This design comes from an exercise in tuning for small area on the open sky130 flow, not from production work.
In this exercise RTL edits were held to simulation tests only and were not proved equivalent to the original.
Not every run is shown, and edits may drop behaviour that the tests do not exercise.
Power and IR drop assume default switching activity.

==> design/flow/design.v <==
module fa(input a, input b, input c, output s, output co);
  assign s = a ^ b ^ c;
  assign co = (a & b) | (a & c) | (b & c);
endmodule
module mul3(
  input [15:0] nx, input [15:0] ny,
  output [31:0] p16, output [7:0] p8h, output [3:0] p4h
);
wire pp1;
wire pp2;
wire pp3;
wire pp4;
wire pp5;
wire pp6;
wire pp7;
wire pp8;
wire pp9;
wire pp10;
wire pp11;
wire pp12;
wire pp13;
wire pp14;
wire pp15;
wire pp16;
wire pp17;
wire pp18;
wire pp19;
wire pp20;
wire pp21;
wire pp22;
wire pp23;
wire pp24;
wire pp25;
wire pp26;
wire pp27;
wire pp28;
wire pp29;
wire pp30;
wire pp31;
wire pp32;
wire pp33;
wire pp34;
wire pp35;
wire pp36;
wire pp37;
wire pp38;
wire pp39;
wire pp40;
wire pp41;
wire pp42;
wire pp43;
wire pp44;
wire pp45;
wire pp46;
wire pp47;
wire pp48;
wire pp49;
wire pp50;
wire pp51;
wire pp52;
wire pp53;
wire pp54;
wire pp55;
wire pp56;
wire pp57;
wire pp58;
wire pp59;
wire pp60;
wire pp61;
wire pp62;
wire pp63;
wire pp64;
wire pp65;
wire pp66;
wire pp67;
wire pp68;
wire pp69;
wire pp70;
wire pp71;
wire pp72;
wire pp73;
wire pp74;
wire pp75;
wire pp76;
wire pp77;
wire pp78;
wire pp79;
wire pp80;
wire pp81;
wire pp82;
wire pp83;
wire pp84;
wire pp85;
wire pp86;
wire pp87;
wire pp88;
wire pp89;
wire pp90;
wire pp91;
wire pp92;
wire pp93;
wire pp94;
wire pp95;
wire pp96;
wire pp97;
wire pp98;
wire pp99;
wire pp100;
wire pp101;
wire pp102;
wire pp103;
wire pp104;
wire pp105;
wire pp106;
wire pp107;
wire pp108;
wire pp109;
wire pp110;
wire pp111;
wire pp112;
wire pp113;
wire pp114;
wire pp115;
wire pp116;
wire pp117;
wire pp118;
wire pp119;
wire pp120;
wire pp121;
wire pp122;
wire pp123;
wire pp124;
wire pp125;
wire pp126;
wire pp127;
wire pp128;
wire pp129;
wire pp130;
wire pp131;
wire pp132;
wire pp133;
wire pp134;
wire pp135;
wire pp136;
wire pp137;
wire pp138;
wire pp139;
wire pp140;
wire pp141;
wire pp142;
wire pp143;
wire pp144;
wire pp145;
wire pp146;
wire pp147;
wire pp148;
wire pp149;
wire pp150;
wire pp151;
wire pp152;
wire pp153;
wire pp154;
wire pp155;
wire pp156;
wire pp157;
wire pp158;
wire pp159;
wire pp160;
wire pp161;
wire pp162;
wire pp163;
wire pp164;
wire pp165;
wire pp166;
wire pp167;
wire pp168;
wire pp169;
wire pp170;
wire pp171;
wire pp172;
wire pp173;
wire pp174;
wire pp175;
wire pp176;
wire pp177;
wire pp178;
wire pp179;
wire pp180;
wire pp181;
wire pp182;
wire pp183;
wire pp184;
wire pp185;
wire pp186;
wire pp187;
wire pp188;
wire pp189;
wire pp190;
wire pp191;
wire pp192;
wire pp193;
wire pp194;
wire pp195;
wire pp196;
wire pp197;
wire pp198;
wire pp199;
wire pp200;
wire pp201;
wire pp202;
wire pp203;
wire pp204;
wire pp205;
wire pp206;
wire pp207;
wire pp208;
wire pp209;
wire pp210;
wire pp211;
wire pp212;
wire pp213;
wire pp214;
wire pp215;
wire pp216;
wire pp217;
wire pp218;
wire pp219;
wire pp220;
wire pp221;
wire pp222;
wire pp223;
wire pp224;
wire pp225;
wire pp226;
wire pp227;
wire pp228;
wire pp229;
wire pp230;
wire pp231;
wire pp232;
wire pp233;
wire pp234;
wire pp235;
wire pp236;
wire pp237;
wire pp238;
wire pp239;
wire pp240;
wire pp241;
wire pp242;
wire pp243;
wire pp244;
wire pp245;
wire pp246;
wire pp247;
wire pp248;
wire pp249;
wire pp250;
wire pp251;
wire pp252;
wire pp253;
wire pp254;
wire pp255;
wire pp256;
wire s257;
wire c258;
wire s259;
wire c260;
wire s261;
wire c262;
wire s263;
wire c264;
wire s265;
wire c266;
wire s267;
wire c268;
wire s269;
wire c270;
wire s271;
wire c272;
wire s273;
wire c274;
wire s275;
wire c276;
wire s277;
wire c278;
wire s279;
wire c280;
wire s281;
wire c282;
wire s283;
wire c284;
wire s285;
wire c286;
wire s287;
wire c288;
wire s289;
wire c290;
wire s291;
wire c292;
wire s293;
wire c294;
wire s295;
wire c296;
wire s297;
wire c298;
wire s299;
wire c300;
wire s301;
wire c302;
wire s303;
wire c304;
wire s305;
wire c306;
wire s307;
wire c308;
wire s309;
wire c310;
wire s311;
wire c312;
wire s313;
wire c314;
wire s315;
wire c316;
wire s317;
wire c318;
wire s319;
wire c320;
wire s321;
wire c322;
wire s323;
wire c324;
wire s325;
wire c326;
wire s327;
wire c328;
wire s329;
wire c330;
wire s331;
wire c332;
wire s333;
wire c334;
wire s335;
wire c336;
wire s337;
wire c338;
wire s339;
wire c340;
wire s341;
wire c342;
wire s343;
wire c344;
wire s345;
wire c346;
wire s347;
wire c348;
wire s349;
wire c350;
wire s351;
wire c352;
wire s353;
wire c354;
wire s355;
wire c356;
wire s357;
wire c358;
wire s359;
wire c360;
wire s361;
wire c362;
wire g363;
wire p364;
wire g365;
wire p366;
wire g367;
wire p368;
wire g369;
wire p370;
wire g371;
wire p372;
wire g373;
wire p374;
wire g375;
wire p376;
wire G377;
wire P378;
wire G379;
wire P380;
wire G381;
wire P382;
wire G383;
wire P384;
wire G385;
wire P386;
wire G387;
wire P388;
wire G389;
wire P390;
wire G391;
wire P392;
wire G393;
wire P394;
wire G395;
wire P396;
wire G397;
wire P398;
wire r399;
wire r400;
wire r401;
wire r402;
wire r403;
wire r404;
wire r405;
wire r406;
wire s407;
wire c408;
wire s409;
wire c410;
wire s411;
wire c412;
wire s413;
wire c414;
wire s415;
wire c416;
wire s417;
wire c418;
wire s419;
wire c420;
wire s421;
wire c422;
wire s423;
wire c424;
wire s425;
wire c426;
wire s427;
wire c428;
wire s429;
wire c430;
wire s431;
wire c432;
wire s433;
wire c434;
wire s435;
wire c436;
wire s437;
wire c438;
wire s439;
wire c440;
wire s441;
wire c442;
wire s443;
wire c444;
wire s445;
wire c446;
wire s447;
wire c448;
wire s449;
wire c450;
wire s451;
wire c452;
wire s453;
wire c454;
wire s455;
wire c456;
wire s457;
wire c458;
wire s459;
wire c460;
wire s461;
wire c462;
wire s463;
wire c464;
wire s465;
wire c466;
wire s467;
wire c468;
wire s469;
wire c470;
wire s471;
wire c472;
wire s473;
wire c474;
wire s475;
wire c476;
wire s477;
wire c478;
wire s479;
wire c480;
wire s481;
wire c482;
wire s483;
wire c484;
wire s485;
wire c486;
wire s487;
wire c488;
wire s489;
wire c490;
wire s491;
wire c492;
wire s493;
wire c494;
wire s495;
wire c496;
wire s497;
wire c498;
wire s499;
wire c500;
wire s501;
wire c502;
wire s503;
wire c504;
wire s505;
wire c506;
wire s507;
wire c508;
wire s509;
wire c510;
wire s511;
wire c512;
wire s513;
wire c514;
wire s515;
wire c516;
wire s517;
wire c518;
wire s519;
wire c520;
wire s521;
wire c522;
wire s523;
wire c524;
wire s525;
wire c526;
wire s527;
wire c528;
wire s529;
wire c530;
wire s531;
wire c532;
wire s533;
wire c534;
wire s535;
wire c536;
wire s537;
wire c538;
wire s539;
wire c540;
wire s541;
wire c542;
wire s543;
wire c544;
wire s545;
wire c546;
wire s547;
wire c548;
wire s549;
wire c550;
wire s551;
wire c552;
wire s553;
wire c554;
wire s555;
wire c556;
wire s557;
wire c558;
wire s559;
wire c560;
wire s561;
wire c562;
wire s563;
wire c564;
wire s565;
wire c566;
wire s567;
wire c568;
wire s569;
wire c570;
wire s571;
wire c572;
wire s573;
wire c574;
wire s575;
wire c576;
wire s577;
wire c578;
wire s579;
wire c580;
wire s581;
wire c582;
wire s583;
wire c584;
wire s585;
wire c586;
wire s587;
wire c588;
wire s589;
wire c590;
wire s591;
wire c592;
wire s593;
wire c594;
wire s595;
wire c596;
wire s597;
wire c598;
wire s599;
wire c600;
wire s601;
wire c602;
wire s603;
wire c604;
wire s605;
wire c606;
wire s607;
wire c608;
wire s609;
wire c610;
wire s611;
wire c612;
wire s613;
wire c614;
wire s615;
wire c616;
wire s617;
wire c618;
wire s619;
wire c620;
wire s621;
wire c622;
wire s623;
wire c624;
wire s625;
wire c626;
wire s627;
wire c628;
wire s629;
wire c630;
wire s631;
wire c632;
wire s633;
wire c634;
wire s635;
wire c636;
wire s637;
wire c638;
wire s639;
wire c640;
wire s641;
wire c642;
wire s643;
wire c644;
wire s645;
wire c646;
wire s647;
wire c648;
wire s649;
wire c650;
wire s651;
wire c652;
wire s653;
wire c654;
wire s655;
wire c656;
wire s657;
wire c658;
wire s659;
wire c660;
wire s661;
wire c662;
wire s663;
wire c664;
wire s665;
wire c666;
wire s667;
wire c668;
wire s669;
wire c670;
wire s671;
wire c672;
wire s673;
wire c674;
wire s675;
wire c676;
wire s677;
wire c678;
wire s679;
wire c680;
wire s681;
wire c682;
wire s683;
wire c684;
wire s685;
wire c686;
wire s687;
wire c688;
wire s689;
wire c690;
wire s691;
wire c692;
wire s693;
wire c694;
wire s695;
wire c696;
wire s697;
wire c698;
wire s699;
wire c700;
wire s701;
wire c702;
wire s703;
wire c704;
wire s705;
wire c706;
wire s707;
wire c708;
wire s709;
wire c710;
wire s711;
wire c712;
wire s713;
wire c714;
wire s715;
wire c716;
wire s717;
wire c718;
wire s719;
wire c720;
wire s721;
wire c722;
wire s723;
wire c724;
wire s725;
wire c726;
wire s727;
wire c728;
wire s729;
wire c730;
wire s731;
wire c732;
wire s733;
wire c734;
wire s735;
wire c736;
wire s737;
wire c738;
wire s739;
wire c740;
wire s741;
wire c742;
wire s743;
wire c744;
wire s745;
wire c746;
wire s747;
wire c748;
wire s749;
wire c750;
wire g751;
wire p752;
wire g753;
wire p754;
wire g755;
wire p756;
wire g757;
wire p758;
wire g759;
wire p760;
wire g761;
wire p762;
wire g763;
wire p764;
wire g765;
wire p766;
wire g767;
wire p768;
wire g769;
wire p770;
wire g771;
wire p772;
wire g773;
wire p774;
wire g775;
wire p776;
wire g777;
wire p778;
wire g779;
wire p780;
wire g781;
wire p782;
wire g783;
wire p784;
wire g785;
wire p786;
wire g787;
wire p788;
wire g789;
wire p790;
wire G791;
wire P792;
wire G793;
wire P794;
wire G795;
wire P796;
wire G797;
wire P798;
wire G799;
wire P800;
wire G801;
wire P802;
wire G803;
wire P804;
wire G805;
wire P806;
wire G807;
wire P808;
wire G809;
wire P810;
wire G811;
wire P812;
wire G813;
wire P814;
wire G815;
wire P816;
wire G817;
wire P818;
wire G819;
wire P820;
wire G821;
wire P822;
wire G823;
wire P824;
wire G825;
wire P826;
wire G827;
wire P828;
wire G829;
wire P830;
wire G831;
wire P832;
wire G833;
wire P834;
wire G835;
wire P836;
wire G837;
wire P838;
wire G839;
wire P840;
wire G841;
wire P842;
wire G843;
wire P844;
wire G845;
wire P846;
wire G847;
wire P848;
wire G849;
wire P850;
wire G851;
wire P852;
wire G853;
wire P854;
wire G855;
wire P856;
wire G857;
wire P858;
wire r859;
wire r860;
wire r861;
wire r862;
wire r863;
wire r864;
wire r865;
wire r866;
wire r867;
wire r868;
wire r869;
wire r870;
wire r871;
wire r872;
wire r873;
wire r874;
wire r875;
wire r876;
wire r877;
wire r878;
wire r879;
assign pp1 = ~(nx[0] | ny[0]);
assign pp2 = ~(nx[0] | ny[1]);
assign pp3 = ~(nx[0] | ny[2]);
assign pp4 = ~(nx[0] | ny[3]);
assign pp5 = ~(nx[0] | ny[4]);
assign pp6 = ~(nx[0] | ny[5]);
assign pp7 = ~(nx[0] | ny[6]);
assign pp8 = ~(nx[0] | ny[7]);
assign pp9 = ~(nx[0] | ny[8]);
assign pp10 = ~(nx[0] | ny[9]);
assign pp11 = ~(nx[0] | ny[10]);
assign pp12 = ~(nx[0] | ny[11]);
assign pp13 = ~(nx[0] | ny[12]);
assign pp14 = ~(nx[0] | ny[13]);
assign pp15 = ~(nx[0] | ny[14]);
assign pp16 = ~(nx[0] | ny[15]);
assign pp17 = ~(nx[1] | ny[0]);
assign pp18 = ~(nx[1] | ny[1]);
assign pp19 = ~(nx[1] | ny[2]);
assign pp20 = ~(nx[1] | ny[3]);
assign pp21 = ~(nx[1] | ny[4]);
assign pp22 = ~(nx[1] | ny[5]);
assign pp23 = ~(nx[1] | ny[6]);
assign pp24 = ~(nx[1] | ny[7]);
assign pp25 = ~(nx[1] | ny[8]);
assign pp26 = ~(nx[1] | ny[9]);
assign pp27 = ~(nx[1] | ny[10]);
assign pp28 = ~(nx[1] | ny[11]);
assign pp29 = ~(nx[1] | ny[12]);
assign pp30 = ~(nx[1] | ny[13]);
assign pp31 = ~(nx[1] | ny[14]);
assign pp32 = ~(nx[1] | ny[15]);
assign pp33 = ~(nx[2] | ny[0]);
assign pp34 = ~(nx[2] | ny[1]);
assign pp35 = ~(nx[2] | ny[2]);
assign pp36 = ~(nx[2] | ny[3]);
assign pp37 = ~(nx[2] | ny[4]);
assign pp38 = ~(nx[2] | ny[5]);
assign pp39 = ~(nx[2] | ny[6]);
assign pp40 = ~(nx[2] | ny[7]);
assign pp41 = ~(nx[2] | ny[8]);
assign pp42 = ~(nx[2] | ny[9]);
assign pp43 = ~(nx[2] | ny[10]);
assign pp44 = ~(nx[2] | ny[11]);
assign pp45 = ~(nx[2] | ny[12]);
assign pp46 = ~(nx[2] | ny[13]);
assign pp47 = ~(nx[2] | ny[14]);
assign pp48 = ~(nx[2] | ny[15]);
assign pp49 = ~(nx[3] | ny[0]);
assign pp50 = ~(nx[3] | ny[1]);
assign pp51 = ~(nx[3] | ny[2]);
assign pp52 = ~(nx[3] | ny[3]);
assign pp53 = ~(nx[3] | ny[4]);
assign pp54 = ~(nx[3] | ny[5]);
assign pp55 = ~(nx[3] | ny[6]);
assign pp56 = ~(nx[3] | ny[7]);
assign pp57 = ~(nx[3] | ny[8]);
assign pp58 = ~(nx[3] | ny[9]);
assign pp59 = ~(nx[3] | ny[10]);
assign pp60 = ~(nx[3] | ny[11]);
assign pp61 = ~(nx[3] | ny[12]);
assign pp62 = ~(nx[3] | ny[13]);
assign pp63 = ~(nx[3] | ny[14]);
assign pp64 = ~(nx[3] | ny[15]);
assign pp65 = ~(nx[4] | ny[0]);
assign pp66 = ~(nx[4] | ny[1]);
assign pp67 = ~(nx[4] | ny[2]);
assign pp68 = ~(nx[4] | ny[3]);
assign pp69 = ~(nx[4] | ny[4]);
assign pp70 = ~(nx[4] | ny[5]);
assign pp71 = ~(nx[4] | ny[6]);
assign pp72 = ~(nx[4] | ny[7]);
assign pp73 = ~(nx[4] | ny[8]);
assign pp74 = ~(nx[4] | ny[9]);
assign pp75 = ~(nx[4] | ny[10]);
assign pp76 = ~(nx[4] | ny[11]);
assign pp77 = ~(nx[4] | ny[12]);
assign pp78 = ~(nx[4] | ny[13]);
assign pp79 = ~(nx[4] | ny[14]);
assign pp80 = ~(nx[4] | ny[15]);
assign pp81 = ~(nx[5] | ny[0]);
assign pp82 = ~(nx[5] | ny[1]);
assign pp83 = ~(nx[5] | ny[2]);
assign pp84 = ~(nx[5] | ny[3]);
assign pp85 = ~(nx[5] | ny[4]);
assign pp86 = ~(nx[5] | ny[5]);
assign pp87 = ~(nx[5] | ny[6]);
assign pp88 = ~(nx[5] | ny[7]);
assign pp89 = ~(nx[5] | ny[8]);
assign pp90 = ~(nx[5] | ny[9]);
assign pp91 = ~(nx[5] | ny[10]);
assign pp92 = ~(nx[5] | ny[11]);
assign pp93 = ~(nx[5] | ny[12]);
assign pp94 = ~(nx[5] | ny[13]);
assign pp95 = ~(nx[5] | ny[14]);
assign pp96 = ~(nx[5] | ny[15]);
assign pp97 = ~(nx[6] | ny[0]);
assign pp98 = ~(nx[6] | ny[1]);
assign pp99 = ~(nx[6] | ny[2]);
assign pp100 = ~(nx[6] | ny[3]);
assign pp101 = ~(nx[6] | ny[4]);
assign pp102 = ~(nx[6] | ny[5]);
assign pp103 = ~(nx[6] | ny[6]);
assign pp104 = ~(nx[6] | ny[7]);
assign pp105 = ~(nx[6] | ny[8]);
assign pp106 = ~(nx[6] | ny[9]);
assign pp107 = ~(nx[6] | ny[10]);
assign pp108 = ~(nx[6] | ny[11]);
assign pp109 = ~(nx[6] | ny[12]);
assign pp110 = ~(nx[6] | ny[13]);
assign pp111 = ~(nx[6] | ny[14]);
assign pp112 = ~(nx[6] | ny[15]);
assign pp113 = ~(nx[7] | ny[0]);
assign pp114 = ~(nx[7] | ny[1]);
assign pp115 = ~(nx[7] | ny[2]);
assign pp116 = ~(nx[7] | ny[3]);
assign pp117 = ~(nx[7] | ny[4]);
assign pp118 = ~(nx[7] | ny[5]);
assign pp119 = ~(nx[7] | ny[6]);
assign pp120 = ~(nx[7] | ny[7]);
assign pp121 = ~(nx[7] | ny[8]);
assign pp122 = ~(nx[7] | ny[9]);
assign pp123 = ~(nx[7] | ny[10]);
assign pp124 = ~(nx[7] | ny[11]);
assign pp125 = ~(nx[7] | ny[12]);
assign pp126 = ~(nx[7] | ny[13]);
assign pp127 = ~(nx[7] | ny[14]);
assign pp128 = ~(nx[7] | ny[15]);
assign pp129 = ~(nx[8] | ny[0]);
assign pp130 = ~(nx[8] | ny[1]);
assign pp131 = ~(nx[8] | ny[2]);
assign pp132 = ~(nx[8] | ny[3]);
assign pp133 = ~(nx[8] | ny[4]);
assign pp134 = ~(nx[8] | ny[5]);
assign pp135 = ~(nx[8] | ny[6]);
assign pp136 = ~(nx[8] | ny[7]);
assign pp137 = ~(nx[8] | ny[8]);
assign pp138 = ~(nx[8] | ny[9]);
assign pp139 = ~(nx[8] | ny[10]);
assign pp140 = ~(nx[8] | ny[11]);
assign pp141 = ~(nx[8] | ny[12]);
assign pp142 = ~(nx[8] | ny[13]);
assign pp143 = ~(nx[8] | ny[14]);
assign pp144 = ~(nx[8] | ny[15]);
assign pp145 = ~(nx[9] | ny[0]);
assign pp146 = ~(nx[9] | ny[1]);
assign pp147 = ~(nx[9] | ny[2]);
assign pp148 = ~(nx[9] | ny[3]);
assign pp149 = ~(nx[9] | ny[4]);
assign pp150 = ~(nx[9] | ny[5]);
assign pp151 = ~(nx[9] | ny[6]);
assign pp152 = ~(nx[9] | ny[7]);
assign pp153 = ~(nx[9] | ny[8]);
assign pp154 = ~(nx[9] | ny[9]);
assign pp155 = ~(nx[9] | ny[10]);
assign pp156 = ~(nx[9] | ny[11]);
assign pp157 = ~(nx[9] | ny[12]);
assign pp158 = ~(nx[9] | ny[13]);
assign pp159 = ~(nx[9] | ny[14]);
assign pp160 = ~(nx[9] | ny[15]);
assign pp161 = ~(nx[10] | ny[0]);
assign pp162 = ~(nx[10] | ny[1]);
assign pp163 = ~(nx[10] | ny[2]);
assign pp164 = ~(nx[10] | ny[3]);
assign pp165 = ~(nx[10] | ny[4]);
assign pp166 = ~(nx[10] | ny[5]);
assign pp167 = ~(nx[10] | ny[6]);
assign pp168 = ~(nx[10] | ny[7]);
assign pp169 = ~(nx[10] | ny[8]);
assign pp170 = ~(nx[10] | ny[9]);
assign pp171 = ~(nx[10] | ny[10]);
assign pp172 = ~(nx[10] | ny[11]);
assign pp173 = ~(nx[10] | ny[12]);
assign pp174 = ~(nx[10] | ny[13]);
assign pp175 = ~(nx[10] | ny[14]);
assign pp176 = ~(nx[10] | ny[15]);
assign pp177 = ~(nx[11] | ny[0]);
assign pp178 = ~(nx[11] | ny[1]);
assign pp179 = ~(nx[11] | ny[2]);
assign pp180 = ~(nx[11] | ny[3]);
assign pp181 = ~(nx[11] | ny[4]);
assign pp182 = ~(nx[11] | ny[5]);
assign pp183 = ~(nx[11] | ny[6]);
assign pp184 = ~(nx[11] | ny[7]);
assign pp185 = ~(nx[11] | ny[8]);
assign pp186 = ~(nx[11] | ny[9]);
assign pp187 = ~(nx[11] | ny[10]);
assign pp188 = ~(nx[11] | ny[11]);
assign pp189 = ~(nx[11] | ny[12]);
assign pp190 = ~(nx[11] | ny[13]);
assign pp191 = ~(nx[11] | ny[14]);
assign pp192 = ~(nx[11] | ny[15]);
assign pp193 = ~(nx[12] | ny[0]);
assign pp194 = ~(nx[12] | ny[1]);
assign pp195 = ~(nx[12] | ny[2]);
assign pp196 = ~(nx[12] | ny[3]);
assign pp197 = ~(nx[12] | ny[4]);
assign pp198 = ~(nx[12] | ny[5]);
assign pp199 = ~(nx[12] | ny[6]);
assign pp200 = ~(nx[12] | ny[7]);
assign pp201 = ~(nx[12] | ny[8]);
assign pp202 = ~(nx[12] | ny[9]);
assign pp203 = ~(nx[12] | ny[10]);
assign pp204 = ~(nx[12] | ny[11]);
assign pp205 = ~(nx[12] | ny[12]);
assign pp206 = ~(nx[12] | ny[13]);
assign pp207 = ~(nx[12] | ny[14]);
assign pp208 = ~(nx[12] | ny[15]);
assign pp209 = ~(nx[13] | ny[0]);
assign pp210 = ~(nx[13] | ny[1]);
assign pp211 = ~(nx[13] | ny[2]);
assign pp212 = ~(nx[13] | ny[3]);
assign pp213 = ~(nx[13] | ny[4]);
assign pp214 = ~(nx[13] | ny[5]);
assign pp215 = ~(nx[13] | ny[6]);
assign pp216 = ~(nx[13] | ny[7]);
assign pp217 = ~(nx[13] | ny[8]);
assign pp218 = ~(nx[13] | ny[9]);
assign pp219 = ~(nx[13] | ny[10]);
assign pp220 = ~(nx[13] | ny[11]);
assign pp221 = ~(nx[13] | ny[12]);
assign pp222 = ~(nx[13] | ny[13]);
assign pp223 = ~(nx[13] | ny[14]);
assign pp224 = ~(nx[13] | ny[15]);
assign pp225 = ~(nx[14] | ny[0]);
assign pp226 = ~(nx[14] | ny[1]);
assign pp227 = ~(nx[14] | ny[2]);
assign pp228 = ~(nx[14] | ny[3]);
assign pp229 = ~(nx[14] | ny[4]);
assign pp230 = ~(nx[14] | ny[5]);
assign pp231 = ~(nx[14] | ny[6]);
assign pp232 = ~(nx[14] | ny[7]);
assign pp233 = ~(nx[14] | ny[8]);
assign pp234 = ~(nx[14] | ny[9]);
assign pp235 = ~(nx[14] | ny[10]);
assign pp236 = ~(nx[14] | ny[11]);
assign pp237 = ~(nx[14] | ny[12]);
assign pp238 = ~(nx[14] | ny[13]);
assign pp239 = ~(nx[14] | ny[14]);
assign pp240 = ~(nx[14] | ny[15]);
assign pp241 = ~(nx[15] | ny[0]);
assign pp242 = ~(nx[15] | ny[1]);
assign pp243 = ~(nx[15] | ny[2]);
assign pp244 = ~(nx[15] | ny[3]);
assign pp245 = ~(nx[15] | ny[4]);
assign pp246 = ~(nx[15] | ny[5]);
assign pp247 = ~(nx[15] | ny[6]);
assign pp248 = ~(nx[15] | ny[7]);
assign pp249 = ~(nx[15] | ny[8]);
assign pp250 = ~(nx[15] | ny[9]);
assign pp251 = ~(nx[15] | ny[10]);
assign pp252 = ~(nx[15] | ny[11]);
assign pp253 = ~(nx[15] | ny[12]);
assign pp254 = ~(nx[15] | ny[13]);
assign pp255 = ~(nx[15] | ny[14]);
assign pp256 = ~(nx[15] | ny[15]);
assign s257 = pp19 ^ pp34;
assign c258 = pp19 & pp34;
assign s259 = pp20 ^ pp35;
assign c260 = pp20 & pp35;
assign s261 = pp18 ^ pp3;
assign c262 = pp18 & pp3;
fa u264 (.a(pp4), .b(pp49), .c(s257), .s(s263), .co(c264));
fa u266 (.a(pp50), .b(c258), .c(s259), .s(s265), .co(c266));
fa u268 (.a(pp36), .b(pp51), .c(c260), .s(s267), .co(c268));
assign s269 = pp17 ^ pp2;
assign c270 = pp17 & pp2;
fa u272 (.a(s261), .b(pp33), .c(c270), .s(s271), .co(c272));
fa u274 (.a(s263), .b(c262), .c(c272), .s(s273), .co(c274));
fa u276 (.a(s265), .b(c264), .c(c274), .s(s275), .co(c276));
fa u278 (.a(s267), .b(c266), .c(c276), .s(s277), .co(c278));
fa u280 (.a(pp52), .b(c268), .c(c278), .s(s279), .co(c280));
fa u282 (.a(pp22), .b(pp37), .c(pp52), .s(s281), .co(c282));
fa u284 (.a(pp113), .b(pp23), .c(pp38), .s(s283), .co(c284));
assign s285 = pp53 ^ pp68;
assign c286 = pp53 & pp68;
fa u288 (.a(pp114), .b(pp24), .c(pp39), .s(s287), .co(c288));
assign s289 = pp54 ^ pp69;
assign c290 = pp54 & pp69;
fa u292 (.a(pp100), .b(pp115), .c(pp40), .s(s291), .co(c292));
fa u294 (.a(pp21), .b(pp6), .c(pp66), .s(s293), .co(c294));
fa u296 (.a(pp67), .b(pp7), .c(pp82), .s(s295), .co(c296));
assign s297 = pp97 ^ s281;
assign c298 = pp97 & s281;
fa u300 (.a(pp8), .b(pp83), .c(pp98), .s(s299), .co(c300));
fa u302 (.a(s285), .b(c282), .c(s283), .s(s301), .co(c302));
fa u304 (.a(pp84), .b(pp99), .c(c286), .s(s303), .co(c304));
fa u306 (.a(s289), .b(c284), .c(s287), .s(s305), .co(c306));
fa u308 (.a(pp55), .b(pp70), .c(pp85), .s(s307), .co(c308));
fa u310 (.a(c290), .b(c288), .c(s291), .s(s309), .co(c310));
fa u312 (.a(pp101), .b(pp116), .c(pp56), .s(s311), .co(c312));
fa u314 (.a(pp71), .b(pp86), .c(c292), .s(s313), .co(c314));
fa u316 (.a(pp102), .b(pp117), .c(pp72), .s(s315), .co(c316));
assign s317 = pp5 ^ pp65;
assign c318 = pp5 & pp65;
fa u320 (.a(pp81), .b(s293), .c(c266), .s(s319), .co(c320));
fa u322 (.a(c294), .b(s295), .c(c268), .s(s321), .co(c322));
fa u324 (.a(c296), .b(s299), .c(c298), .s(s323), .co(c324));
fa u326 (.a(c300), .b(s303), .c(c302), .s(s325), .co(c326));
fa u328 (.a(s307), .b(c304), .c(c306), .s(s327), .co(c328));
fa u330 (.a(c308), .b(s311), .c(c310), .s(s329), .co(c330));
fa u332 (.a(pp87), .b(c312), .c(s315), .s(s331), .co(c332));
fa u334 (.a(pp103), .b(pp118), .c(pp88), .s(s333), .co(c334));
assign s335 = s317 ^ c264;
assign c336 = s317 & c264;
fa u338 (.a(c318), .b(s267), .c(s319), .s(s337), .co(c338));
fa u340 (.a(s297), .b(c320), .c(s321), .s(s339), .co(c340));
fa u342 (.a(s301), .b(c322), .c(s323), .s(s341), .co(c342));
fa u344 (.a(s305), .b(c324), .c(s325), .s(s343), .co(c344));
fa u346 (.a(s309), .b(c326), .c(s327), .s(s345), .co(c346));
fa u348 (.a(s313), .b(c328), .c(s329), .s(s347), .co(c348));
fa u350 (.a(c314), .b(s331), .c(c330), .s(s349), .co(c350));
fa u352 (.a(c316), .b(s333), .c(c332), .s(s351), .co(c352));
fa u354 (.a(pp104), .b(pp119), .c(c334), .s(s353), .co(c354));
fa u356 (.a(s335), .b(s265), .c(c274), .s(s355), .co(c356));
fa u358 (.a(s337), .b(c336), .c(c356), .s(s357), .co(c358));
fa u360 (.a(s339), .b(c338), .c(c358), .s(s359), .co(c360));
fa u362 (.a(s341), .b(c340), .c(c360), .s(s361), .co(c362));
assign g363 = s343 & c342;
assign p364 = s343 ^ c342;
assign g365 = s345 & c344;
assign p366 = s345 ^ c344;
assign g367 = s347 & c346;
assign p368 = s347 ^ c346;
assign g369 = s349 & c348;
assign p370 = s349 ^ c348;
assign g371 = s351 & c350;
assign p372 = s351 ^ c350;
assign g373 = s353 & c352;
assign p374 = s353 ^ c352;
assign g375 = pp120 & c354;
assign p376 = pp120 ^ c354;
assign G377 = g363 | (p364 & c362);
assign P378 = p364 & 1'b0;
assign G379 = g367 | (p368 & g365);
assign P380 = p368 & p366;
assign G381 = g371 | (p372 & g369);
assign P382 = p372 & p370;
assign G383 = g375 | (p376 & g373);
assign P384 = p376 & p374;
assign G385 = G379 | (P380 & G377);
assign P386 = P380 & P378;
assign G387 = G383 | (P384 & G381);
assign P388 = P384 & P382;
assign G389 = G387 | (P388 & G385);
assign P390 = P388 & P386;
assign G391 = G381 | (P382 & G385);
assign P392 = P382 & P386;
assign G393 = g365 | (p366 & G377);
assign P394 = p366 & P378;
assign G395 = g369 | (p370 & G385);
assign P396 = p370 & P386;
assign G397 = g373 | (p374 & G391);
assign P398 = p374 & P392;
assign r399 = p364 ^ c362;
assign r400 = p366 ^ G377;
assign r401 = p368 ^ G393;
assign r402 = p370 ^ G385;
assign r403 = p372 ^ G395;
assign r404 = p374 ^ G391;
assign r405 = p376 ^ G397;
assign r406 = 1'b0 ^ G389;
assign s407 = pp134 ^ pp14;
assign c408 = pp134 & pp14;
fa u410 (.a(pp105), .b(pp120), .c(pp135), .s(s409), .co(c410));
fa u412 (.a(pp15), .b(pp150), .c(pp165), .s(s411), .co(c412));
fa u414 (.a(pp106), .b(pp121), .c(pp136), .s(s413), .co(c414));
fa u416 (.a(pp151), .b(pp16), .c(pp166), .s(s415), .co(c416));
assign s417 = pp181 ^ pp196;
assign c418 = pp181 & pp196;
fa u420 (.a(pp107), .b(pp122), .c(pp137), .s(s419), .co(c420));
fa u422 (.a(pp152), .b(pp167), .c(pp182), .s(s421), .co(c422));
assign s423 = pp197 ^ pp212;
assign c424 = pp197 & pp212;
fa u426 (.a(pp108), .b(pp123), .c(pp138), .s(s425), .co(c426));
fa u428 (.a(pp153), .b(pp168), .c(pp183), .s(s427), .co(c428));
fa u430 (.a(pp109), .b(pp124), .c(pp139), .s(s429), .co(c430));
assign s431 = pp12 ^ pp132;
assign c432 = pp12 & pp132;
fa u434 (.a(pp13), .b(pp133), .c(pp148), .s(s433), .co(c434));
fa u436 (.a(pp163), .b(pp178), .c(pp193), .s(s435), .co(c436));
fa u438 (.a(pp149), .b(pp164), .c(pp179), .s(s437), .co(c438));
fa u440 (.a(pp194), .b(pp209), .c(pp29), .s(s439), .co(c440));
fa u442 (.a(pp44), .b(pp59), .c(pp74), .s(s441), .co(c442));
fa u444 (.a(pp180), .b(pp195), .c(pp210), .s(s443), .co(c444));
fa u446 (.a(pp225), .b(pp30), .c(pp45), .s(s445), .co(c446));
fa u448 (.a(pp60), .b(pp75), .c(pp90), .s(s447), .co(c448));
assign s449 = c408 ^ s409;
assign c450 = c408 & s409;
fa u452 (.a(pp211), .b(pp226), .c(pp241), .s(s451), .co(c452));
fa u454 (.a(pp31), .b(pp46), .c(pp61), .s(s453), .co(c454));
fa u456 (.a(pp76), .b(pp91), .c(s417), .s(s455), .co(c456));
fa u458 (.a(c410), .b(c412), .c(s413), .s(s457), .co(c458));
fa u460 (.a(pp227), .b(pp242), .c(pp32), .s(s459), .co(c460));
fa u462 (.a(pp47), .b(pp62), .c(pp77), .s(s461), .co(c462));
fa u464 (.a(pp92), .b(c418), .c(s423), .s(s463), .co(c464));
fa u466 (.a(c414), .b(c416), .c(s419), .s(s465), .co(c466));
fa u468 (.a(pp198), .b(pp213), .c(pp228), .s(s467), .co(c468));
fa u470 (.a(pp243), .b(pp48), .c(pp63), .s(s469), .co(c470));
fa u472 (.a(pp78), .b(pp93), .c(c424), .s(s471), .co(c472));
fa u474 (.a(c420), .b(c422), .c(s425), .s(s473), .co(c474));
fa u476 (.a(pp154), .b(pp169), .c(pp184), .s(s475), .co(c476));
fa u478 (.a(pp199), .b(pp214), .c(pp229), .s(s477), .co(c478));
fa u480 (.a(pp244), .b(pp64), .c(pp79), .s(s479), .co(c480));
fa u482 (.a(pp94), .b(c426), .c(c428), .s(s481), .co(c482));
fa u484 (.a(pp110), .b(pp125), .c(pp140), .s(s483), .co(c484));
fa u486 (.a(pp155), .b(pp170), .c(pp185), .s(s485), .co(c486));
fa u488 (.a(pp200), .b(pp215), .c(pp230), .s(s487), .co(c488));
fa u490 (.a(pp245), .b(pp80), .c(pp95), .s(s489), .co(c490));
fa u492 (.a(pp111), .b(pp126), .c(pp141), .s(s491), .co(c492));
fa u494 (.a(pp156), .b(pp171), .c(pp186), .s(s493), .co(c494));
fa u496 (.a(pp201), .b(pp216), .c(pp231), .s(s495), .co(c496));
fa u498 (.a(pp112), .b(pp127), .c(pp142), .s(s497), .co(c498));
fa u500 (.a(pp157), .b(pp172), .c(pp187), .s(s499), .co(c500));
fa u502 (.a(pp128), .b(pp143), .c(pp158), .s(s501), .co(c502));
fa u504 (.a(pp11), .b(pp131), .c(pp146), .s(s503), .co(c504));
fa u506 (.a(pp147), .b(pp162), .c(pp177), .s(s505), .co(c506));
fa u508 (.a(pp27), .b(pp42), .c(pp57), .s(s507), .co(c508));
fa u510 (.a(pp28), .b(pp43), .c(pp58), .s(s509), .co(c510));
fa u512 (.a(pp73), .b(c432), .c(s433), .s(s511), .co(c512));
assign s513 = s435 ^ s351;
assign c514 = s435 & s351;
fa u516 (.a(pp89), .b(s407), .c(c434), .s(s515), .co(c516));
fa u518 (.a(c436), .b(s437), .c(s439), .s(s517), .co(c518));
fa u520 (.a(s441), .b(s353), .c(c352), .s(s519), .co(c520));
fa u522 (.a(c438), .b(c440), .c(c442), .s(s521), .co(c522));
fa u524 (.a(s411), .b(s443), .c(s445), .s(s523), .co(c524));
fa u526 (.a(s447), .b(c354), .c(s449), .s(s525), .co(c526));
fa u528 (.a(c444), .b(c446), .c(c448), .s(s527), .co(c528));
fa u530 (.a(s415), .b(s451), .c(s453), .s(s529), .co(c530));
fa u532 (.a(c450), .b(s455), .c(s457), .s(s531), .co(c532));
fa u534 (.a(c452), .b(c454), .c(s421), .s(s533), .co(c534));
fa u536 (.a(s459), .b(s461), .c(c456), .s(s535), .co(c536));
fa u538 (.a(s463), .b(c458), .c(s465), .s(s537), .co(c538));
fa u540 (.a(c460), .b(c462), .c(s427), .s(s539), .co(c540));
fa u542 (.a(s467), .b(s469), .c(c464), .s(s541), .co(c542));
fa u544 (.a(s471), .b(c466), .c(s473), .s(s543), .co(c544));
fa u546 (.a(c468), .b(c470), .c(s429), .s(s545), .co(c546));
fa u548 (.a(s475), .b(s477), .c(s479), .s(s547), .co(c548));
fa u550 (.a(c472), .b(c474), .c(s481), .s(s549), .co(c550));
fa u552 (.a(c430), .b(c476), .c(c478), .s(s551), .co(c552));
fa u554 (.a(c480), .b(s483), .c(s485), .s(s553), .co(c554));
fa u556 (.a(s487), .b(s489), .c(c482), .s(s555), .co(c556));
fa u558 (.a(pp246), .b(pp96), .c(c484), .s(s557), .co(c558));
fa u560 (.a(c486), .b(c488), .c(c490), .s(s559), .co(c560));
fa u562 (.a(s491), .b(s493), .c(s495), .s(s561), .co(c562));
fa u564 (.a(pp202), .b(pp217), .c(pp232), .s(s563), .co(c564));
fa u566 (.a(pp247), .b(c492), .c(c494), .s(s565), .co(c566));
fa u568 (.a(c496), .b(s497), .c(s499), .s(s567), .co(c568));
fa u570 (.a(pp173), .b(pp188), .c(pp203), .s(s569), .co(c570));
fa u572 (.a(pp218), .b(pp233), .c(pp248), .s(s571), .co(c572));
fa u574 (.a(c498), .b(c500), .c(s501), .s(s573), .co(c574));
fa u576 (.a(pp144), .b(pp159), .c(pp174), .s(s575), .co(c576));
fa u578 (.a(pp189), .b(pp204), .c(pp219), .s(s577), .co(c578));
fa u580 (.a(pp234), .b(pp249), .c(c502), .s(s579), .co(c580));
fa u582 (.a(pp160), .b(pp175), .c(pp190), .s(s581), .co(c582));
fa u584 (.a(pp205), .b(pp220), .c(pp235), .s(s583), .co(c584));
fa u586 (.a(pp176), .b(pp191), .c(pp206), .s(s585), .co(c586));
fa u588 (.a(pp10), .b(pp130), .c(pp145), .s(s587), .co(c588));
fa u590 (.a(pp161), .b(pp26), .c(pp41), .s(s589), .co(c590));
assign s591 = s503 ^ c346;
assign c592 = s503 & c346;
fa u594 (.a(s431), .b(c504), .c(s505), .s(s593), .co(c594));
fa u596 (.a(s507), .b(c348), .c(s349), .s(s595), .co(c596));
fa u598 (.a(c506), .b(c508), .c(s509), .s(s597), .co(c598));
fa u600 (.a(s511), .b(c350), .c(s513), .s(s599), .co(c600));
fa u602 (.a(c510), .b(c512), .c(s515), .s(s601), .co(c602));
fa u604 (.a(s517), .b(c514), .c(s519), .s(s603), .co(c604));
fa u606 (.a(c516), .b(c518), .c(s521), .s(s605), .co(c606));
fa u608 (.a(s523), .b(s525), .c(c520), .s(s607), .co(c608));
fa u610 (.a(c522), .b(c524), .c(s527), .s(s609), .co(c610));
fa u612 (.a(s529), .b(c526), .c(s531), .s(s611), .co(c612));
fa u614 (.a(c528), .b(c530), .c(s533), .s(s613), .co(c614));
fa u616 (.a(s535), .b(c532), .c(s537), .s(s615), .co(c616));
fa u618 (.a(c534), .b(s539), .c(c536), .s(s617), .co(c618));
fa u620 (.a(s541), .b(c538), .c(s543), .s(s619), .co(c620));
fa u622 (.a(c540), .b(s545), .c(s547), .s(s621), .co(c622));
fa u624 (.a(c542), .b(c544), .c(s549), .s(s623), .co(c624));
fa u626 (.a(c546), .b(c548), .c(s551), .s(s625), .co(c626));
fa u628 (.a(s553), .b(c550), .c(s555), .s(s627), .co(c628));
fa u630 (.a(c552), .b(c554), .c(s557), .s(s629), .co(c630));
fa u632 (.a(s559), .b(s561), .c(c556), .s(s631), .co(c632));
fa u634 (.a(s563), .b(c558), .c(c560), .s(s633), .co(c634));
fa u636 (.a(c562), .b(s565), .c(s567), .s(s635), .co(c636));
fa u638 (.a(c564), .b(s569), .c(s571), .s(s637), .co(c638));
fa u640 (.a(c566), .b(c568), .c(s573), .s(s639), .co(c640));
fa u642 (.a(c570), .b(c572), .c(s575), .s(s641), .co(c642));
fa u644 (.a(s577), .b(c574), .c(s579), .s(s643), .co(c644));
fa u646 (.a(pp250), .b(c576), .c(c578), .s(s645), .co(c646));
fa u648 (.a(s581), .b(s583), .c(c580), .s(s647), .co(c648));
fa u650 (.a(pp221), .b(pp236), .c(pp251), .s(s649), .co(c650));
fa u652 (.a(c582), .b(c584), .c(s585), .s(s651), .co(c652));
fa u654 (.a(pp192), .b(pp207), .c(pp222), .s(s653), .co(c654));
fa u656 (.a(pp237), .b(pp252), .c(c586), .s(s655), .co(c656));
fa u658 (.a(pp208), .b(pp223), .c(pp238), .s(s657), .co(c658));
assign s659 = pp129 ^ pp9;
assign c660 = pp129 & pp9;
fa u662 (.a(pp25), .b(s587), .c(c344), .s(s661), .co(c662));
fa u664 (.a(c588), .b(s589), .c(s347), .s(s663), .co(c664));
fa u666 (.a(c590), .b(s593), .c(c592), .s(s665), .co(c666));
fa u668 (.a(c594), .b(s597), .c(c596), .s(s667), .co(c668));
fa u670 (.a(c598), .b(s601), .c(c600), .s(s669), .co(c670));
fa u672 (.a(c602), .b(s605), .c(c604), .s(s671), .co(c672));
fa u674 (.a(c606), .b(s609), .c(s611), .s(s673), .co(c674));
fa u676 (.a(c610), .b(s613), .c(c612), .s(s675), .co(c676));
fa u678 (.a(c614), .b(s617), .c(c616), .s(s677), .co(c678));
fa u680 (.a(c618), .b(s621), .c(c620), .s(s679), .co(c680));
fa u682 (.a(c622), .b(s625), .c(c624), .s(s681), .co(c682));
fa u684 (.a(c626), .b(s629), .c(c628), .s(s683), .co(c684));
fa u686 (.a(c630), .b(s633), .c(s635), .s(s685), .co(c686));
fa u688 (.a(s637), .b(c634), .c(c636), .s(s687), .co(c688));
fa u690 (.a(c638), .b(s641), .c(c640), .s(s689), .co(c690));
fa u692 (.a(c642), .b(s645), .c(c644), .s(s691), .co(c692));
fa u694 (.a(s649), .b(c646), .c(s651), .s(s693), .co(c694));
fa u696 (.a(c650), .b(s653), .c(c652), .s(s695), .co(c696));
fa u698 (.a(pp253), .b(c654), .c(s657), .s(s697), .co(c698));
fa u700 (.a(pp224), .b(pp239), .c(pp254), .s(s699), .co(c700));
assign s701 = s659 ^ c342;
assign c702 = s659 & c342;
fa u704 (.a(c660), .b(s345), .c(s661), .s(s703), .co(c704));
fa u706 (.a(s591), .b(c662), .c(s663), .s(s705), .co(c706));
fa u708 (.a(c664), .b(s595), .c(s665), .s(s707), .co(c708));
fa u710 (.a(s599), .b(c666), .c(s667), .s(s709), .co(c710));
fa u712 (.a(s603), .b(c668), .c(s669), .s(s711), .co(c712));
fa u714 (.a(s607), .b(c670), .c(s671), .s(s713), .co(c714));
fa u716 (.a(c608), .b(s673), .c(c672), .s(s715), .co(c716));
fa u718 (.a(s615), .b(c674), .c(s675), .s(s717), .co(c718));
fa u720 (.a(s619), .b(c676), .c(s677), .s(s719), .co(c720));
fa u722 (.a(s623), .b(c678), .c(s679), .s(s721), .co(c722));
fa u724 (.a(s627), .b(c680), .c(s681), .s(s723), .co(c724));
fa u726 (.a(s631), .b(c682), .c(s683), .s(s725), .co(c726));
fa u728 (.a(c632), .b(s685), .c(c684), .s(s727), .co(c728));
fa u730 (.a(s639), .b(c686), .c(s687), .s(s729), .co(c730));
fa u732 (.a(s643), .b(c688), .c(s689), .s(s731), .co(c732));
fa u734 (.a(s647), .b(c690), .c(s691), .s(s733), .co(c734));
fa u736 (.a(c648), .b(s693), .c(c692), .s(s735), .co(c736));
fa u738 (.a(s655), .b(c694), .c(s695), .s(s737), .co(c738));
fa u740 (.a(c656), .b(s697), .c(c696), .s(s739), .co(c740));
fa u742 (.a(c658), .b(s699), .c(c698), .s(s741), .co(c742));
fa u744 (.a(pp240), .b(pp255), .c(c700), .s(s743), .co(c744));
fa u746 (.a(s701), .b(s343), .c(c362), .s(s745), .co(c746));
fa u748 (.a(s703), .b(c702), .c(c746), .s(s747), .co(c748));
fa u750 (.a(s705), .b(c704), .c(c748), .s(s749), .co(c750));
assign g751 = s707 & c706;
assign p752 = s707 ^ c706;
assign g753 = s709 & c708;
assign p754 = s709 ^ c708;
assign g755 = s711 & c710;
assign p756 = s711 ^ c710;
assign g757 = s713 & c712;
assign p758 = s713 ^ c712;
assign g759 = s715 & c714;
assign p760 = s715 ^ c714;
assign g761 = s717 & c716;
assign p762 = s717 ^ c716;
assign g763 = s719 & c718;
assign p764 = s719 ^ c718;
assign g765 = s721 & c720;
assign p766 = s721 ^ c720;
assign g767 = s723 & c722;
assign p768 = s723 ^ c722;
assign g769 = s725 & c724;
assign p770 = s725 ^ c724;
assign g771 = s727 & c726;
assign p772 = s727 ^ c726;
assign g773 = s729 & c728;
assign p774 = s729 ^ c728;
assign g775 = s731 & c730;
assign p776 = s731 ^ c730;
assign g777 = s733 & c732;
assign p778 = s733 ^ c732;
assign g779 = s735 & c734;
assign p780 = s735 ^ c734;
assign g781 = s737 & c736;
assign p782 = s737 ^ c736;
assign g783 = s739 & c738;
assign p784 = s739 ^ c738;
assign g785 = s741 & c740;
assign p786 = s741 ^ c740;
assign g787 = s743 & c742;
assign p788 = s743 ^ c742;
assign g789 = pp256 & c744;
assign p790 = pp256 ^ c744;
assign G791 = g751 | (p752 & c750);
assign P792 = p752 & 1'b0;
assign G793 = g755 | (p756 & g753);
assign P794 = p756 & p754;
assign G795 = g759 | (p760 & g757);
assign P796 = p760 & p758;
assign G797 = g763 | (p764 & g761);
assign P798 = p764 & p762;
assign G799 = g767 | (p768 & g765);
assign P800 = p768 & p766;
assign G801 = g771 | (p772 & g769);
assign P802 = p772 & p770;
assign G803 = g775 | (p776 & g773);
assign P804 = p776 & p774;
assign G805 = g779 | (p780 & g777);
assign P806 = p780 & p778;
assign G807 = g783 | (p784 & g781);
assign P808 = p784 & p782;
assign G809 = g787 | (p788 & g785);
assign P810 = p788 & p786;
assign G811 = G793 | (P794 & G791);
assign P812 = P794 & P792;
assign G813 = G797 | (P798 & G795);
assign P814 = P798 & P796;
assign G815 = G801 | (P802 & G799);
assign P816 = P802 & P800;
assign G817 = G805 | (P806 & G803);
assign P818 = P806 & P804;
assign G819 = G809 | (P810 & G807);
assign P820 = P810 & P808;
assign G821 = G813 | (P814 & G811);
assign P822 = P814 & P812;
assign G823 = G817 | (P818 & G815);
assign P824 = P818 & P816;
assign G825 = G823 | (P824 & G821);
assign P826 = P824 & P822;
assign G827 = G815 | (P816 & G821);
assign P828 = P816 & P822;
assign G829 = G819 | (P820 & G825);
assign P830 = P820 & P826;
assign G831 = G795 | (P796 & G811);
assign P832 = P796 & P812;
assign G833 = G799 | (P800 & G821);
assign P834 = P800 & P822;
assign G835 = G803 | (P804 & G827);
assign P836 = P804 & P828;
assign G837 = G807 | (P808 & G825);
assign P838 = P808 & P826;
assign G839 = g753 | (p754 & G791);
assign P840 = p754 & P792;
assign G841 = g757 | (p758 & G811);
assign P842 = p758 & P812;
assign G843 = g761 | (p762 & G831);
assign P844 = p762 & P832;
assign G845 = g765 | (p766 & G821);
assign P846 = p766 & P822;
assign G847 = g769 | (p770 & G833);
assign P848 = p770 & P834;
assign G849 = g773 | (p774 & G827);
assign P850 = p774 & P828;
assign G851 = g777 | (p778 & G835);
assign P852 = p778 & P836;
assign G853 = g781 | (p782 & G825);
assign P854 = p782 & P826;
assign G855 = g785 | (p786 & G837);
assign P856 = p786 & P838;
assign G857 = g789 | (p790 & G829);
assign P858 = p790 & P830;
assign r859 = p752 ^ c750;
assign r860 = p754 ^ G791;
assign r861 = p756 ^ G839;
assign r862 = p758 ^ G811;
assign r863 = p760 ^ G841;
assign r864 = p762 ^ G831;
assign r865 = p764 ^ G843;
assign r866 = p766 ^ G821;
assign r867 = p768 ^ G845;
assign r868 = p770 ^ G833;
assign r869 = p772 ^ G847;
assign r870 = p774 ^ G827;
assign r871 = p776 ^ G849;
assign r872 = p778 ^ G835;
assign r873 = p780 ^ G851;
assign r874 = p782 ^ G825;
assign r875 = p784 ^ G853;
assign r876 = p786 ^ G837;
assign r877 = p788 ^ G855;
assign r878 = p790 ^ G829;
assign r879 = 1'b0 ^ G857;
assign p16 = {r879, r878, r877, r876, r875, r874, r873, r872, r871, r870, r869, r868, r867, r866, r865, r864, r863, r862, r861, r860, r859, s749, s747, s745, s361, s359, s357, s355, s273, s271, s269, pp1};
assign p8h = {r406, r405, r404, r403, r402, r401, r400, r399};
assign p4h = {c280, s279, s277, s275};
endmodule
module add32(
  input [31:0] x, input [31:0] y,
  output [31:0] s
);
wire s1;
wire c2;
wire s3;
wire c4;
wire s5;
wire c6;
wire s7;
wire c8;
wire s9;
wire c10;
wire s11;
wire c12;
wire s13;
wire c14;
wire s15;
wire c16;
wire s17;
wire c18;
wire s19;
wire c20;
wire s21;
wire c22;
wire s23;
wire c24;
wire s25;
wire c26;
wire g27;
wire p28;
wire g29;
wire p30;
wire g31;
wire p32;
wire g33;
wire p34;
wire g35;
wire p36;
wire g37;
wire p38;
wire g39;
wire p40;
wire g41;
wire p42;
wire g43;
wire p44;
wire g45;
wire p46;
wire g47;
wire p48;
wire g49;
wire p50;
wire g51;
wire p52;
wire g53;
wire p54;
wire g55;
wire p56;
wire g57;
wire p58;
wire g59;
wire p60;
wire g61;
wire p62;
wire g63;
wire p64;
wire G65;
wire P66;
wire G67;
wire P68;
wire G69;
wire P70;
wire G71;
wire P72;
wire G73;
wire P74;
wire G75;
wire P76;
wire G77;
wire P78;
wire G79;
wire P80;
wire G81;
wire P82;
wire G83;
wire P84;
wire G85;
wire P86;
wire G87;
wire P88;
wire G89;
wire P90;
wire G91;
wire P92;
wire G93;
wire P94;
wire G95;
wire P96;
wire G97;
wire P98;
wire G99;
wire P100;
wire G101;
wire P102;
wire G103;
wire P104;
wire G105;
wire P106;
wire G107;
wire P108;
wire G109;
wire P110;
wire G111;
wire P112;
wire G113;
wire P114;
wire G115;
wire P116;
wire G117;
wire P118;
wire G119;
wire P120;
wire G121;
wire P122;
wire G123;
wire P124;
wire r125;
wire r126;
wire r127;
wire r128;
wire r129;
wire r130;
wire r131;
wire r132;
wire r133;
wire r134;
wire r135;
wire r136;
wire r137;
wire r138;
wire r139;
wire r140;
wire r141;
wire r142;
wire r143;
assign s1 = x[0] ^ y[0];
assign c2 = x[0] & y[0];
fa u4 (.a(x[1]), .b(y[1]), .c(c2), .s(s3), .co(c4));
fa u6 (.a(x[2]), .b(y[2]), .c(c4), .s(s5), .co(c6));
fa u8 (.a(x[3]), .b(y[3]), .c(c6), .s(s7), .co(c8));
fa u10 (.a(x[4]), .b(y[4]), .c(c8), .s(s9), .co(c10));
fa u12 (.a(x[5]), .b(y[5]), .c(c10), .s(s11), .co(c12));
fa u14 (.a(x[6]), .b(y[6]), .c(c12), .s(s13), .co(c14));
fa u16 (.a(x[7]), .b(y[7]), .c(c14), .s(s15), .co(c16));
fa u18 (.a(x[8]), .b(y[8]), .c(c16), .s(s17), .co(c18));
fa u20 (.a(x[9]), .b(y[9]), .c(c18), .s(s19), .co(c20));
fa u22 (.a(x[10]), .b(y[10]), .c(c20), .s(s21), .co(c22));
fa u24 (.a(x[11]), .b(y[11]), .c(c22), .s(s23), .co(c24));
fa u26 (.a(x[12]), .b(y[12]), .c(c24), .s(s25), .co(c26));
assign g27 = x[13] & y[13];
assign p28 = x[13] ^ y[13];
assign g29 = x[14] & y[14];
assign p30 = x[14] ^ y[14];
assign g31 = x[15] & y[15];
assign p32 = x[15] ^ y[15];
assign g33 = x[16] & y[16];
assign p34 = x[16] ^ y[16];
assign g35 = x[17] & y[17];
assign p36 = x[17] ^ y[17];
assign g37 = x[18] & y[18];
assign p38 = x[18] ^ y[18];
assign g39 = x[19] & y[19];
assign p40 = x[19] ^ y[19];
assign g41 = x[20] & y[20];
assign p42 = x[20] ^ y[20];
assign g43 = x[21] & y[21];
assign p44 = x[21] ^ y[21];
assign g45 = x[22] & y[22];
assign p46 = x[22] ^ y[22];
assign g47 = x[23] & y[23];
assign p48 = x[23] ^ y[23];
assign g49 = x[24] & y[24];
assign p50 = x[24] ^ y[24];
assign g51 = x[25] & y[25];
assign p52 = x[25] ^ y[25];
assign g53 = x[26] & y[26];
assign p54 = x[26] ^ y[26];
assign g55 = x[27] & y[27];
assign p56 = x[27] ^ y[27];
assign g57 = x[28] & y[28];
assign p58 = x[28] ^ y[28];
assign g59 = x[29] & y[29];
assign p60 = x[29] ^ y[29];
assign g61 = x[30] & y[30];
assign p62 = x[30] ^ y[30];
assign g63 = x[31] & y[31];
assign p64 = x[31] ^ y[31];
assign G65 = g27 | (p28 & c26);
assign P66 = p28 & 1'b0;
assign G67 = g31 | (p32 & g29);
assign P68 = p32 & p30;
assign G69 = g35 | (p36 & g33);
assign P70 = p36 & p34;
assign G71 = g39 | (p40 & g37);
assign P72 = p40 & p38;
assign G73 = g43 | (p44 & g41);
assign P74 = p44 & p42;
assign G75 = g47 | (p48 & g45);
assign P76 = p48 & p46;
assign G77 = g51 | (p52 & g49);
assign P78 = p52 & p50;
assign G79 = g55 | (p56 & g53);
assign P80 = p56 & p54;
assign G81 = g59 | (p60 & g57);
assign P82 = p60 & p58;
assign G83 = G67 | (P68 & G65);
assign P84 = P68 & P66;
assign G85 = G71 | (P72 & G69);
assign P86 = P72 & P70;
assign G87 = G75 | (P76 & G73);
assign P88 = P76 & P74;
assign G89 = G79 | (P80 & G77);
assign P90 = P80 & P78;
assign G91 = G85 | (P86 & G83);
assign P92 = P86 & P84;
assign G93 = G89 | (P90 & G87);
assign P94 = P90 & P88;
assign G95 = G93 | (P94 & G91);
assign P96 = P94 & P92;
assign G97 = G87 | (P88 & G91);
assign P98 = P88 & P92;
assign G99 = G69 | (P70 & G83);
assign P100 = P70 & P84;
assign G101 = G73 | (P74 & G91);
assign P102 = P74 & P92;
assign G103 = G77 | (P78 & G97);
assign P104 = P78 & P98;
assign G105 = G81 | (P82 & G95);
assign P106 = P82 & P96;
assign G107 = g29 | (p30 & G65);
assign P108 = p30 & P66;
assign G109 = g33 | (p34 & G83);
assign P110 = p34 & P84;
assign G111 = g37 | (p38 & G99);
assign P112 = p38 & P100;
assign G113 = g41 | (p42 & G91);
assign P114 = p42 & P92;
assign G115 = g45 | (p46 & G101);
assign P116 = p46 & P102;
assign G117 = g49 | (p50 & G97);
assign P118 = p50 & P98;
assign G119 = g53 | (p54 & G103);
assign P120 = p54 & P104;
assign G121 = g57 | (p58 & G95);
assign P122 = p58 & P96;
assign G123 = g61 | (p62 & G105);
assign P124 = p62 & P106;
assign r125 = p28 ^ c26;
assign r126 = p30 ^ G65;
assign r127 = p32 ^ G107;
assign r128 = p34 ^ G83;
assign r129 = p36 ^ G109;
assign r130 = p38 ^ G99;
assign r131 = p40 ^ G111;
assign r132 = p42 ^ G91;
assign r133 = p44 ^ G113;
assign r134 = p46 ^ G101;
assign r135 = p48 ^ G115;
assign r136 = p50 ^ G97;
assign r137 = p52 ^ G117;
assign r138 = p54 ^ G103;
assign r139 = p56 ^ G119;
assign r140 = p58 ^ G95;
assign r141 = p60 ^ G121;
assign r142 = p62 ^ G105;
assign r143 = p64 ^ G123;
assign s = {r143, r142, r141, r140, r139, r138, r137, r136, r135, r134, r133, r132, r131, r130, r129, r128, r127, r126, r125, s25, s23, s21, s19, s17, s15, s13, s11, s9, s7, s5, s3, s1};
endmodule
module multiple(
 input iClk,
 input iReset_n,
 input iChipSelect_n,
 input iWrite_n,
 input iRead_n,
 input [3:0] iAddress,
 input [31:0] iData,
 output reg [31:0] oData
 );
	reg [31:0] a, b, c, d;
	reg za, zb, zc, zd;
	reg [3:0] control;
	wire wr = ~iChipSelect_n & ~iWrite_n;
	wire rd = ~iChipSelect_n & ~iRead_n;
	always @(posedge iClk, negedge iReset_n)
		if (~iReset_n) begin
			za <= 1'b1; zb <= 1'b1; zc <= 1'b1; zd <= 1'b1;
			control <= 4'd0;
		end else if (wr) begin
			case (iAddress)
			4'd0: za <= 1'b0;
			4'd1: zb <= 1'b0;
			4'd2: zc <= 1'b0;
			4'd3: zd <= 1'b0;
			4'd4: control <= iData[3:0];
			default: ;
			endcase
		end
	reg pac;
	always @(posedge iClk)
		if (wr) begin
			case (iAddress)
			4'd0: begin a <= iData; pac <= 1'b1; end
			4'd1: begin b <= iData; pac <= 1'b0; end
			4'd2: begin c <= iData; pac <= 1'b1; end
			4'd3: begin d <= iData; pac <= 1'b0; end
			default: ;
			endcase
		end
	wire [15:0] nx = ~(pac ? a[15:0] : b[15:0]);
	wire [15:0] ny = ~(pac ? c[15:0] : d[15:0]);
	wire [31:0] m16;
	wire [7:0] m8h;
	wire [3:0] m4h;
	mul3 mul(.nx(nx), .ny(ny), .p16(m16), .p8h(m8h), .p4h(m4h));
	reg pacd;
	reg [31:0] l16, o16;
	reg [7:0] l8h, o8h;
	reg [3:0] l4h, o4h;
	wire sw = pac ^ pacd;
	always @(posedge iClk) begin
		pacd <= pac;
		l16 <= m16; l8h <= m8h; l4h <= m4h;
		if (sw) begin
			o16 <= l16; o8h <= l8h; o4h <= l4h;
		end
	end
	reg zl, zo;
	always @(posedge iClk, negedge iReset_n)
		if (~iReset_n) begin
			zl <= 1'b1; zo <= 1'b1;
		end else begin
			zl <= pac ? (za | zc) : (zb | zd);
			zo <= pac ? (zb | zd) : (za | zc);
		end
	reg hd, rn, md1, md0;
	always @(posedge iClk) begin
		hd <= control[2] & control[3] & control[1] & ~control[0];
		rn <= control[2] & control[3];
		md1 <= control[1];
		md0 <= control[0];
	end
	function [31:0] msel(input [31:0] p16, input [7:0] p8h, input [3:0] p4h, input z);
		msel = z ? 32'd0 : {p16[31:16] & {16{md1}},
		                    md0 ? (md1 ? p16[15:8] : p8h) : 8'd0,
		                    md0 ? p16[7:4] : p4h,
		                    p16[3:0]};
	endfunction
	reg [31:0] rst;
	reg vst;
	wire [31:0] res;
	add32 add(.x(hd ? rst : msel(l16, l8h, l4h, zl)), .y(msel(o16, o8h, o4h, zo | hd)), .s(res));
	wire val = hd ? vst : rn;
	always @(posedge iClk) begin
		rst <= res;
		vst <= val;
	end
	wire vis = control[2] & val;
	always @(posedge iClk, negedge iReset_n)
		if (~iReset_n)
			oData <= 32'd0;
		else if (rd) begin
			case (iAddress)
			4'd0: oData <= za ? 32'd0 : a;
			4'd1: oData <= zb ? 32'd0 : b;
			4'd2: oData <= zc ? 32'd0 : c;
			4'd3: oData <= zd ? 32'd0 : d;
			4'd4: oData[3:0] <= control;
			4'd5: oData <= vis ? res : 32'd0;
			4'd6: oData[1:0] <= {2{vis}};
			default: ;
			endcase
		end
endmodule
==> design/flow/flow/run.sh <==
#!/bin/bash
# The standard layout, with the input and output port buffers made of the
# smallest buffer cell (every port still gets its own buffer).
set -euo pipefail
export BUFFER_PORTS_ARGS="-buffer_cell sky130_fd_sc_hd__buf_1"
bash standard.sh > standard_flow.log 2>&1
==> design/flow/standard.sh <==
#!/bin/bash
# synth_recipe.tcl (not shown) runs the flow's synth.tcl, then flattens the netlist and writes it again
# the make line also repeats each setting of config.mk as NAME=value (left out here)
make -C /OpenROAD-flow-scripts/flow DESIGN_CONFIG=/design/flow/config.mk WORK_HOME=/design/flow/orfs CLKGATE_MAP_FILE= SYNTH_SCRIPT=/design/flow/synth_recipe.tcl "${@:-finish}"
==> design/flow/config.mk <==
export PLATFORM = sky130hd
export DESIGN_NAME = multiple
export DESIGN_NICKNAME = multiple
export VERILOG_FILES = /design/flow/design.v
export SDC_FILE = /design/flow/constraint.sdc
export NUM_CORES = 4
export LEC_CHECK = 0
export CAP_MARGIN = 20
export CORE_MARGIN = 2
export CORE_UTILIZATION = 40
export CTS_CLUSTER_DIAMETER = 120
export CTS_CLUSTER_SIZE = 26
export SLEW_MARGIN = 20
export SYNTH_HIERARCHICAL = 1
==> design/flow/constraint.sdc <==
create_clock -name core_clock -period 9.0 [get_ports {iClk}]
set_input_delay 1.8000 -clock core_clock [delete_from_list [all_inputs] [get_ports {iClk}]]
set_output_delay 1.8000 -clock core_clock [all_outputs]
set_load 0.01 [all_outputs]
==> results.toml, run 1 <==
[placed_design]
place_area_sq_um = 19200
dp_hpwl_microns = 35500
pre_cts_ws_ns = 0.701
place_congestion = 0.870

[timing]
finalCritPeriodShare = 0.919
finalHoldViolCount = 0
setup_violations = 0
fin_setup_tns_ns = 0
finalClockSkew_ns = 0.0183
worst_slack_ns = 0.733

[synthesis]
syn_area_sq_um = 18800
synth_top_area_cell = "edfxtp_1"
yosys_most_used_dff = "edfxtp_1"
async_reset_ff_frac = 0.141
synthCells = 1505
synth_seq_cells = 297
yosysSeqAreaShare = 0.421
ys_top_cells_by_area = "edfxtp_1 28%, fa_1 26%, dfxtp_1 8.8%"
synth_most_common_cell = "nor2_1"
synthDistinctLibCells = 61
syn_avg_cell_area_sq_um = 12.5
synth-edff-count = 173
syn_nets = 1849

[cts]
tritoncts = "built"
insertion_delay_ns = 0.50
clk_pin_slew_ns = 0.10
ctsResizeCount = 0

[worst_setup_path]
r2r_cells = 25
critical_path.max_fanout = 5
worst_setup_path_startpoint = "zo"
endpoint = "oData[31]"
cpMaxStageDelayCell = "dfstp_2"
crit_required_ns = 9.42
crit_type = "reg -> reg"
cpPeakStageDelay_ns = 0.58

[route]
viasPerCell = 5.49
drt_iter0_drc = 1040
routed_wl_microns = 47400
avgRoutedWirePerCell_microns = 22.8
wl_met2_microns = 23700
wl_met1_microns = 18800

[finish]
n_fill_cell = 4368
n_all_buffers = 119
layout.cells.most_common_list = "306 x nor2_1, 244 x fa_1, 173 x edfxtp_1"
clock_area_frac = 0.0217
drive_gt1_frac = 0.0673
layout_commonest_cell = "nor2_1"
n_all_inverters = 50
sh_seq_area = 0.403
final_net_count = 1808
fin_area_sq_um = 19600
multiInputGateArea_sq_um = 9690

[pwr]
p_leak_nw = 7.84
power.internal_mw = 2.66
seqPwrFrac = 0.440
switchingPower_mw = 1.44
top_power_group = "registers"
switching_share = 0.351
p_comb_frac = 0.380

[job]
drv_cap = 0

[hold_path]
whs_path_depth = 0

[global_routing]
track_usage = 0.203
antenna_found_initial = 5
use_met3 = 0.0373
grt_pass1_vias = 12400

[run_status]
status = "no timing/DRC/antenna violations"
**Run 1: M1 wires**

Supply wires on this layer in grey.
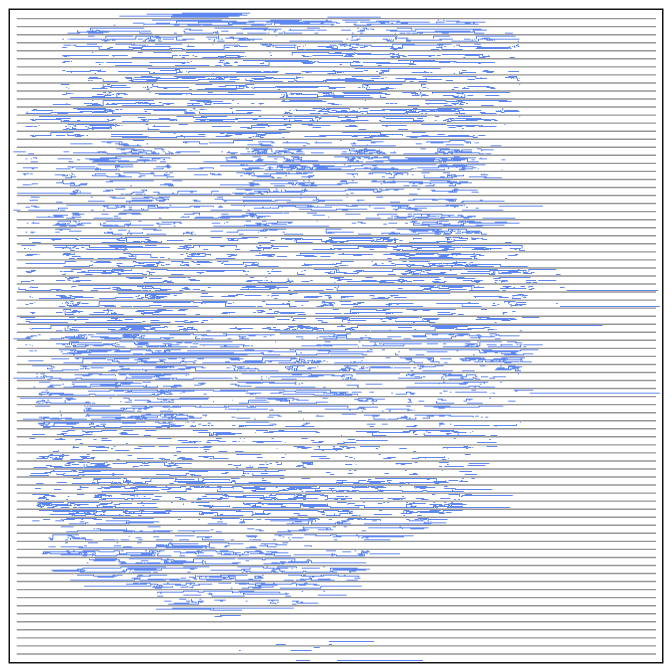
nets with wire on the layer: 1623
wire length on this layer: 18800 microns

**Run 1: metal 2**

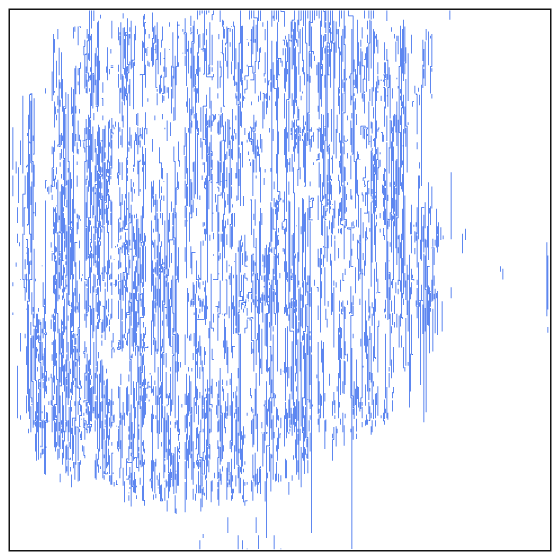
nets with wire on the layer: 1603
main direction: vertical
wire length on this layer: 23.7 mm
met2 usage: 0.352
via count: 11400

**Run 1: met3 routing**

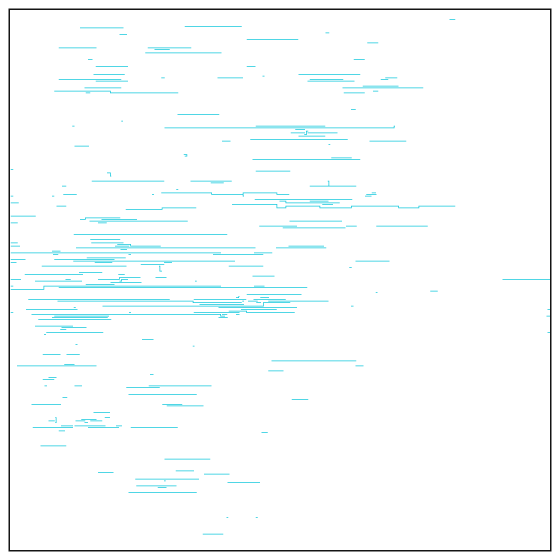
share of all routed wire: 6.8%
main direction: horizontal
wire length on this layer: 3230 microns

**Run 1: clock tree branches**

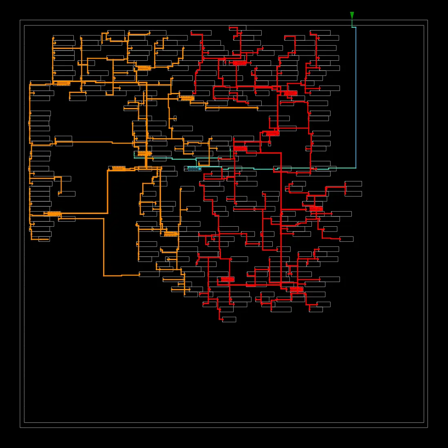
Root Buffer: clkbuf_16
H-tree levels: 1
number of buffers created by CTS: 15
Seq cells: 297
clock sink total: 297

==> run 2: a larger rewrite; changed files in full <==
==> design/flow/design.v <==
module fa(input a, input b, input c, output s, output co);
  assign s = a ^ b ^ c;
  assign co = (a & b) | (a & c) | (b & c);
endmodule
module mul3(
  input [15:0] nx, input [15:0] ny,
  output [31:0] p16, output [7:0] p8h, output [3:0] p4h
);
wire pp1;
wire pp2;
wire pp3;
wire pp4;
wire pp5;
wire pp6;
wire pp7;
wire pp8;
wire pp9;
wire pp10;
wire pp11;
wire pp12;
wire pp13;
wire pp14;
wire pp15;
wire pp16;
wire pp17;
wire pp18;
wire pp19;
wire pp20;
wire pp21;
wire pp22;
wire pp23;
wire pp24;
wire pp25;
wire pp26;
wire pp27;
wire pp28;
wire pp29;
wire pp30;
wire pp31;
wire pp32;
wire pp33;
wire pp34;
wire pp35;
wire pp36;
wire pp37;
wire pp38;
wire pp39;
wire pp40;
wire pp41;
wire pp42;
wire pp43;
wire pp44;
wire pp45;
wire pp46;
wire pp47;
wire pp48;
wire pp49;
wire pp50;
wire pp51;
wire pp52;
wire pp53;
wire pp54;
wire pp55;
wire pp56;
wire pp57;
wire pp58;
wire pp59;
wire pp60;
wire pp61;
wire pp62;
wire pp63;
wire pp64;
wire pp65;
wire pp66;
wire pp67;
wire pp68;
wire pp69;
wire pp70;
wire pp71;
wire pp72;
wire pp73;
wire pp74;
wire pp75;
wire pp76;
wire pp77;
wire pp78;
wire pp79;
wire pp80;
wire pp81;
wire pp82;
wire pp83;
wire pp84;
wire pp85;
wire pp86;
wire pp87;
wire pp88;
wire pp89;
wire pp90;
wire pp91;
wire pp92;
wire pp93;
wire pp94;
wire pp95;
wire pp96;
wire pp97;
wire pp98;
wire pp99;
wire pp100;
wire pp101;
wire pp102;
wire pp103;
wire pp104;
wire pp105;
wire pp106;
wire pp107;
wire pp108;
wire pp109;
wire pp110;
wire pp111;
wire pp112;
wire pp113;
wire pp114;
wire pp115;
wire pp116;
wire pp117;
wire pp118;
wire pp119;
wire pp120;
wire pp121;
wire pp122;
wire pp123;
wire pp124;
wire pp125;
wire pp126;
wire pp127;
wire pp128;
wire pp129;
wire pp130;
wire pp131;
wire pp132;
wire pp133;
wire pp134;
wire pp135;
wire pp136;
wire pp137;
wire pp138;
wire pp139;
wire pp140;
wire pp141;
wire pp142;
wire pp143;
wire pp144;
wire pp145;
wire pp146;
wire pp147;
wire pp148;
wire pp149;
wire pp150;
wire pp151;
wire pp152;
wire pp153;
wire pp154;
wire pp155;
wire pp156;
wire pp157;
wire pp158;
wire pp159;
wire pp160;
wire pp161;
wire pp162;
wire pp163;
wire pp164;
wire pp165;
wire pp166;
wire pp167;
wire pp168;
wire pp169;
wire pp170;
wire pp171;
wire pp172;
wire pp173;
wire pp174;
wire pp175;
wire pp176;
wire pp177;
wire pp178;
wire pp179;
wire pp180;
wire pp181;
wire pp182;
wire pp183;
wire pp184;
wire pp185;
wire pp186;
wire pp187;
wire pp188;
wire pp189;
wire pp190;
wire pp191;
wire pp192;
wire pp193;
wire pp194;
wire pp195;
wire pp196;
wire pp197;
wire pp198;
wire pp199;
wire pp200;
wire pp201;
wire pp202;
wire pp203;
wire pp204;
wire pp205;
wire pp206;
wire pp207;
wire pp208;
wire pp209;
wire pp210;
wire pp211;
wire pp212;
wire pp213;
wire pp214;
wire pp215;
wire pp216;
wire pp217;
wire pp218;
wire pp219;
wire pp220;
wire pp221;
wire pp222;
wire pp223;
wire pp224;
wire pp225;
wire pp226;
wire pp227;
wire pp228;
wire pp229;
wire pp230;
wire pp231;
wire pp232;
wire pp233;
wire pp234;
wire pp235;
wire pp236;
wire pp237;
wire pp238;
wire pp239;
wire pp240;
wire pp241;
wire pp242;
wire pp243;
wire pp244;
wire pp245;
wire pp246;
wire pp247;
wire pp248;
wire pp249;
wire pp250;
wire pp251;
wire pp252;
wire pp253;
wire pp254;
wire pp255;
wire pp256;
wire s257;
wire c258;
wire s259;
wire c260;
wire s261;
wire c262;
wire s263;
wire c264;
wire s265;
wire c266;
wire s267;
wire c268;
wire s269;
wire c270;
wire s271;
wire c272;
wire s273;
wire c274;
wire s275;
wire c276;
wire s277;
wire c278;
wire s279;
wire c280;
wire s281;
wire c282;
wire s283;
wire c284;
wire s285;
wire c286;
wire s287;
wire c288;
wire s289;
wire c290;
wire s291;
wire c292;
wire s293;
wire c294;
wire s295;
wire c296;
wire s297;
wire c298;
wire s299;
wire c300;
wire s301;
wire c302;
wire s303;
wire c304;
wire s305;
wire c306;
wire s307;
wire c308;
wire s309;
wire c310;
wire s311;
wire c312;
wire s313;
wire c314;
wire s315;
wire c316;
wire s317;
wire c318;
wire s319;
wire c320;
wire s321;
wire c322;
wire s323;
wire c324;
wire s325;
wire c326;
wire s327;
wire c328;
wire s329;
wire c330;
wire s331;
wire c332;
wire s333;
wire c334;
wire s335;
wire c336;
wire s337;
wire c338;
wire s339;
wire c340;
wire s341;
wire c342;
wire s343;
wire c344;
wire s345;
wire c346;
wire s347;
wire c348;
wire s349;
wire c350;
wire s351;
wire c352;
wire s353;
wire c354;
wire s355;
wire c356;
wire s357;
wire c358;
wire s359;
wire c360;
wire s361;
wire c362;
wire s363;
wire c364;
wire s365;
wire c366;
wire s367;
wire c368;
wire s369;
wire c370;
wire s371;
wire c372;
wire s373;
wire c374;
wire s375;
wire c376;
wire s377;
wire c378;
wire s379;
wire c380;
wire s381;
wire c382;
wire s383;
wire c384;
wire s385;
wire c386;
wire s387;
wire c388;
wire s389;
wire c390;
wire s391;
wire c392;
wire s393;
wire c394;
wire s395;
wire c396;
wire s397;
wire c398;
wire s399;
wire c400;
wire s401;
wire c402;
wire s403;
wire c404;
wire s405;
wire c406;
wire s407;
wire c408;
wire s409;
wire c410;
wire s411;
wire c412;
wire s413;
wire c414;
wire s415;
wire c416;
wire s417;
wire c418;
wire s419;
wire c420;
wire s421;
wire c422;
wire s423;
wire c424;
wire s425;
wire c426;
wire s427;
wire c428;
wire s429;
wire c430;
wire s431;
wire c432;
wire s433;
wire c434;
wire s435;
wire c436;
wire s437;
wire c438;
wire s439;
wire c440;
wire s441;
wire c442;
wire s443;
wire c444;
wire s445;
wire c446;
wire s447;
wire c448;
wire s449;
wire c450;
wire s451;
wire c452;
wire s453;
wire c454;
wire s455;
wire c456;
wire s457;
wire c458;
wire s459;
wire c460;
wire s461;
wire c462;
wire s463;
wire c464;
wire s465;
wire c466;
wire s467;
wire c468;
wire s469;
wire c470;
wire s471;
wire c472;
wire s473;
wire c474;
wire s475;
wire c476;
wire s477;
wire c478;
wire s479;
wire c480;
wire s481;
wire c482;
wire s483;
wire c484;
wire s485;
wire c486;
wire s487;
wire c488;
wire s489;
wire c490;
wire s491;
wire c492;
wire s493;
wire c494;
wire s495;
wire c496;
wire s497;
wire c498;
wire s499;
wire c500;
wire s501;
wire c502;
wire s503;
wire c504;
wire s505;
wire c506;
wire s507;
wire c508;
wire s509;
wire c510;
wire s511;
wire c512;
wire s513;
wire c514;
wire s515;
wire c516;
wire s517;
wire c518;
wire s519;
wire c520;
wire s521;
wire c522;
wire s523;
wire c524;
wire s525;
wire c526;
wire s527;
wire c528;
wire s529;
wire c530;
wire s531;
wire c532;
wire s533;
wire c534;
wire s535;
wire c536;
wire s537;
wire c538;
wire s539;
wire c540;
wire s541;
wire c542;
wire s543;
wire c544;
wire s545;
wire c546;
wire s547;
wire c548;
wire s549;
wire c550;
wire s551;
wire c552;
wire s553;
wire c554;
wire s555;
wire c556;
wire s557;
wire c558;
wire s559;
wire c560;
wire s561;
wire c562;
wire s563;
wire c564;
wire s565;
wire c566;
wire s567;
wire c568;
wire s569;
wire c570;
wire s571;
wire c572;
wire s573;
wire c574;
wire s575;
wire c576;
wire s577;
wire c578;
wire s579;
wire c580;
wire s581;
wire c582;
wire s583;
wire c584;
wire s585;
wire c586;
wire s587;
wire c588;
wire s589;
wire c590;
wire s591;
wire c592;
wire s593;
wire c594;
wire s595;
wire c596;
wire s597;
wire c598;
wire s599;
wire c600;
wire s601;
wire c602;
wire s603;
wire c604;
wire s605;
wire c606;
wire s607;
wire c608;
wire s609;
wire c610;
wire s611;
wire c612;
wire s613;
wire c614;
wire s615;
wire c616;
wire s617;
wire c618;
wire s619;
wire c620;
wire s621;
wire c622;
wire s623;
wire c624;
wire s625;
wire c626;
wire s627;
wire c628;
wire s629;
wire c630;
wire s631;
wire c632;
wire s633;
wire c634;
wire s635;
wire c636;
wire s637;
wire c638;
wire s639;
wire c640;
wire s641;
wire c642;
wire s643;
wire c644;
wire s645;
wire c646;
wire s647;
wire c648;
wire s649;
wire c650;
wire s651;
wire c652;
wire s653;
wire c654;
wire s655;
wire c656;
wire s657;
wire c658;
wire s659;
wire c660;
wire s661;
wire c662;
wire s663;
wire c664;
wire s665;
wire c666;
wire s667;
wire c668;
wire s669;
wire c670;
wire s671;
wire c672;
wire s673;
wire c674;
wire s675;
wire c676;
wire s677;
wire c678;
wire s679;
wire c680;
wire s681;
wire c682;
wire s683;
wire c684;
wire s685;
wire c686;
wire s687;
wire c688;
wire s689;
wire c690;
wire s691;
wire c692;
wire s693;
wire c694;
wire s695;
wire c696;
wire s697;
wire c698;
wire s699;
wire c700;
wire s701;
wire c702;
wire s703;
wire c704;
wire s705;
wire c706;
wire s707;
wire c708;
wire s709;
wire c710;
wire s711;
wire c712;
wire s713;
wire c714;
wire s715;
wire c716;
wire s717;
wire c718;
wire s719;
wire c720;
wire g721;
wire p722;
wire g723;
wire p724;
wire g725;
wire p726;
wire g727;
wire p728;
wire g729;
wire p730;
wire g731;
wire p732;
wire g733;
wire p734;
wire g735;
wire p736;
wire g737;
wire p738;
wire g739;
wire p740;
wire g741;
wire p742;
wire g743;
wire p744;
wire g745;
wire p746;
wire g747;
wire p748;
wire g749;
wire p750;
wire g751;
wire p752;
wire g753;
wire p754;
wire g755;
wire p756;
wire g757;
wire p758;
wire g759;
wire p760;
wire G761;
wire P762;
wire G763;
wire P764;
wire G765;
wire P766;
wire G767;
wire P768;
wire G769;
wire P770;
wire G771;
wire P772;
wire G773;
wire P774;
wire G775;
wire P776;
wire G777;
wire P778;
wire G779;
wire P780;
wire G781;
wire P782;
wire G783;
wire P784;
wire G785;
wire P786;
wire G787;
wire P788;
wire G789;
wire P790;
wire G791;
wire P792;
wire G793;
wire P794;
wire G795;
wire P796;
wire G797;
wire P798;
wire G799;
wire P800;
wire G801;
wire P802;
wire G803;
wire P804;
wire G805;
wire P806;
wire G807;
wire P808;
wire G809;
wire P810;
wire G811;
wire P812;
wire G813;
wire P814;
wire G815;
wire P816;
wire G817;
wire P818;
wire G819;
wire P820;
wire G821;
wire P822;
wire G823;
wire P824;
wire G825;
wire P826;
wire G827;
wire P828;
wire r829;
wire r830;
wire r831;
wire r832;
wire r833;
wire r834;
wire r835;
wire r836;
wire r837;
wire r838;
wire r839;
wire r840;
wire r841;
wire r842;
wire r843;
wire r844;
wire r845;
wire r846;
wire r847;
wire r848;
wire r849;
assign pp1 = ~(nx[0] | ny[0]);
assign pp2 = ~(nx[0] | ny[1]);
assign pp3 = ~(nx[0] | ny[2]);
assign pp4 = ~(nx[0] | ny[3]);
assign pp5 = ~(nx[0] | ny[4]);
assign pp6 = ~(nx[0] | ny[5]);
assign pp7 = ~(nx[0] | ny[6]);
assign pp8 = ~(nx[0] | ny[7]);
assign pp9 = ~(nx[0] | ny[8]);
assign pp10 = ~(nx[0] | ny[9]);
assign pp11 = ~(nx[0] | ny[10]);
assign pp12 = ~(nx[0] | ny[11]);
assign pp13 = ~(nx[0] | ny[12]);
assign pp14 = ~(nx[0] | ny[13]);
assign pp15 = ~(nx[0] | ny[14]);
assign pp16 = ~(nx[0] | ny[15]);
assign pp17 = ~(nx[1] | ny[0]);
assign pp18 = ~(nx[1] | ny[1]);
assign pp19 = ~(nx[1] | ny[2]);
assign pp20 = ~(nx[1] | ny[3]);
assign pp21 = ~(nx[1] | ny[4]);
assign pp22 = ~(nx[1] | ny[5]);
assign pp23 = ~(nx[1] | ny[6]);
assign pp24 = ~(nx[1] | ny[7]);
assign pp25 = ~(nx[1] | ny[8]);
assign pp26 = ~(nx[1] | ny[9]);
assign pp27 = ~(nx[1] | ny[10]);
assign pp28 = ~(nx[1] | ny[11]);
assign pp29 = ~(nx[1] | ny[12]);
assign pp30 = ~(nx[1] | ny[13]);
assign pp31 = ~(nx[1] | ny[14]);
assign pp32 = ~(nx[1] | ny[15]);
assign pp33 = ~(nx[2] | ny[0]);
assign pp34 = ~(nx[2] | ny[1]);
assign pp35 = ~(nx[2] | ny[2]);
assign pp36 = ~(nx[2] | ny[3]);
assign pp37 = ~(nx[2] | ny[4]);
assign pp38 = ~(nx[2] | ny[5]);
assign pp39 = ~(nx[2] | ny[6]);
assign pp40 = ~(nx[2] | ny[7]);
assign pp41 = ~(nx[2] | ny[8]);
assign pp42 = ~(nx[2] | ny[9]);
assign pp43 = ~(nx[2] | ny[10]);
assign pp44 = ~(nx[2] | ny[11]);
assign pp45 = ~(nx[2] | ny[12]);
assign pp46 = ~(nx[2] | ny[13]);
assign pp47 = ~(nx[2] | ny[14]);
assign pp48 = ~(nx[2] | ny[15]);
assign pp49 = ~(nx[3] | ny[0]);
assign pp50 = ~(nx[3] | ny[1]);
assign pp51 = ~(nx[3] | ny[2]);
assign pp52 = ~(nx[3] | ny[3]);
assign pp53 = ~(nx[3] | ny[4]);
assign pp54 = ~(nx[3] | ny[5]);
assign pp55 = ~(nx[3] | ny[6]);
assign pp56 = ~(nx[3] | ny[7]);
assign pp57 = ~(nx[3] | ny[8]);
assign pp58 = ~(nx[3] | ny[9]);
assign pp59 = ~(nx[3] | ny[10]);
assign pp60 = ~(nx[3] | ny[11]);
assign pp61 = ~(nx[3] | ny[12]);
assign pp62 = ~(nx[3] | ny[13]);
assign pp63 = ~(nx[3] | ny[14]);
assign pp64 = ~(nx[3] | ny[15]);
assign pp65 = ~(nx[4] | ny[0]);
assign pp66 = ~(nx[4] | ny[1]);
assign pp67 = ~(nx[4] | ny[2]);
assign pp68 = ~(nx[4] | ny[3]);
assign pp69 = ~(nx[4] | ny[4]);
assign pp70 = ~(nx[4] | ny[5]);
assign pp71 = ~(nx[4] | ny[6]);
assign pp72 = ~(nx[4] | ny[7]);
assign pp73 = ~(nx[4] | ny[8]);
assign pp74 = ~(nx[4] | ny[9]);
assign pp75 = ~(nx[4] | ny[10]);
assign pp76 = ~(nx[4] | ny[11]);
assign pp77 = ~(nx[4] | ny[12]);
assign pp78 = ~(nx[4] | ny[13]);
assign pp79 = ~(nx[4] | ny[14]);
assign pp80 = ~(nx[4] | ny[15]);
assign pp81 = ~(nx[5] | ny[0]);
assign pp82 = ~(nx[5] | ny[1]);
assign pp83 = ~(nx[5] | ny[2]);
assign pp84 = ~(nx[5] | ny[3]);
assign pp85 = ~(nx[5] | ny[4]);
assign pp86 = ~(nx[5] | ny[5]);
assign pp87 = ~(nx[5] | ny[6]);
assign pp88 = ~(nx[5] | ny[7]);
assign pp89 = ~(nx[5] | ny[8]);
assign pp90 = ~(nx[5] | ny[9]);
assign pp91 = ~(nx[5] | ny[10]);
assign pp92 = ~(nx[5] | ny[11]);
assign pp93 = ~(nx[5] | ny[12]);
assign pp94 = ~(nx[5] | ny[13]);
assign pp95 = ~(nx[5] | ny[14]);
assign pp96 = ~(nx[5] | ny[15]);
assign pp97 = ~(nx[6] | ny[0]);
assign pp98 = ~(nx[6] | ny[1]);
assign pp99 = ~(nx[6] | ny[2]);
assign pp100 = ~(nx[6] | ny[3]);
assign pp101 = ~(nx[6] | ny[4]);
assign pp102 = ~(nx[6] | ny[5]);
assign pp103 = ~(nx[6] | ny[6]);
assign pp104 = ~(nx[6] | ny[7]);
assign pp105 = ~(nx[6] | ny[8]);
assign pp106 = ~(nx[6] | ny[9]);
assign pp107 = ~(nx[6] | ny[10]);
assign pp108 = ~(nx[6] | ny[11]);
assign pp109 = ~(nx[6] | ny[12]);
assign pp110 = ~(nx[6] | ny[13]);
assign pp111 = ~(nx[6] | ny[14]);
assign pp112 = ~(nx[6] | ny[15]);
assign pp113 = ~(nx[7] | ny[0]);
assign pp114 = ~(nx[7] | ny[1]);
assign pp115 = ~(nx[7] | ny[2]);
assign pp116 = ~(nx[7] | ny[3]);
assign pp117 = ~(nx[7] | ny[4]);
assign pp118 = ~(nx[7] | ny[5]);
assign pp119 = ~(nx[7] | ny[6]);
assign pp120 = ~(nx[7] | ny[7]);
assign pp121 = ~(nx[7] | ny[8]);
assign pp122 = ~(nx[7] | ny[9]);
assign pp123 = ~(nx[7] | ny[10]);
assign pp124 = ~(nx[7] | ny[11]);
assign pp125 = ~(nx[7] | ny[12]);
assign pp126 = ~(nx[7] | ny[13]);
assign pp127 = ~(nx[7] | ny[14]);
assign pp128 = ~(nx[7] | ny[15]);
assign pp129 = ~(nx[8] | ny[0]);
assign pp130 = ~(nx[8] | ny[1]);
assign pp131 = ~(nx[8] | ny[2]);
assign pp132 = ~(nx[8] | ny[3]);
assign pp133 = ~(nx[8] | ny[4]);
assign pp134 = ~(nx[8] | ny[5]);
assign pp135 = ~(nx[8] | ny[6]);
assign pp136 = ~(nx[8] | ny[7]);
assign pp137 = ~(nx[8] | ny[8]);
assign pp138 = ~(nx[8] | ny[9]);
assign pp139 = ~(nx[8] | ny[10]);
assign pp140 = ~(nx[8] | ny[11]);
assign pp141 = ~(nx[8] | ny[12]);
assign pp142 = ~(nx[8] | ny[13]);
assign pp143 = ~(nx[8] | ny[14]);
assign pp144 = ~(nx[8] | ny[15]);
assign pp145 = ~(nx[9] | ny[0]);
assign pp146 = ~(nx[9] | ny[1]);
assign pp147 = ~(nx[9] | ny[2]);
assign pp148 = ~(nx[9] | ny[3]);
assign pp149 = ~(nx[9] | ny[4]);
assign pp150 = ~(nx[9] | ny[5]);
assign pp151 = ~(nx[9] | ny[6]);
assign pp152 = ~(nx[9] | ny[7]);
assign pp153 = ~(nx[9] | ny[8]);
assign pp154 = ~(nx[9] | ny[9]);
assign pp155 = ~(nx[9] | ny[10]);
assign pp156 = ~(nx[9] | ny[11]);
assign pp157 = ~(nx[9] | ny[12]);
assign pp158 = ~(nx[9] | ny[13]);
assign pp159 = ~(nx[9] | ny[14]);
assign pp160 = ~(nx[9] | ny[15]);
assign pp161 = ~(nx[10] | ny[0]);
assign pp162 = ~(nx[10] | ny[1]);
assign pp163 = ~(nx[10] | ny[2]);
assign pp164 = ~(nx[10] | ny[3]);
assign pp165 = ~(nx[10] | ny[4]);
assign pp166 = ~(nx[10] | ny[5]);
assign pp167 = ~(nx[10] | ny[6]);
assign pp168 = ~(nx[10] | ny[7]);
assign pp169 = ~(nx[10] | ny[8]);
assign pp170 = ~(nx[10] | ny[9]);
assign pp171 = ~(nx[10] | ny[10]);
assign pp172 = ~(nx[10] | ny[11]);
assign pp173 = ~(nx[10] | ny[12]);
assign pp174 = ~(nx[10] | ny[13]);
assign pp175 = ~(nx[10] | ny[14]);
assign pp176 = ~(nx[10] | ny[15]);
assign pp177 = ~(nx[11] | ny[0]);
assign pp178 = ~(nx[11] | ny[1]);
assign pp179 = ~(nx[11] | ny[2]);
assign pp180 = ~(nx[11] | ny[3]);
assign pp181 = ~(nx[11] | ny[4]);
assign pp182 = ~(nx[11] | ny[5]);
assign pp183 = ~(nx[11] | ny[6]);
assign pp184 = ~(nx[11] | ny[7]);
assign pp185 = ~(nx[11] | ny[8]);
assign pp186 = ~(nx[11] | ny[9]);
assign pp187 = ~(nx[11] | ny[10]);
assign pp188 = ~(nx[11] | ny[11]);
assign pp189 = ~(nx[11] | ny[12]);
assign pp190 = ~(nx[11] | ny[13]);
assign pp191 = ~(nx[11] | ny[14]);
assign pp192 = ~(nx[11] | ny[15]);
assign pp193 = ~(nx[12] | ny[0]);
assign pp194 = ~(nx[12] | ny[1]);
assign pp195 = ~(nx[12] | ny[2]);
assign pp196 = ~(nx[12] | ny[3]);
assign pp197 = ~(nx[12] | ny[4]);
assign pp198 = ~(nx[12] | ny[5]);
assign pp199 = ~(nx[12] | ny[6]);
assign pp200 = ~(nx[12] | ny[7]);
assign pp201 = ~(nx[12] | ny[8]);
assign pp202 = ~(nx[12] | ny[9]);
assign pp203 = ~(nx[12] | ny[10]);
assign pp204 = ~(nx[12] | ny[11]);
assign pp205 = ~(nx[12] | ny[12]);
assign pp206 = ~(nx[12] | ny[13]);
assign pp207 = ~(nx[12] | ny[14]);
assign pp208 = ~(nx[12] | ny[15]);
assign pp209 = ~(nx[13] | ny[0]);
assign pp210 = ~(nx[13] | ny[1]);
assign pp211 = ~(nx[13] | ny[2]);
assign pp212 = ~(nx[13] | ny[3]);
assign pp213 = ~(nx[13] | ny[4]);
assign pp214 = ~(nx[13] | ny[5]);
assign pp215 = ~(nx[13] | ny[6]);
assign pp216 = ~(nx[13] | ny[7]);
assign pp217 = ~(nx[13] | ny[8]);
assign pp218 = ~(nx[13] | ny[9]);
assign pp219 = ~(nx[13] | ny[10]);
assign pp220 = ~(nx[13] | ny[11]);
assign pp221 = ~(nx[13] | ny[12]);
assign pp222 = ~(nx[13] | ny[13]);
assign pp223 = ~(nx[13] | ny[14]);
assign pp224 = ~(nx[13] | ny[15]);
assign pp225 = ~(nx[14] | ny[0]);
assign pp226 = ~(nx[14] | ny[1]);
assign pp227 = ~(nx[14] | ny[2]);
assign pp228 = ~(nx[14] | ny[3]);
assign pp229 = ~(nx[14] | ny[4]);
assign pp230 = ~(nx[14] | ny[5]);
assign pp231 = ~(nx[14] | ny[6]);
assign pp232 = ~(nx[14] | ny[7]);
assign pp233 = ~(nx[14] | ny[8]);
assign pp234 = ~(nx[14] | ny[9]);
assign pp235 = ~(nx[14] | ny[10]);
assign pp236 = ~(nx[14] | ny[11]);
assign pp237 = ~(nx[14] | ny[12]);
assign pp238 = ~(nx[14] | ny[13]);
assign pp239 = ~(nx[14] | ny[14]);
assign pp240 = ~(nx[14] | ny[15]);
assign pp241 = ~(nx[15] | ny[0]);
assign pp242 = ~(nx[15] | ny[1]);
assign pp243 = ~(nx[15] | ny[2]);
assign pp244 = ~(nx[15] | ny[3]);
assign pp245 = ~(nx[15] | ny[4]);
assign pp246 = ~(nx[15] | ny[5]);
assign pp247 = ~(nx[15] | ny[6]);
assign pp248 = ~(nx[15] | ny[7]);
assign pp249 = ~(nx[15] | ny[8]);
assign pp250 = ~(nx[15] | ny[9]);
assign pp251 = ~(nx[15] | ny[10]);
assign pp252 = ~(nx[15] | ny[11]);
assign pp253 = ~(nx[15] | ny[12]);
assign pp254 = ~(nx[15] | ny[13]);
assign pp255 = ~(nx[15] | ny[14]);
assign pp256 = ~(nx[15] | ny[15]);
assign s257 = pp19 ^ pp34;
assign c258 = pp19 & pp34;
assign s259 = pp20 ^ pp35;
assign c260 = pp20 & pp35;
assign s261 = pp18 ^ pp3;
assign c262 = pp18 & pp3;
fa u264 (.a(pp4), .b(pp49), .c(s257), .s(s263), .co(c264));
fa u266 (.a(pp50), .b(c258), .c(s259), .s(s265), .co(c266));
fa u268 (.a(pp36), .b(pp51), .c(c260), .s(s267), .co(c268));
assign s269 = pp17 ^ pp2;
assign c270 = pp17 & pp2;
fa u272 (.a(s261), .b(pp33), .c(c270), .s(s271), .co(c272));
fa u274 (.a(s263), .b(c262), .c(c272), .s(s273), .co(c274));
fa u276 (.a(s265), .b(c264), .c(c274), .s(s275), .co(c276));
fa u278 (.a(s267), .b(c266), .c(c276), .s(s277), .co(c278));
fa u280 (.a(pp52), .b(c268), .c(c278), .s(s279), .co(c280));
fa u282 (.a(pp22), .b(pp37), .c(pp52), .s(s281), .co(c282));
fa u284 (.a(pp113), .b(pp23), .c(pp38), .s(s283), .co(c284));
assign s285 = pp53 ^ pp68;
assign c286 = pp53 & pp68;
fa u288 (.a(pp114), .b(pp24), .c(pp39), .s(s287), .co(c288));
assign s289 = pp54 ^ pp69;
assign c290 = pp54 & pp69;
fa u292 (.a(pp100), .b(pp115), .c(pp40), .s(s291), .co(c292));
fa u294 (.a(pp21), .b(pp6), .c(pp66), .s(s293), .co(c294));
fa u296 (.a(pp67), .b(pp7), .c(pp82), .s(s295), .co(c296));
assign s297 = pp97 ^ s281;
assign c298 = pp97 & s281;
fa u300 (.a(pp8), .b(pp83), .c(pp98), .s(s299), .co(c300));
fa u302 (.a(s285), .b(c282), .c(s283), .s(s301), .co(c302));
fa u304 (.a(pp84), .b(pp99), .c(c286), .s(s303), .co(c304));
fa u306 (.a(s289), .b(c284), .c(s287), .s(s305), .co(c306));
fa u308 (.a(pp55), .b(pp70), .c(pp85), .s(s307), .co(c308));
fa u310 (.a(c290), .b(c288), .c(s291), .s(s309), .co(c310));
fa u312 (.a(pp101), .b(pp116), .c(pp56), .s(s311), .co(c312));
fa u314 (.a(pp71), .b(pp86), .c(c292), .s(s313), .co(c314));
fa u316 (.a(pp102), .b(pp117), .c(pp72), .s(s315), .co(c316));
assign s317 = pp5 ^ pp65;
assign c318 = pp5 & pp65;
fa u320 (.a(pp81), .b(s293), .c(c266), .s(s319), .co(c320));
fa u322 (.a(c294), .b(s295), .c(c268), .s(s321), .co(c322));
fa u324 (.a(c296), .b(s299), .c(c298), .s(s323), .co(c324));
fa u326 (.a(c300), .b(s303), .c(c302), .s(s325), .co(c326));
fa u328 (.a(s307), .b(c304), .c(c306), .s(s327), .co(c328));
fa u330 (.a(c308), .b(s311), .c(c310), .s(s329), .co(c330));
fa u332 (.a(pp87), .b(c312), .c(s315), .s(s331), .co(c332));
fa u334 (.a(pp103), .b(pp118), .c(pp88), .s(s333), .co(c334));
assign s335 = s317 ^ c264;
assign c336 = s317 & c264;
fa u338 (.a(c318), .b(s267), .c(s319), .s(s337), .co(c338));
fa u340 (.a(s297), .b(c320), .c(s321), .s(s339), .co(c340));
fa u342 (.a(s301), .b(c322), .c(s323), .s(s341), .co(c342));
fa u344 (.a(s305), .b(c324), .c(s325), .s(s343), .co(c344));
fa u346 (.a(s309), .b(c326), .c(s327), .s(s345), .co(c346));
fa u348 (.a(s313), .b(c328), .c(s329), .s(s347), .co(c348));
fa u350 (.a(c314), .b(s331), .c(c330), .s(s349), .co(c350));
fa u352 (.a(c316), .b(s333), .c(c332), .s(s351), .co(c352));
fa u354 (.a(pp104), .b(pp119), .c(c334), .s(s353), .co(c354));
fa u356 (.a(s335), .b(s265), .c(c274), .s(s355), .co(c356));
fa u358 (.a(s337), .b(c336), .c(c356), .s(s357), .co(c358));
fa u360 (.a(s339), .b(c338), .c(c358), .s(s359), .co(c360));
fa u362 (.a(s341), .b(c340), .c(c360), .s(s361), .co(c362));
fa u364 (.a(s343), .b(c342), .c(c362), .s(s363), .co(c364));
fa u366 (.a(s345), .b(c344), .c(c364), .s(s365), .co(c366));
fa u368 (.a(s347), .b(c346), .c(c366), .s(s367), .co(c368));
fa u370 (.a(s349), .b(c348), .c(c368), .s(s369), .co(c370));
fa u372 (.a(s351), .b(c350), .c(c370), .s(s371), .co(c372));
fa u374 (.a(s353), .b(c352), .c(c372), .s(s373), .co(c374));
fa u376 (.a(pp120), .b(c354), .c(c374), .s(s375), .co(c376));
assign s377 = pp134 ^ pp14;
assign c378 = pp134 & pp14;
fa u380 (.a(pp105), .b(pp120), .c(pp135), .s(s379), .co(c380));
fa u382 (.a(pp15), .b(pp150), .c(pp165), .s(s381), .co(c382));
fa u384 (.a(pp106), .b(pp121), .c(pp136), .s(s383), .co(c384));
fa u386 (.a(pp151), .b(pp16), .c(pp166), .s(s385), .co(c386));
assign s387 = pp181 ^ pp196;
assign c388 = pp181 & pp196;
fa u390 (.a(pp107), .b(pp122), .c(pp137), .s(s389), .co(c390));
fa u392 (.a(pp152), .b(pp167), .c(pp182), .s(s391), .co(c392));
assign s393 = pp197 ^ pp212;
assign c394 = pp197 & pp212;
fa u396 (.a(pp108), .b(pp123), .c(pp138), .s(s395), .co(c396));
fa u398 (.a(pp153), .b(pp168), .c(pp183), .s(s397), .co(c398));
fa u400 (.a(pp109), .b(pp124), .c(pp139), .s(s399), .co(c400));
assign s401 = pp12 ^ pp132;
assign c402 = pp12 & pp132;
fa u404 (.a(pp13), .b(pp133), .c(pp148), .s(s403), .co(c404));
fa u406 (.a(pp163), .b(pp178), .c(pp193), .s(s405), .co(c406));
fa u408 (.a(pp149), .b(pp164), .c(pp179), .s(s407), .co(c408));
fa u410 (.a(pp194), .b(pp209), .c(pp29), .s(s409), .co(c410));
fa u412 (.a(pp44), .b(pp59), .c(pp74), .s(s411), .co(c412));
fa u414 (.a(pp180), .b(pp195), .c(pp210), .s(s413), .co(c414));
fa u416 (.a(pp225), .b(pp30), .c(pp45), .s(s415), .co(c416));
fa u418 (.a(pp60), .b(pp75), .c(pp90), .s(s417), .co(c418));
assign s419 = c378 ^ s379;
assign c420 = c378 & s379;
fa u422 (.a(pp211), .b(pp226), .c(pp241), .s(s421), .co(c422));
fa u424 (.a(pp31), .b(pp46), .c(pp61), .s(s423), .co(c424));
fa u426 (.a(pp76), .b(pp91), .c(s387), .s(s425), .co(c426));
fa u428 (.a(c380), .b(c382), .c(s383), .s(s427), .co(c428));
fa u430 (.a(pp227), .b(pp242), .c(pp32), .s(s429), .co(c430));
fa u432 (.a(pp47), .b(pp62), .c(pp77), .s(s431), .co(c432));
fa u434 (.a(pp92), .b(c388), .c(s393), .s(s433), .co(c434));
fa u436 (.a(c384), .b(c386), .c(s389), .s(s435), .co(c436));
fa u438 (.a(pp198), .b(pp213), .c(pp228), .s(s437), .co(c438));
fa u440 (.a(pp243), .b(pp48), .c(pp63), .s(s439), .co(c440));
fa u442 (.a(pp78), .b(pp93), .c(c394), .s(s441), .co(c442));
fa u444 (.a(c390), .b(c392), .c(s395), .s(s443), .co(c444));
fa u446 (.a(pp154), .b(pp169), .c(pp184), .s(s445), .co(c446));
fa u448 (.a(pp199), .b(pp214), .c(pp229), .s(s447), .co(c448));
fa u450 (.a(pp244), .b(pp64), .c(pp79), .s(s449), .co(c450));
fa u452 (.a(pp94), .b(c396), .c(c398), .s(s451), .co(c452));
fa u454 (.a(pp110), .b(pp125), .c(pp140), .s(s453), .co(c454));
fa u456 (.a(pp155), .b(pp170), .c(pp185), .s(s455), .co(c456));
fa u458 (.a(pp200), .b(pp215), .c(pp230), .s(s457), .co(c458));
fa u460 (.a(pp245), .b(pp80), .c(pp95), .s(s459), .co(c460));
fa u462 (.a(pp111), .b(pp126), .c(pp141), .s(s461), .co(c462));
fa u464 (.a(pp156), .b(pp171), .c(pp186), .s(s463), .co(c464));
fa u466 (.a(pp201), .b(pp216), .c(pp231), .s(s465), .co(c466));
fa u468 (.a(pp112), .b(pp127), .c(pp142), .s(s467), .co(c468));
fa u470 (.a(pp157), .b(pp172), .c(pp187), .s(s469), .co(c470));
fa u472 (.a(pp128), .b(pp143), .c(pp158), .s(s471), .co(c472));
fa u474 (.a(pp11), .b(pp131), .c(pp146), .s(s473), .co(c474));
fa u476 (.a(pp147), .b(pp162), .c(pp177), .s(s475), .co(c476));
fa u478 (.a(pp27), .b(pp42), .c(pp57), .s(s477), .co(c478));
fa u480 (.a(pp28), .b(pp43), .c(pp58), .s(s479), .co(c480));
fa u482 (.a(pp73), .b(c402), .c(s403), .s(s481), .co(c482));
assign s483 = s405 ^ s351;
assign c484 = s405 & s351;
fa u486 (.a(pp89), .b(s377), .c(c404), .s(s485), .co(c486));
fa u488 (.a(c406), .b(s407), .c(s409), .s(s487), .co(c488));
fa u490 (.a(s411), .b(s353), .c(c352), .s(s489), .co(c490));
fa u492 (.a(c408), .b(c410), .c(c412), .s(s491), .co(c492));
fa u494 (.a(s381), .b(s413), .c(s415), .s(s493), .co(c494));
fa u496 (.a(s417), .b(c354), .c(s419), .s(s495), .co(c496));
fa u498 (.a(c414), .b(c416), .c(c418), .s(s497), .co(c498));
fa u500 (.a(s385), .b(s421), .c(s423), .s(s499), .co(c500));
fa u502 (.a(c420), .b(s425), .c(s427), .s(s501), .co(c502));
fa u504 (.a(c422), .b(c424), .c(s391), .s(s503), .co(c504));
fa u506 (.a(s429), .b(s431), .c(c426), .s(s505), .co(c506));
fa u508 (.a(s433), .b(c428), .c(s435), .s(s507), .co(c508));
fa u510 (.a(c430), .b(c432), .c(s397), .s(s509), .co(c510));
fa u512 (.a(s437), .b(s439), .c(c434), .s(s511), .co(c512));
fa u514 (.a(s441), .b(c436), .c(s443), .s(s513), .co(c514));
fa u516 (.a(c438), .b(c440), .c(s399), .s(s515), .co(c516));
fa u518 (.a(s445), .b(s447), .c(s449), .s(s517), .co(c518));
fa u520 (.a(c442), .b(c444), .c(s451), .s(s519), .co(c520));
fa u522 (.a(c400), .b(c446), .c(c448), .s(s521), .co(c522));
fa u524 (.a(c450), .b(s453), .c(s455), .s(s523), .co(c524));
fa u526 (.a(s457), .b(s459), .c(c452), .s(s525), .co(c526));
fa u528 (.a(pp246), .b(pp96), .c(c454), .s(s527), .co(c528));
fa u530 (.a(c456), .b(c458), .c(c460), .s(s529), .co(c530));
fa u532 (.a(s461), .b(s463), .c(s465), .s(s531), .co(c532));
fa u534 (.a(pp202), .b(pp217), .c(pp232), .s(s533), .co(c534));
fa u536 (.a(pp247), .b(c462), .c(c464), .s(s535), .co(c536));
fa u538 (.a(c466), .b(s467), .c(s469), .s(s537), .co(c538));
fa u540 (.a(pp173), .b(pp188), .c(pp203), .s(s539), .co(c540));
fa u542 (.a(pp218), .b(pp233), .c(pp248), .s(s541), .co(c542));
fa u544 (.a(c468), .b(c470), .c(s471), .s(s543), .co(c544));
fa u546 (.a(pp144), .b(pp159), .c(pp174), .s(s545), .co(c546));
fa u548 (.a(pp189), .b(pp204), .c(pp219), .s(s547), .co(c548));
fa u550 (.a(pp234), .b(pp249), .c(c472), .s(s549), .co(c550));
fa u552 (.a(pp160), .b(pp175), .c(pp190), .s(s551), .co(c552));
fa u554 (.a(pp205), .b(pp220), .c(pp235), .s(s553), .co(c554));
fa u556 (.a(pp176), .b(pp191), .c(pp206), .s(s555), .co(c556));
fa u558 (.a(pp10), .b(pp130), .c(pp145), .s(s557), .co(c558));
fa u560 (.a(pp161), .b(pp26), .c(pp41), .s(s559), .co(c560));
assign s561 = s473 ^ c346;
assign c562 = s473 & c346;
fa u564 (.a(s401), .b(c474), .c(s475), .s(s563), .co(c564));
fa u566 (.a(s477), .b(c348), .c(s349), .s(s565), .co(c566));
fa u568 (.a(c476), .b(c478), .c(s479), .s(s567), .co(c568));
fa u570 (.a(s481), .b(c350), .c(s483), .s(s569), .co(c570));
fa u572 (.a(c480), .b(c482), .c(s485), .s(s571), .co(c572));
fa u574 (.a(s487), .b(c484), .c(s489), .s(s573), .co(c574));
fa u576 (.a(c486), .b(c488), .c(s491), .s(s575), .co(c576));
fa u578 (.a(s493), .b(s495), .c(c490), .s(s577), .co(c578));
fa u580 (.a(c492), .b(c494), .c(s497), .s(s579), .co(c580));
fa u582 (.a(s499), .b(c496), .c(s501), .s(s581), .co(c582));
fa u584 (.a(c498), .b(c500), .c(s503), .s(s583), .co(c584));
fa u586 (.a(s505), .b(c502), .c(s507), .s(s585), .co(c586));
fa u588 (.a(c504), .b(s509), .c(c506), .s(s587), .co(c588));
fa u590 (.a(s511), .b(c508), .c(s513), .s(s589), .co(c590));
fa u592 (.a(c510), .b(s515), .c(s517), .s(s591), .co(c592));
fa u594 (.a(c512), .b(c514), .c(s519), .s(s593), .co(c594));
fa u596 (.a(c516), .b(c518), .c(s521), .s(s595), .co(c596));
fa u598 (.a(s523), .b(c520), .c(s525), .s(s597), .co(c598));
fa u600 (.a(c522), .b(c524), .c(s527), .s(s599), .co(c600));
fa u602 (.a(s529), .b(s531), .c(c526), .s(s601), .co(c602));
fa u604 (.a(s533), .b(c528), .c(c530), .s(s603), .co(c604));
fa u606 (.a(c532), .b(s535), .c(s537), .s(s605), .co(c606));
fa u608 (.a(c534), .b(s539), .c(s541), .s(s607), .co(c608));
fa u610 (.a(c536), .b(c538), .c(s543), .s(s609), .co(c610));
fa u612 (.a(c540), .b(c542), .c(s545), .s(s611), .co(c612));
fa u614 (.a(s547), .b(c544), .c(s549), .s(s613), .co(c614));
fa u616 (.a(pp250), .b(c546), .c(c548), .s(s615), .co(c616));
fa u618 (.a(s551), .b(s553), .c(c550), .s(s617), .co(c618));
fa u620 (.a(pp221), .b(pp236), .c(pp251), .s(s619), .co(c620));
fa u622 (.a(c552), .b(c554), .c(s555), .s(s621), .co(c622));
fa u624 (.a(pp192), .b(pp207), .c(pp222), .s(s623), .co(c624));
fa u626 (.a(pp237), .b(pp252), .c(c556), .s(s625), .co(c626));
fa u628 (.a(pp208), .b(pp223), .c(pp238), .s(s627), .co(c628));
assign s629 = pp129 ^ pp9;
assign c630 = pp129 & pp9;
fa u632 (.a(pp25), .b(s557), .c(c344), .s(s631), .co(c632));
fa u634 (.a(c558), .b(s559), .c(s347), .s(s633), .co(c634));
fa u636 (.a(c560), .b(s563), .c(c562), .s(s635), .co(c636));
fa u638 (.a(c564), .b(s567), .c(c566), .s(s637), .co(c638));
fa u640 (.a(c568), .b(s571), .c(c570), .s(s639), .co(c640));
fa u642 (.a(c572), .b(s575), .c(c574), .s(s641), .co(c642));
fa u644 (.a(c576), .b(s579), .c(s581), .s(s643), .co(c644));
fa u646 (.a(c580), .b(s583), .c(c582), .s(s645), .co(c646));
fa u648 (.a(c584), .b(s587), .c(c586), .s(s647), .co(c648));
fa u650 (.a(c588), .b(s591), .c(c590), .s(s649), .co(c650));
fa u652 (.a(c592), .b(s595), .c(c594), .s(s651), .co(c652));
fa u654 (.a(c596), .b(s599), .c(c598), .s(s653), .co(c654));
fa u656 (.a(c600), .b(s603), .c(s605), .s(s655), .co(c656));
fa u658 (.a(s607), .b(c604), .c(c606), .s(s657), .co(c658));
fa u660 (.a(c608), .b(s611), .c(c610), .s(s659), .co(c660));
fa u662 (.a(c612), .b(s615), .c(c614), .s(s661), .co(c662));
fa u664 (.a(s619), .b(c616), .c(s621), .s(s663), .co(c664));
fa u666 (.a(c620), .b(s623), .c(c622), .s(s665), .co(c666));
fa u668 (.a(pp253), .b(c624), .c(s627), .s(s667), .co(c668));
fa u670 (.a(pp224), .b(pp239), .c(pp254), .s(s669), .co(c670));
assign s671 = s629 ^ c342;
assign c672 = s629 & c342;
fa u674 (.a(c630), .b(s345), .c(s631), .s(s673), .co(c674));
fa u676 (.a(s561), .b(c632), .c(s633), .s(s675), .co(c676));
fa u678 (.a(c634), .b(s565), .c(s635), .s(s677), .co(c678));
fa u680 (.a(s569), .b(c636), .c(s637), .s(s679), .co(c680));
fa u682 (.a(s573), .b(c638), .c(s639), .s(s681), .co(c682));
fa u684 (.a(s577), .b(c640), .c(s641), .s(s683), .co(c684));
fa u686 (.a(c578), .b(s643), .c(c642), .s(s685), .co(c686));
fa u688 (.a(s585), .b(c644), .c(s645), .s(s687), .co(c688));
fa u690 (.a(s589), .b(c646), .c(s647), .s(s689), .co(c690));
fa u692 (.a(s593), .b(c648), .c(s649), .s(s691), .co(c692));
fa u694 (.a(s597), .b(c650), .c(s651), .s(s693), .co(c694));
fa u696 (.a(s601), .b(c652), .c(s653), .s(s695), .co(c696));
fa u698 (.a(c602), .b(s655), .c(c654), .s(s697), .co(c698));
fa u700 (.a(s609), .b(c656), .c(s657), .s(s699), .co(c700));
fa u702 (.a(s613), .b(c658), .c(s659), .s(s701), .co(c702));
fa u704 (.a(s617), .b(c660), .c(s661), .s(s703), .co(c704));
fa u706 (.a(c618), .b(s663), .c(c662), .s(s705), .co(c706));
fa u708 (.a(s625), .b(c664), .c(s665), .s(s707), .co(c708));
fa u710 (.a(c626), .b(s667), .c(c666), .s(s709), .co(c710));
fa u712 (.a(c628), .b(s669), .c(c668), .s(s711), .co(c712));
fa u714 (.a(pp240), .b(pp255), .c(c670), .s(s713), .co(c714));
fa u716 (.a(s671), .b(s343), .c(c362), .s(s715), .co(c716));
fa u718 (.a(s673), .b(c672), .c(c716), .s(s717), .co(c718));
fa u720 (.a(s675), .b(c674), .c(c718), .s(s719), .co(c720));
assign g721 = s677 & c676;
assign p722 = s677 ^ c676;
assign g723 = s679 & c678;
assign p724 = s679 ^ c678;
assign g725 = s681 & c680;
assign p726 = s681 ^ c680;
assign g727 = s683 & c682;
assign p728 = s683 ^ c682;
assign g729 = s685 & c684;
assign p730 = s685 ^ c684;
assign g731 = s687 & c686;
assign p732 = s687 ^ c686;
assign g733 = s689 & c688;
assign p734 = s689 ^ c688;
assign g735 = s691 & c690;
assign p736 = s691 ^ c690;
assign g737 = s693 & c692;
assign p738 = s693 ^ c692;
assign g739 = s695 & c694;
assign p740 = s695 ^ c694;
assign g741 = s697 & c696;
assign p742 = s697 ^ c696;
assign g743 = s699 & c698;
assign p744 = s699 ^ c698;
assign g745 = s701 & c700;
assign p746 = s701 ^ c700;
assign g747 = s703 & c702;
assign p748 = s703 ^ c702;
assign g749 = s705 & c704;
assign p750 = s705 ^ c704;
assign g751 = s707 & c706;
assign p752 = s707 ^ c706;
assign g753 = s709 & c708;
assign p754 = s709 ^ c708;
assign g755 = s711 & c710;
assign p756 = s711 ^ c710;
assign g757 = s713 & c712;
assign p758 = s713 ^ c712;
assign g759 = pp256 & c714;
assign p760 = pp256 ^ c714;
assign G761 = g721 | (p722 & c720);
assign P762 = p722 & 1'b0;
assign G763 = g725 | (p726 & g723);
assign P764 = p726 & p724;
assign G765 = g729 | (p730 & g727);
assign P766 = p730 & p728;
assign G767 = g733 | (p734 & g731);
assign P768 = p734 & p732;
assign G769 = g737 | (p738 & g735);
assign P770 = p738 & p736;
assign G771 = g741 | (p742 & g739);
assign P772 = p742 & p740;
assign G773 = g745 | (p746 & g743);
assign P774 = p746 & p744;
assign G775 = g749 | (p750 & g747);
assign P776 = p750 & p748;
assign G777 = g753 | (p754 & g751);
assign P778 = p754 & p752;
assign G779 = g757 | (p758 & g755);
assign P780 = p758 & p756;
assign G781 = G763 | (P764 & G761);
assign P782 = P764 & P762;
assign G783 = G767 | (P768 & G765);
assign P784 = P768 & P766;
assign G785 = G771 | (P772 & G769);
assign P786 = P772 & P770;
assign G787 = G775 | (P776 & G773);
assign P788 = P776 & P774;
assign G789 = G779 | (P780 & G777);
assign P790 = P780 & P778;
assign G791 = G783 | (P784 & G781);
assign P792 = P784 & P782;
assign G793 = G787 | (P788 & G785);
assign P794 = P788 & P786;
assign G795 = G793 | (P794 & G791);
assign P796 = P794 & P792;
assign G797 = G785 | (P786 & G791);
assign P798 = P786 & P792;
assign G799 = G789 | (P790 & G795);
assign P800 = P790 & P796;
assign G801 = G765 | (P766 & G781);
assign P802 = P766 & P782;
assign G803 = G769 | (P770 & G791);
assign P804 = P770 & P792;
assign G805 = G773 | (P774 & G797);
assign P806 = P774 & P798;
assign G807 = G777 | (P778 & G795);
assign P808 = P778 & P796;
assign G809 = g723 | (p724 & G761);
assign P810 = p724 & P762;
assign G811 = g727 | (p728 & G781);
assign P812 = p728 & P782;
assign G813 = g731 | (p732 & G801);
assign P814 = p732 & P802;
assign G815 = g735 | (p736 & G791);
assign P816 = p736 & P792;
assign G817 = g739 | (p740 & G803);
assign P818 = p740 & P804;
assign G819 = g743 | (p744 & G797);
assign P820 = p744 & P798;
assign G821 = g747 | (p748 & G805);
assign P822 = p748 & P806;
assign G823 = g751 | (p752 & G795);
assign P824 = p752 & P796;
assign G825 = g755 | (p756 & G807);
assign P826 = p756 & P808;
assign G827 = g759 | (p760 & G799);
assign P828 = p760 & P800;
assign r829 = p722 ^ c720;
assign r830 = p724 ^ G761;
assign r831 = p726 ^ G809;
assign r832 = p728 ^ G781;
assign r833 = p730 ^ G811;
assign r834 = p732 ^ G801;
assign r835 = p734 ^ G813;
assign r836 = p736 ^ G791;
assign r837 = p738 ^ G815;
assign r838 = p740 ^ G803;
assign r839 = p742 ^ G817;
assign r840 = p744 ^ G797;
assign r841 = p746 ^ G819;
assign r842 = p748 ^ G805;
assign r843 = p750 ^ G821;
assign r844 = p752 ^ G795;
assign r845 = p754 ^ G823;
assign r846 = p756 ^ G807;
assign r847 = p758 ^ G825;
assign r848 = p760 ^ G799;
assign r849 = 1'b0 ^ G827;
assign p16 = {r849, r848, r847, r846, r845, r844, r843, r842, r841, r840, r839, r838, r837, r836, r835, r834, r833, r832, r831, r830, r829, s719, s717, s715, s361, s359, s357, s355, s273, s271, s269, pp1};
assign p8h = {c376, s375, s373, s371, s369, s367, s365, s363};
assign p4h = {c280, s279, s277, s275};
endmodule
module add32(
  input [31:0] x, input [31:0] y,
  output [31:0] s
);
wire s1;
wire c2;
wire s3;
wire c4;
wire s5;
wire c6;
wire s7;
wire c8;
wire s9;
wire c10;
wire s11;
wire c12;
wire s13;
wire c14;
wire s15;
wire c16;
wire s17;
wire c18;
wire s19;
wire c20;
wire s21;
wire c22;
wire s23;
wire c24;
wire s25;
wire c26;
wire g27;
wire p28;
wire g29;
wire p30;
wire g31;
wire p32;
wire g33;
wire p34;
wire g35;
wire p36;
wire g37;
wire p38;
wire g39;
wire p40;
wire g41;
wire p42;
wire g43;
wire p44;
wire g45;
wire p46;
wire g47;
wire p48;
wire g49;
wire p50;
wire g51;
wire p52;
wire g53;
wire p54;
wire g55;
wire p56;
wire g57;
wire p58;
wire g59;
wire p60;
wire g61;
wire p62;
wire g63;
wire p64;
wire G65;
wire P66;
wire G67;
wire P68;
wire G69;
wire P70;
wire G71;
wire P72;
wire G73;
wire P74;
wire G75;
wire P76;
wire G77;
wire P78;
wire G79;
wire P80;
wire G81;
wire P82;
wire G83;
wire P84;
wire G85;
wire P86;
wire G87;
wire P88;
wire G89;
wire P90;
wire G91;
wire P92;
wire G93;
wire P94;
wire G95;
wire P96;
wire G97;
wire P98;
wire G99;
wire P100;
wire G101;
wire P102;
wire G103;
wire P104;
wire G105;
wire P106;
wire G107;
wire P108;
wire G109;
wire P110;
wire G111;
wire P112;
wire G113;
wire P114;
wire G115;
wire P116;
wire G117;
wire P118;
wire G119;
wire P120;
wire G121;
wire P122;
wire G123;
wire P124;
wire r125;
wire r126;
wire r127;
wire r128;
wire r129;
wire r130;
wire r131;
wire r132;
wire r133;
wire r134;
wire r135;
wire r136;
wire r137;
wire r138;
wire r139;
wire r140;
wire r141;
wire r142;
wire r143;
assign s1 = x[0] ^ y[0];
assign c2 = x[0] & y[0];
fa u4 (.a(x[1]), .b(y[1]), .c(c2), .s(s3), .co(c4));
fa u6 (.a(x[2]), .b(y[2]), .c(c4), .s(s5), .co(c6));
fa u8 (.a(x[3]), .b(y[3]), .c(c6), .s(s7), .co(c8));
fa u10 (.a(x[4]), .b(y[4]), .c(c8), .s(s9), .co(c10));
fa u12 (.a(x[5]), .b(y[5]), .c(c10), .s(s11), .co(c12));
fa u14 (.a(x[6]), .b(y[6]), .c(c12), .s(s13), .co(c14));
fa u16 (.a(x[7]), .b(y[7]), .c(c14), .s(s15), .co(c16));
fa u18 (.a(x[8]), .b(y[8]), .c(c16), .s(s17), .co(c18));
fa u20 (.a(x[9]), .b(y[9]), .c(c18), .s(s19), .co(c20));
fa u22 (.a(x[10]), .b(y[10]), .c(c20), .s(s21), .co(c22));
fa u24 (.a(x[11]), .b(y[11]), .c(c22), .s(s23), .co(c24));
fa u26 (.a(x[12]), .b(y[12]), .c(c24), .s(s25), .co(c26));
assign g27 = x[13] & y[13];
assign p28 = x[13] ^ y[13];
assign g29 = x[14] & y[14];
assign p30 = x[14] ^ y[14];
assign g31 = x[15] & y[15];
assign p32 = x[15] ^ y[15];
assign g33 = x[16] & y[16];
assign p34 = x[16] ^ y[16];
assign g35 = x[17] & y[17];
assign p36 = x[17] ^ y[17];
assign g37 = x[18] & y[18];
assign p38 = x[18] ^ y[18];
assign g39 = x[19] & y[19];
assign p40 = x[19] ^ y[19];
assign g41 = x[20] & y[20];
assign p42 = x[20] ^ y[20];
assign g43 = x[21] & y[21];
assign p44 = x[21] ^ y[21];
assign g45 = x[22] & y[22];
assign p46 = x[22] ^ y[22];
assign g47 = x[23] & y[23];
assign p48 = x[23] ^ y[23];
assign g49 = x[24] & y[24];
assign p50 = x[24] ^ y[24];
assign g51 = x[25] & y[25];
assign p52 = x[25] ^ y[25];
assign g53 = x[26] & y[26];
assign p54 = x[26] ^ y[26];
assign g55 = x[27] & y[27];
assign p56 = x[27] ^ y[27];
assign g57 = x[28] & y[28];
assign p58 = x[28] ^ y[28];
assign g59 = x[29] & y[29];
assign p60 = x[29] ^ y[29];
assign g61 = x[30] & y[30];
assign p62 = x[30] ^ y[30];
assign g63 = x[31] & y[31];
assign p64 = x[31] ^ y[31];
assign G65 = g27 | (p28 & c26);
assign P66 = p28 & 1'b0;
assign G67 = g31 | (p32 & g29);
assign P68 = p32 & p30;
assign G69 = g35 | (p36 & g33);
assign P70 = p36 & p34;
assign G71 = g39 | (p40 & g37);
assign P72 = p40 & p38;
assign G73 = g43 | (p44 & g41);
assign P74 = p44 & p42;
assign G75 = g47 | (p48 & g45);
assign P76 = p48 & p46;
assign G77 = g51 | (p52 & g49);
assign P78 = p52 & p50;
assign G79 = g55 | (p56 & g53);
assign P80 = p56 & p54;
assign G81 = g59 | (p60 & g57);
assign P82 = p60 & p58;
assign G83 = G67 | (P68 & G65);
assign P84 = P68 & P66;
assign G85 = G71 | (P72 & G69);
assign P86 = P72 & P70;
assign G87 = G75 | (P76 & G73);
assign P88 = P76 & P74;
assign G89 = G79 | (P80 & G77);
assign P90 = P80 & P78;
assign G91 = G85 | (P86 & G83);
assign P92 = P86 & P84;
assign G93 = G89 | (P90 & G87);
assign P94 = P90 & P88;
assign G95 = G93 | (P94 & G91);
assign P96 = P94 & P92;
assign G97 = G87 | (P88 & G91);
assign P98 = P88 & P92;
assign G99 = G69 | (P70 & G83);
assign P100 = P70 & P84;
assign G101 = G73 | (P74 & G91);
assign P102 = P74 & P92;
assign G103 = G77 | (P78 & G97);
assign P104 = P78 & P98;
assign G105 = G81 | (P82 & G95);
assign P106 = P82 & P96;
assign G107 = g29 | (p30 & G65);
assign P108 = p30 & P66;
assign G109 = g33 | (p34 & G83);
assign P110 = p34 & P84;
assign G111 = g37 | (p38 & G99);
assign P112 = p38 & P100;
assign G113 = g41 | (p42 & G91);
assign P114 = p42 & P92;
assign G115 = g45 | (p46 & G101);
assign P116 = p46 & P102;
assign G117 = g49 | (p50 & G97);
assign P118 = p50 & P98;
assign G119 = g53 | (p54 & G103);
assign P120 = p54 & P104;
assign G121 = g57 | (p58 & G95);
assign P122 = p58 & P96;
assign G123 = g61 | (p62 & G105);
assign P124 = p62 & P106;
assign r125 = p28 ^ c26;
assign r126 = p30 ^ G65;
assign r127 = p32 ^ G107;
assign r128 = p34 ^ G83;
assign r129 = p36 ^ G109;
assign r130 = p38 ^ G99;
assign r131 = p40 ^ G111;
assign r132 = p42 ^ G91;
assign r133 = p44 ^ G113;
assign r134 = p46 ^ G101;
assign r135 = p48 ^ G115;
assign r136 = p50 ^ G97;
assign r137 = p52 ^ G117;
assign r138 = p54 ^ G103;
assign r139 = p56 ^ G119;
assign r140 = p58 ^ G95;
assign r141 = p60 ^ G121;
assign r142 = p62 ^ G105;
assign r143 = p64 ^ G123;
assign s = {r143, r142, r141, r140, r139, r138, r137, r136, r135, r134, r133, r132, r131, r130, r129, r128, r127, r126, r125, s25, s23, s21, s19, s17, s15, s13, s11, s9, s7, s5, s3, s1};
endmodule
module multiple(
 input iClk,
 input iReset_n,
 input iChipSelect_n,
 input iWrite_n,
 input iRead_n,
 input [3:0] iAddress,
 input [31:0] iData,
 output reg [31:0] oData
 );
	reg [31:0] a, b, c, d;
	reg za, zb, zc, zd;
	reg [3:0] control;
	wire wr = ~iChipSelect_n & ~iWrite_n;
	wire rd = ~iChipSelect_n & ~iRead_n;
	always @(posedge iClk, negedge iReset_n)
		if (~iReset_n) begin
			za <= 1'b1; zb <= 1'b1; zc <= 1'b1; zd <= 1'b1;
			control <= 4'd0;
		end else if (wr) begin
			case (iAddress)
			4'd0: za <= 1'b0;
			4'd1: zb <= 1'b0;
			4'd2: zc <= 1'b0;
			4'd3: zd <= 1'b0;
			4'd4: control <= iData[3:0];
			default: ;
			endcase
		end
	reg pac;
	always @(posedge iClk)
		if (wr) begin
			case (iAddress)
			4'd0: begin a <= iData; pac <= 1'b1; end
			4'd1: begin b <= iData; pac <= 1'b0; end
			4'd2: begin c <= iData; pac <= 1'b1; end
			4'd3: begin d <= iData; pac <= 1'b0; end
			default: ;
			endcase
		end
	wire [15:0] nx = ~(pac ? a[15:0] : b[15:0]);
	wire [15:0] ny = ~(pac ? c[15:0] : d[15:0]);
	wire [31:0] m16;
	wire [7:0] m8h;
	wire [3:0] m4h;
	mul3 mul(.nx(nx), .ny(ny), .p16(m16), .p8h(m8h), .p4h(m4h));
	reg pacd;
	reg [31:0] l16, o16;
	reg [7:0] l8h, o8h;
	reg [3:0] l4h, o4h;
	wire sw = pac ^ pacd;
	always @(posedge iClk) begin
		pacd <= pac;
		l16 <= m16; l8h <= m8h; l4h <= m4h;
		if (sw) begin
			o16 <= l16; o8h <= l8h; o4h <= l4h;
		end
	end
	reg zl, zo;
	always @(posedge iClk, negedge iReset_n)
		if (~iReset_n) begin
			zl <= 1'b1; zo <= 1'b1;
		end else begin
			zl <= pac ? (za | zc) : (zb | zd);
			zo <= pac ? (zb | zd) : (za | zc);
		end
	reg hd, rn, md1, md0;
	always @(posedge iClk) begin
		hd <= control[2] & control[3] & control[1] & ~control[0];
		rn <= control[2] & control[3];
		md1 <= control[1];
		md0 <= control[0];
	end
	function [31:0] msel(input [31:0] p16, input [7:0] p8h, input [3:0] p4h, input z);
		msel = z ? 32'd0 : {p16[31:16] & {16{md1}},
		                    md0 ? (md1 ? p16[15:8] : p8h) : 8'd0,
		                    md0 ? p16[7:4] : p4h,
		                    p16[3:0]};
	endfunction
	reg [31:0] rst;
	reg vst;
	wire [31:0] res;
	add32 add(.x(hd ? rst : msel(l16, l8h, l4h, zl)), .y(msel(o16, o8h, o4h, zo | hd)), .s(res));
	wire val = hd ? vst : rn;
	always @(posedge iClk) begin
		rst <= res;
		vst <= val;
	end
	wire vis = control[2] & val;
	always @(posedge iClk, negedge iReset_n)
		if (~iReset_n)
			oData <= 32'd0;
		else if (rd) begin
			case (iAddress)
			4'd0: oData <= za ? 32'd0 : a;
			4'd1: oData <= zb ? 32'd0 : b;
			4'd2: oData <= zc ? 32'd0 : c;
			4'd3: oData <= zd ? 32'd0 : d;
			4'd4: oData[3:0] <= control;
			4'd5: oData <= vis ? res : 32'd0;
			4'd6: oData[1:0] <= {2{vis}};
			default: ;
			endcase
		end
endmodule
==> design/flow/flow/run.sh <==
#!/bin/bash
# The standard layout, with the input and output port buffers made of the
# smallest buffer cell (every port still gets its own buffer), and ORFS's
# power recovery after global routing (downsizes cells on paths with slack).
set -euo pipefail
export BUFFER_PORTS_ARGS="-buffer_cell sky130_fd_sc_hd__buf_1"
export RECOVER_POWER=100
bash standard.sh > standard_flow.log 2>&1
**Run 2: clock tree branches**

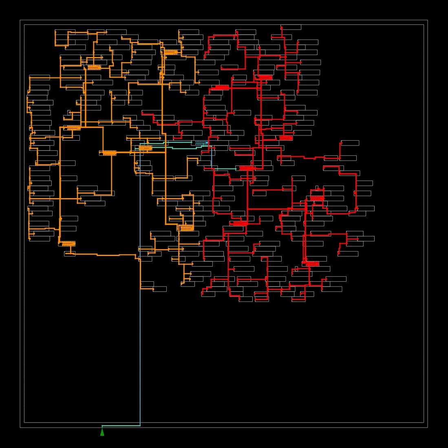

**Run 2: metal 2**

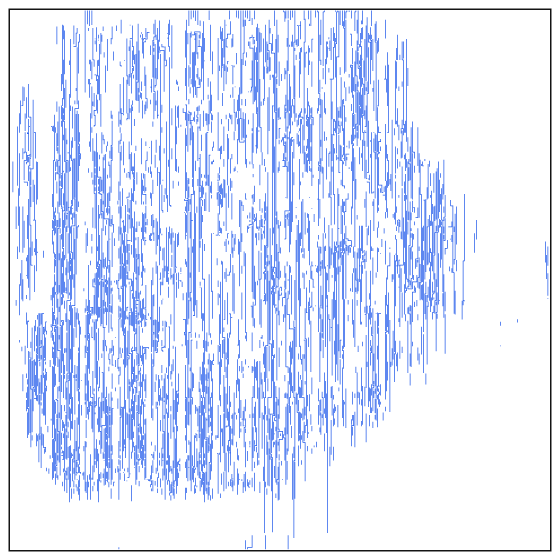
nets with wire on the layer: 1581
wire length on this layer: 23.4 mm
share of all routed wire: 50%
met2 usage: 0.349
via count: 11400
final WL: 47100 microns

**Run 2: M1 wires**

Supply wires on this layer in grey.
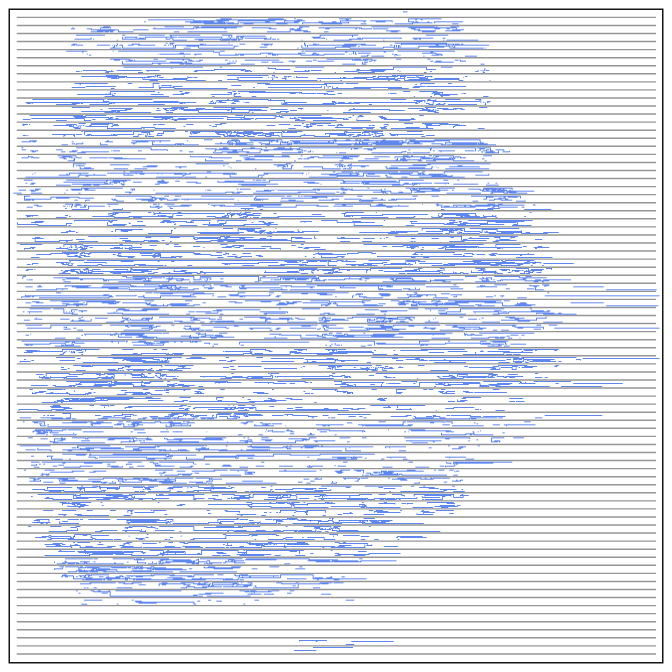
main direction: horizontal
longest straight run: 73.1 microns
wire length on this layer: 19000 microns
nets with wire on the layer: 1612
GR Util met1: 0.262

==> run 2 against run 1 <==
Net effect: the layout now fails its checks (max-capacitance violations, max-slew violations); combinational power up 3%; register-to-register slack worse by 0.09 ns; non-clock buffer count is 2 higher; highest routed layer unchanged; utilization fell by 0.24 points; hold slack gained 0.0048 ns; routed wire length is 0.48% lower; sequential power about the same; critical path depth unchanged; largest cell class unchanged.
==> results.toml, run 2 <==
[placed_design]
place_area_sq_um = 19100
dp_cells = 2043
dp_hpwl_microns = 34700
place_congestion = 0.848
portBuffers = 72
pre_cts_ws_ns = 0.786

[cts]
h-tree-depth = 1
ctsResizeCount = 0
cts_buffers = 15
clk_pin_slew_ns = 0.11
tritoncts = "built"
insertion_delay_ns = 0.50
clock-sinks = 297
ctsHoldBuffers = 0
cts_root_buf = "clkbuf_16"

[synthesis]
yosys-top-cells-count = "310 x nor2_1, 247 x fa_1, 173 x edfxtp_1"
yosys_most_used_dff = "edfxtp_1"
ys_warn_count = 7
yosysSeqAreaShare = 0.423
syn_nets = 1833
synthMuxAreaShare = 0.0330
ys_top_cells_by_area = "edfxtp_1 28%, fa_1 26%, dfxtp_1 8.8%"
syn_avg_cell_area_sq_um = 12.5
synth-edff-count = 173
synth_xor_area_frac = 0.00938
yosys.area_share.simple = 0.0936
synth_top_family_by_area = "adder cells"
synth_top_area_cell = "edfxtp_1"
syn_area_sq_um = 18700
synth_most_common_cell = "nor2_1"
synth_top_area_frac = 0.278
async_reset_ff_frac = 0.141
yosys.area_share.adder = 0.300
synth_seq_cells = 297
synthDistinctLibCells = 63
synthCells = 1492

[worst_setup_path]
regToRegStartpoint = "zo"
critPathMostFrequentCell = "fa_1"
start_kind = "flip-flop"
crit_required_ns = 9.41
worst_setup_path_startpoint = "zo"
endpoint = "oData[31]"
cpMaxStageDelayCell = "dfstp_1"
rrSetupSlack_ns = 0.64
worst-path-stages = 25
end_kind = "flip-flop"
crit_type = "reg -> reg"
path_buf_inv = 1
cpPeakStageDelay_ns = 0.61
critical_path.max_fanout = 20
r2r_cells = 25

[global_routing]
grt_max_degree = 57
grt_pass1_wl_microns = 73400
use_met3 = 0.0324
grt-ovfl-total = 0
grt_pass1_vias = 12400
busiest_layer = "met2"
antenna_found_initial = 3
track_usage = 0.204

[floorplan]
die_x_microns = 220
dieArea_sq_um = 48400
tapCellCount = 607
die_y_microns = 220
initial_utilization = 0.403
io_pins = 73

[finish]
antenna_cells = 0
n_all_inverters = 47
clock_area_frac = 0.0219
n_all_buffers = 121
drive_gt1_frac = 0.0602
seq_cell_count = 297
sh_seq_area = 0.406
multi_input_gates = 971
buffer_area_frac = 0.0316
area_growth_pct = 4.03
multi_input_area_share = 0.492
finalNonFillerCells = 2068
final_net_count = 1794
layout.cells.most_common_list = "310 x nor2_1, 247 x fa_1, 173 x edfxtp_1"
fin_area_sq_um = 19400
multiInputGateArea_sq_um = 9560
seq_area_sq_um = 7900
utilization = 0.419
area_dominant_class = "multi-input gates"
n_fill_cell = 4276
layout_commonest_cell = "nor2_1"

[timing]
drv_slew = 231
finalClockSkew_ns = 0.0197
slew_headroom = -1.35
worstMarginPinSlew_ns = 3.49
holdWs_ns = 0.441
setup_violations = 0
timing.final.crit_period_ns = 8.36
max_freq_mhz = 120
finalCritPeriodShare = 0.928
rsz0062_at_grt = "false"
worst_slack_ns = 0.644
fin_setup_tns_ns = 0
finalHoldViolCount = 0

[route]
avgRoutedWirePerCell_microns = 22.8
drtAntennaViolNets = 0
drcViolationCount = 0
drt_iter0_drc = 856
first_pass_iters = 5
wl_met2_microns = 23400
viasPerCell = 5.51
wl_met1_microns = 19000

[job]
drv_cap = 8

[pwr]
power_frac_clock = 0.179
p_per_area_nw_per_um2 = 214
p_seq_mw = 1.80
switching_share = 0.357
comb_power_mw = 1.61
switchingPower_mw = 1.48
power.internal_mw = 2.67
top_power_group = "registers"
p_comb_frac = 0.387
peakVddDrop_uv = 172
seqPwrFrac = 0.434
pwr.group.clock_uw = 742
p_leak_nw = 7.72

[hold_path]
hp-start = "l8h[1]"
whs_path_depth = 0
hold_class = "reg -> reg"

[run_status]
status = "finished with violations"
so_faults = "max-capacitance violations, max-slew violations"
==> inputs of run 3 (changes only) <==
==> design/flow/flow/run.sh (replaced) <==
#!/bin/bash
# The standard layout, with the input and output port buffers made of the
# smallest buffer cell (every port still gets its own buffer).
set -euo pipefail
export BUFFER_PORTS_ARGS="-buffer_cell sky130_fd_sc_hd__buf_1"
bash standard.sh > standard_flow.log 2>&1
**Run 3: metal 2**

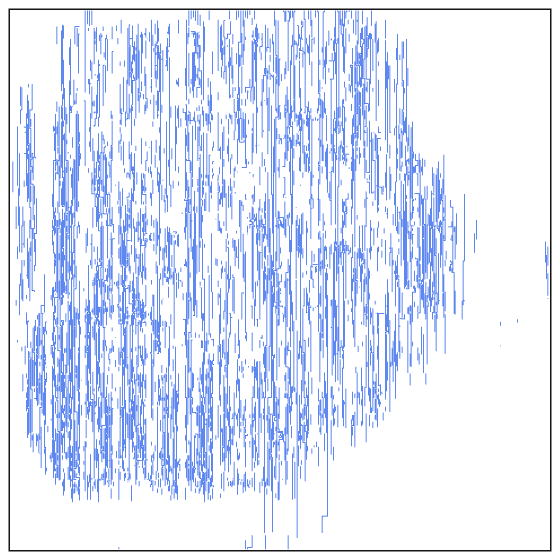
share of all routed wire: 50%
wire length on this layer: 23.4 mm
main direction: vertical
final WL: 47100 microns
via count: 11400

**Run 3: M1 wires**

Supply wires on this layer in grey.
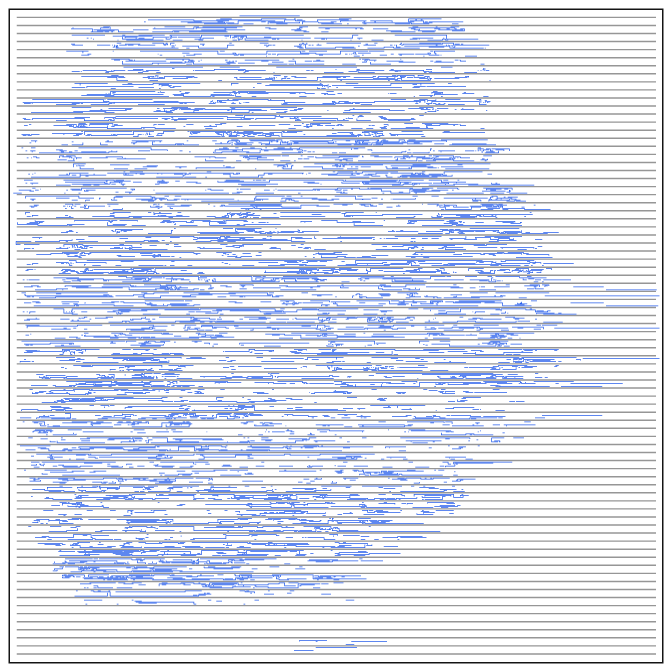
nets with wire on the layer: 1613
share of all routed wire: 41%

**Run 3: met3 routing**

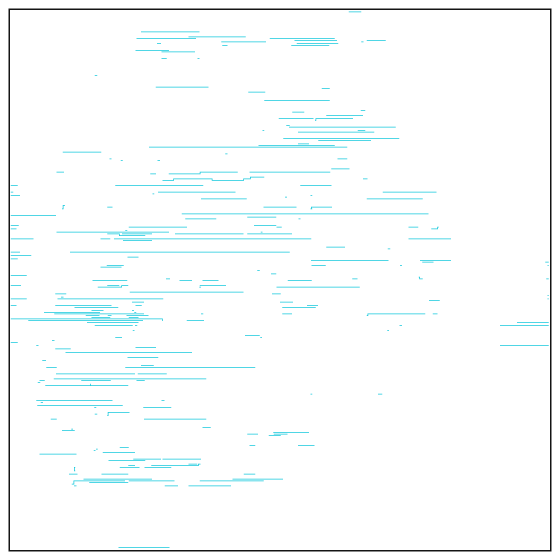
share of all routed wire: 6.2%
main direction: horizontal
nets with wire on the layer: 133

==> run 3 against run 2 <==
Net effect: now clean on timing, DRC and antenna; utilization up 0.21 points; power up 0.16%; hold slack better by 0.00073 ns; register-to-register slack better by 0.17 ns; area after synthesis unchanged; largest power group unchanged; highest routed layer unchanged.
==> results.toml, run 3 <==
[pwr]
switching_share = 0.358
power_frac_clock = 0.178
power.internal_mw = 2.67
top_power_group = "registers"
p_leak_nw = 7.76
p_comb_frac = 0.388
p_per_area_nw_per_um2 = 213
switchingPower_mw = 1.49
comb_power_mw = 1.61
peakVddDrop_uv = 172
pwr.group.clock_uw = 742

[timing]
finalClockSkew_ns = 0.0234
holdWs_ns = 0.442
setup_violations = 0
worstMarginPinSlew_ns = 1.12
rsz0062_at_grt = "false"
fin_setup_tns_ns = 0
finalCritPeriodShare = 0.910
timing.final.crit_period_ns = 8.19
slew_headroom = 0.245
max_freq_mhz = 122
worst_slack_ns = 0.814
drv_slew = 0

[hold_path]
whs_path_depth = 0

[synthesis]
synth_most_common_cell = "nor2_1"
yosysSeqAreaShare = 0.423
yosys.area_share.adder = 0.300
synthCells = 1492
synthDistinctLibCells = 63
syn_area_sq_um = 18700
synth_top_area_frac = 0.278
yosys-top-cells-count = "310 x nor2_1, 247 x fa_1, 173 x edfxtp_1"
yosys.area_share.simple = 0.0936
synth_xor_area_frac = 0.00938
async_reset_ff_frac = 0.141
synth_seq_cells = 297
synth-edff-count = 173
syn_nets = 1833
syn_avg_cell_area_sq_um = 12.5
ys_warn_count = 7
ys_top_cells_by_area = "edfxtp_1 28%, fa_1 26%, dfxtp_1 8.8%"
synth_top_family_by_area = "adder cells"
synthMuxAreaShare = 0.0330

[finish]
layout_commonest_cell = "nor2_1"
multi_input_area_share = 0.493
buffer_area_frac = 0.0327
seq_area_sq_um = 7900
sh_seq_area = 0.404
area_dominant_class = "multi-input gates"
multi_input_gates = 971
antenna_cells = 0
area_growth_pct = 4.54
seq_cell_count = 297
n_all_buffers = 121
layout.cells.most_common_list = "306 x nor2_1, 247 x fa_1, 173 x edfxtp_1"
drive_gt1_frac = 0.0726
n_fill_cell = 4253
n_all_inverters = 47
clock_area_frac = 0.0218
fin_area_sq_um = 19500
utilization = 0.421
final_net_count = 1794

[cts]
insertion_delay_ns = 0.51
ctsResizeCount = 0
clk_pin_slew_ns = 0.11
cts_post_setup_buffers_inserted = 0
tritoncts = "built"
clock-sinks = 297
h-tree-depth = 1
ctsHoldBuffers = 0
cts_root_buf = "clkbuf_16"
cts_buffers = 15

[global_routing]
met1_usage = 0.262
grt_max_degree = 57
use_met3 = 0.0324
grt-ovfl-total = 0
busiest_layer = "met2"
antenna_found_initial = 3
grt_pass1_wl_microns = 73400
grt_pass1_vias = 12400
track_usage = 0.204
met2_usage = 0.349

[route]
wl_met2_microns = 23400
viasPerCell = 5.51
avgRoutedWirePerCell_microns = 22.8
wl_met1_microns = 19200
drtAntennaViolNets = 0
first_pass_iters = 8
drt_iter0_drc = 927
drcViolationCount = 0

[worst_setup_path]
critical_path.max_fanout = 20
end_kind = "flip-flop"
rrSetupSlack_ns = 0.81
crit_type = "reg -> reg"
cpMaxStageDelayCell = "dfstp_2"
start_kind = "flip-flop"
regToRegStartpoint = "zo"
worst-path-stages = 25
r2r_cells = 25
cpPeakStageDelay_ns = 0.59
critPathMostFrequentCell = "fa_1"
crit_required_ns = 9.41
path_buf_inv = 1
endpoint = "oData[31]"
worst_setup_path_startpoint = "zo"

[placed_design]
place_area_sq_um = 19100
dp_hpwl_microns = 34700
dp_cells = 2043
portBuffers = 72
pre_cts_ws_ns = 0.786

[floorplan]
initial_utilization = 0.403
die_x_microns = 220
dieArea_sq_um = 48400
die_y_microns = 220
io_pins = 73

[run_status]
status = "no timing/DRC/antenna violations"

[job]
drv_cap = 0
==> inputs of run 4 (changes only) <==
--- a/design/flow/design.v
+++ b/design/flow/design.v
@@ -1848,8 +1848,9 @@
 		md0 <= control[0];
 	end
-	function [31:0] msel(input [31:0] p16, input [7:0] p8h, input [3:0] p4h, input z);
-		msel = z ? 32'd0 : {p16[31:16] & {16{md1}},
-		                    md0 ? (md1 ? p16[15:8] : p8h) : 8'd0,
-		                    md0 ? p16[7:4] : p4h,
+	function [31:0] msel(input [31:0] p16, input [7:0] p8h, input [3:0] p4h,
+	                     input z, input m1, input m0);
+		msel = z ? 32'd0 : {p16[31:16] & {16{m1}},
+		                    m0 ? (m1 ? p16[15:8] : p8h) : 8'd0,
+		                    m0 ? p16[7:4] : p4h,
 		                    p16[3:0]};
 	endfunction
@@ -1857,5 +1858,5 @@
 	reg vst;
 	wire [31:0] res;
-	add32 add(.x(hd ? rst : msel(l16, l8h, l4h, zl)), .y(msel(o16, o8h, o4h, zo | hd)), .s(res));
+	add32 add(.x(hd ? rst : msel(l16, l8h, l4h, zl, md1, md0)), .y(msel(o16, o8h, o4h, zo | hd, md1, md0)), .s(res));
 	wire val = hd ? vst : rn;
 	always @(posedge iClk) begin
**Run 4: clock tree branches**

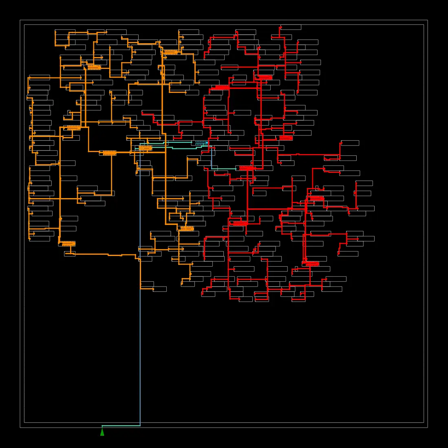

**Run 4: wires at chosen ports, followed through buffers**

Scale bar: 50 microns.
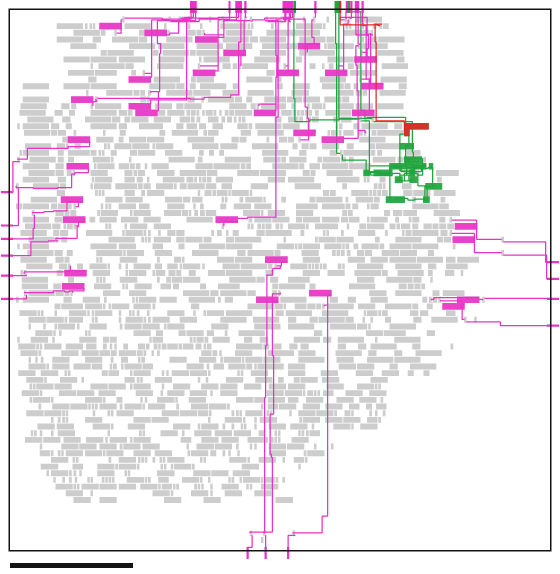
| colour | port | direction | end cells | buffers | wire |
|---|---|---|---|---|---|
| red | iRead_n | input | 2 | 1 | 84.2 microns |
| green | iAddress | input | 19 | 4 | 589 microns |
| magenta | oData | output | 32 | 32 | 1850 microns |
Port Buf Inserts: 72
I/O pin count: 73

==> run 4 against run 3 <==
Net effect: clock skew stayed put; first-iteration DRC count stayed put; critical path depth stayed put; hold slack unchanged; utilization unchanged; fmax is the same; register-to-register slack is essentially flat; setup slack is the same; cell area did not move; sequential share of layout area is the same.
==> results.toml, run 4 <==
[pwr]
p_leak_nw = 7.76
switching_share = 0.358
top_power_group = "registers"
p_comb_frac = 0.388
comb_power_mw = 1.61
peakVddDrop_uv = 172
power_frac_clock = 0.178
pwr.group.clock_uw = 742
p_per_area_nw_per_um2 = 213
power.internal_mw = 2.67
switchingPower_mw = 1.49

[finish]
fin_area_sq_um = 19500
buffer_area_frac = 0.0327
n_fill_cell = 4253
n_all_buffers = 121
sh_seq_area = 0.404
multiInputGateArea_sq_um = 9630
multi_input_gates = 971
seq_cell_count = 297
n_all_inverters = 47
antenna_cells = 0
multi_input_area_share = 0.493
layout_commonest_cell = "nor2_1"
area_dominant_class = "multi-input gates"
seq_area_sq_um = 7900
utilization = 0.421
final_net_count = 1794
area_growth_pct = 4.54
clock_area_frac = 0.0218
drive_gt1_frac = 0.0726
layout.cells.most_common_list = "306 x nor2_1, 247 x fa_1, 173 x edfxtp_1"

[synthesis]
synth_seq_cells = 297
synth_xor_area_frac = 0.00938
synth_top_family_by_area = "adder cells"
yosys.area_share.simple = 0.0936
ys_warn_count = 7
synthDistinctLibCells = 63
syn_avg_cell_area_sq_um = 12.5
synth_top_area_cell = "edfxtp_1"
syn_area_sq_um = 18700
synth-edff-count = 173
async_reset_ff_frac = 0.141
synthMuxAreaShare = 0.0330
ys_top_cells_by_area = "edfxtp_1 28%, fa_1 26%, dfxtp_1 8.8%"
synth_most_common_cell = "nor2_1"
yosysSeqAreaShare = 0.423
syn_nets = 1833
synth_top_area_frac = 0.278
yosys.area_share.adder = 0.300
yosys-top-cells-count = "310 x nor2_1, 247 x fa_1, 173 x edfxtp_1"
synthCells = 1492

[worst_setup_path]
path_buf_inv = 1
critPathMostFrequentCell = "fa_1"
worst_setup_path_startpoint = "zo"
end_kind = "flip-flop"
rrSetupSlack_ns = 0.81
critical_path.max_fanout = 20
r2r_cells = 25
cpPeakStageDelay_ns = 0.59
crit_type = "reg -> reg"
regToRegStartpoint = "zo"
worst-path-stages = 25
endpoint = "oData[31]"
crit_required_ns = 9.41
start_kind = "flip-flop"
cpMaxStageDelayCell = "dfstp_2"

[floorplan]
tapCellCount = 607
die_x_microns = 220
initial_utilization = 0.403
die_y_microns = 220
core_area_sq_um = 46400
dieArea_sq_um = 48400
rows = 79

[hold_path]
hold_end = "o8h[4]"
whs_path_depth = 0

[timing]
worstMarginPinSlew_ns = 1.12
fin_setup_tns_ns = 0
rsz0062_at_grt = "false"
timing.final.crit_period_ns = 8.19
finalCritPeriodShare = 0.910
slew_headroom = 0.245
worst_slack_ns = 0.814
max_freq_mhz = 122
finalClockSkew_ns = 0.0234
drv_slew = 0
finalHoldViolCount = 0
holdWs_ns = 0.442
setup_violations = 0

[global_routing]
grt-ovfl-total = 0
busiest_layer = "met2"
grt_pass1_vias = 12400
grt_pass1_wl_microns = 73400
met1_usage = 0.262
track_usage = 0.204
grt_max_degree = 57
use_met3 = 0.0324
met2_usage = 0.349
antenna_found_initial = 3

[placed_design]
place_area_sq_um = 19100
dp_hpwl_microns = 34700
dp_cells = 2043
pre_cts_ws_ns = 0.786

[cts]
ctsHoldBuffers = 0
cts_post_setup_buffers_inserted = 0
clock-sinks = 297
tritoncts = "built"
cts_buffers = 15
cts_root_buf = "clkbuf_16"
clk_pin_slew_ns = 0.11
insertion_delay_ns = 0.51
h-tree-depth = 1
ctsResizeCount = 0

[route]
drt_iter0_drc = 927
routed_wl_microns = 47100
wl_met2_microns = 23400
avgRoutedWirePerCell_microns = 22.8
drcViolationCount = 0
first_pass_iters = 8
wl_met1_microns = 19200
drtAntennaViolNets = 0
viasPerCell = 5.51
num_vias = 11400

[run_status]
status = "no timing/DRC/antenna violations"

[job]
drv_cap = 0
==> inputs of run 5 (changes only) <==
--- a/design/flow/config.mk
+++ b/design/flow/config.mk
@@ -9,6 +9,7 @@
 export CORE_MARGIN = 2
 export CORE_UTILIZATION = 40
-export CTS_CLUSTER_DIAMETER = 120
-export CTS_CLUSTER_SIZE = 26
+export CTS_CLUSTER_DIAMETER = 150
+export CTS_CLUSTER_SIZE = 30
+export PLACE_DENSITY = 0.7
 export SLEW_MARGIN = 20
 export SYNTH_HIERARCHICAL = 1
**Run 5: met3 routing**

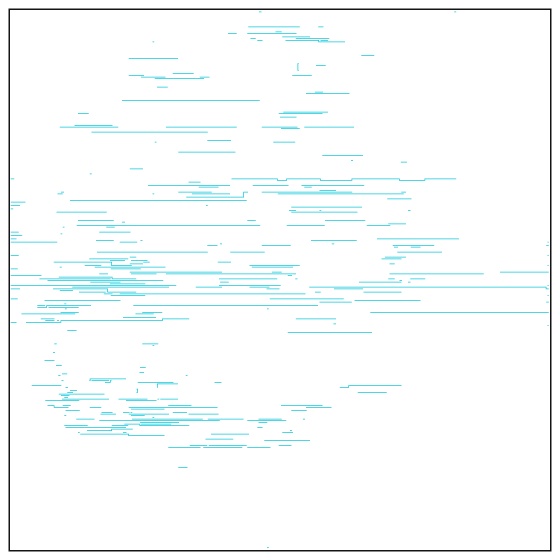
longest straight run: 96.4 microns
wire length on this layer: 3640 microns
share of all routed wire: 8.2%
main direction: horizontal
met3 Resource Use GR: 0.0411
final WL: 44700 microns
via count: 11500

**Run 5: M1 wires**

Supply wires on this layer in grey.
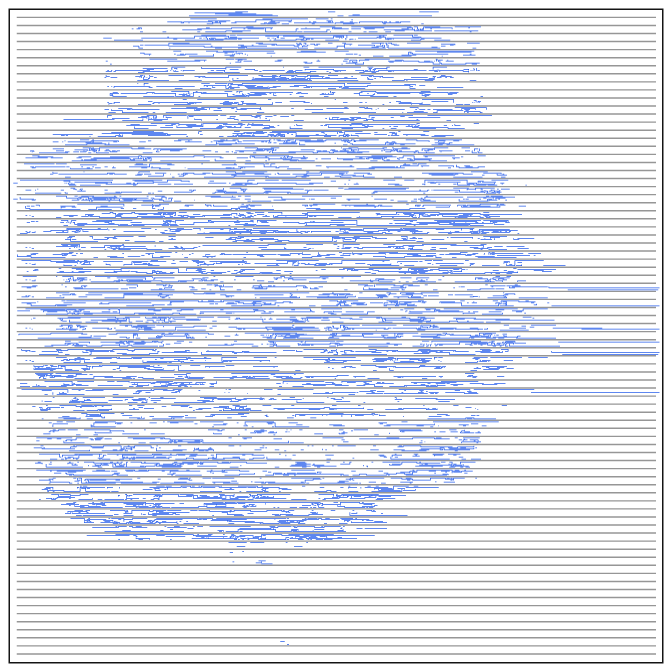
share of all routed wire: 38%
longest straight run: 50.6 microns
main direction: horizontal
wire length on this layer: 17100 microns
nets with wire on the layer: 1610
GR Util met1: 0.236

**Run 5: clock tree branches**

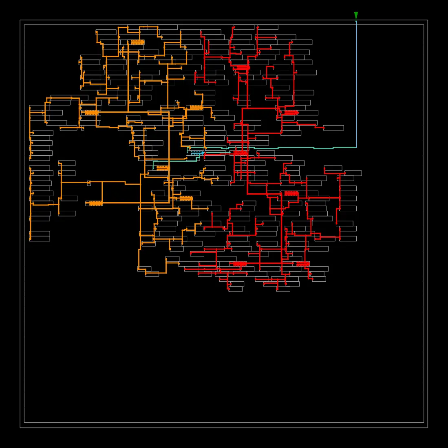
number of buffers created by CTS: 13

==> run 5 against run 4 <==
Net effect: setup slack lost 0.12 ns; power shrank 2.9%; cell area shrank 0.23%; clock power shrank 9.7%; via count grew 0.89%; synthesized cell count is the same; sequential share of layout area grew 0.094 points; die area is the same; flip-flop and latch count is the same; routed wire length shrank 5.3%; critical path type unchanged; largest power group unchanged.
==> results.toml, run 5 <==
[run_status]
status = "no timing/DRC/antenna violations"

[finish]
area_growth_pct = 4.30
sh_seq_area = 0.405
utilization = 0.420
buffer_area_frac = 0.0331
multi_input_area_share = 0.495
final_net_count = 1791
drive_gt1_frac = 0.0735
area_dominant_class = "multi-input gates"
layout_commonest_cell = "nor2_1"

[job]
drv_cap = 0

[pwr]
peakVddDrop_uv = 167
p_comb_frac = 0.388
p_leak_nw = 7.73
power_frac_clock = 0.166
comb_power_mw = 1.57
pwr.group.clock_uw = 670

[placed_design]
dp_hpwl_microns = 33100
pre_cts_ws_ns = 0.590
dp_cells = 2042
place_area_sq_um = 19100

[worst_setup_path]
cpPeakStageDelay_ns = 0.60
rrSetupSlack_ns = 0.69
crit_type = "reg -> reg"
cpMaxStageDelayCell = "dfstp_2"
endpoint = "oData[31]"
start_kind = "flip-flop"
regToRegStartpoint = "zo"
path_buf_inv = 0

[global_routing]
met2_usage = 0.328
track_usage = 0.190
antenna_found_initial = 5
grt_max_degree = 57
grt-ovfl-total = 0
busiest_layer = "met2"

[floorplan]
die_x_microns = 220
initial_utilization = 0.403
rows = 79
tapCellCount = 607

[cts]
clock-sinks = 297
tritoncts = "built"
ctsResizeCount = 0
cts_root_buf = "clkbuf_16"
insertion_delay_ns = 0.49
h-tree-depth = 1

[hold_path]
whs_path_depth = 0
hold_end = "o16[13]"

[timing]
finalCritPeriodShare = 0.923
max_freq_mhz = 120
timing.final.crit_period_ns = 8.31
holdWs_ns = 0.439
slew_headroom = 0.264
finalClockSkew_ns = 0.0157
drv_slew = 0

[route]
drtAntennaViolNets = 0
drt_iter0_drc = 1090
wl_met2_microns = 22400
first_pass_iters = 6

[synthesis]
synth-edff-count = 173
synth_seq_cells = 297
syn_area_sq_um = 18700
synthMuxAreaShare = 0.0330
synth_top_family_by_area = "adder cells"
synthCells = 1492
async_reset_ff_frac = 0.141
synth_most_common_cell = "nor2_1"
synth_top_area_cell = "edfxtp_1"
yosys.area_share.adder = 0.300
==> inputs of run 6 (changes only) <==
--- a/design/flow/config.mk
+++ b/design/flow/config.mk
@@ -11,5 +11,4 @@
 export CTS_CLUSTER_DIAMETER = 150
 export CTS_CLUSTER_SIZE = 30
-export PLACE_DENSITY = 0.7
 export SLEW_MARGIN = 20
 export SYNTH_HIERARCHICAL = 1
**Run 6: clock tree branches**

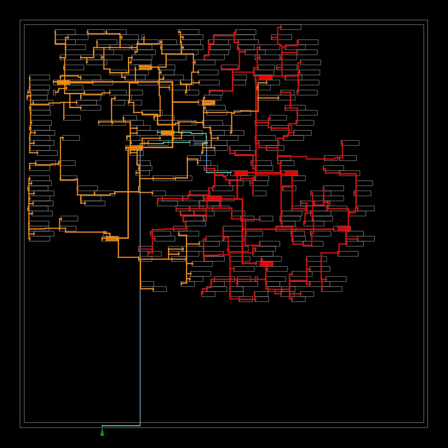

**Run 6: M1 wires**

Supply wires on this layer in grey.
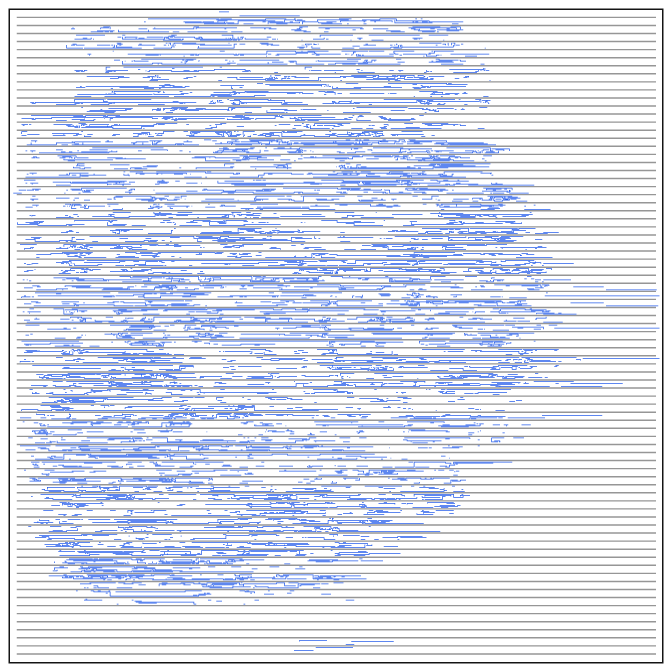
longest straight run: 73.1 microns
wire length on this layer: 19200 microns
share of all routed wire: 41%
main direction: horizontal
nets with wire on the layer: 1606

**Run 6: met3 routing**

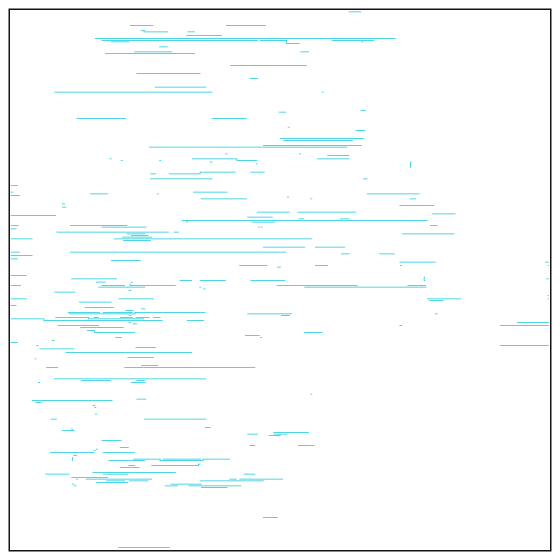
share of all routed wire: 6.2%
nets with wire on the layer: 129

==> run 6 against run 5 <==
Net effect: synthesized cell count unchanged; final cell count about the same; global-route usage increased by 1.4 points; utilization decreased by 0.051 points; cell area decreased by 0.12%; count of clock-buffer cells in the layout unchanged; flip-flop and latch count unchanged; critical endpoint unchanged.
==> results.toml, run 6 <==
[synthesis]
synth_seq_cells = 297
syn_area_sq_um = 18700
yosys.area_share.simple = 0.0936
yosys_most_used_dff = "edfxtp_1"
synth_most_common_cell = "nor2_1"
synth-edff-count = 173
async_reset_ff_frac = 0.141
yosysSeqAreaShare = 0.423
yosys-top-cells-count = "310 x nor2_1, 247 x fa_1, 173 x edfxtp_1"
synthDistinctLibCells = 63
syn_nets = 1833
yosys.area_share.adder = 0.300
synthCells = 1492
synth_compound_area_frac = 0.0760
ys_top_cells_by_area = "edfxtp_1 28%, fa_1 26%, dfxtp_1 8.8%"
synth_top_family_by_area = "adder cells"
synthMuxAreaShare = 0.0330
ys_warn_count = 7
syn_avg_cell_area_sq_um = 12.5
synth_top_area_cell = "edfxtp_1"

[finish]
layout.cells.most_common_list = "306 x nor2_1, 247 x fa_1, 173 x edfxtp_1"
sh_seq_area = 0.406
clock_area_frac = 0.0183
multiInputGateArea_sq_um = 9630
multi_input_area_share = 0.495
area_growth_pct = 4.17
finalNonFillerCells = 2064
antenna_cells = 0
seq_cell_count = 297
layout_commonest_cell = "nor2_1"
final_net_count = 1792
n_fill_cell = 4265
utilization = 0.420
clkbuf_count = 20
area_dominant_class = "multi-input gates"
drive_gt1_frac = 0.0714
buffer_area_frac = 0.0329

[timing]
setup_violations = 0
worstMarginPinSlew_ns = 1.10
finalCritPeriodShare = 0.910
slew_headroom = 0.260
finalHoldViolCount = 0
timing.final.crit_period_ns = 8.19
finalClockSkew_ns = 0.0141
drv_slew = 0
max_freq_mhz = 122
rsz0062_at_grt = "false"
holdWs_ns = 0.444
fin_setup_tns_ns = 0

[worst_setup_path]
regToRegStartpoint = "zo"
start_kind = "flip-flop"
rrSetupSlack_ns = 0.81
cpPeakStageDelay_ns = 0.59
cp.arrival_ns = 8.61
r2r-end = "oData[31]"
cpMaxStageDelayCell = "dfstp_2"
endpoint = "oData[31]"
crit_required_ns = 9.42
worst-path-stages = 25
worst_setup_path_startpoint = "zo"
path_buf_inv = 1
critical_path.max_fanout = 20
crit_type = "reg -> reg"

[global_routing]
track_usage = 0.203
met2_usage = 0.348
use_met3 = 0.0312
antenna_found_initial = 3
met1_usage = 0.263
busiest_layer = "met2"
grt_pass1_wl_microns = 73300
grt-ovfl-total = 0
grt_pass1_vias = 12300
grt_max_degree = 57

[pwr]
power.internal_mw = 2.62
power_frac_clock = 0.166
p_total_mw = 4.10
p_leak_nw = 7.73
switchingPower_mw = 1.47
comb_power_mw = 1.62
seqPwrFrac = 0.440
p_seq_mw = 1.80
pwr.group.clock_uw = 681
p_comb_frac = 0.394
peakVddDrop_uv = 175
p_per_area_nw_per_um2 = 211
switching_share = 0.360

[cts]
cts_buffers = 13
cts_root_buf = "clkbuf_16"
ctsHoldBuffers = 0
clk_pin_slew_ns = 0.12
tritoncts = "built"
insertion_delay_ns = 0.50
clock-sinks = 297
cts_post_setup_buffers_inserted = 0
ctsResizeCount = 0
h-tree-depth = 1

[floorplan]
die_y_microns = 220
die_x_microns = 220
initial_utilization = 0.403
core_area_sq_um = 46400
io_pins = 73
rows = 79
tapCellCount = 607

[hold_path]
hold_end = "o16[4]"
whs_path_depth = 0

[placed_design]
dp_hpwl_microns = 34700
dp_cells = 2043
portBuffers = 72
pre_cts_ws_ns = 0.786
place_area_sq_um = 19100
place_congestion = 0.848

[route]
routed.top_layer = "met5"
avgRoutedWirePerCell_microns = 22.8
drt_iter0_drc = 1013
drtAntennaViolNets = 0
drcViolationCount = 0
wl_met2_microns = 23300
first_pass_iters = 6
wl_met1_microns = 19200
routed_wl_microns = 47000
num_vias = 11300

[job]
drv_cap = 0

[run_status]
status = "no timing/DRC/antenna violations"
==> inputs of run 7 (changes only) <==
--- a/design/flow/config.mk
+++ b/design/flow/config.mk
@@ -11,4 +11,5 @@
 export CTS_CLUSTER_DIAMETER = 150
 export CTS_CLUSTER_SIZE = 30
+export PLACE_DENSITY = 0.85
 export SLEW_MARGIN = 20
 export SYNTH_HIERARCHICAL = 1
**Run 7: M1 wires**

Supply wires on this layer in grey.
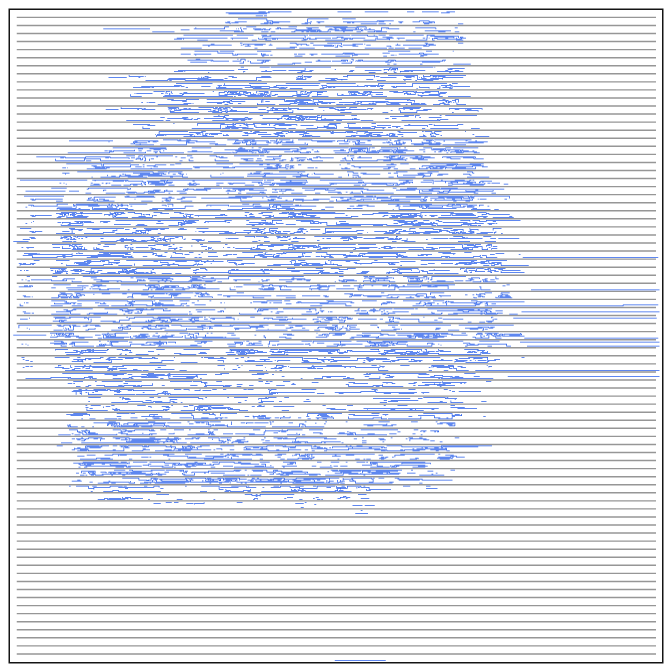
nets with wire on the layer: 1614
main direction: horizontal
via count: 11900
final WL: 45000 microns

**Run 7: metal 2**

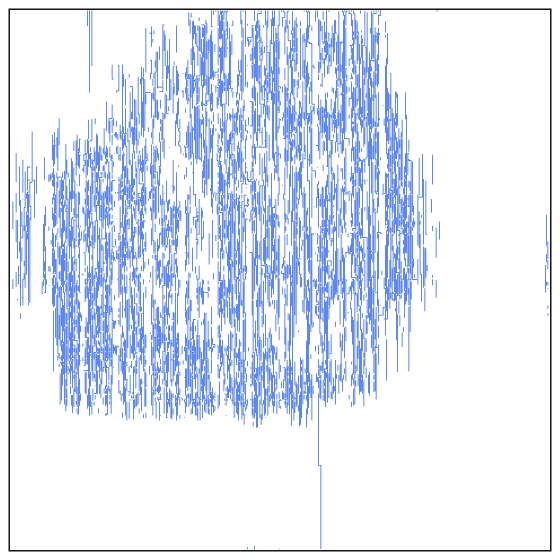
share of all routed wire: 51%
longest straight run: 62.0 microns
main direction: vertical
wire length on this layer: 23.0 mm
nets with wire on the layer: 1660
met2 usage: 0.327

**Run 7: wires at chosen ports, followed through buffers**

Scale bar: 50 microns.
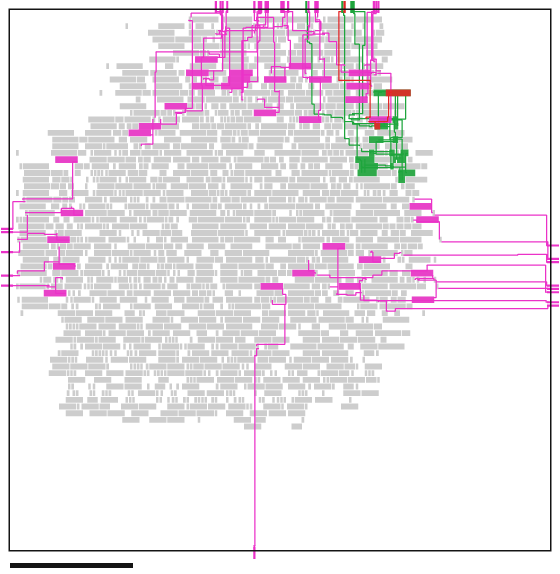
| colour | port | direction | end cells | buffers | wire |
|---|---|---|---|---|---|
| magenta | oData | output | 32 | 32 | 1980 microns |
| green | iAddress | input | 19 | 4 | 575 microns |
| red | iRead_n | input | 2 | 1 | 84.3 microns |

==> run 7 against run 6 <==
Net effect: area after synthesis did not move; clock power about the same; utilization rose by 0.15 points; critical path depth up 1; register-to-register slack got worse by 0.28 ns; sequential power hardly changed; via count up 5.3%; setup slack got worse by 0.28 ns; sequential share of layout area down 0.15 points; largest power group unchanged; still clean on timing, DRC and antenna.
==> results.toml, run 7 <==
[finish]
multiInputGateArea_sq_um = 9670
multi_input_area_share = 0.495
area_dominant_class = "multi-input gates"
clock_area_frac = 0.0187
seq_cell_count = 297
layout_commonest_cell = "nor2_1"
finalNonFillerCells = 2063
multi_input_gates = 971
drive_gt1_frac = 0.0736
area_growth_pct = 4.55
buffer_area_frac = 0.0334
seq_area_sq_um = 7900
layout.cells.most_common_list = "305 x nor2_1, 247 x fa_1, 173 x edfxtp_1"
final_net_count = 1787
sh_seq_area = 0.404
clkbuf_count = 20
utilization = 0.421
n_fill_cell = 4009
antenna_cells = 3

[synthesis]
ys_top_cells_by_area = "edfxtp_1 28%, fa_1 26%, dfxtp_1 8.8%"
ys_warn_count = 7
yosys.area_share.simple = 0.0936
syn_avg_cell_area_sq_um = 12.5
synthCells = 1492
synthDistinctLibCells = 63
yosys-top-cells-count = "310 x nor2_1, 247 x fa_1, 173 x edfxtp_1"
synth_seq_cells = 297
syn_nets = 1833
synth_compound_area_frac = 0.0760
yosysSeqAreaShare = 0.423
synth_top_family_by_area = "adder cells"
synth-edff-count = 173
synthMuxAreaShare = 0.0330
yosys.area_share.adder = 0.300
async_reset_ff_frac = 0.141
synth_top_area_cell = "edfxtp_1"
synth_most_common_cell = "nor2_1"
syn_area_sq_um = 18700
yosys_most_used_dff = "edfxtp_1"

[pwr]
seqPwrFrac = 0.448
pwr.group.clock_uw = 678
comb_power_mw = 1.55
switchingPower_mw = 1.43
p_seq_mw = 1.81
switching_share = 0.353
p_per_area_nw_per_um2 = 207
peakVddDrop_uv = 144
power.internal_mw = 2.62
p_total_mw = 4.04
p_leak_nw = 7.73
power_frac_clock = 0.168
p_comb_frac = 0.384

[cts]
clock-sinks = 297
cts_root_buf = "clkbuf_16"
ctsResizeCount = 0
cts_post_setup_buffers_inserted = 0
clockBufferDepth = 3
tritoncts = "built"
cts_buffers = 13
clk_pin_slew_ns = 0.12
insertion_delay_ns = 0.50
ctsHoldBuffers = 0
h-tree-depth = 1

[route]
wl_met1_microns = 15900
avgRoutedWirePerCell_microns = 21.8
first_pass_iters = 8
wl_met2_microns = 23000
drt_iter0_drc = 1461
drcViolationCount = 0
drtAntennaViolNets = 0
routed.top_layer = "met5"

[worst_setup_path]
crit_required_ns = 9.41
critPathMostFrequentCell = "fa_1"
rrSetupSlack_ns = 0.53
r2r-end = "oData[31]"
endpoint = "oData[31]"
worst_setup_path_startpoint = "hd"
critical_path.max_fanout = 22
cp.arrival_ns = 8.88
regToRegStartpoint = "hd"
start_kind = "flip-flop"
crit_type = "reg -> reg"
cpMaxStageDelayCell = "fa_1"
worst-path-stages = 26
path_buf_inv = 1
cpPeakStageDelay_ns = 0.45

[floorplan]
tapCellCount = 607
die_x_microns = 220
io_pins = 73
dieArea_sq_um = 48400
core_area_sq_um = 46400
initial_utilization = 0.403
rows = 79
die_y_microns = 220

[placed_design]
dp_hpwl_microns = 32700
place_area_sq_um = 19100
portBuffers = 72
dp_cells = 2034
place_congestion = 0.901
pre_cts_ws_ns = 0.474

[timing]
setup_violations = 0
fin_setup_tns_ns = 0
finalHoldViolCount = 0
finalClockSkew_ns = 0.0277
finalCritPeriodShare = 0.941
worstMarginPinSlew_ns = 1.17
rsz0062_at_grt = "false"
max_freq_mhz = 118
slew_headroom = 0.207
drv_slew = 0
timing.final.crit_period_ns = 8.47
holdWs_ns = 0.433

[global_routing]
use_met3 = 0.0346
met1_usage = 0.222
antenna_found_initial = 3
track_usage = 0.187
grt_pass1_wl_microns = 70200
busiest_layer = "met2"
grt_max_degree = 57
grt_pass1_vias = 13100
grt-ovfl-total = 0

[hold_path]
hold_end = "md0"
whs_path_depth = 0
hold_class = "reg -> reg"

[job]
drv_cap = 0

[run_status]
status = "no timing/DRC/antenna violations"
==> inputs of run 8 (changes only) <==
--- a/design/flow/config.mk
+++ b/design/flow/config.mk
@@ -6,10 +6,9 @@
 export NUM_CORES = 4
 export LEC_CHECK = 0
-export CAP_MARGIN = 20
+export CAP_MARGIN = 5
 export CORE_MARGIN = 2
 export CORE_UTILIZATION = 40
 export CTS_CLUSTER_DIAMETER = 150
 export CTS_CLUSTER_SIZE = 30
-export PLACE_DENSITY = 0.85
-export SLEW_MARGIN = 20
+export SLEW_MARGIN = 5
 export SYNTH_HIERARCHICAL = 1
**Run 8: wires at chosen ports, followed through buffers**

Scale bar: 50 microns.
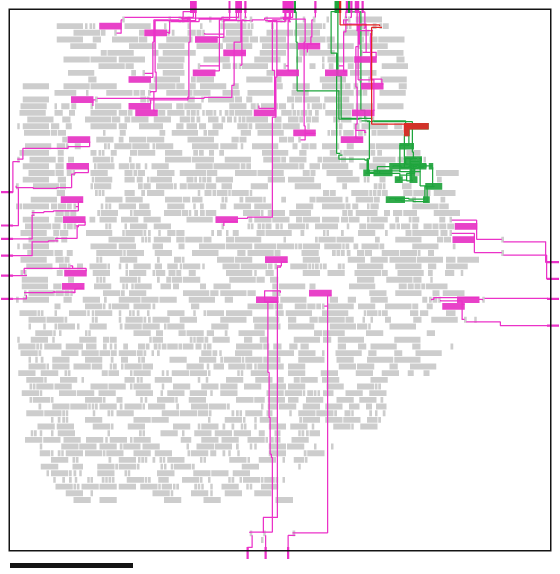
| colour | port | direction | end cells | buffers | wire |
|---|---|---|---|---|---|
| red | iRead_n | input | 2 | 1 | 85.9 microns |
| green | iAddress | input | 19 | 4 | 587 microns |
| magenta | oData | output | 32 | 32 | 1850 microns |

**Run 8: metal 2**

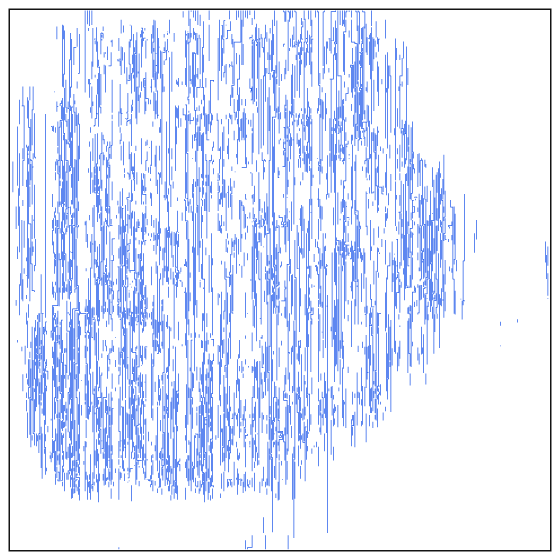
longest straight run: 96.9 microns
share of all routed wire: 49%
final WL: 47000 microns
via count: 11300
met2 usage: 0.348

==> run 8 against run 7 <==
Net effect: count of clock-buffer cells in the layout is the same; clock power is essentially flat; area after synthesis is the same; hold slack gained 0.011 ns; critical endpoint unchanged; critical path depth shrank 1; via count shrank 5.0%; die area is the same; largest power group unchanged; clock skew shrank 0.014 ns; setup slack gained 0.28 ns; highest routed layer unchanged; sequential share of layout area grew 0.15 points; global-route usage grew 1.7 points; register-to-register slack gained 0.28 ns.
==> results.toml, run 8 <==
[floorplan]
rows = 79
dieArea_sq_um = 48400
tapCellCount = 607
die_y_microns = 220
initial_utilization = 0.403

[placed_design]
pre_cts_ws_ns = 0.786
dp_hpwl_microns = 34700
portBuffers = 72
dp_cells = 2043
place_congestion = 0.848

[synthesis]
yosys.area_share.adder = 0.300
synth_seq_cells = 297
synthMuxAreaShare = 0.0330
synth_most_common_cell = "nor2_1"
syn_avg_cell_area_sq_um = 12.5
synthCells = 1492
yosys.area_share.simple = 0.0936
yosysSeqAreaShare = 0.423
synth-edff-count = 173
syn_nets = 1833
ys_warn_count = 7
synth_top_family_by_area = "adder cells"
yosys-top-cells-count = "310 x nor2_1, 247 x fa_1, 173 x edfxtp_1"
async_reset_ff_frac = 0.141
synth_compound_area_frac = 0.0760
ys_top_cells_by_area = "edfxtp_1 28%, fa_1 26%, dfxtp_1 8.8%"

[worst_setup_path]
r2r-end = "oData[31]"
worst_setup_path_startpoint = "zo"
path_buf_inv = 1
rrSetupSlack_ns = 0.81
critical_path.max_fanout = 20
cp.arrival_ns = 8.61
crit_type = "reg -> reg"
critPathMostFrequentCell = "fa_1"
regToRegStartpoint = "zo"

[finish]
seq_cell_count = 297
area_growth_pct = 4.17
layout.cells.most_common_list = "306 x nor2_1, 247 x fa_1, 173 x edfxtp_1"
clock_area_frac = 0.0183
antenna_cells = 0
area_dominant_class = "multi-input gates"
seq_area_sq_um = 7900
drive_gt1_frac = 0.0714
multi_input_gates = 971
multi_input_area_share = 0.495
layout_commonest_cell = "nor2_1"
sh_seq_area = 0.406
multiInputGateArea_sq_um = 9630
buffer_area_frac = 0.0329

[pwr]
peakVddDrop_uv = 175
p_comb_frac = 0.394
p_total_mw = 4.10
switching_share = 0.360
power_frac_clock = 0.166
seqPwrFrac = 0.440
p_seq_mw = 1.80
p_leak_nw = 7.73
comb_power_mw = 1.62
power.internal_mw = 2.62

[timing]
max_freq_mhz = 122
finalClockSkew_ns = 0.0141
fin_setup_tns_ns = 0
worstMarginPinSlew_ns = 1.10
rsz0062_at_grt = "false"
timing.final.crit_period_ns = 8.19
finalHoldViolCount = 0
drv_slew = 0
finalCritPeriodShare = 0.910
holdWs_ns = 0.444

[cts]
cts_buffers = 13
insertion_delay_ns = 0.50
clockBufferDepth = 3
ctsHoldBuffers = 0
h-tree-depth = 1
clock-sinks = 297
cts_root_buf = "clkbuf_16"
ctsResizeCount = 0
clk_pin_slew_ns = 0.12

[run_status]
status = "no timing/DRC/antenna violations"

[global_routing]
grt_pass1_wl_microns = 73300
use_met3 = 0.0312
met1_usage = 0.263
grt-ovfl-total = 0

[hold_path]
hold_class = "reg -> reg"
whs_path_depth = 0

[route]
drcViolationCount = 0
routed.top_layer = "met5"
avgRoutedWirePerCell_microns = 22.8
wl_met1_microns = 19200
==> run 9: too many edits to list; what changed since run 8 <==
design/flow/design.v: 1882 -> 2869 lines; modules unchanged: 1
  dotprod: new, 2790 lines
  multiple: edited, 106 -> 75 lines
  removed: mul3, add32
==> module multiple as of run 9 <==
module multiple(
 input iClk,
 input iReset_n,
 input iChipSelect_n,
 input iWrite_n,
 input iRead_n,
 input [3:0] iAddress,
 input [31:0] iData,
 output reg [31:0] oData
 );
	reg [31:0] a, b, c, d;
	reg za, zb, zc, zd;
	reg [3:0] control;
	reg [31:0] r;
	reg v;
	wire wr = ~iChipSelect_n & ~iWrite_n;
	wire rd = ~iChipSelect_n & ~iRead_n;
	always @(posedge iClk, negedge iReset_n)
		if (~iReset_n) begin
			za <= 1'b1; zb <= 1'b1; zc <= 1'b1; zd <= 1'b1;
			control <= 4'd0;
		end else if (wr) begin
			case (iAddress)
			4'd0: za <= 1'b0;
			4'd1: zb <= 1'b0;
			4'd2: zc <= 1'b0;
			4'd3: zd <= 1'b0;
			4'd4: control <= iData[3:0];
			default: ;
			endcase
		end
	always @(posedge iClk)
		if (wr) begin
			case (iAddress)
			4'd0: a <= iData;
			4'd1: b <= iData;
			4'd2: c <= iData;
			4'd3: d <= iData;
			default: ;
			endcase
		end
	wire [15:0] mlo = {{8{control[1]}}, {4{control[0]}}, 4'hf};
	wire [15:0] na = ~(a[15:0] & mlo & {16{~za}});
	wire [15:0] nb = ~(b[15:0] & mlo & {16{~zb}});
	wire [15:0] nc = ~(c[15:0] & mlo & {16{~zc}});
	wire [15:0] nd = ~(d[15:0] & mlo & {16{~zd}});
	wire [31:0] sum;
	dotprod dp(.nx0(na), .ny0(nc), .nx1(nb), .ny1(nd), .r(sum));
	wire hold = control[1] & ~control[0];
	wire run = control[2] & control[3];
	always @(posedge iClk) begin
		if (~hold)
			r <= sum;
		if (~run)
			v <= 1'b0;
		else if (~hold)
			v <= 1'b1;
	end
	wire vis = control[2] & v;
	always @(posedge iClk, negedge iReset_n)
		if (~iReset_n)
			oData <= 32'd0;
		else if (rd) begin
			case (iAddress)
			4'd0: oData <= za ? 32'd0 : a;
			4'd1: oData <= zb ? 32'd0 : b;
			4'd2: oData <= zc ? 32'd0 : c;
			4'd3: oData <= zd ? 32'd0 : d;
			4'd4: oData[3:0] <= control;
			4'd5: oData <= vis ? r : 32'd0;
			4'd6: oData[1:0] <= {2{vis}};
			default: ;
			endcase
		end
endmodule
==> design/flow/run.sh (new file) <==
#!/bin/bash
# synth_recipe.tcl (not shown) runs the flow's synth.tcl, then flattens the netlist and writes it again
# the make line also repeats each setting of config.mk as NAME=value (left out here)
make -C /OpenROAD-flow-scripts/flow DESIGN_CONFIG=/design/flow/config.mk WORK_HOME=/design/flow/orfs CLKGATE_MAP_FILE= SYNTH_SCRIPT=/design/flow/synth_recipe.tcl finish
==> design/flow/config.mk (replaced) <==
export PLATFORM = sky130hd
export DESIGN_NAME = multiple
export DESIGN_NICKNAME = multiple
export VERILOG_FILES = /design/flow/design.v
export SDC_FILE = /design/flow/constraint.sdc
export NUM_CORES = 4
export LEC_CHECK = 0
export CAP_MARGIN = 20
export CORE_MARGIN = 2
export CORE_UTILIZATION = 40
export CTS_BUF_LIST = sky130_fd_sc_hd__clkbuf_4
export GPL_TIMING_DRIVEN = 0
export SLEW_MARGIN = 20
export SYNTH_HIERARCHICAL = 1
removed: design/flow/flow/run.sh
removed: design/flow/standard.sh
**Run 9: M1 wires**

Supply wires on this layer in grey.
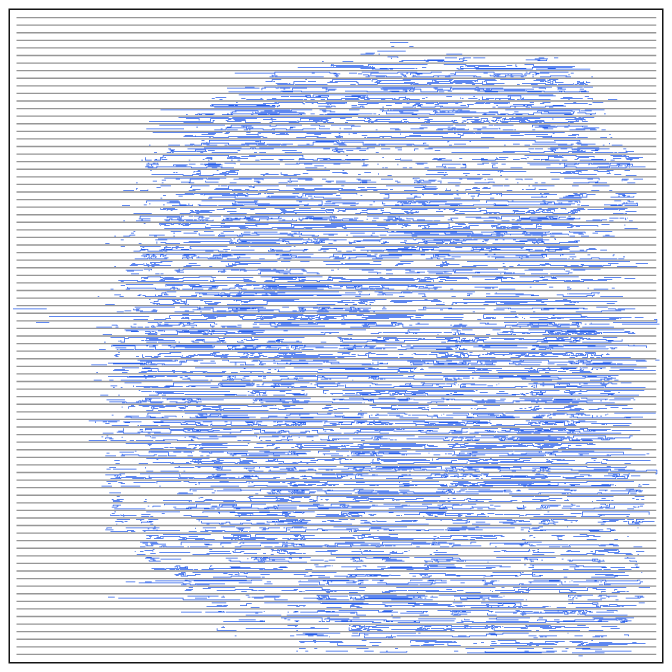
wire length on this layer: 29.3 mm
nets with wire on the layer: 2312
share of all routed wire: 41%
via count: 15400
final WL: 70600 microns
GR Util met1: 0.382

**Run 9: metal 2**

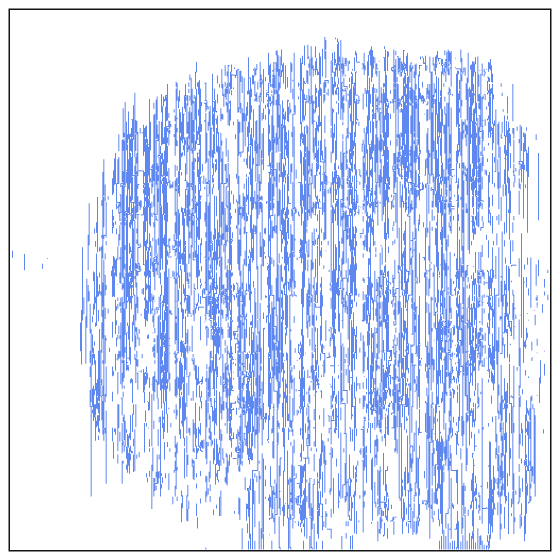
longest straight run: 88.2 microns
main direction: vertical

**Run 9: wires at chosen ports, followed through buffers**

Scale bar: 50 microns.
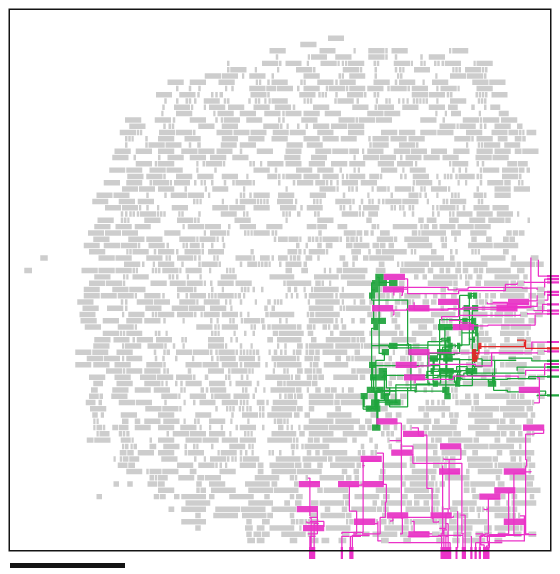
| colour | port | direction | end cells | buffers | wire |
|---|---|---|---|---|---|
| magenta | oData | output | 32 | 32 | 1620 microns |
| green | iAddress | input | 56 | 13 | 1190 microns |
| red | iRead_n | input | 3 | 1 | 50.0 microns |

==> run 9 against run 8 <==
Net effect: still clean on timing, DRC and antenna; area after synthesis increased by 13%; clock power rose by 22%; register-to-register slack got worse by 0.57 ns; die area up 13%; fmax down 6.5%; critical path type unchanged; critical endpoint is now r[29].
==> results.toml, run 9 <==
[worst_setup_path]
critPathMostFrequentCell = "fa_1"
rrSetupSlack_ns = 0.24
critical_path.max_fanout = 10
regToRegStartpoint = "zd"
r2r-end = "r[29]"
cp.arrival_ns = 9.15
path_buf_inv = 6
crit_type = "reg -> reg"
worst_setup_path_startpoint = "zd"
endpoint = "r[29]"
cpPeakStageDelay_ns = 0.62
start_kind = "flip-flop"

[finish]
layout.cells.most_common_list = "547 x nor2_1, 466 x fa_1, 160 x edfxtp_1"
antenna_cells = 3
sh_seq_area = 0.247
layout_commonest_cell = "nor2_1"
n_fill_cell = 4883
seq_cell_count = 201
buffer_area_frac = 0.0754
area_growth_pct = 11.7
drive_gt1_frac = 0.106
area_dominant_class = "multi-input gates"
multi_input_area_share = 0.608
multiInputGateArea_sq_um = 14400
seq_area_sq_um = 5830
n_all_inverters = 21
multi_input_gates = 1421
clock_area_frac = 0.0297

[synthesis]
synth_seq_cells = 201
syn_avg_cell_area_sq_um = 11.5
synthMuxAreaShare = 0.00213
synthCells = 1841
synth_most_common_cell = "nor2_1"
yosys.area_share.adder = 0.466
yosysSeqAreaShare = 0.276
ys_top_cells_by_area = "fa_1 44%, edfxtp_1 23%, nor2_1 9.7%"
synth_top_family_by_area = "adder cells"
ys_warn_count = 7
async_reset_ff_frac = 0.199
syn_nets = 2390
synth_compound_area_frac = 0.0577
synth-edff-count = 160
yosys_most_used_dff = "edfxtp_1"
synth_top_area_cell = "fa_1"
yosys-top-cells-count = "547 x nor2_1, 466 x fa_1, 160 x edfxtp_1"
yosys.area_share.simple = 0.147

[route]
wl_met1_microns = 29300
avgRoutedWirePerCell_microns = 26.1
drcViolationCount = 0
routed.top_layer = "met4"

[placed_design]
pre_cts_ws_ns = -0.353
place_congestion = 0.933
dp_cells = 2616
dp_hpwl_microns = 55900
portBuffers = 72

[timing]
timing.final.crit_period_ns = 8.76
holdWs_ns = 0.515
drv_slew = 0
max_freq_mhz = 114
fin_setup_tns_ns = 0
finalCritPeriodShare = 0.973
rsz0062_at_grt = "false"
worstMarginPinSlew_ns = 0.915
slew_headroom = 0.390
finalHoldViolCount = 0
finalClockSkew_ns = 0.100

[global_routing]
grt-ovfl-total = 0
antenna_found_initial = 2
met2_usage = 0.418
grt_pass1_wl_microns = 107000
grt_pass1_vias = 16900
use_met3 = 0.0502
busiest_layer = "met2"

[pwr]
peakVddDrop_uv = 186
p_seq_mw = 1.27
power.internal_mw = 2.64
comb_power_mw = 2.33
p_total_mw = 4.44
p_comb_frac = 0.525
p_per_area_nw_per_um2 = 188
power_frac_clock = 0.188
switching_share = 0.405
p_leak_nw = 10.6
seqPwrFrac = 0.287

[floorplan]
dieArea_sq_um = 54700
io_pins = 73
die_y_microns = 234
initial_utilization = 0.403
tapCellCount = 688
rows = 84

[cts]
clock-sinks = 201
clockBufferDepth = 3
h-tree-depth = 2
ctsResizeCount = 14
insertion_delay_ns = 0.69
cts_post_setup_buffers_inserted = 0
clk_pin_slew_ns = 0.07
ctsHoldBuffers = 0
cts_root_buf = "clkbuf_4"
cts_buffers = 51

[hold_path]
whs_path_depth = 2
hold_class = "reg -> reg"

[run_status]
status = "no timing/DRC/antenna violations"
==> inputs of run 10 (changes only) <==
--- a/design/flow/config.mk
+++ b/design/flow/config.mk
@@ -9,6 +9,4 @@
 export CORE_MARGIN = 2
 export CORE_UTILIZATION = 40
-export CTS_BUF_LIST = sky130_fd_sc_hd__clkbuf_4
-export GPL_TIMING_DRIVEN = 0
 export SLEW_MARGIN = 20
 export SYNTH_HIERARCHICAL = 1
**Run 10: M1 wires**

Supply wires on this layer in grey.
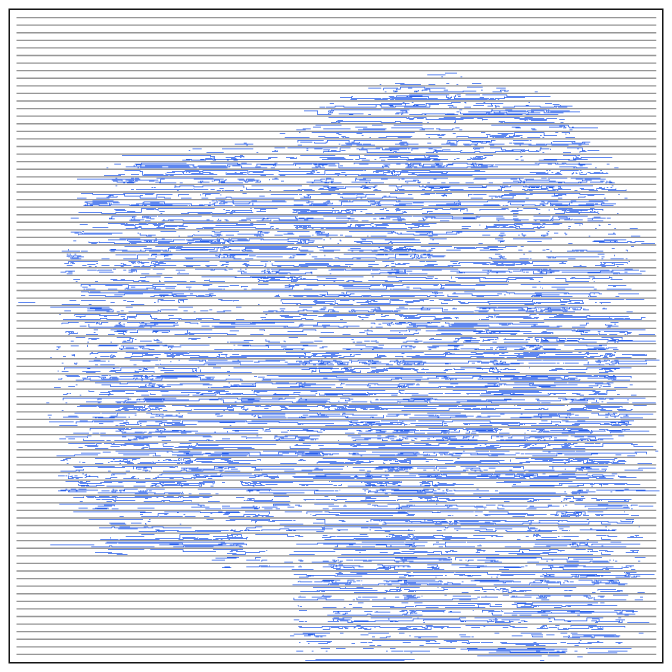
main direction: horizontal
wire length on this layer: 27.0 mm
longest straight run: 76.8 microns
share of all routed wire: 39%
final WL: 70100 microns
via count: 14800
GR Util met1: 0.350

**Run 10: met3 routing**

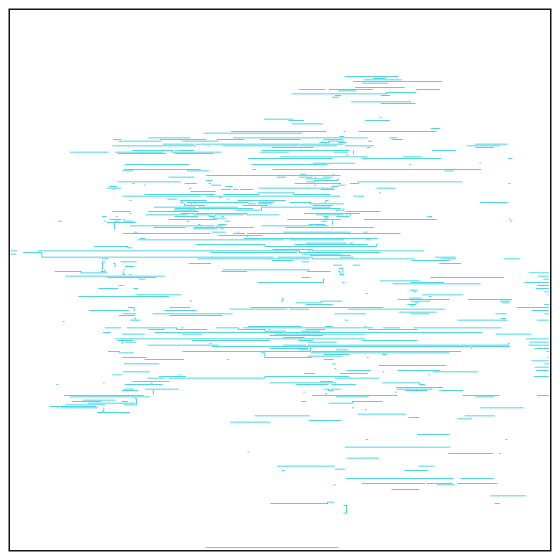
nets with wire on the layer: 207
share of all routed wire: 10%
main direction: horizontal

**Run 10: clock tree branches**

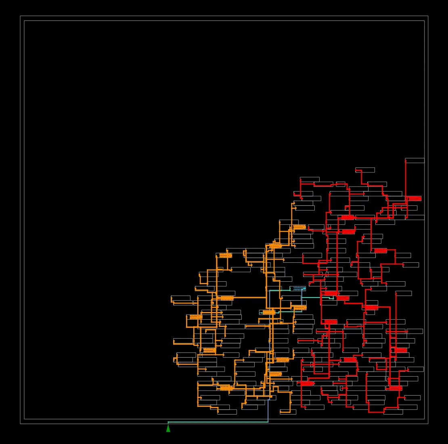
clock sink total: 201
number of buffers created by CTS: 24
Seq cells: 201

==> run 10 against run 9 <==
Net effect: clock power increased by 13%; still clean on timing, DRC and antenna; largest power group unchanged; clock skew shrank 0.090 ns; sequential power hardly changed; hold slack got worse by 0.025 ns.
==> results.toml, run 10 <==
[route]
first_pass_iters = 6
wl_met1_microns = 27000
routed.top_layer = "met4"
drcViolationCount = 0
avgRoutedWirePerCell_microns = 27.8
wl_met2_microns = 33200
dr_wl_met3_microns = 7110
drtAntennaViolNets = 0
drt_iter0_drc = 1486

[worst_setup_path]
rrSetupSlack_ns = 0.96
r2r-end = "r[24]"
path_buf_inv = 1
cpMaxStageDelayCell = "dfrtp_1"
crit_type = "reg -> reg"
cpPeakStageDelay_ns = 0.74
critical_path.max_fanout = 20
endpoint = "r[24]"
crit_required_ns = 9.25
end_kind = "flip-flop"
crit_path_cell_trace = "buf_4, nor2b_1, nand2_1, nor2_1, fa_1, fa_1, fa_1, fa_1, fa_1, fa_1, fa_1, ha_1, a21oi_1, o21ai_0, a21oi_1, nand2_1, a21o_1, a21o_1, fa_1, xor2_1"
cp.arrival_ns = 8.29
critPathMostFrequentCell = "fa_1"
start_kind = "flip-flop"
regToRegStartpoint = "control[1]"
worst_setup_path_startpoint = "control[1]"

[pwr]
power.internal_mw = 2.50
p_per_area_nw_per_um2 = 179
p_leak_nw = 10.4
power_frac_clock = 0.227
switchingPower_mw = 1.65
p_total_mw = 4.15
seqPwrFrac = 0.311
p_seq_mw = 1.29
switching_share = 0.398
comb_power_mw = 1.92
p_comb_frac = 0.462
peakVddDrop_uv = 140
pwr.group.clock_uw = 940
top_power_group = "combinational cells"

[placed_design]
place_congestion = 0.978
dp_cells = 2474
dp_hpwl_microns = 50700
portBuffers = 72
pre_cts_ws_ns = 1.07

[timing]
worstMarginPinSlew_ns = 1.20
drv_slew = 0
rsz0062_at_grt = "false"
timing.final.crit_period_ns = 8.04
slew_headroom = 0.199
finalClockSkew_ns = 0.0103
max_freq_mhz = 124
finalCritPeriodShare = 0.893
worst_slack_ns = 0.959
holdWs_ns = 0.489
fin_setup_tns_ns = 0
finalHoldViolCount = 0

[finish]
multi_input_gates = 1421
n_fill_cell = 4823
seq_area_sq_um = 5830
sh_seq_area = 0.251
n_all_inverters = 21
final_net_count = 2361
multi_input_area_share = 0.620
clkbuf_count = 36
buffer_area_frac = 0.0544
area_growth_pct = 9.65
drive_gt1_frac = 0.0776
n_all_buffers = 143
multiInputGateArea_sq_um = 14400
antenna_cells = 0
layout_commonest_cell = "nor2_1"
area_dominant_class = "multi-input gates"
utilization = 0.442
fin_area_sq_um = 23200
layout.cells.most_common_list = "547 x nor2_1, 466 x fa_1, 160 x edfxtp_1"
clock_area_frac = 0.0333

[floorplan]
io_pins = 73
rows = 84
dieArea_sq_um = 54700
die_y_microns = 234
tapCellCount = 688
initial_utilization = 0.403
core_area_sq_um = 52400

[cts]
h-tree-depth = 1
clk_pin_slew_ns = 0.06
clockBufferDepth = 3
cts_post_setup_buffers_inserted = 0
ctsResizeCount = 0
ctsHoldBuffers = 0
cts_root_buf = "clkbuf_16"
tritoncts = "built"
insertion_delay_ns = 0.51

[hold_path]
hp-start = "oData[8]"
hold_end = "oData[8]"
whs_path_depth = 2
hold_class = "reg -> reg"

[global_routing]
track_usage = 0.266
grt-ovfl-total = 0
busiest_layer = "met2"
grt_pass1_vias = 16100
grt_pass1_wl_microns = 106000
antenna_found_initial = 0
use_met3 = 0.0665
met2_usage = 0.432

[synthesis]
synthDistinctLibCells = 57
yosys.area_share.simple = 0.147
synth_top_area_cell = "fa_1"
synth_most_common_cell = "nor2_1"
yosys-top-cells-count = "547 x nor2_1, 466 x fa_1, 160 x edfxtp_1"
synth_top_area_frac = 0.441
ys_top_cells_by_area = "fa_1 44%, edfxtp_1 23%, nor2_1 9.7%"
synth-edff-count = 160
ys_warn_count = 7
async_reset_ff_frac = 0.199
synthCells = 1841
yosysSeqAreaShare = 0.276
syn_area_sq_um = 21100
syn_avg_cell_area_sq_um = 11.5
yosys.area_share.adder = 0.466
syn_nets = 2390
yosys_most_used_dff = "edfxtp_1"
synth_xor_area_frac = 0.00580
synth_top_family_by_area = "adder cells"
synth_seq_cells = 201
synthMuxAreaShare = 0.00213
synth_compound_area_frac = 0.0577

[job]
drv_cap = 0

[run_status]
status = "no timing/DRC/antenna violations"
==> inputs of run 11 (changes only) <==
--- a/design/flow/config.mk
+++ b/design/flow/config.mk
@@ -9,4 +9,7 @@
 export CORE_MARGIN = 2
 export CORE_UTILIZATION = 40
+export CTS_BUF_LIST = sky130_fd_sc_hd__clkbuf_8
+export CTS_CLUSTER_SIZE = 30
+export GPL_TIMING_DRIVEN = 0
 export SLEW_MARGIN = 20
 export SYNTH_HIERARCHICAL = 1
**Run 11: clock tree branches**

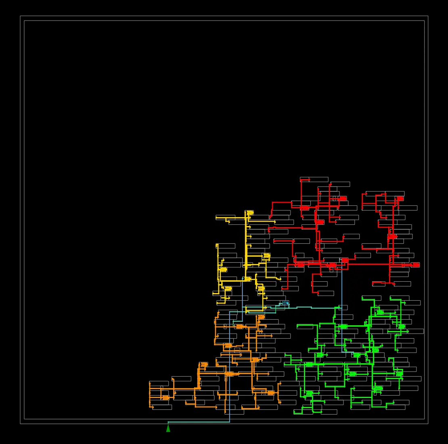
H-tree levels: 2
number of buffers created by CTS: 35
Root Buffer: clkbuf_8

**Run 11: met3 routing**

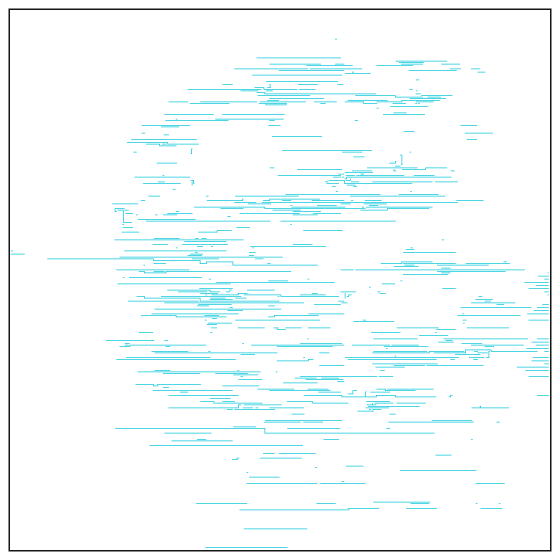
wire length on this layer: 6590 microns
nets with wire on the layer: 293
longest straight run: 84.6 microns
main direction: horizontal

**Run 11: wires at chosen ports, followed through buffers**

Scale bar: 50 microns.
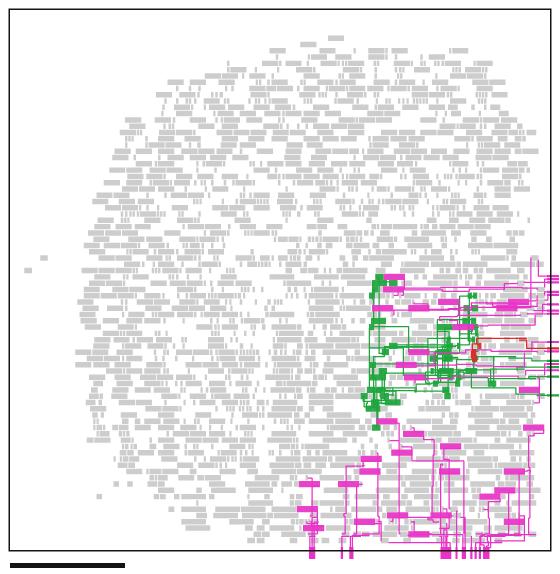
| colour | port | direction | end cells | buffers | wire |
|---|---|---|---|---|---|
| green | iAddress | input | 56 | 13 | 1180 microns |
| red | iRead_n | input | 3 | 1 | 51.3 microns |
| magenta | oData | output | 32 | 32 | 1620 microns |

==> run 11 against run 10 <==
Net effect: power up 7.2%; via count up 2.8%; final cell count up 6.3%; fmax down 8.0%; first-iteration DRC count up 19%; sequential power about the same; utilization up 0.84 points; clock power down 11%; largest cell class unchanged; highest routed layer unchanged.
==> results.toml, run 11 <==
[run_status]
status = "no timing/DRC/antenna violations"

[worst_setup_path]
r2r-end = "r[24]"
endpoint = "r[24]"
cpPeakStageDelay_ns = 0.62
crit_required_ns = 9.28
critPathMostFrequentCell = "fa_1"
regToRegStartpoint = "zd"
worst_setup_path_startpoint = "zd"
cp.arrival_ns = 9.02
cpMaxStageDelayCell = "dfstp_2"
end_kind = "flip-flop"
crit_path_cell_trace = "clkbuf_1, clkbuf_1, nor2b_1, nand2_1, clkbuf_1, nor2_1, fa_1, fa_1, fa_1, fa_1, fa_1, fa_1, fa_1, ha_1, a21oi_1, o21ai_0, a21oi_2, nand2_1, a21o_1, a21o_1, fa_1, xor2_1, buf_4"
path_buf_inv = 4
critical_path.max_fanout = 10
start_kind = "flip-flop"

[finish]
final_net_count = 2509
layout.cells.most_common_list = "547 x nor2_1, 466 x fa_1, 160 x edfxtp_1"
utilization = 0.451
n_fill_cell = 4870
n_all_inverters = 21
drive_gt1_frac = 0.0881
area_growth_pct = 11.7
clock_area_frac = 0.0302
seq_cell_count = 201
clkbuf_count = 39
seq_area_sq_um = 5830
buffer_area_frac = 0.0753
multi_input_gates = 1421
area_dominant_class = "multi-input gates"
sh_seq_area = 0.247
fin_area_sq_um = 23600
multi_input_area_share = 0.608
antenna_cells = 1

[global_routing]
met2_usage = 0.418
antenna_found_initial = 0
use_met3 = 0.0517
met1_usage = 0.381
grt-ovfl-total = 0
track_usage = 0.268
grt_pass1_vias = 16800

[pwr]
p_total_mw = 4.45
comb_power_mw = 2.33
top_power_group = "combinational cells"
p_comb_frac = 0.525
switchingPower_mw = 1.80
p_seq_mw = 1.28
p_per_area_nw_per_um2 = 188
power.internal_mw = 2.64
switching_share = 0.405
p_leak_nw = 10.6
seqPwrFrac = 0.287

[placed_design]
pre_cts_ws_ns = -0.353
dp_cells = 2616
portBuffers = 72
dp_hpwl_microns = 55900

[cts]
tritoncts = "built"
clock-sinks = 201
ctsResizeCount = 13
clk_pin_slew_ns = 0.06
cts_post_setup_buffers_inserted = 0
insertion_delay_ns = 0.54
clockBufferDepth = 3

[timing]
finalCritPeriodShare = 0.971
slew_headroom = 0.400
finalHoldViolCount = 0
finalClockSkew_ns = 0.0447
timing.final.crit_period_ns = 8.74
rsz0062_at_grt = "false"
max_freq_mhz = 114
holdWs_ns = 0.516
fin_setup_tns_ns = 0
drv_slew = 0

[synthesis]
synth_top_family_by_area = "adder cells"
synthDistinctLibCells = 57
syn_nets = 2390
syn_area_sq_um = 21100
synth_top_area_cell = "fa_1"
synth_xor_area_frac = 0.00580
ys_warn_count = 7
synth_seq_cells = 201
synthCells = 1841
synth_most_common_cell = "nor2_1"
async_reset_ff_frac = 0.199
ys_top_cells_by_area = "fa_1 44%, edfxtp_1 23%, nor2_1 9.7%"
yosys_most_used_dff = "edfxtp_1"
yosysSeqAreaShare = 0.276
yosys.area_share.simple = 0.147
synthMuxAreaShare = 0.00213
syn_avg_cell_area_sq_um = 11.5
synth-edff-count = 160
synth_top_area_frac = 0.441
yosys-top-cells-count = "547 x nor2_1, 466 x fa_1, 160 x edfxtp_1"
yosys.area_share.adder = 0.466

[floorplan]
io_pins = 73
initial_utilization = 0.403
tapCellCount = 688
die_x_microns = 234
core_area_sq_um = 52400
die_y_microns = 234
rows = 84

[job]
drv_cap = 0

[route]
wl_met2_microns = 32500
first_pass_iters = 8
dr_wl_met3_microns = 6590
routed.top_layer = "met4"
routed_wl_microns = 70400
num_vias = 15200
drtAntennaViolNets = 0
drt_iter0_drc = 1764
wl_met1_microns = 29200
drcViolationCount = 0
avgRoutedWirePerCell_microns = 26.3

[hold_path]
whs_path_depth = 2
hold_end = "oData[30]"

what the ideal ports hide:
No port has a modelled driver above. Below, the same layouts with a new extraction and two added sets of constraints. Step 1 assumes that a clkbuf_16 drives the clock port and a buf_2 every other input. Step 2 adds t to the input delays and takes it off the output delays; t is the mean of the earliest and latest rising clock arrival at the registers after step 1. Input paths then give back, and output paths get back, about the clock's delay inside the block. Three values: ideal ports, drivers, drivers and shift; two values: the first two.
run | shift t [ns] | slack for setup (ns) | clock arrival spread, ns | cell pins on the clock port's net
run 1 | 0.542 | 0.733 / 0.733 / 0.733 | 0.019 / 0.019 | 1
run 2 | 0.548 | 0.644 / 0.644 / 0.644 | 0.021 / 0.021 | 1
run 3 | 0.550 | 0.814 / 0.814 / 0.814 | 0.023 / 0.023 | 1
run 4 | 0.550 | 0.814 / 0.814 / 0.814 | 0.023 / 0.023 | 1
run 5 | 0.530 | 0.694 / 0.694 / 0.694 | 0.016 / 0.016 | 1
run 6 | 0.545 | 0.814 / 0.814 / 0.814 | 0.015 / 0.014 | 1
run 7 | 0.538 | 0.529 / 0.529 / 0.529 | 0.028 / 0.028 | 1
run 8 | 0.545 | 0.814 / 0.814 / 0.814 | 0.015 / 0.014 | 1
run 9 | 0.682 | 0.243 / 0.243 / 0.243 | 0.100 / 0.101 | 1
run 10 | 0.554 | 0.959 / 0.959 / 0.959 | 0.011 / 0.011 | 1
run 11 | 0.559 | 0.263 / 0.263 / 0.263 | 0.048 / 0.047 | 1
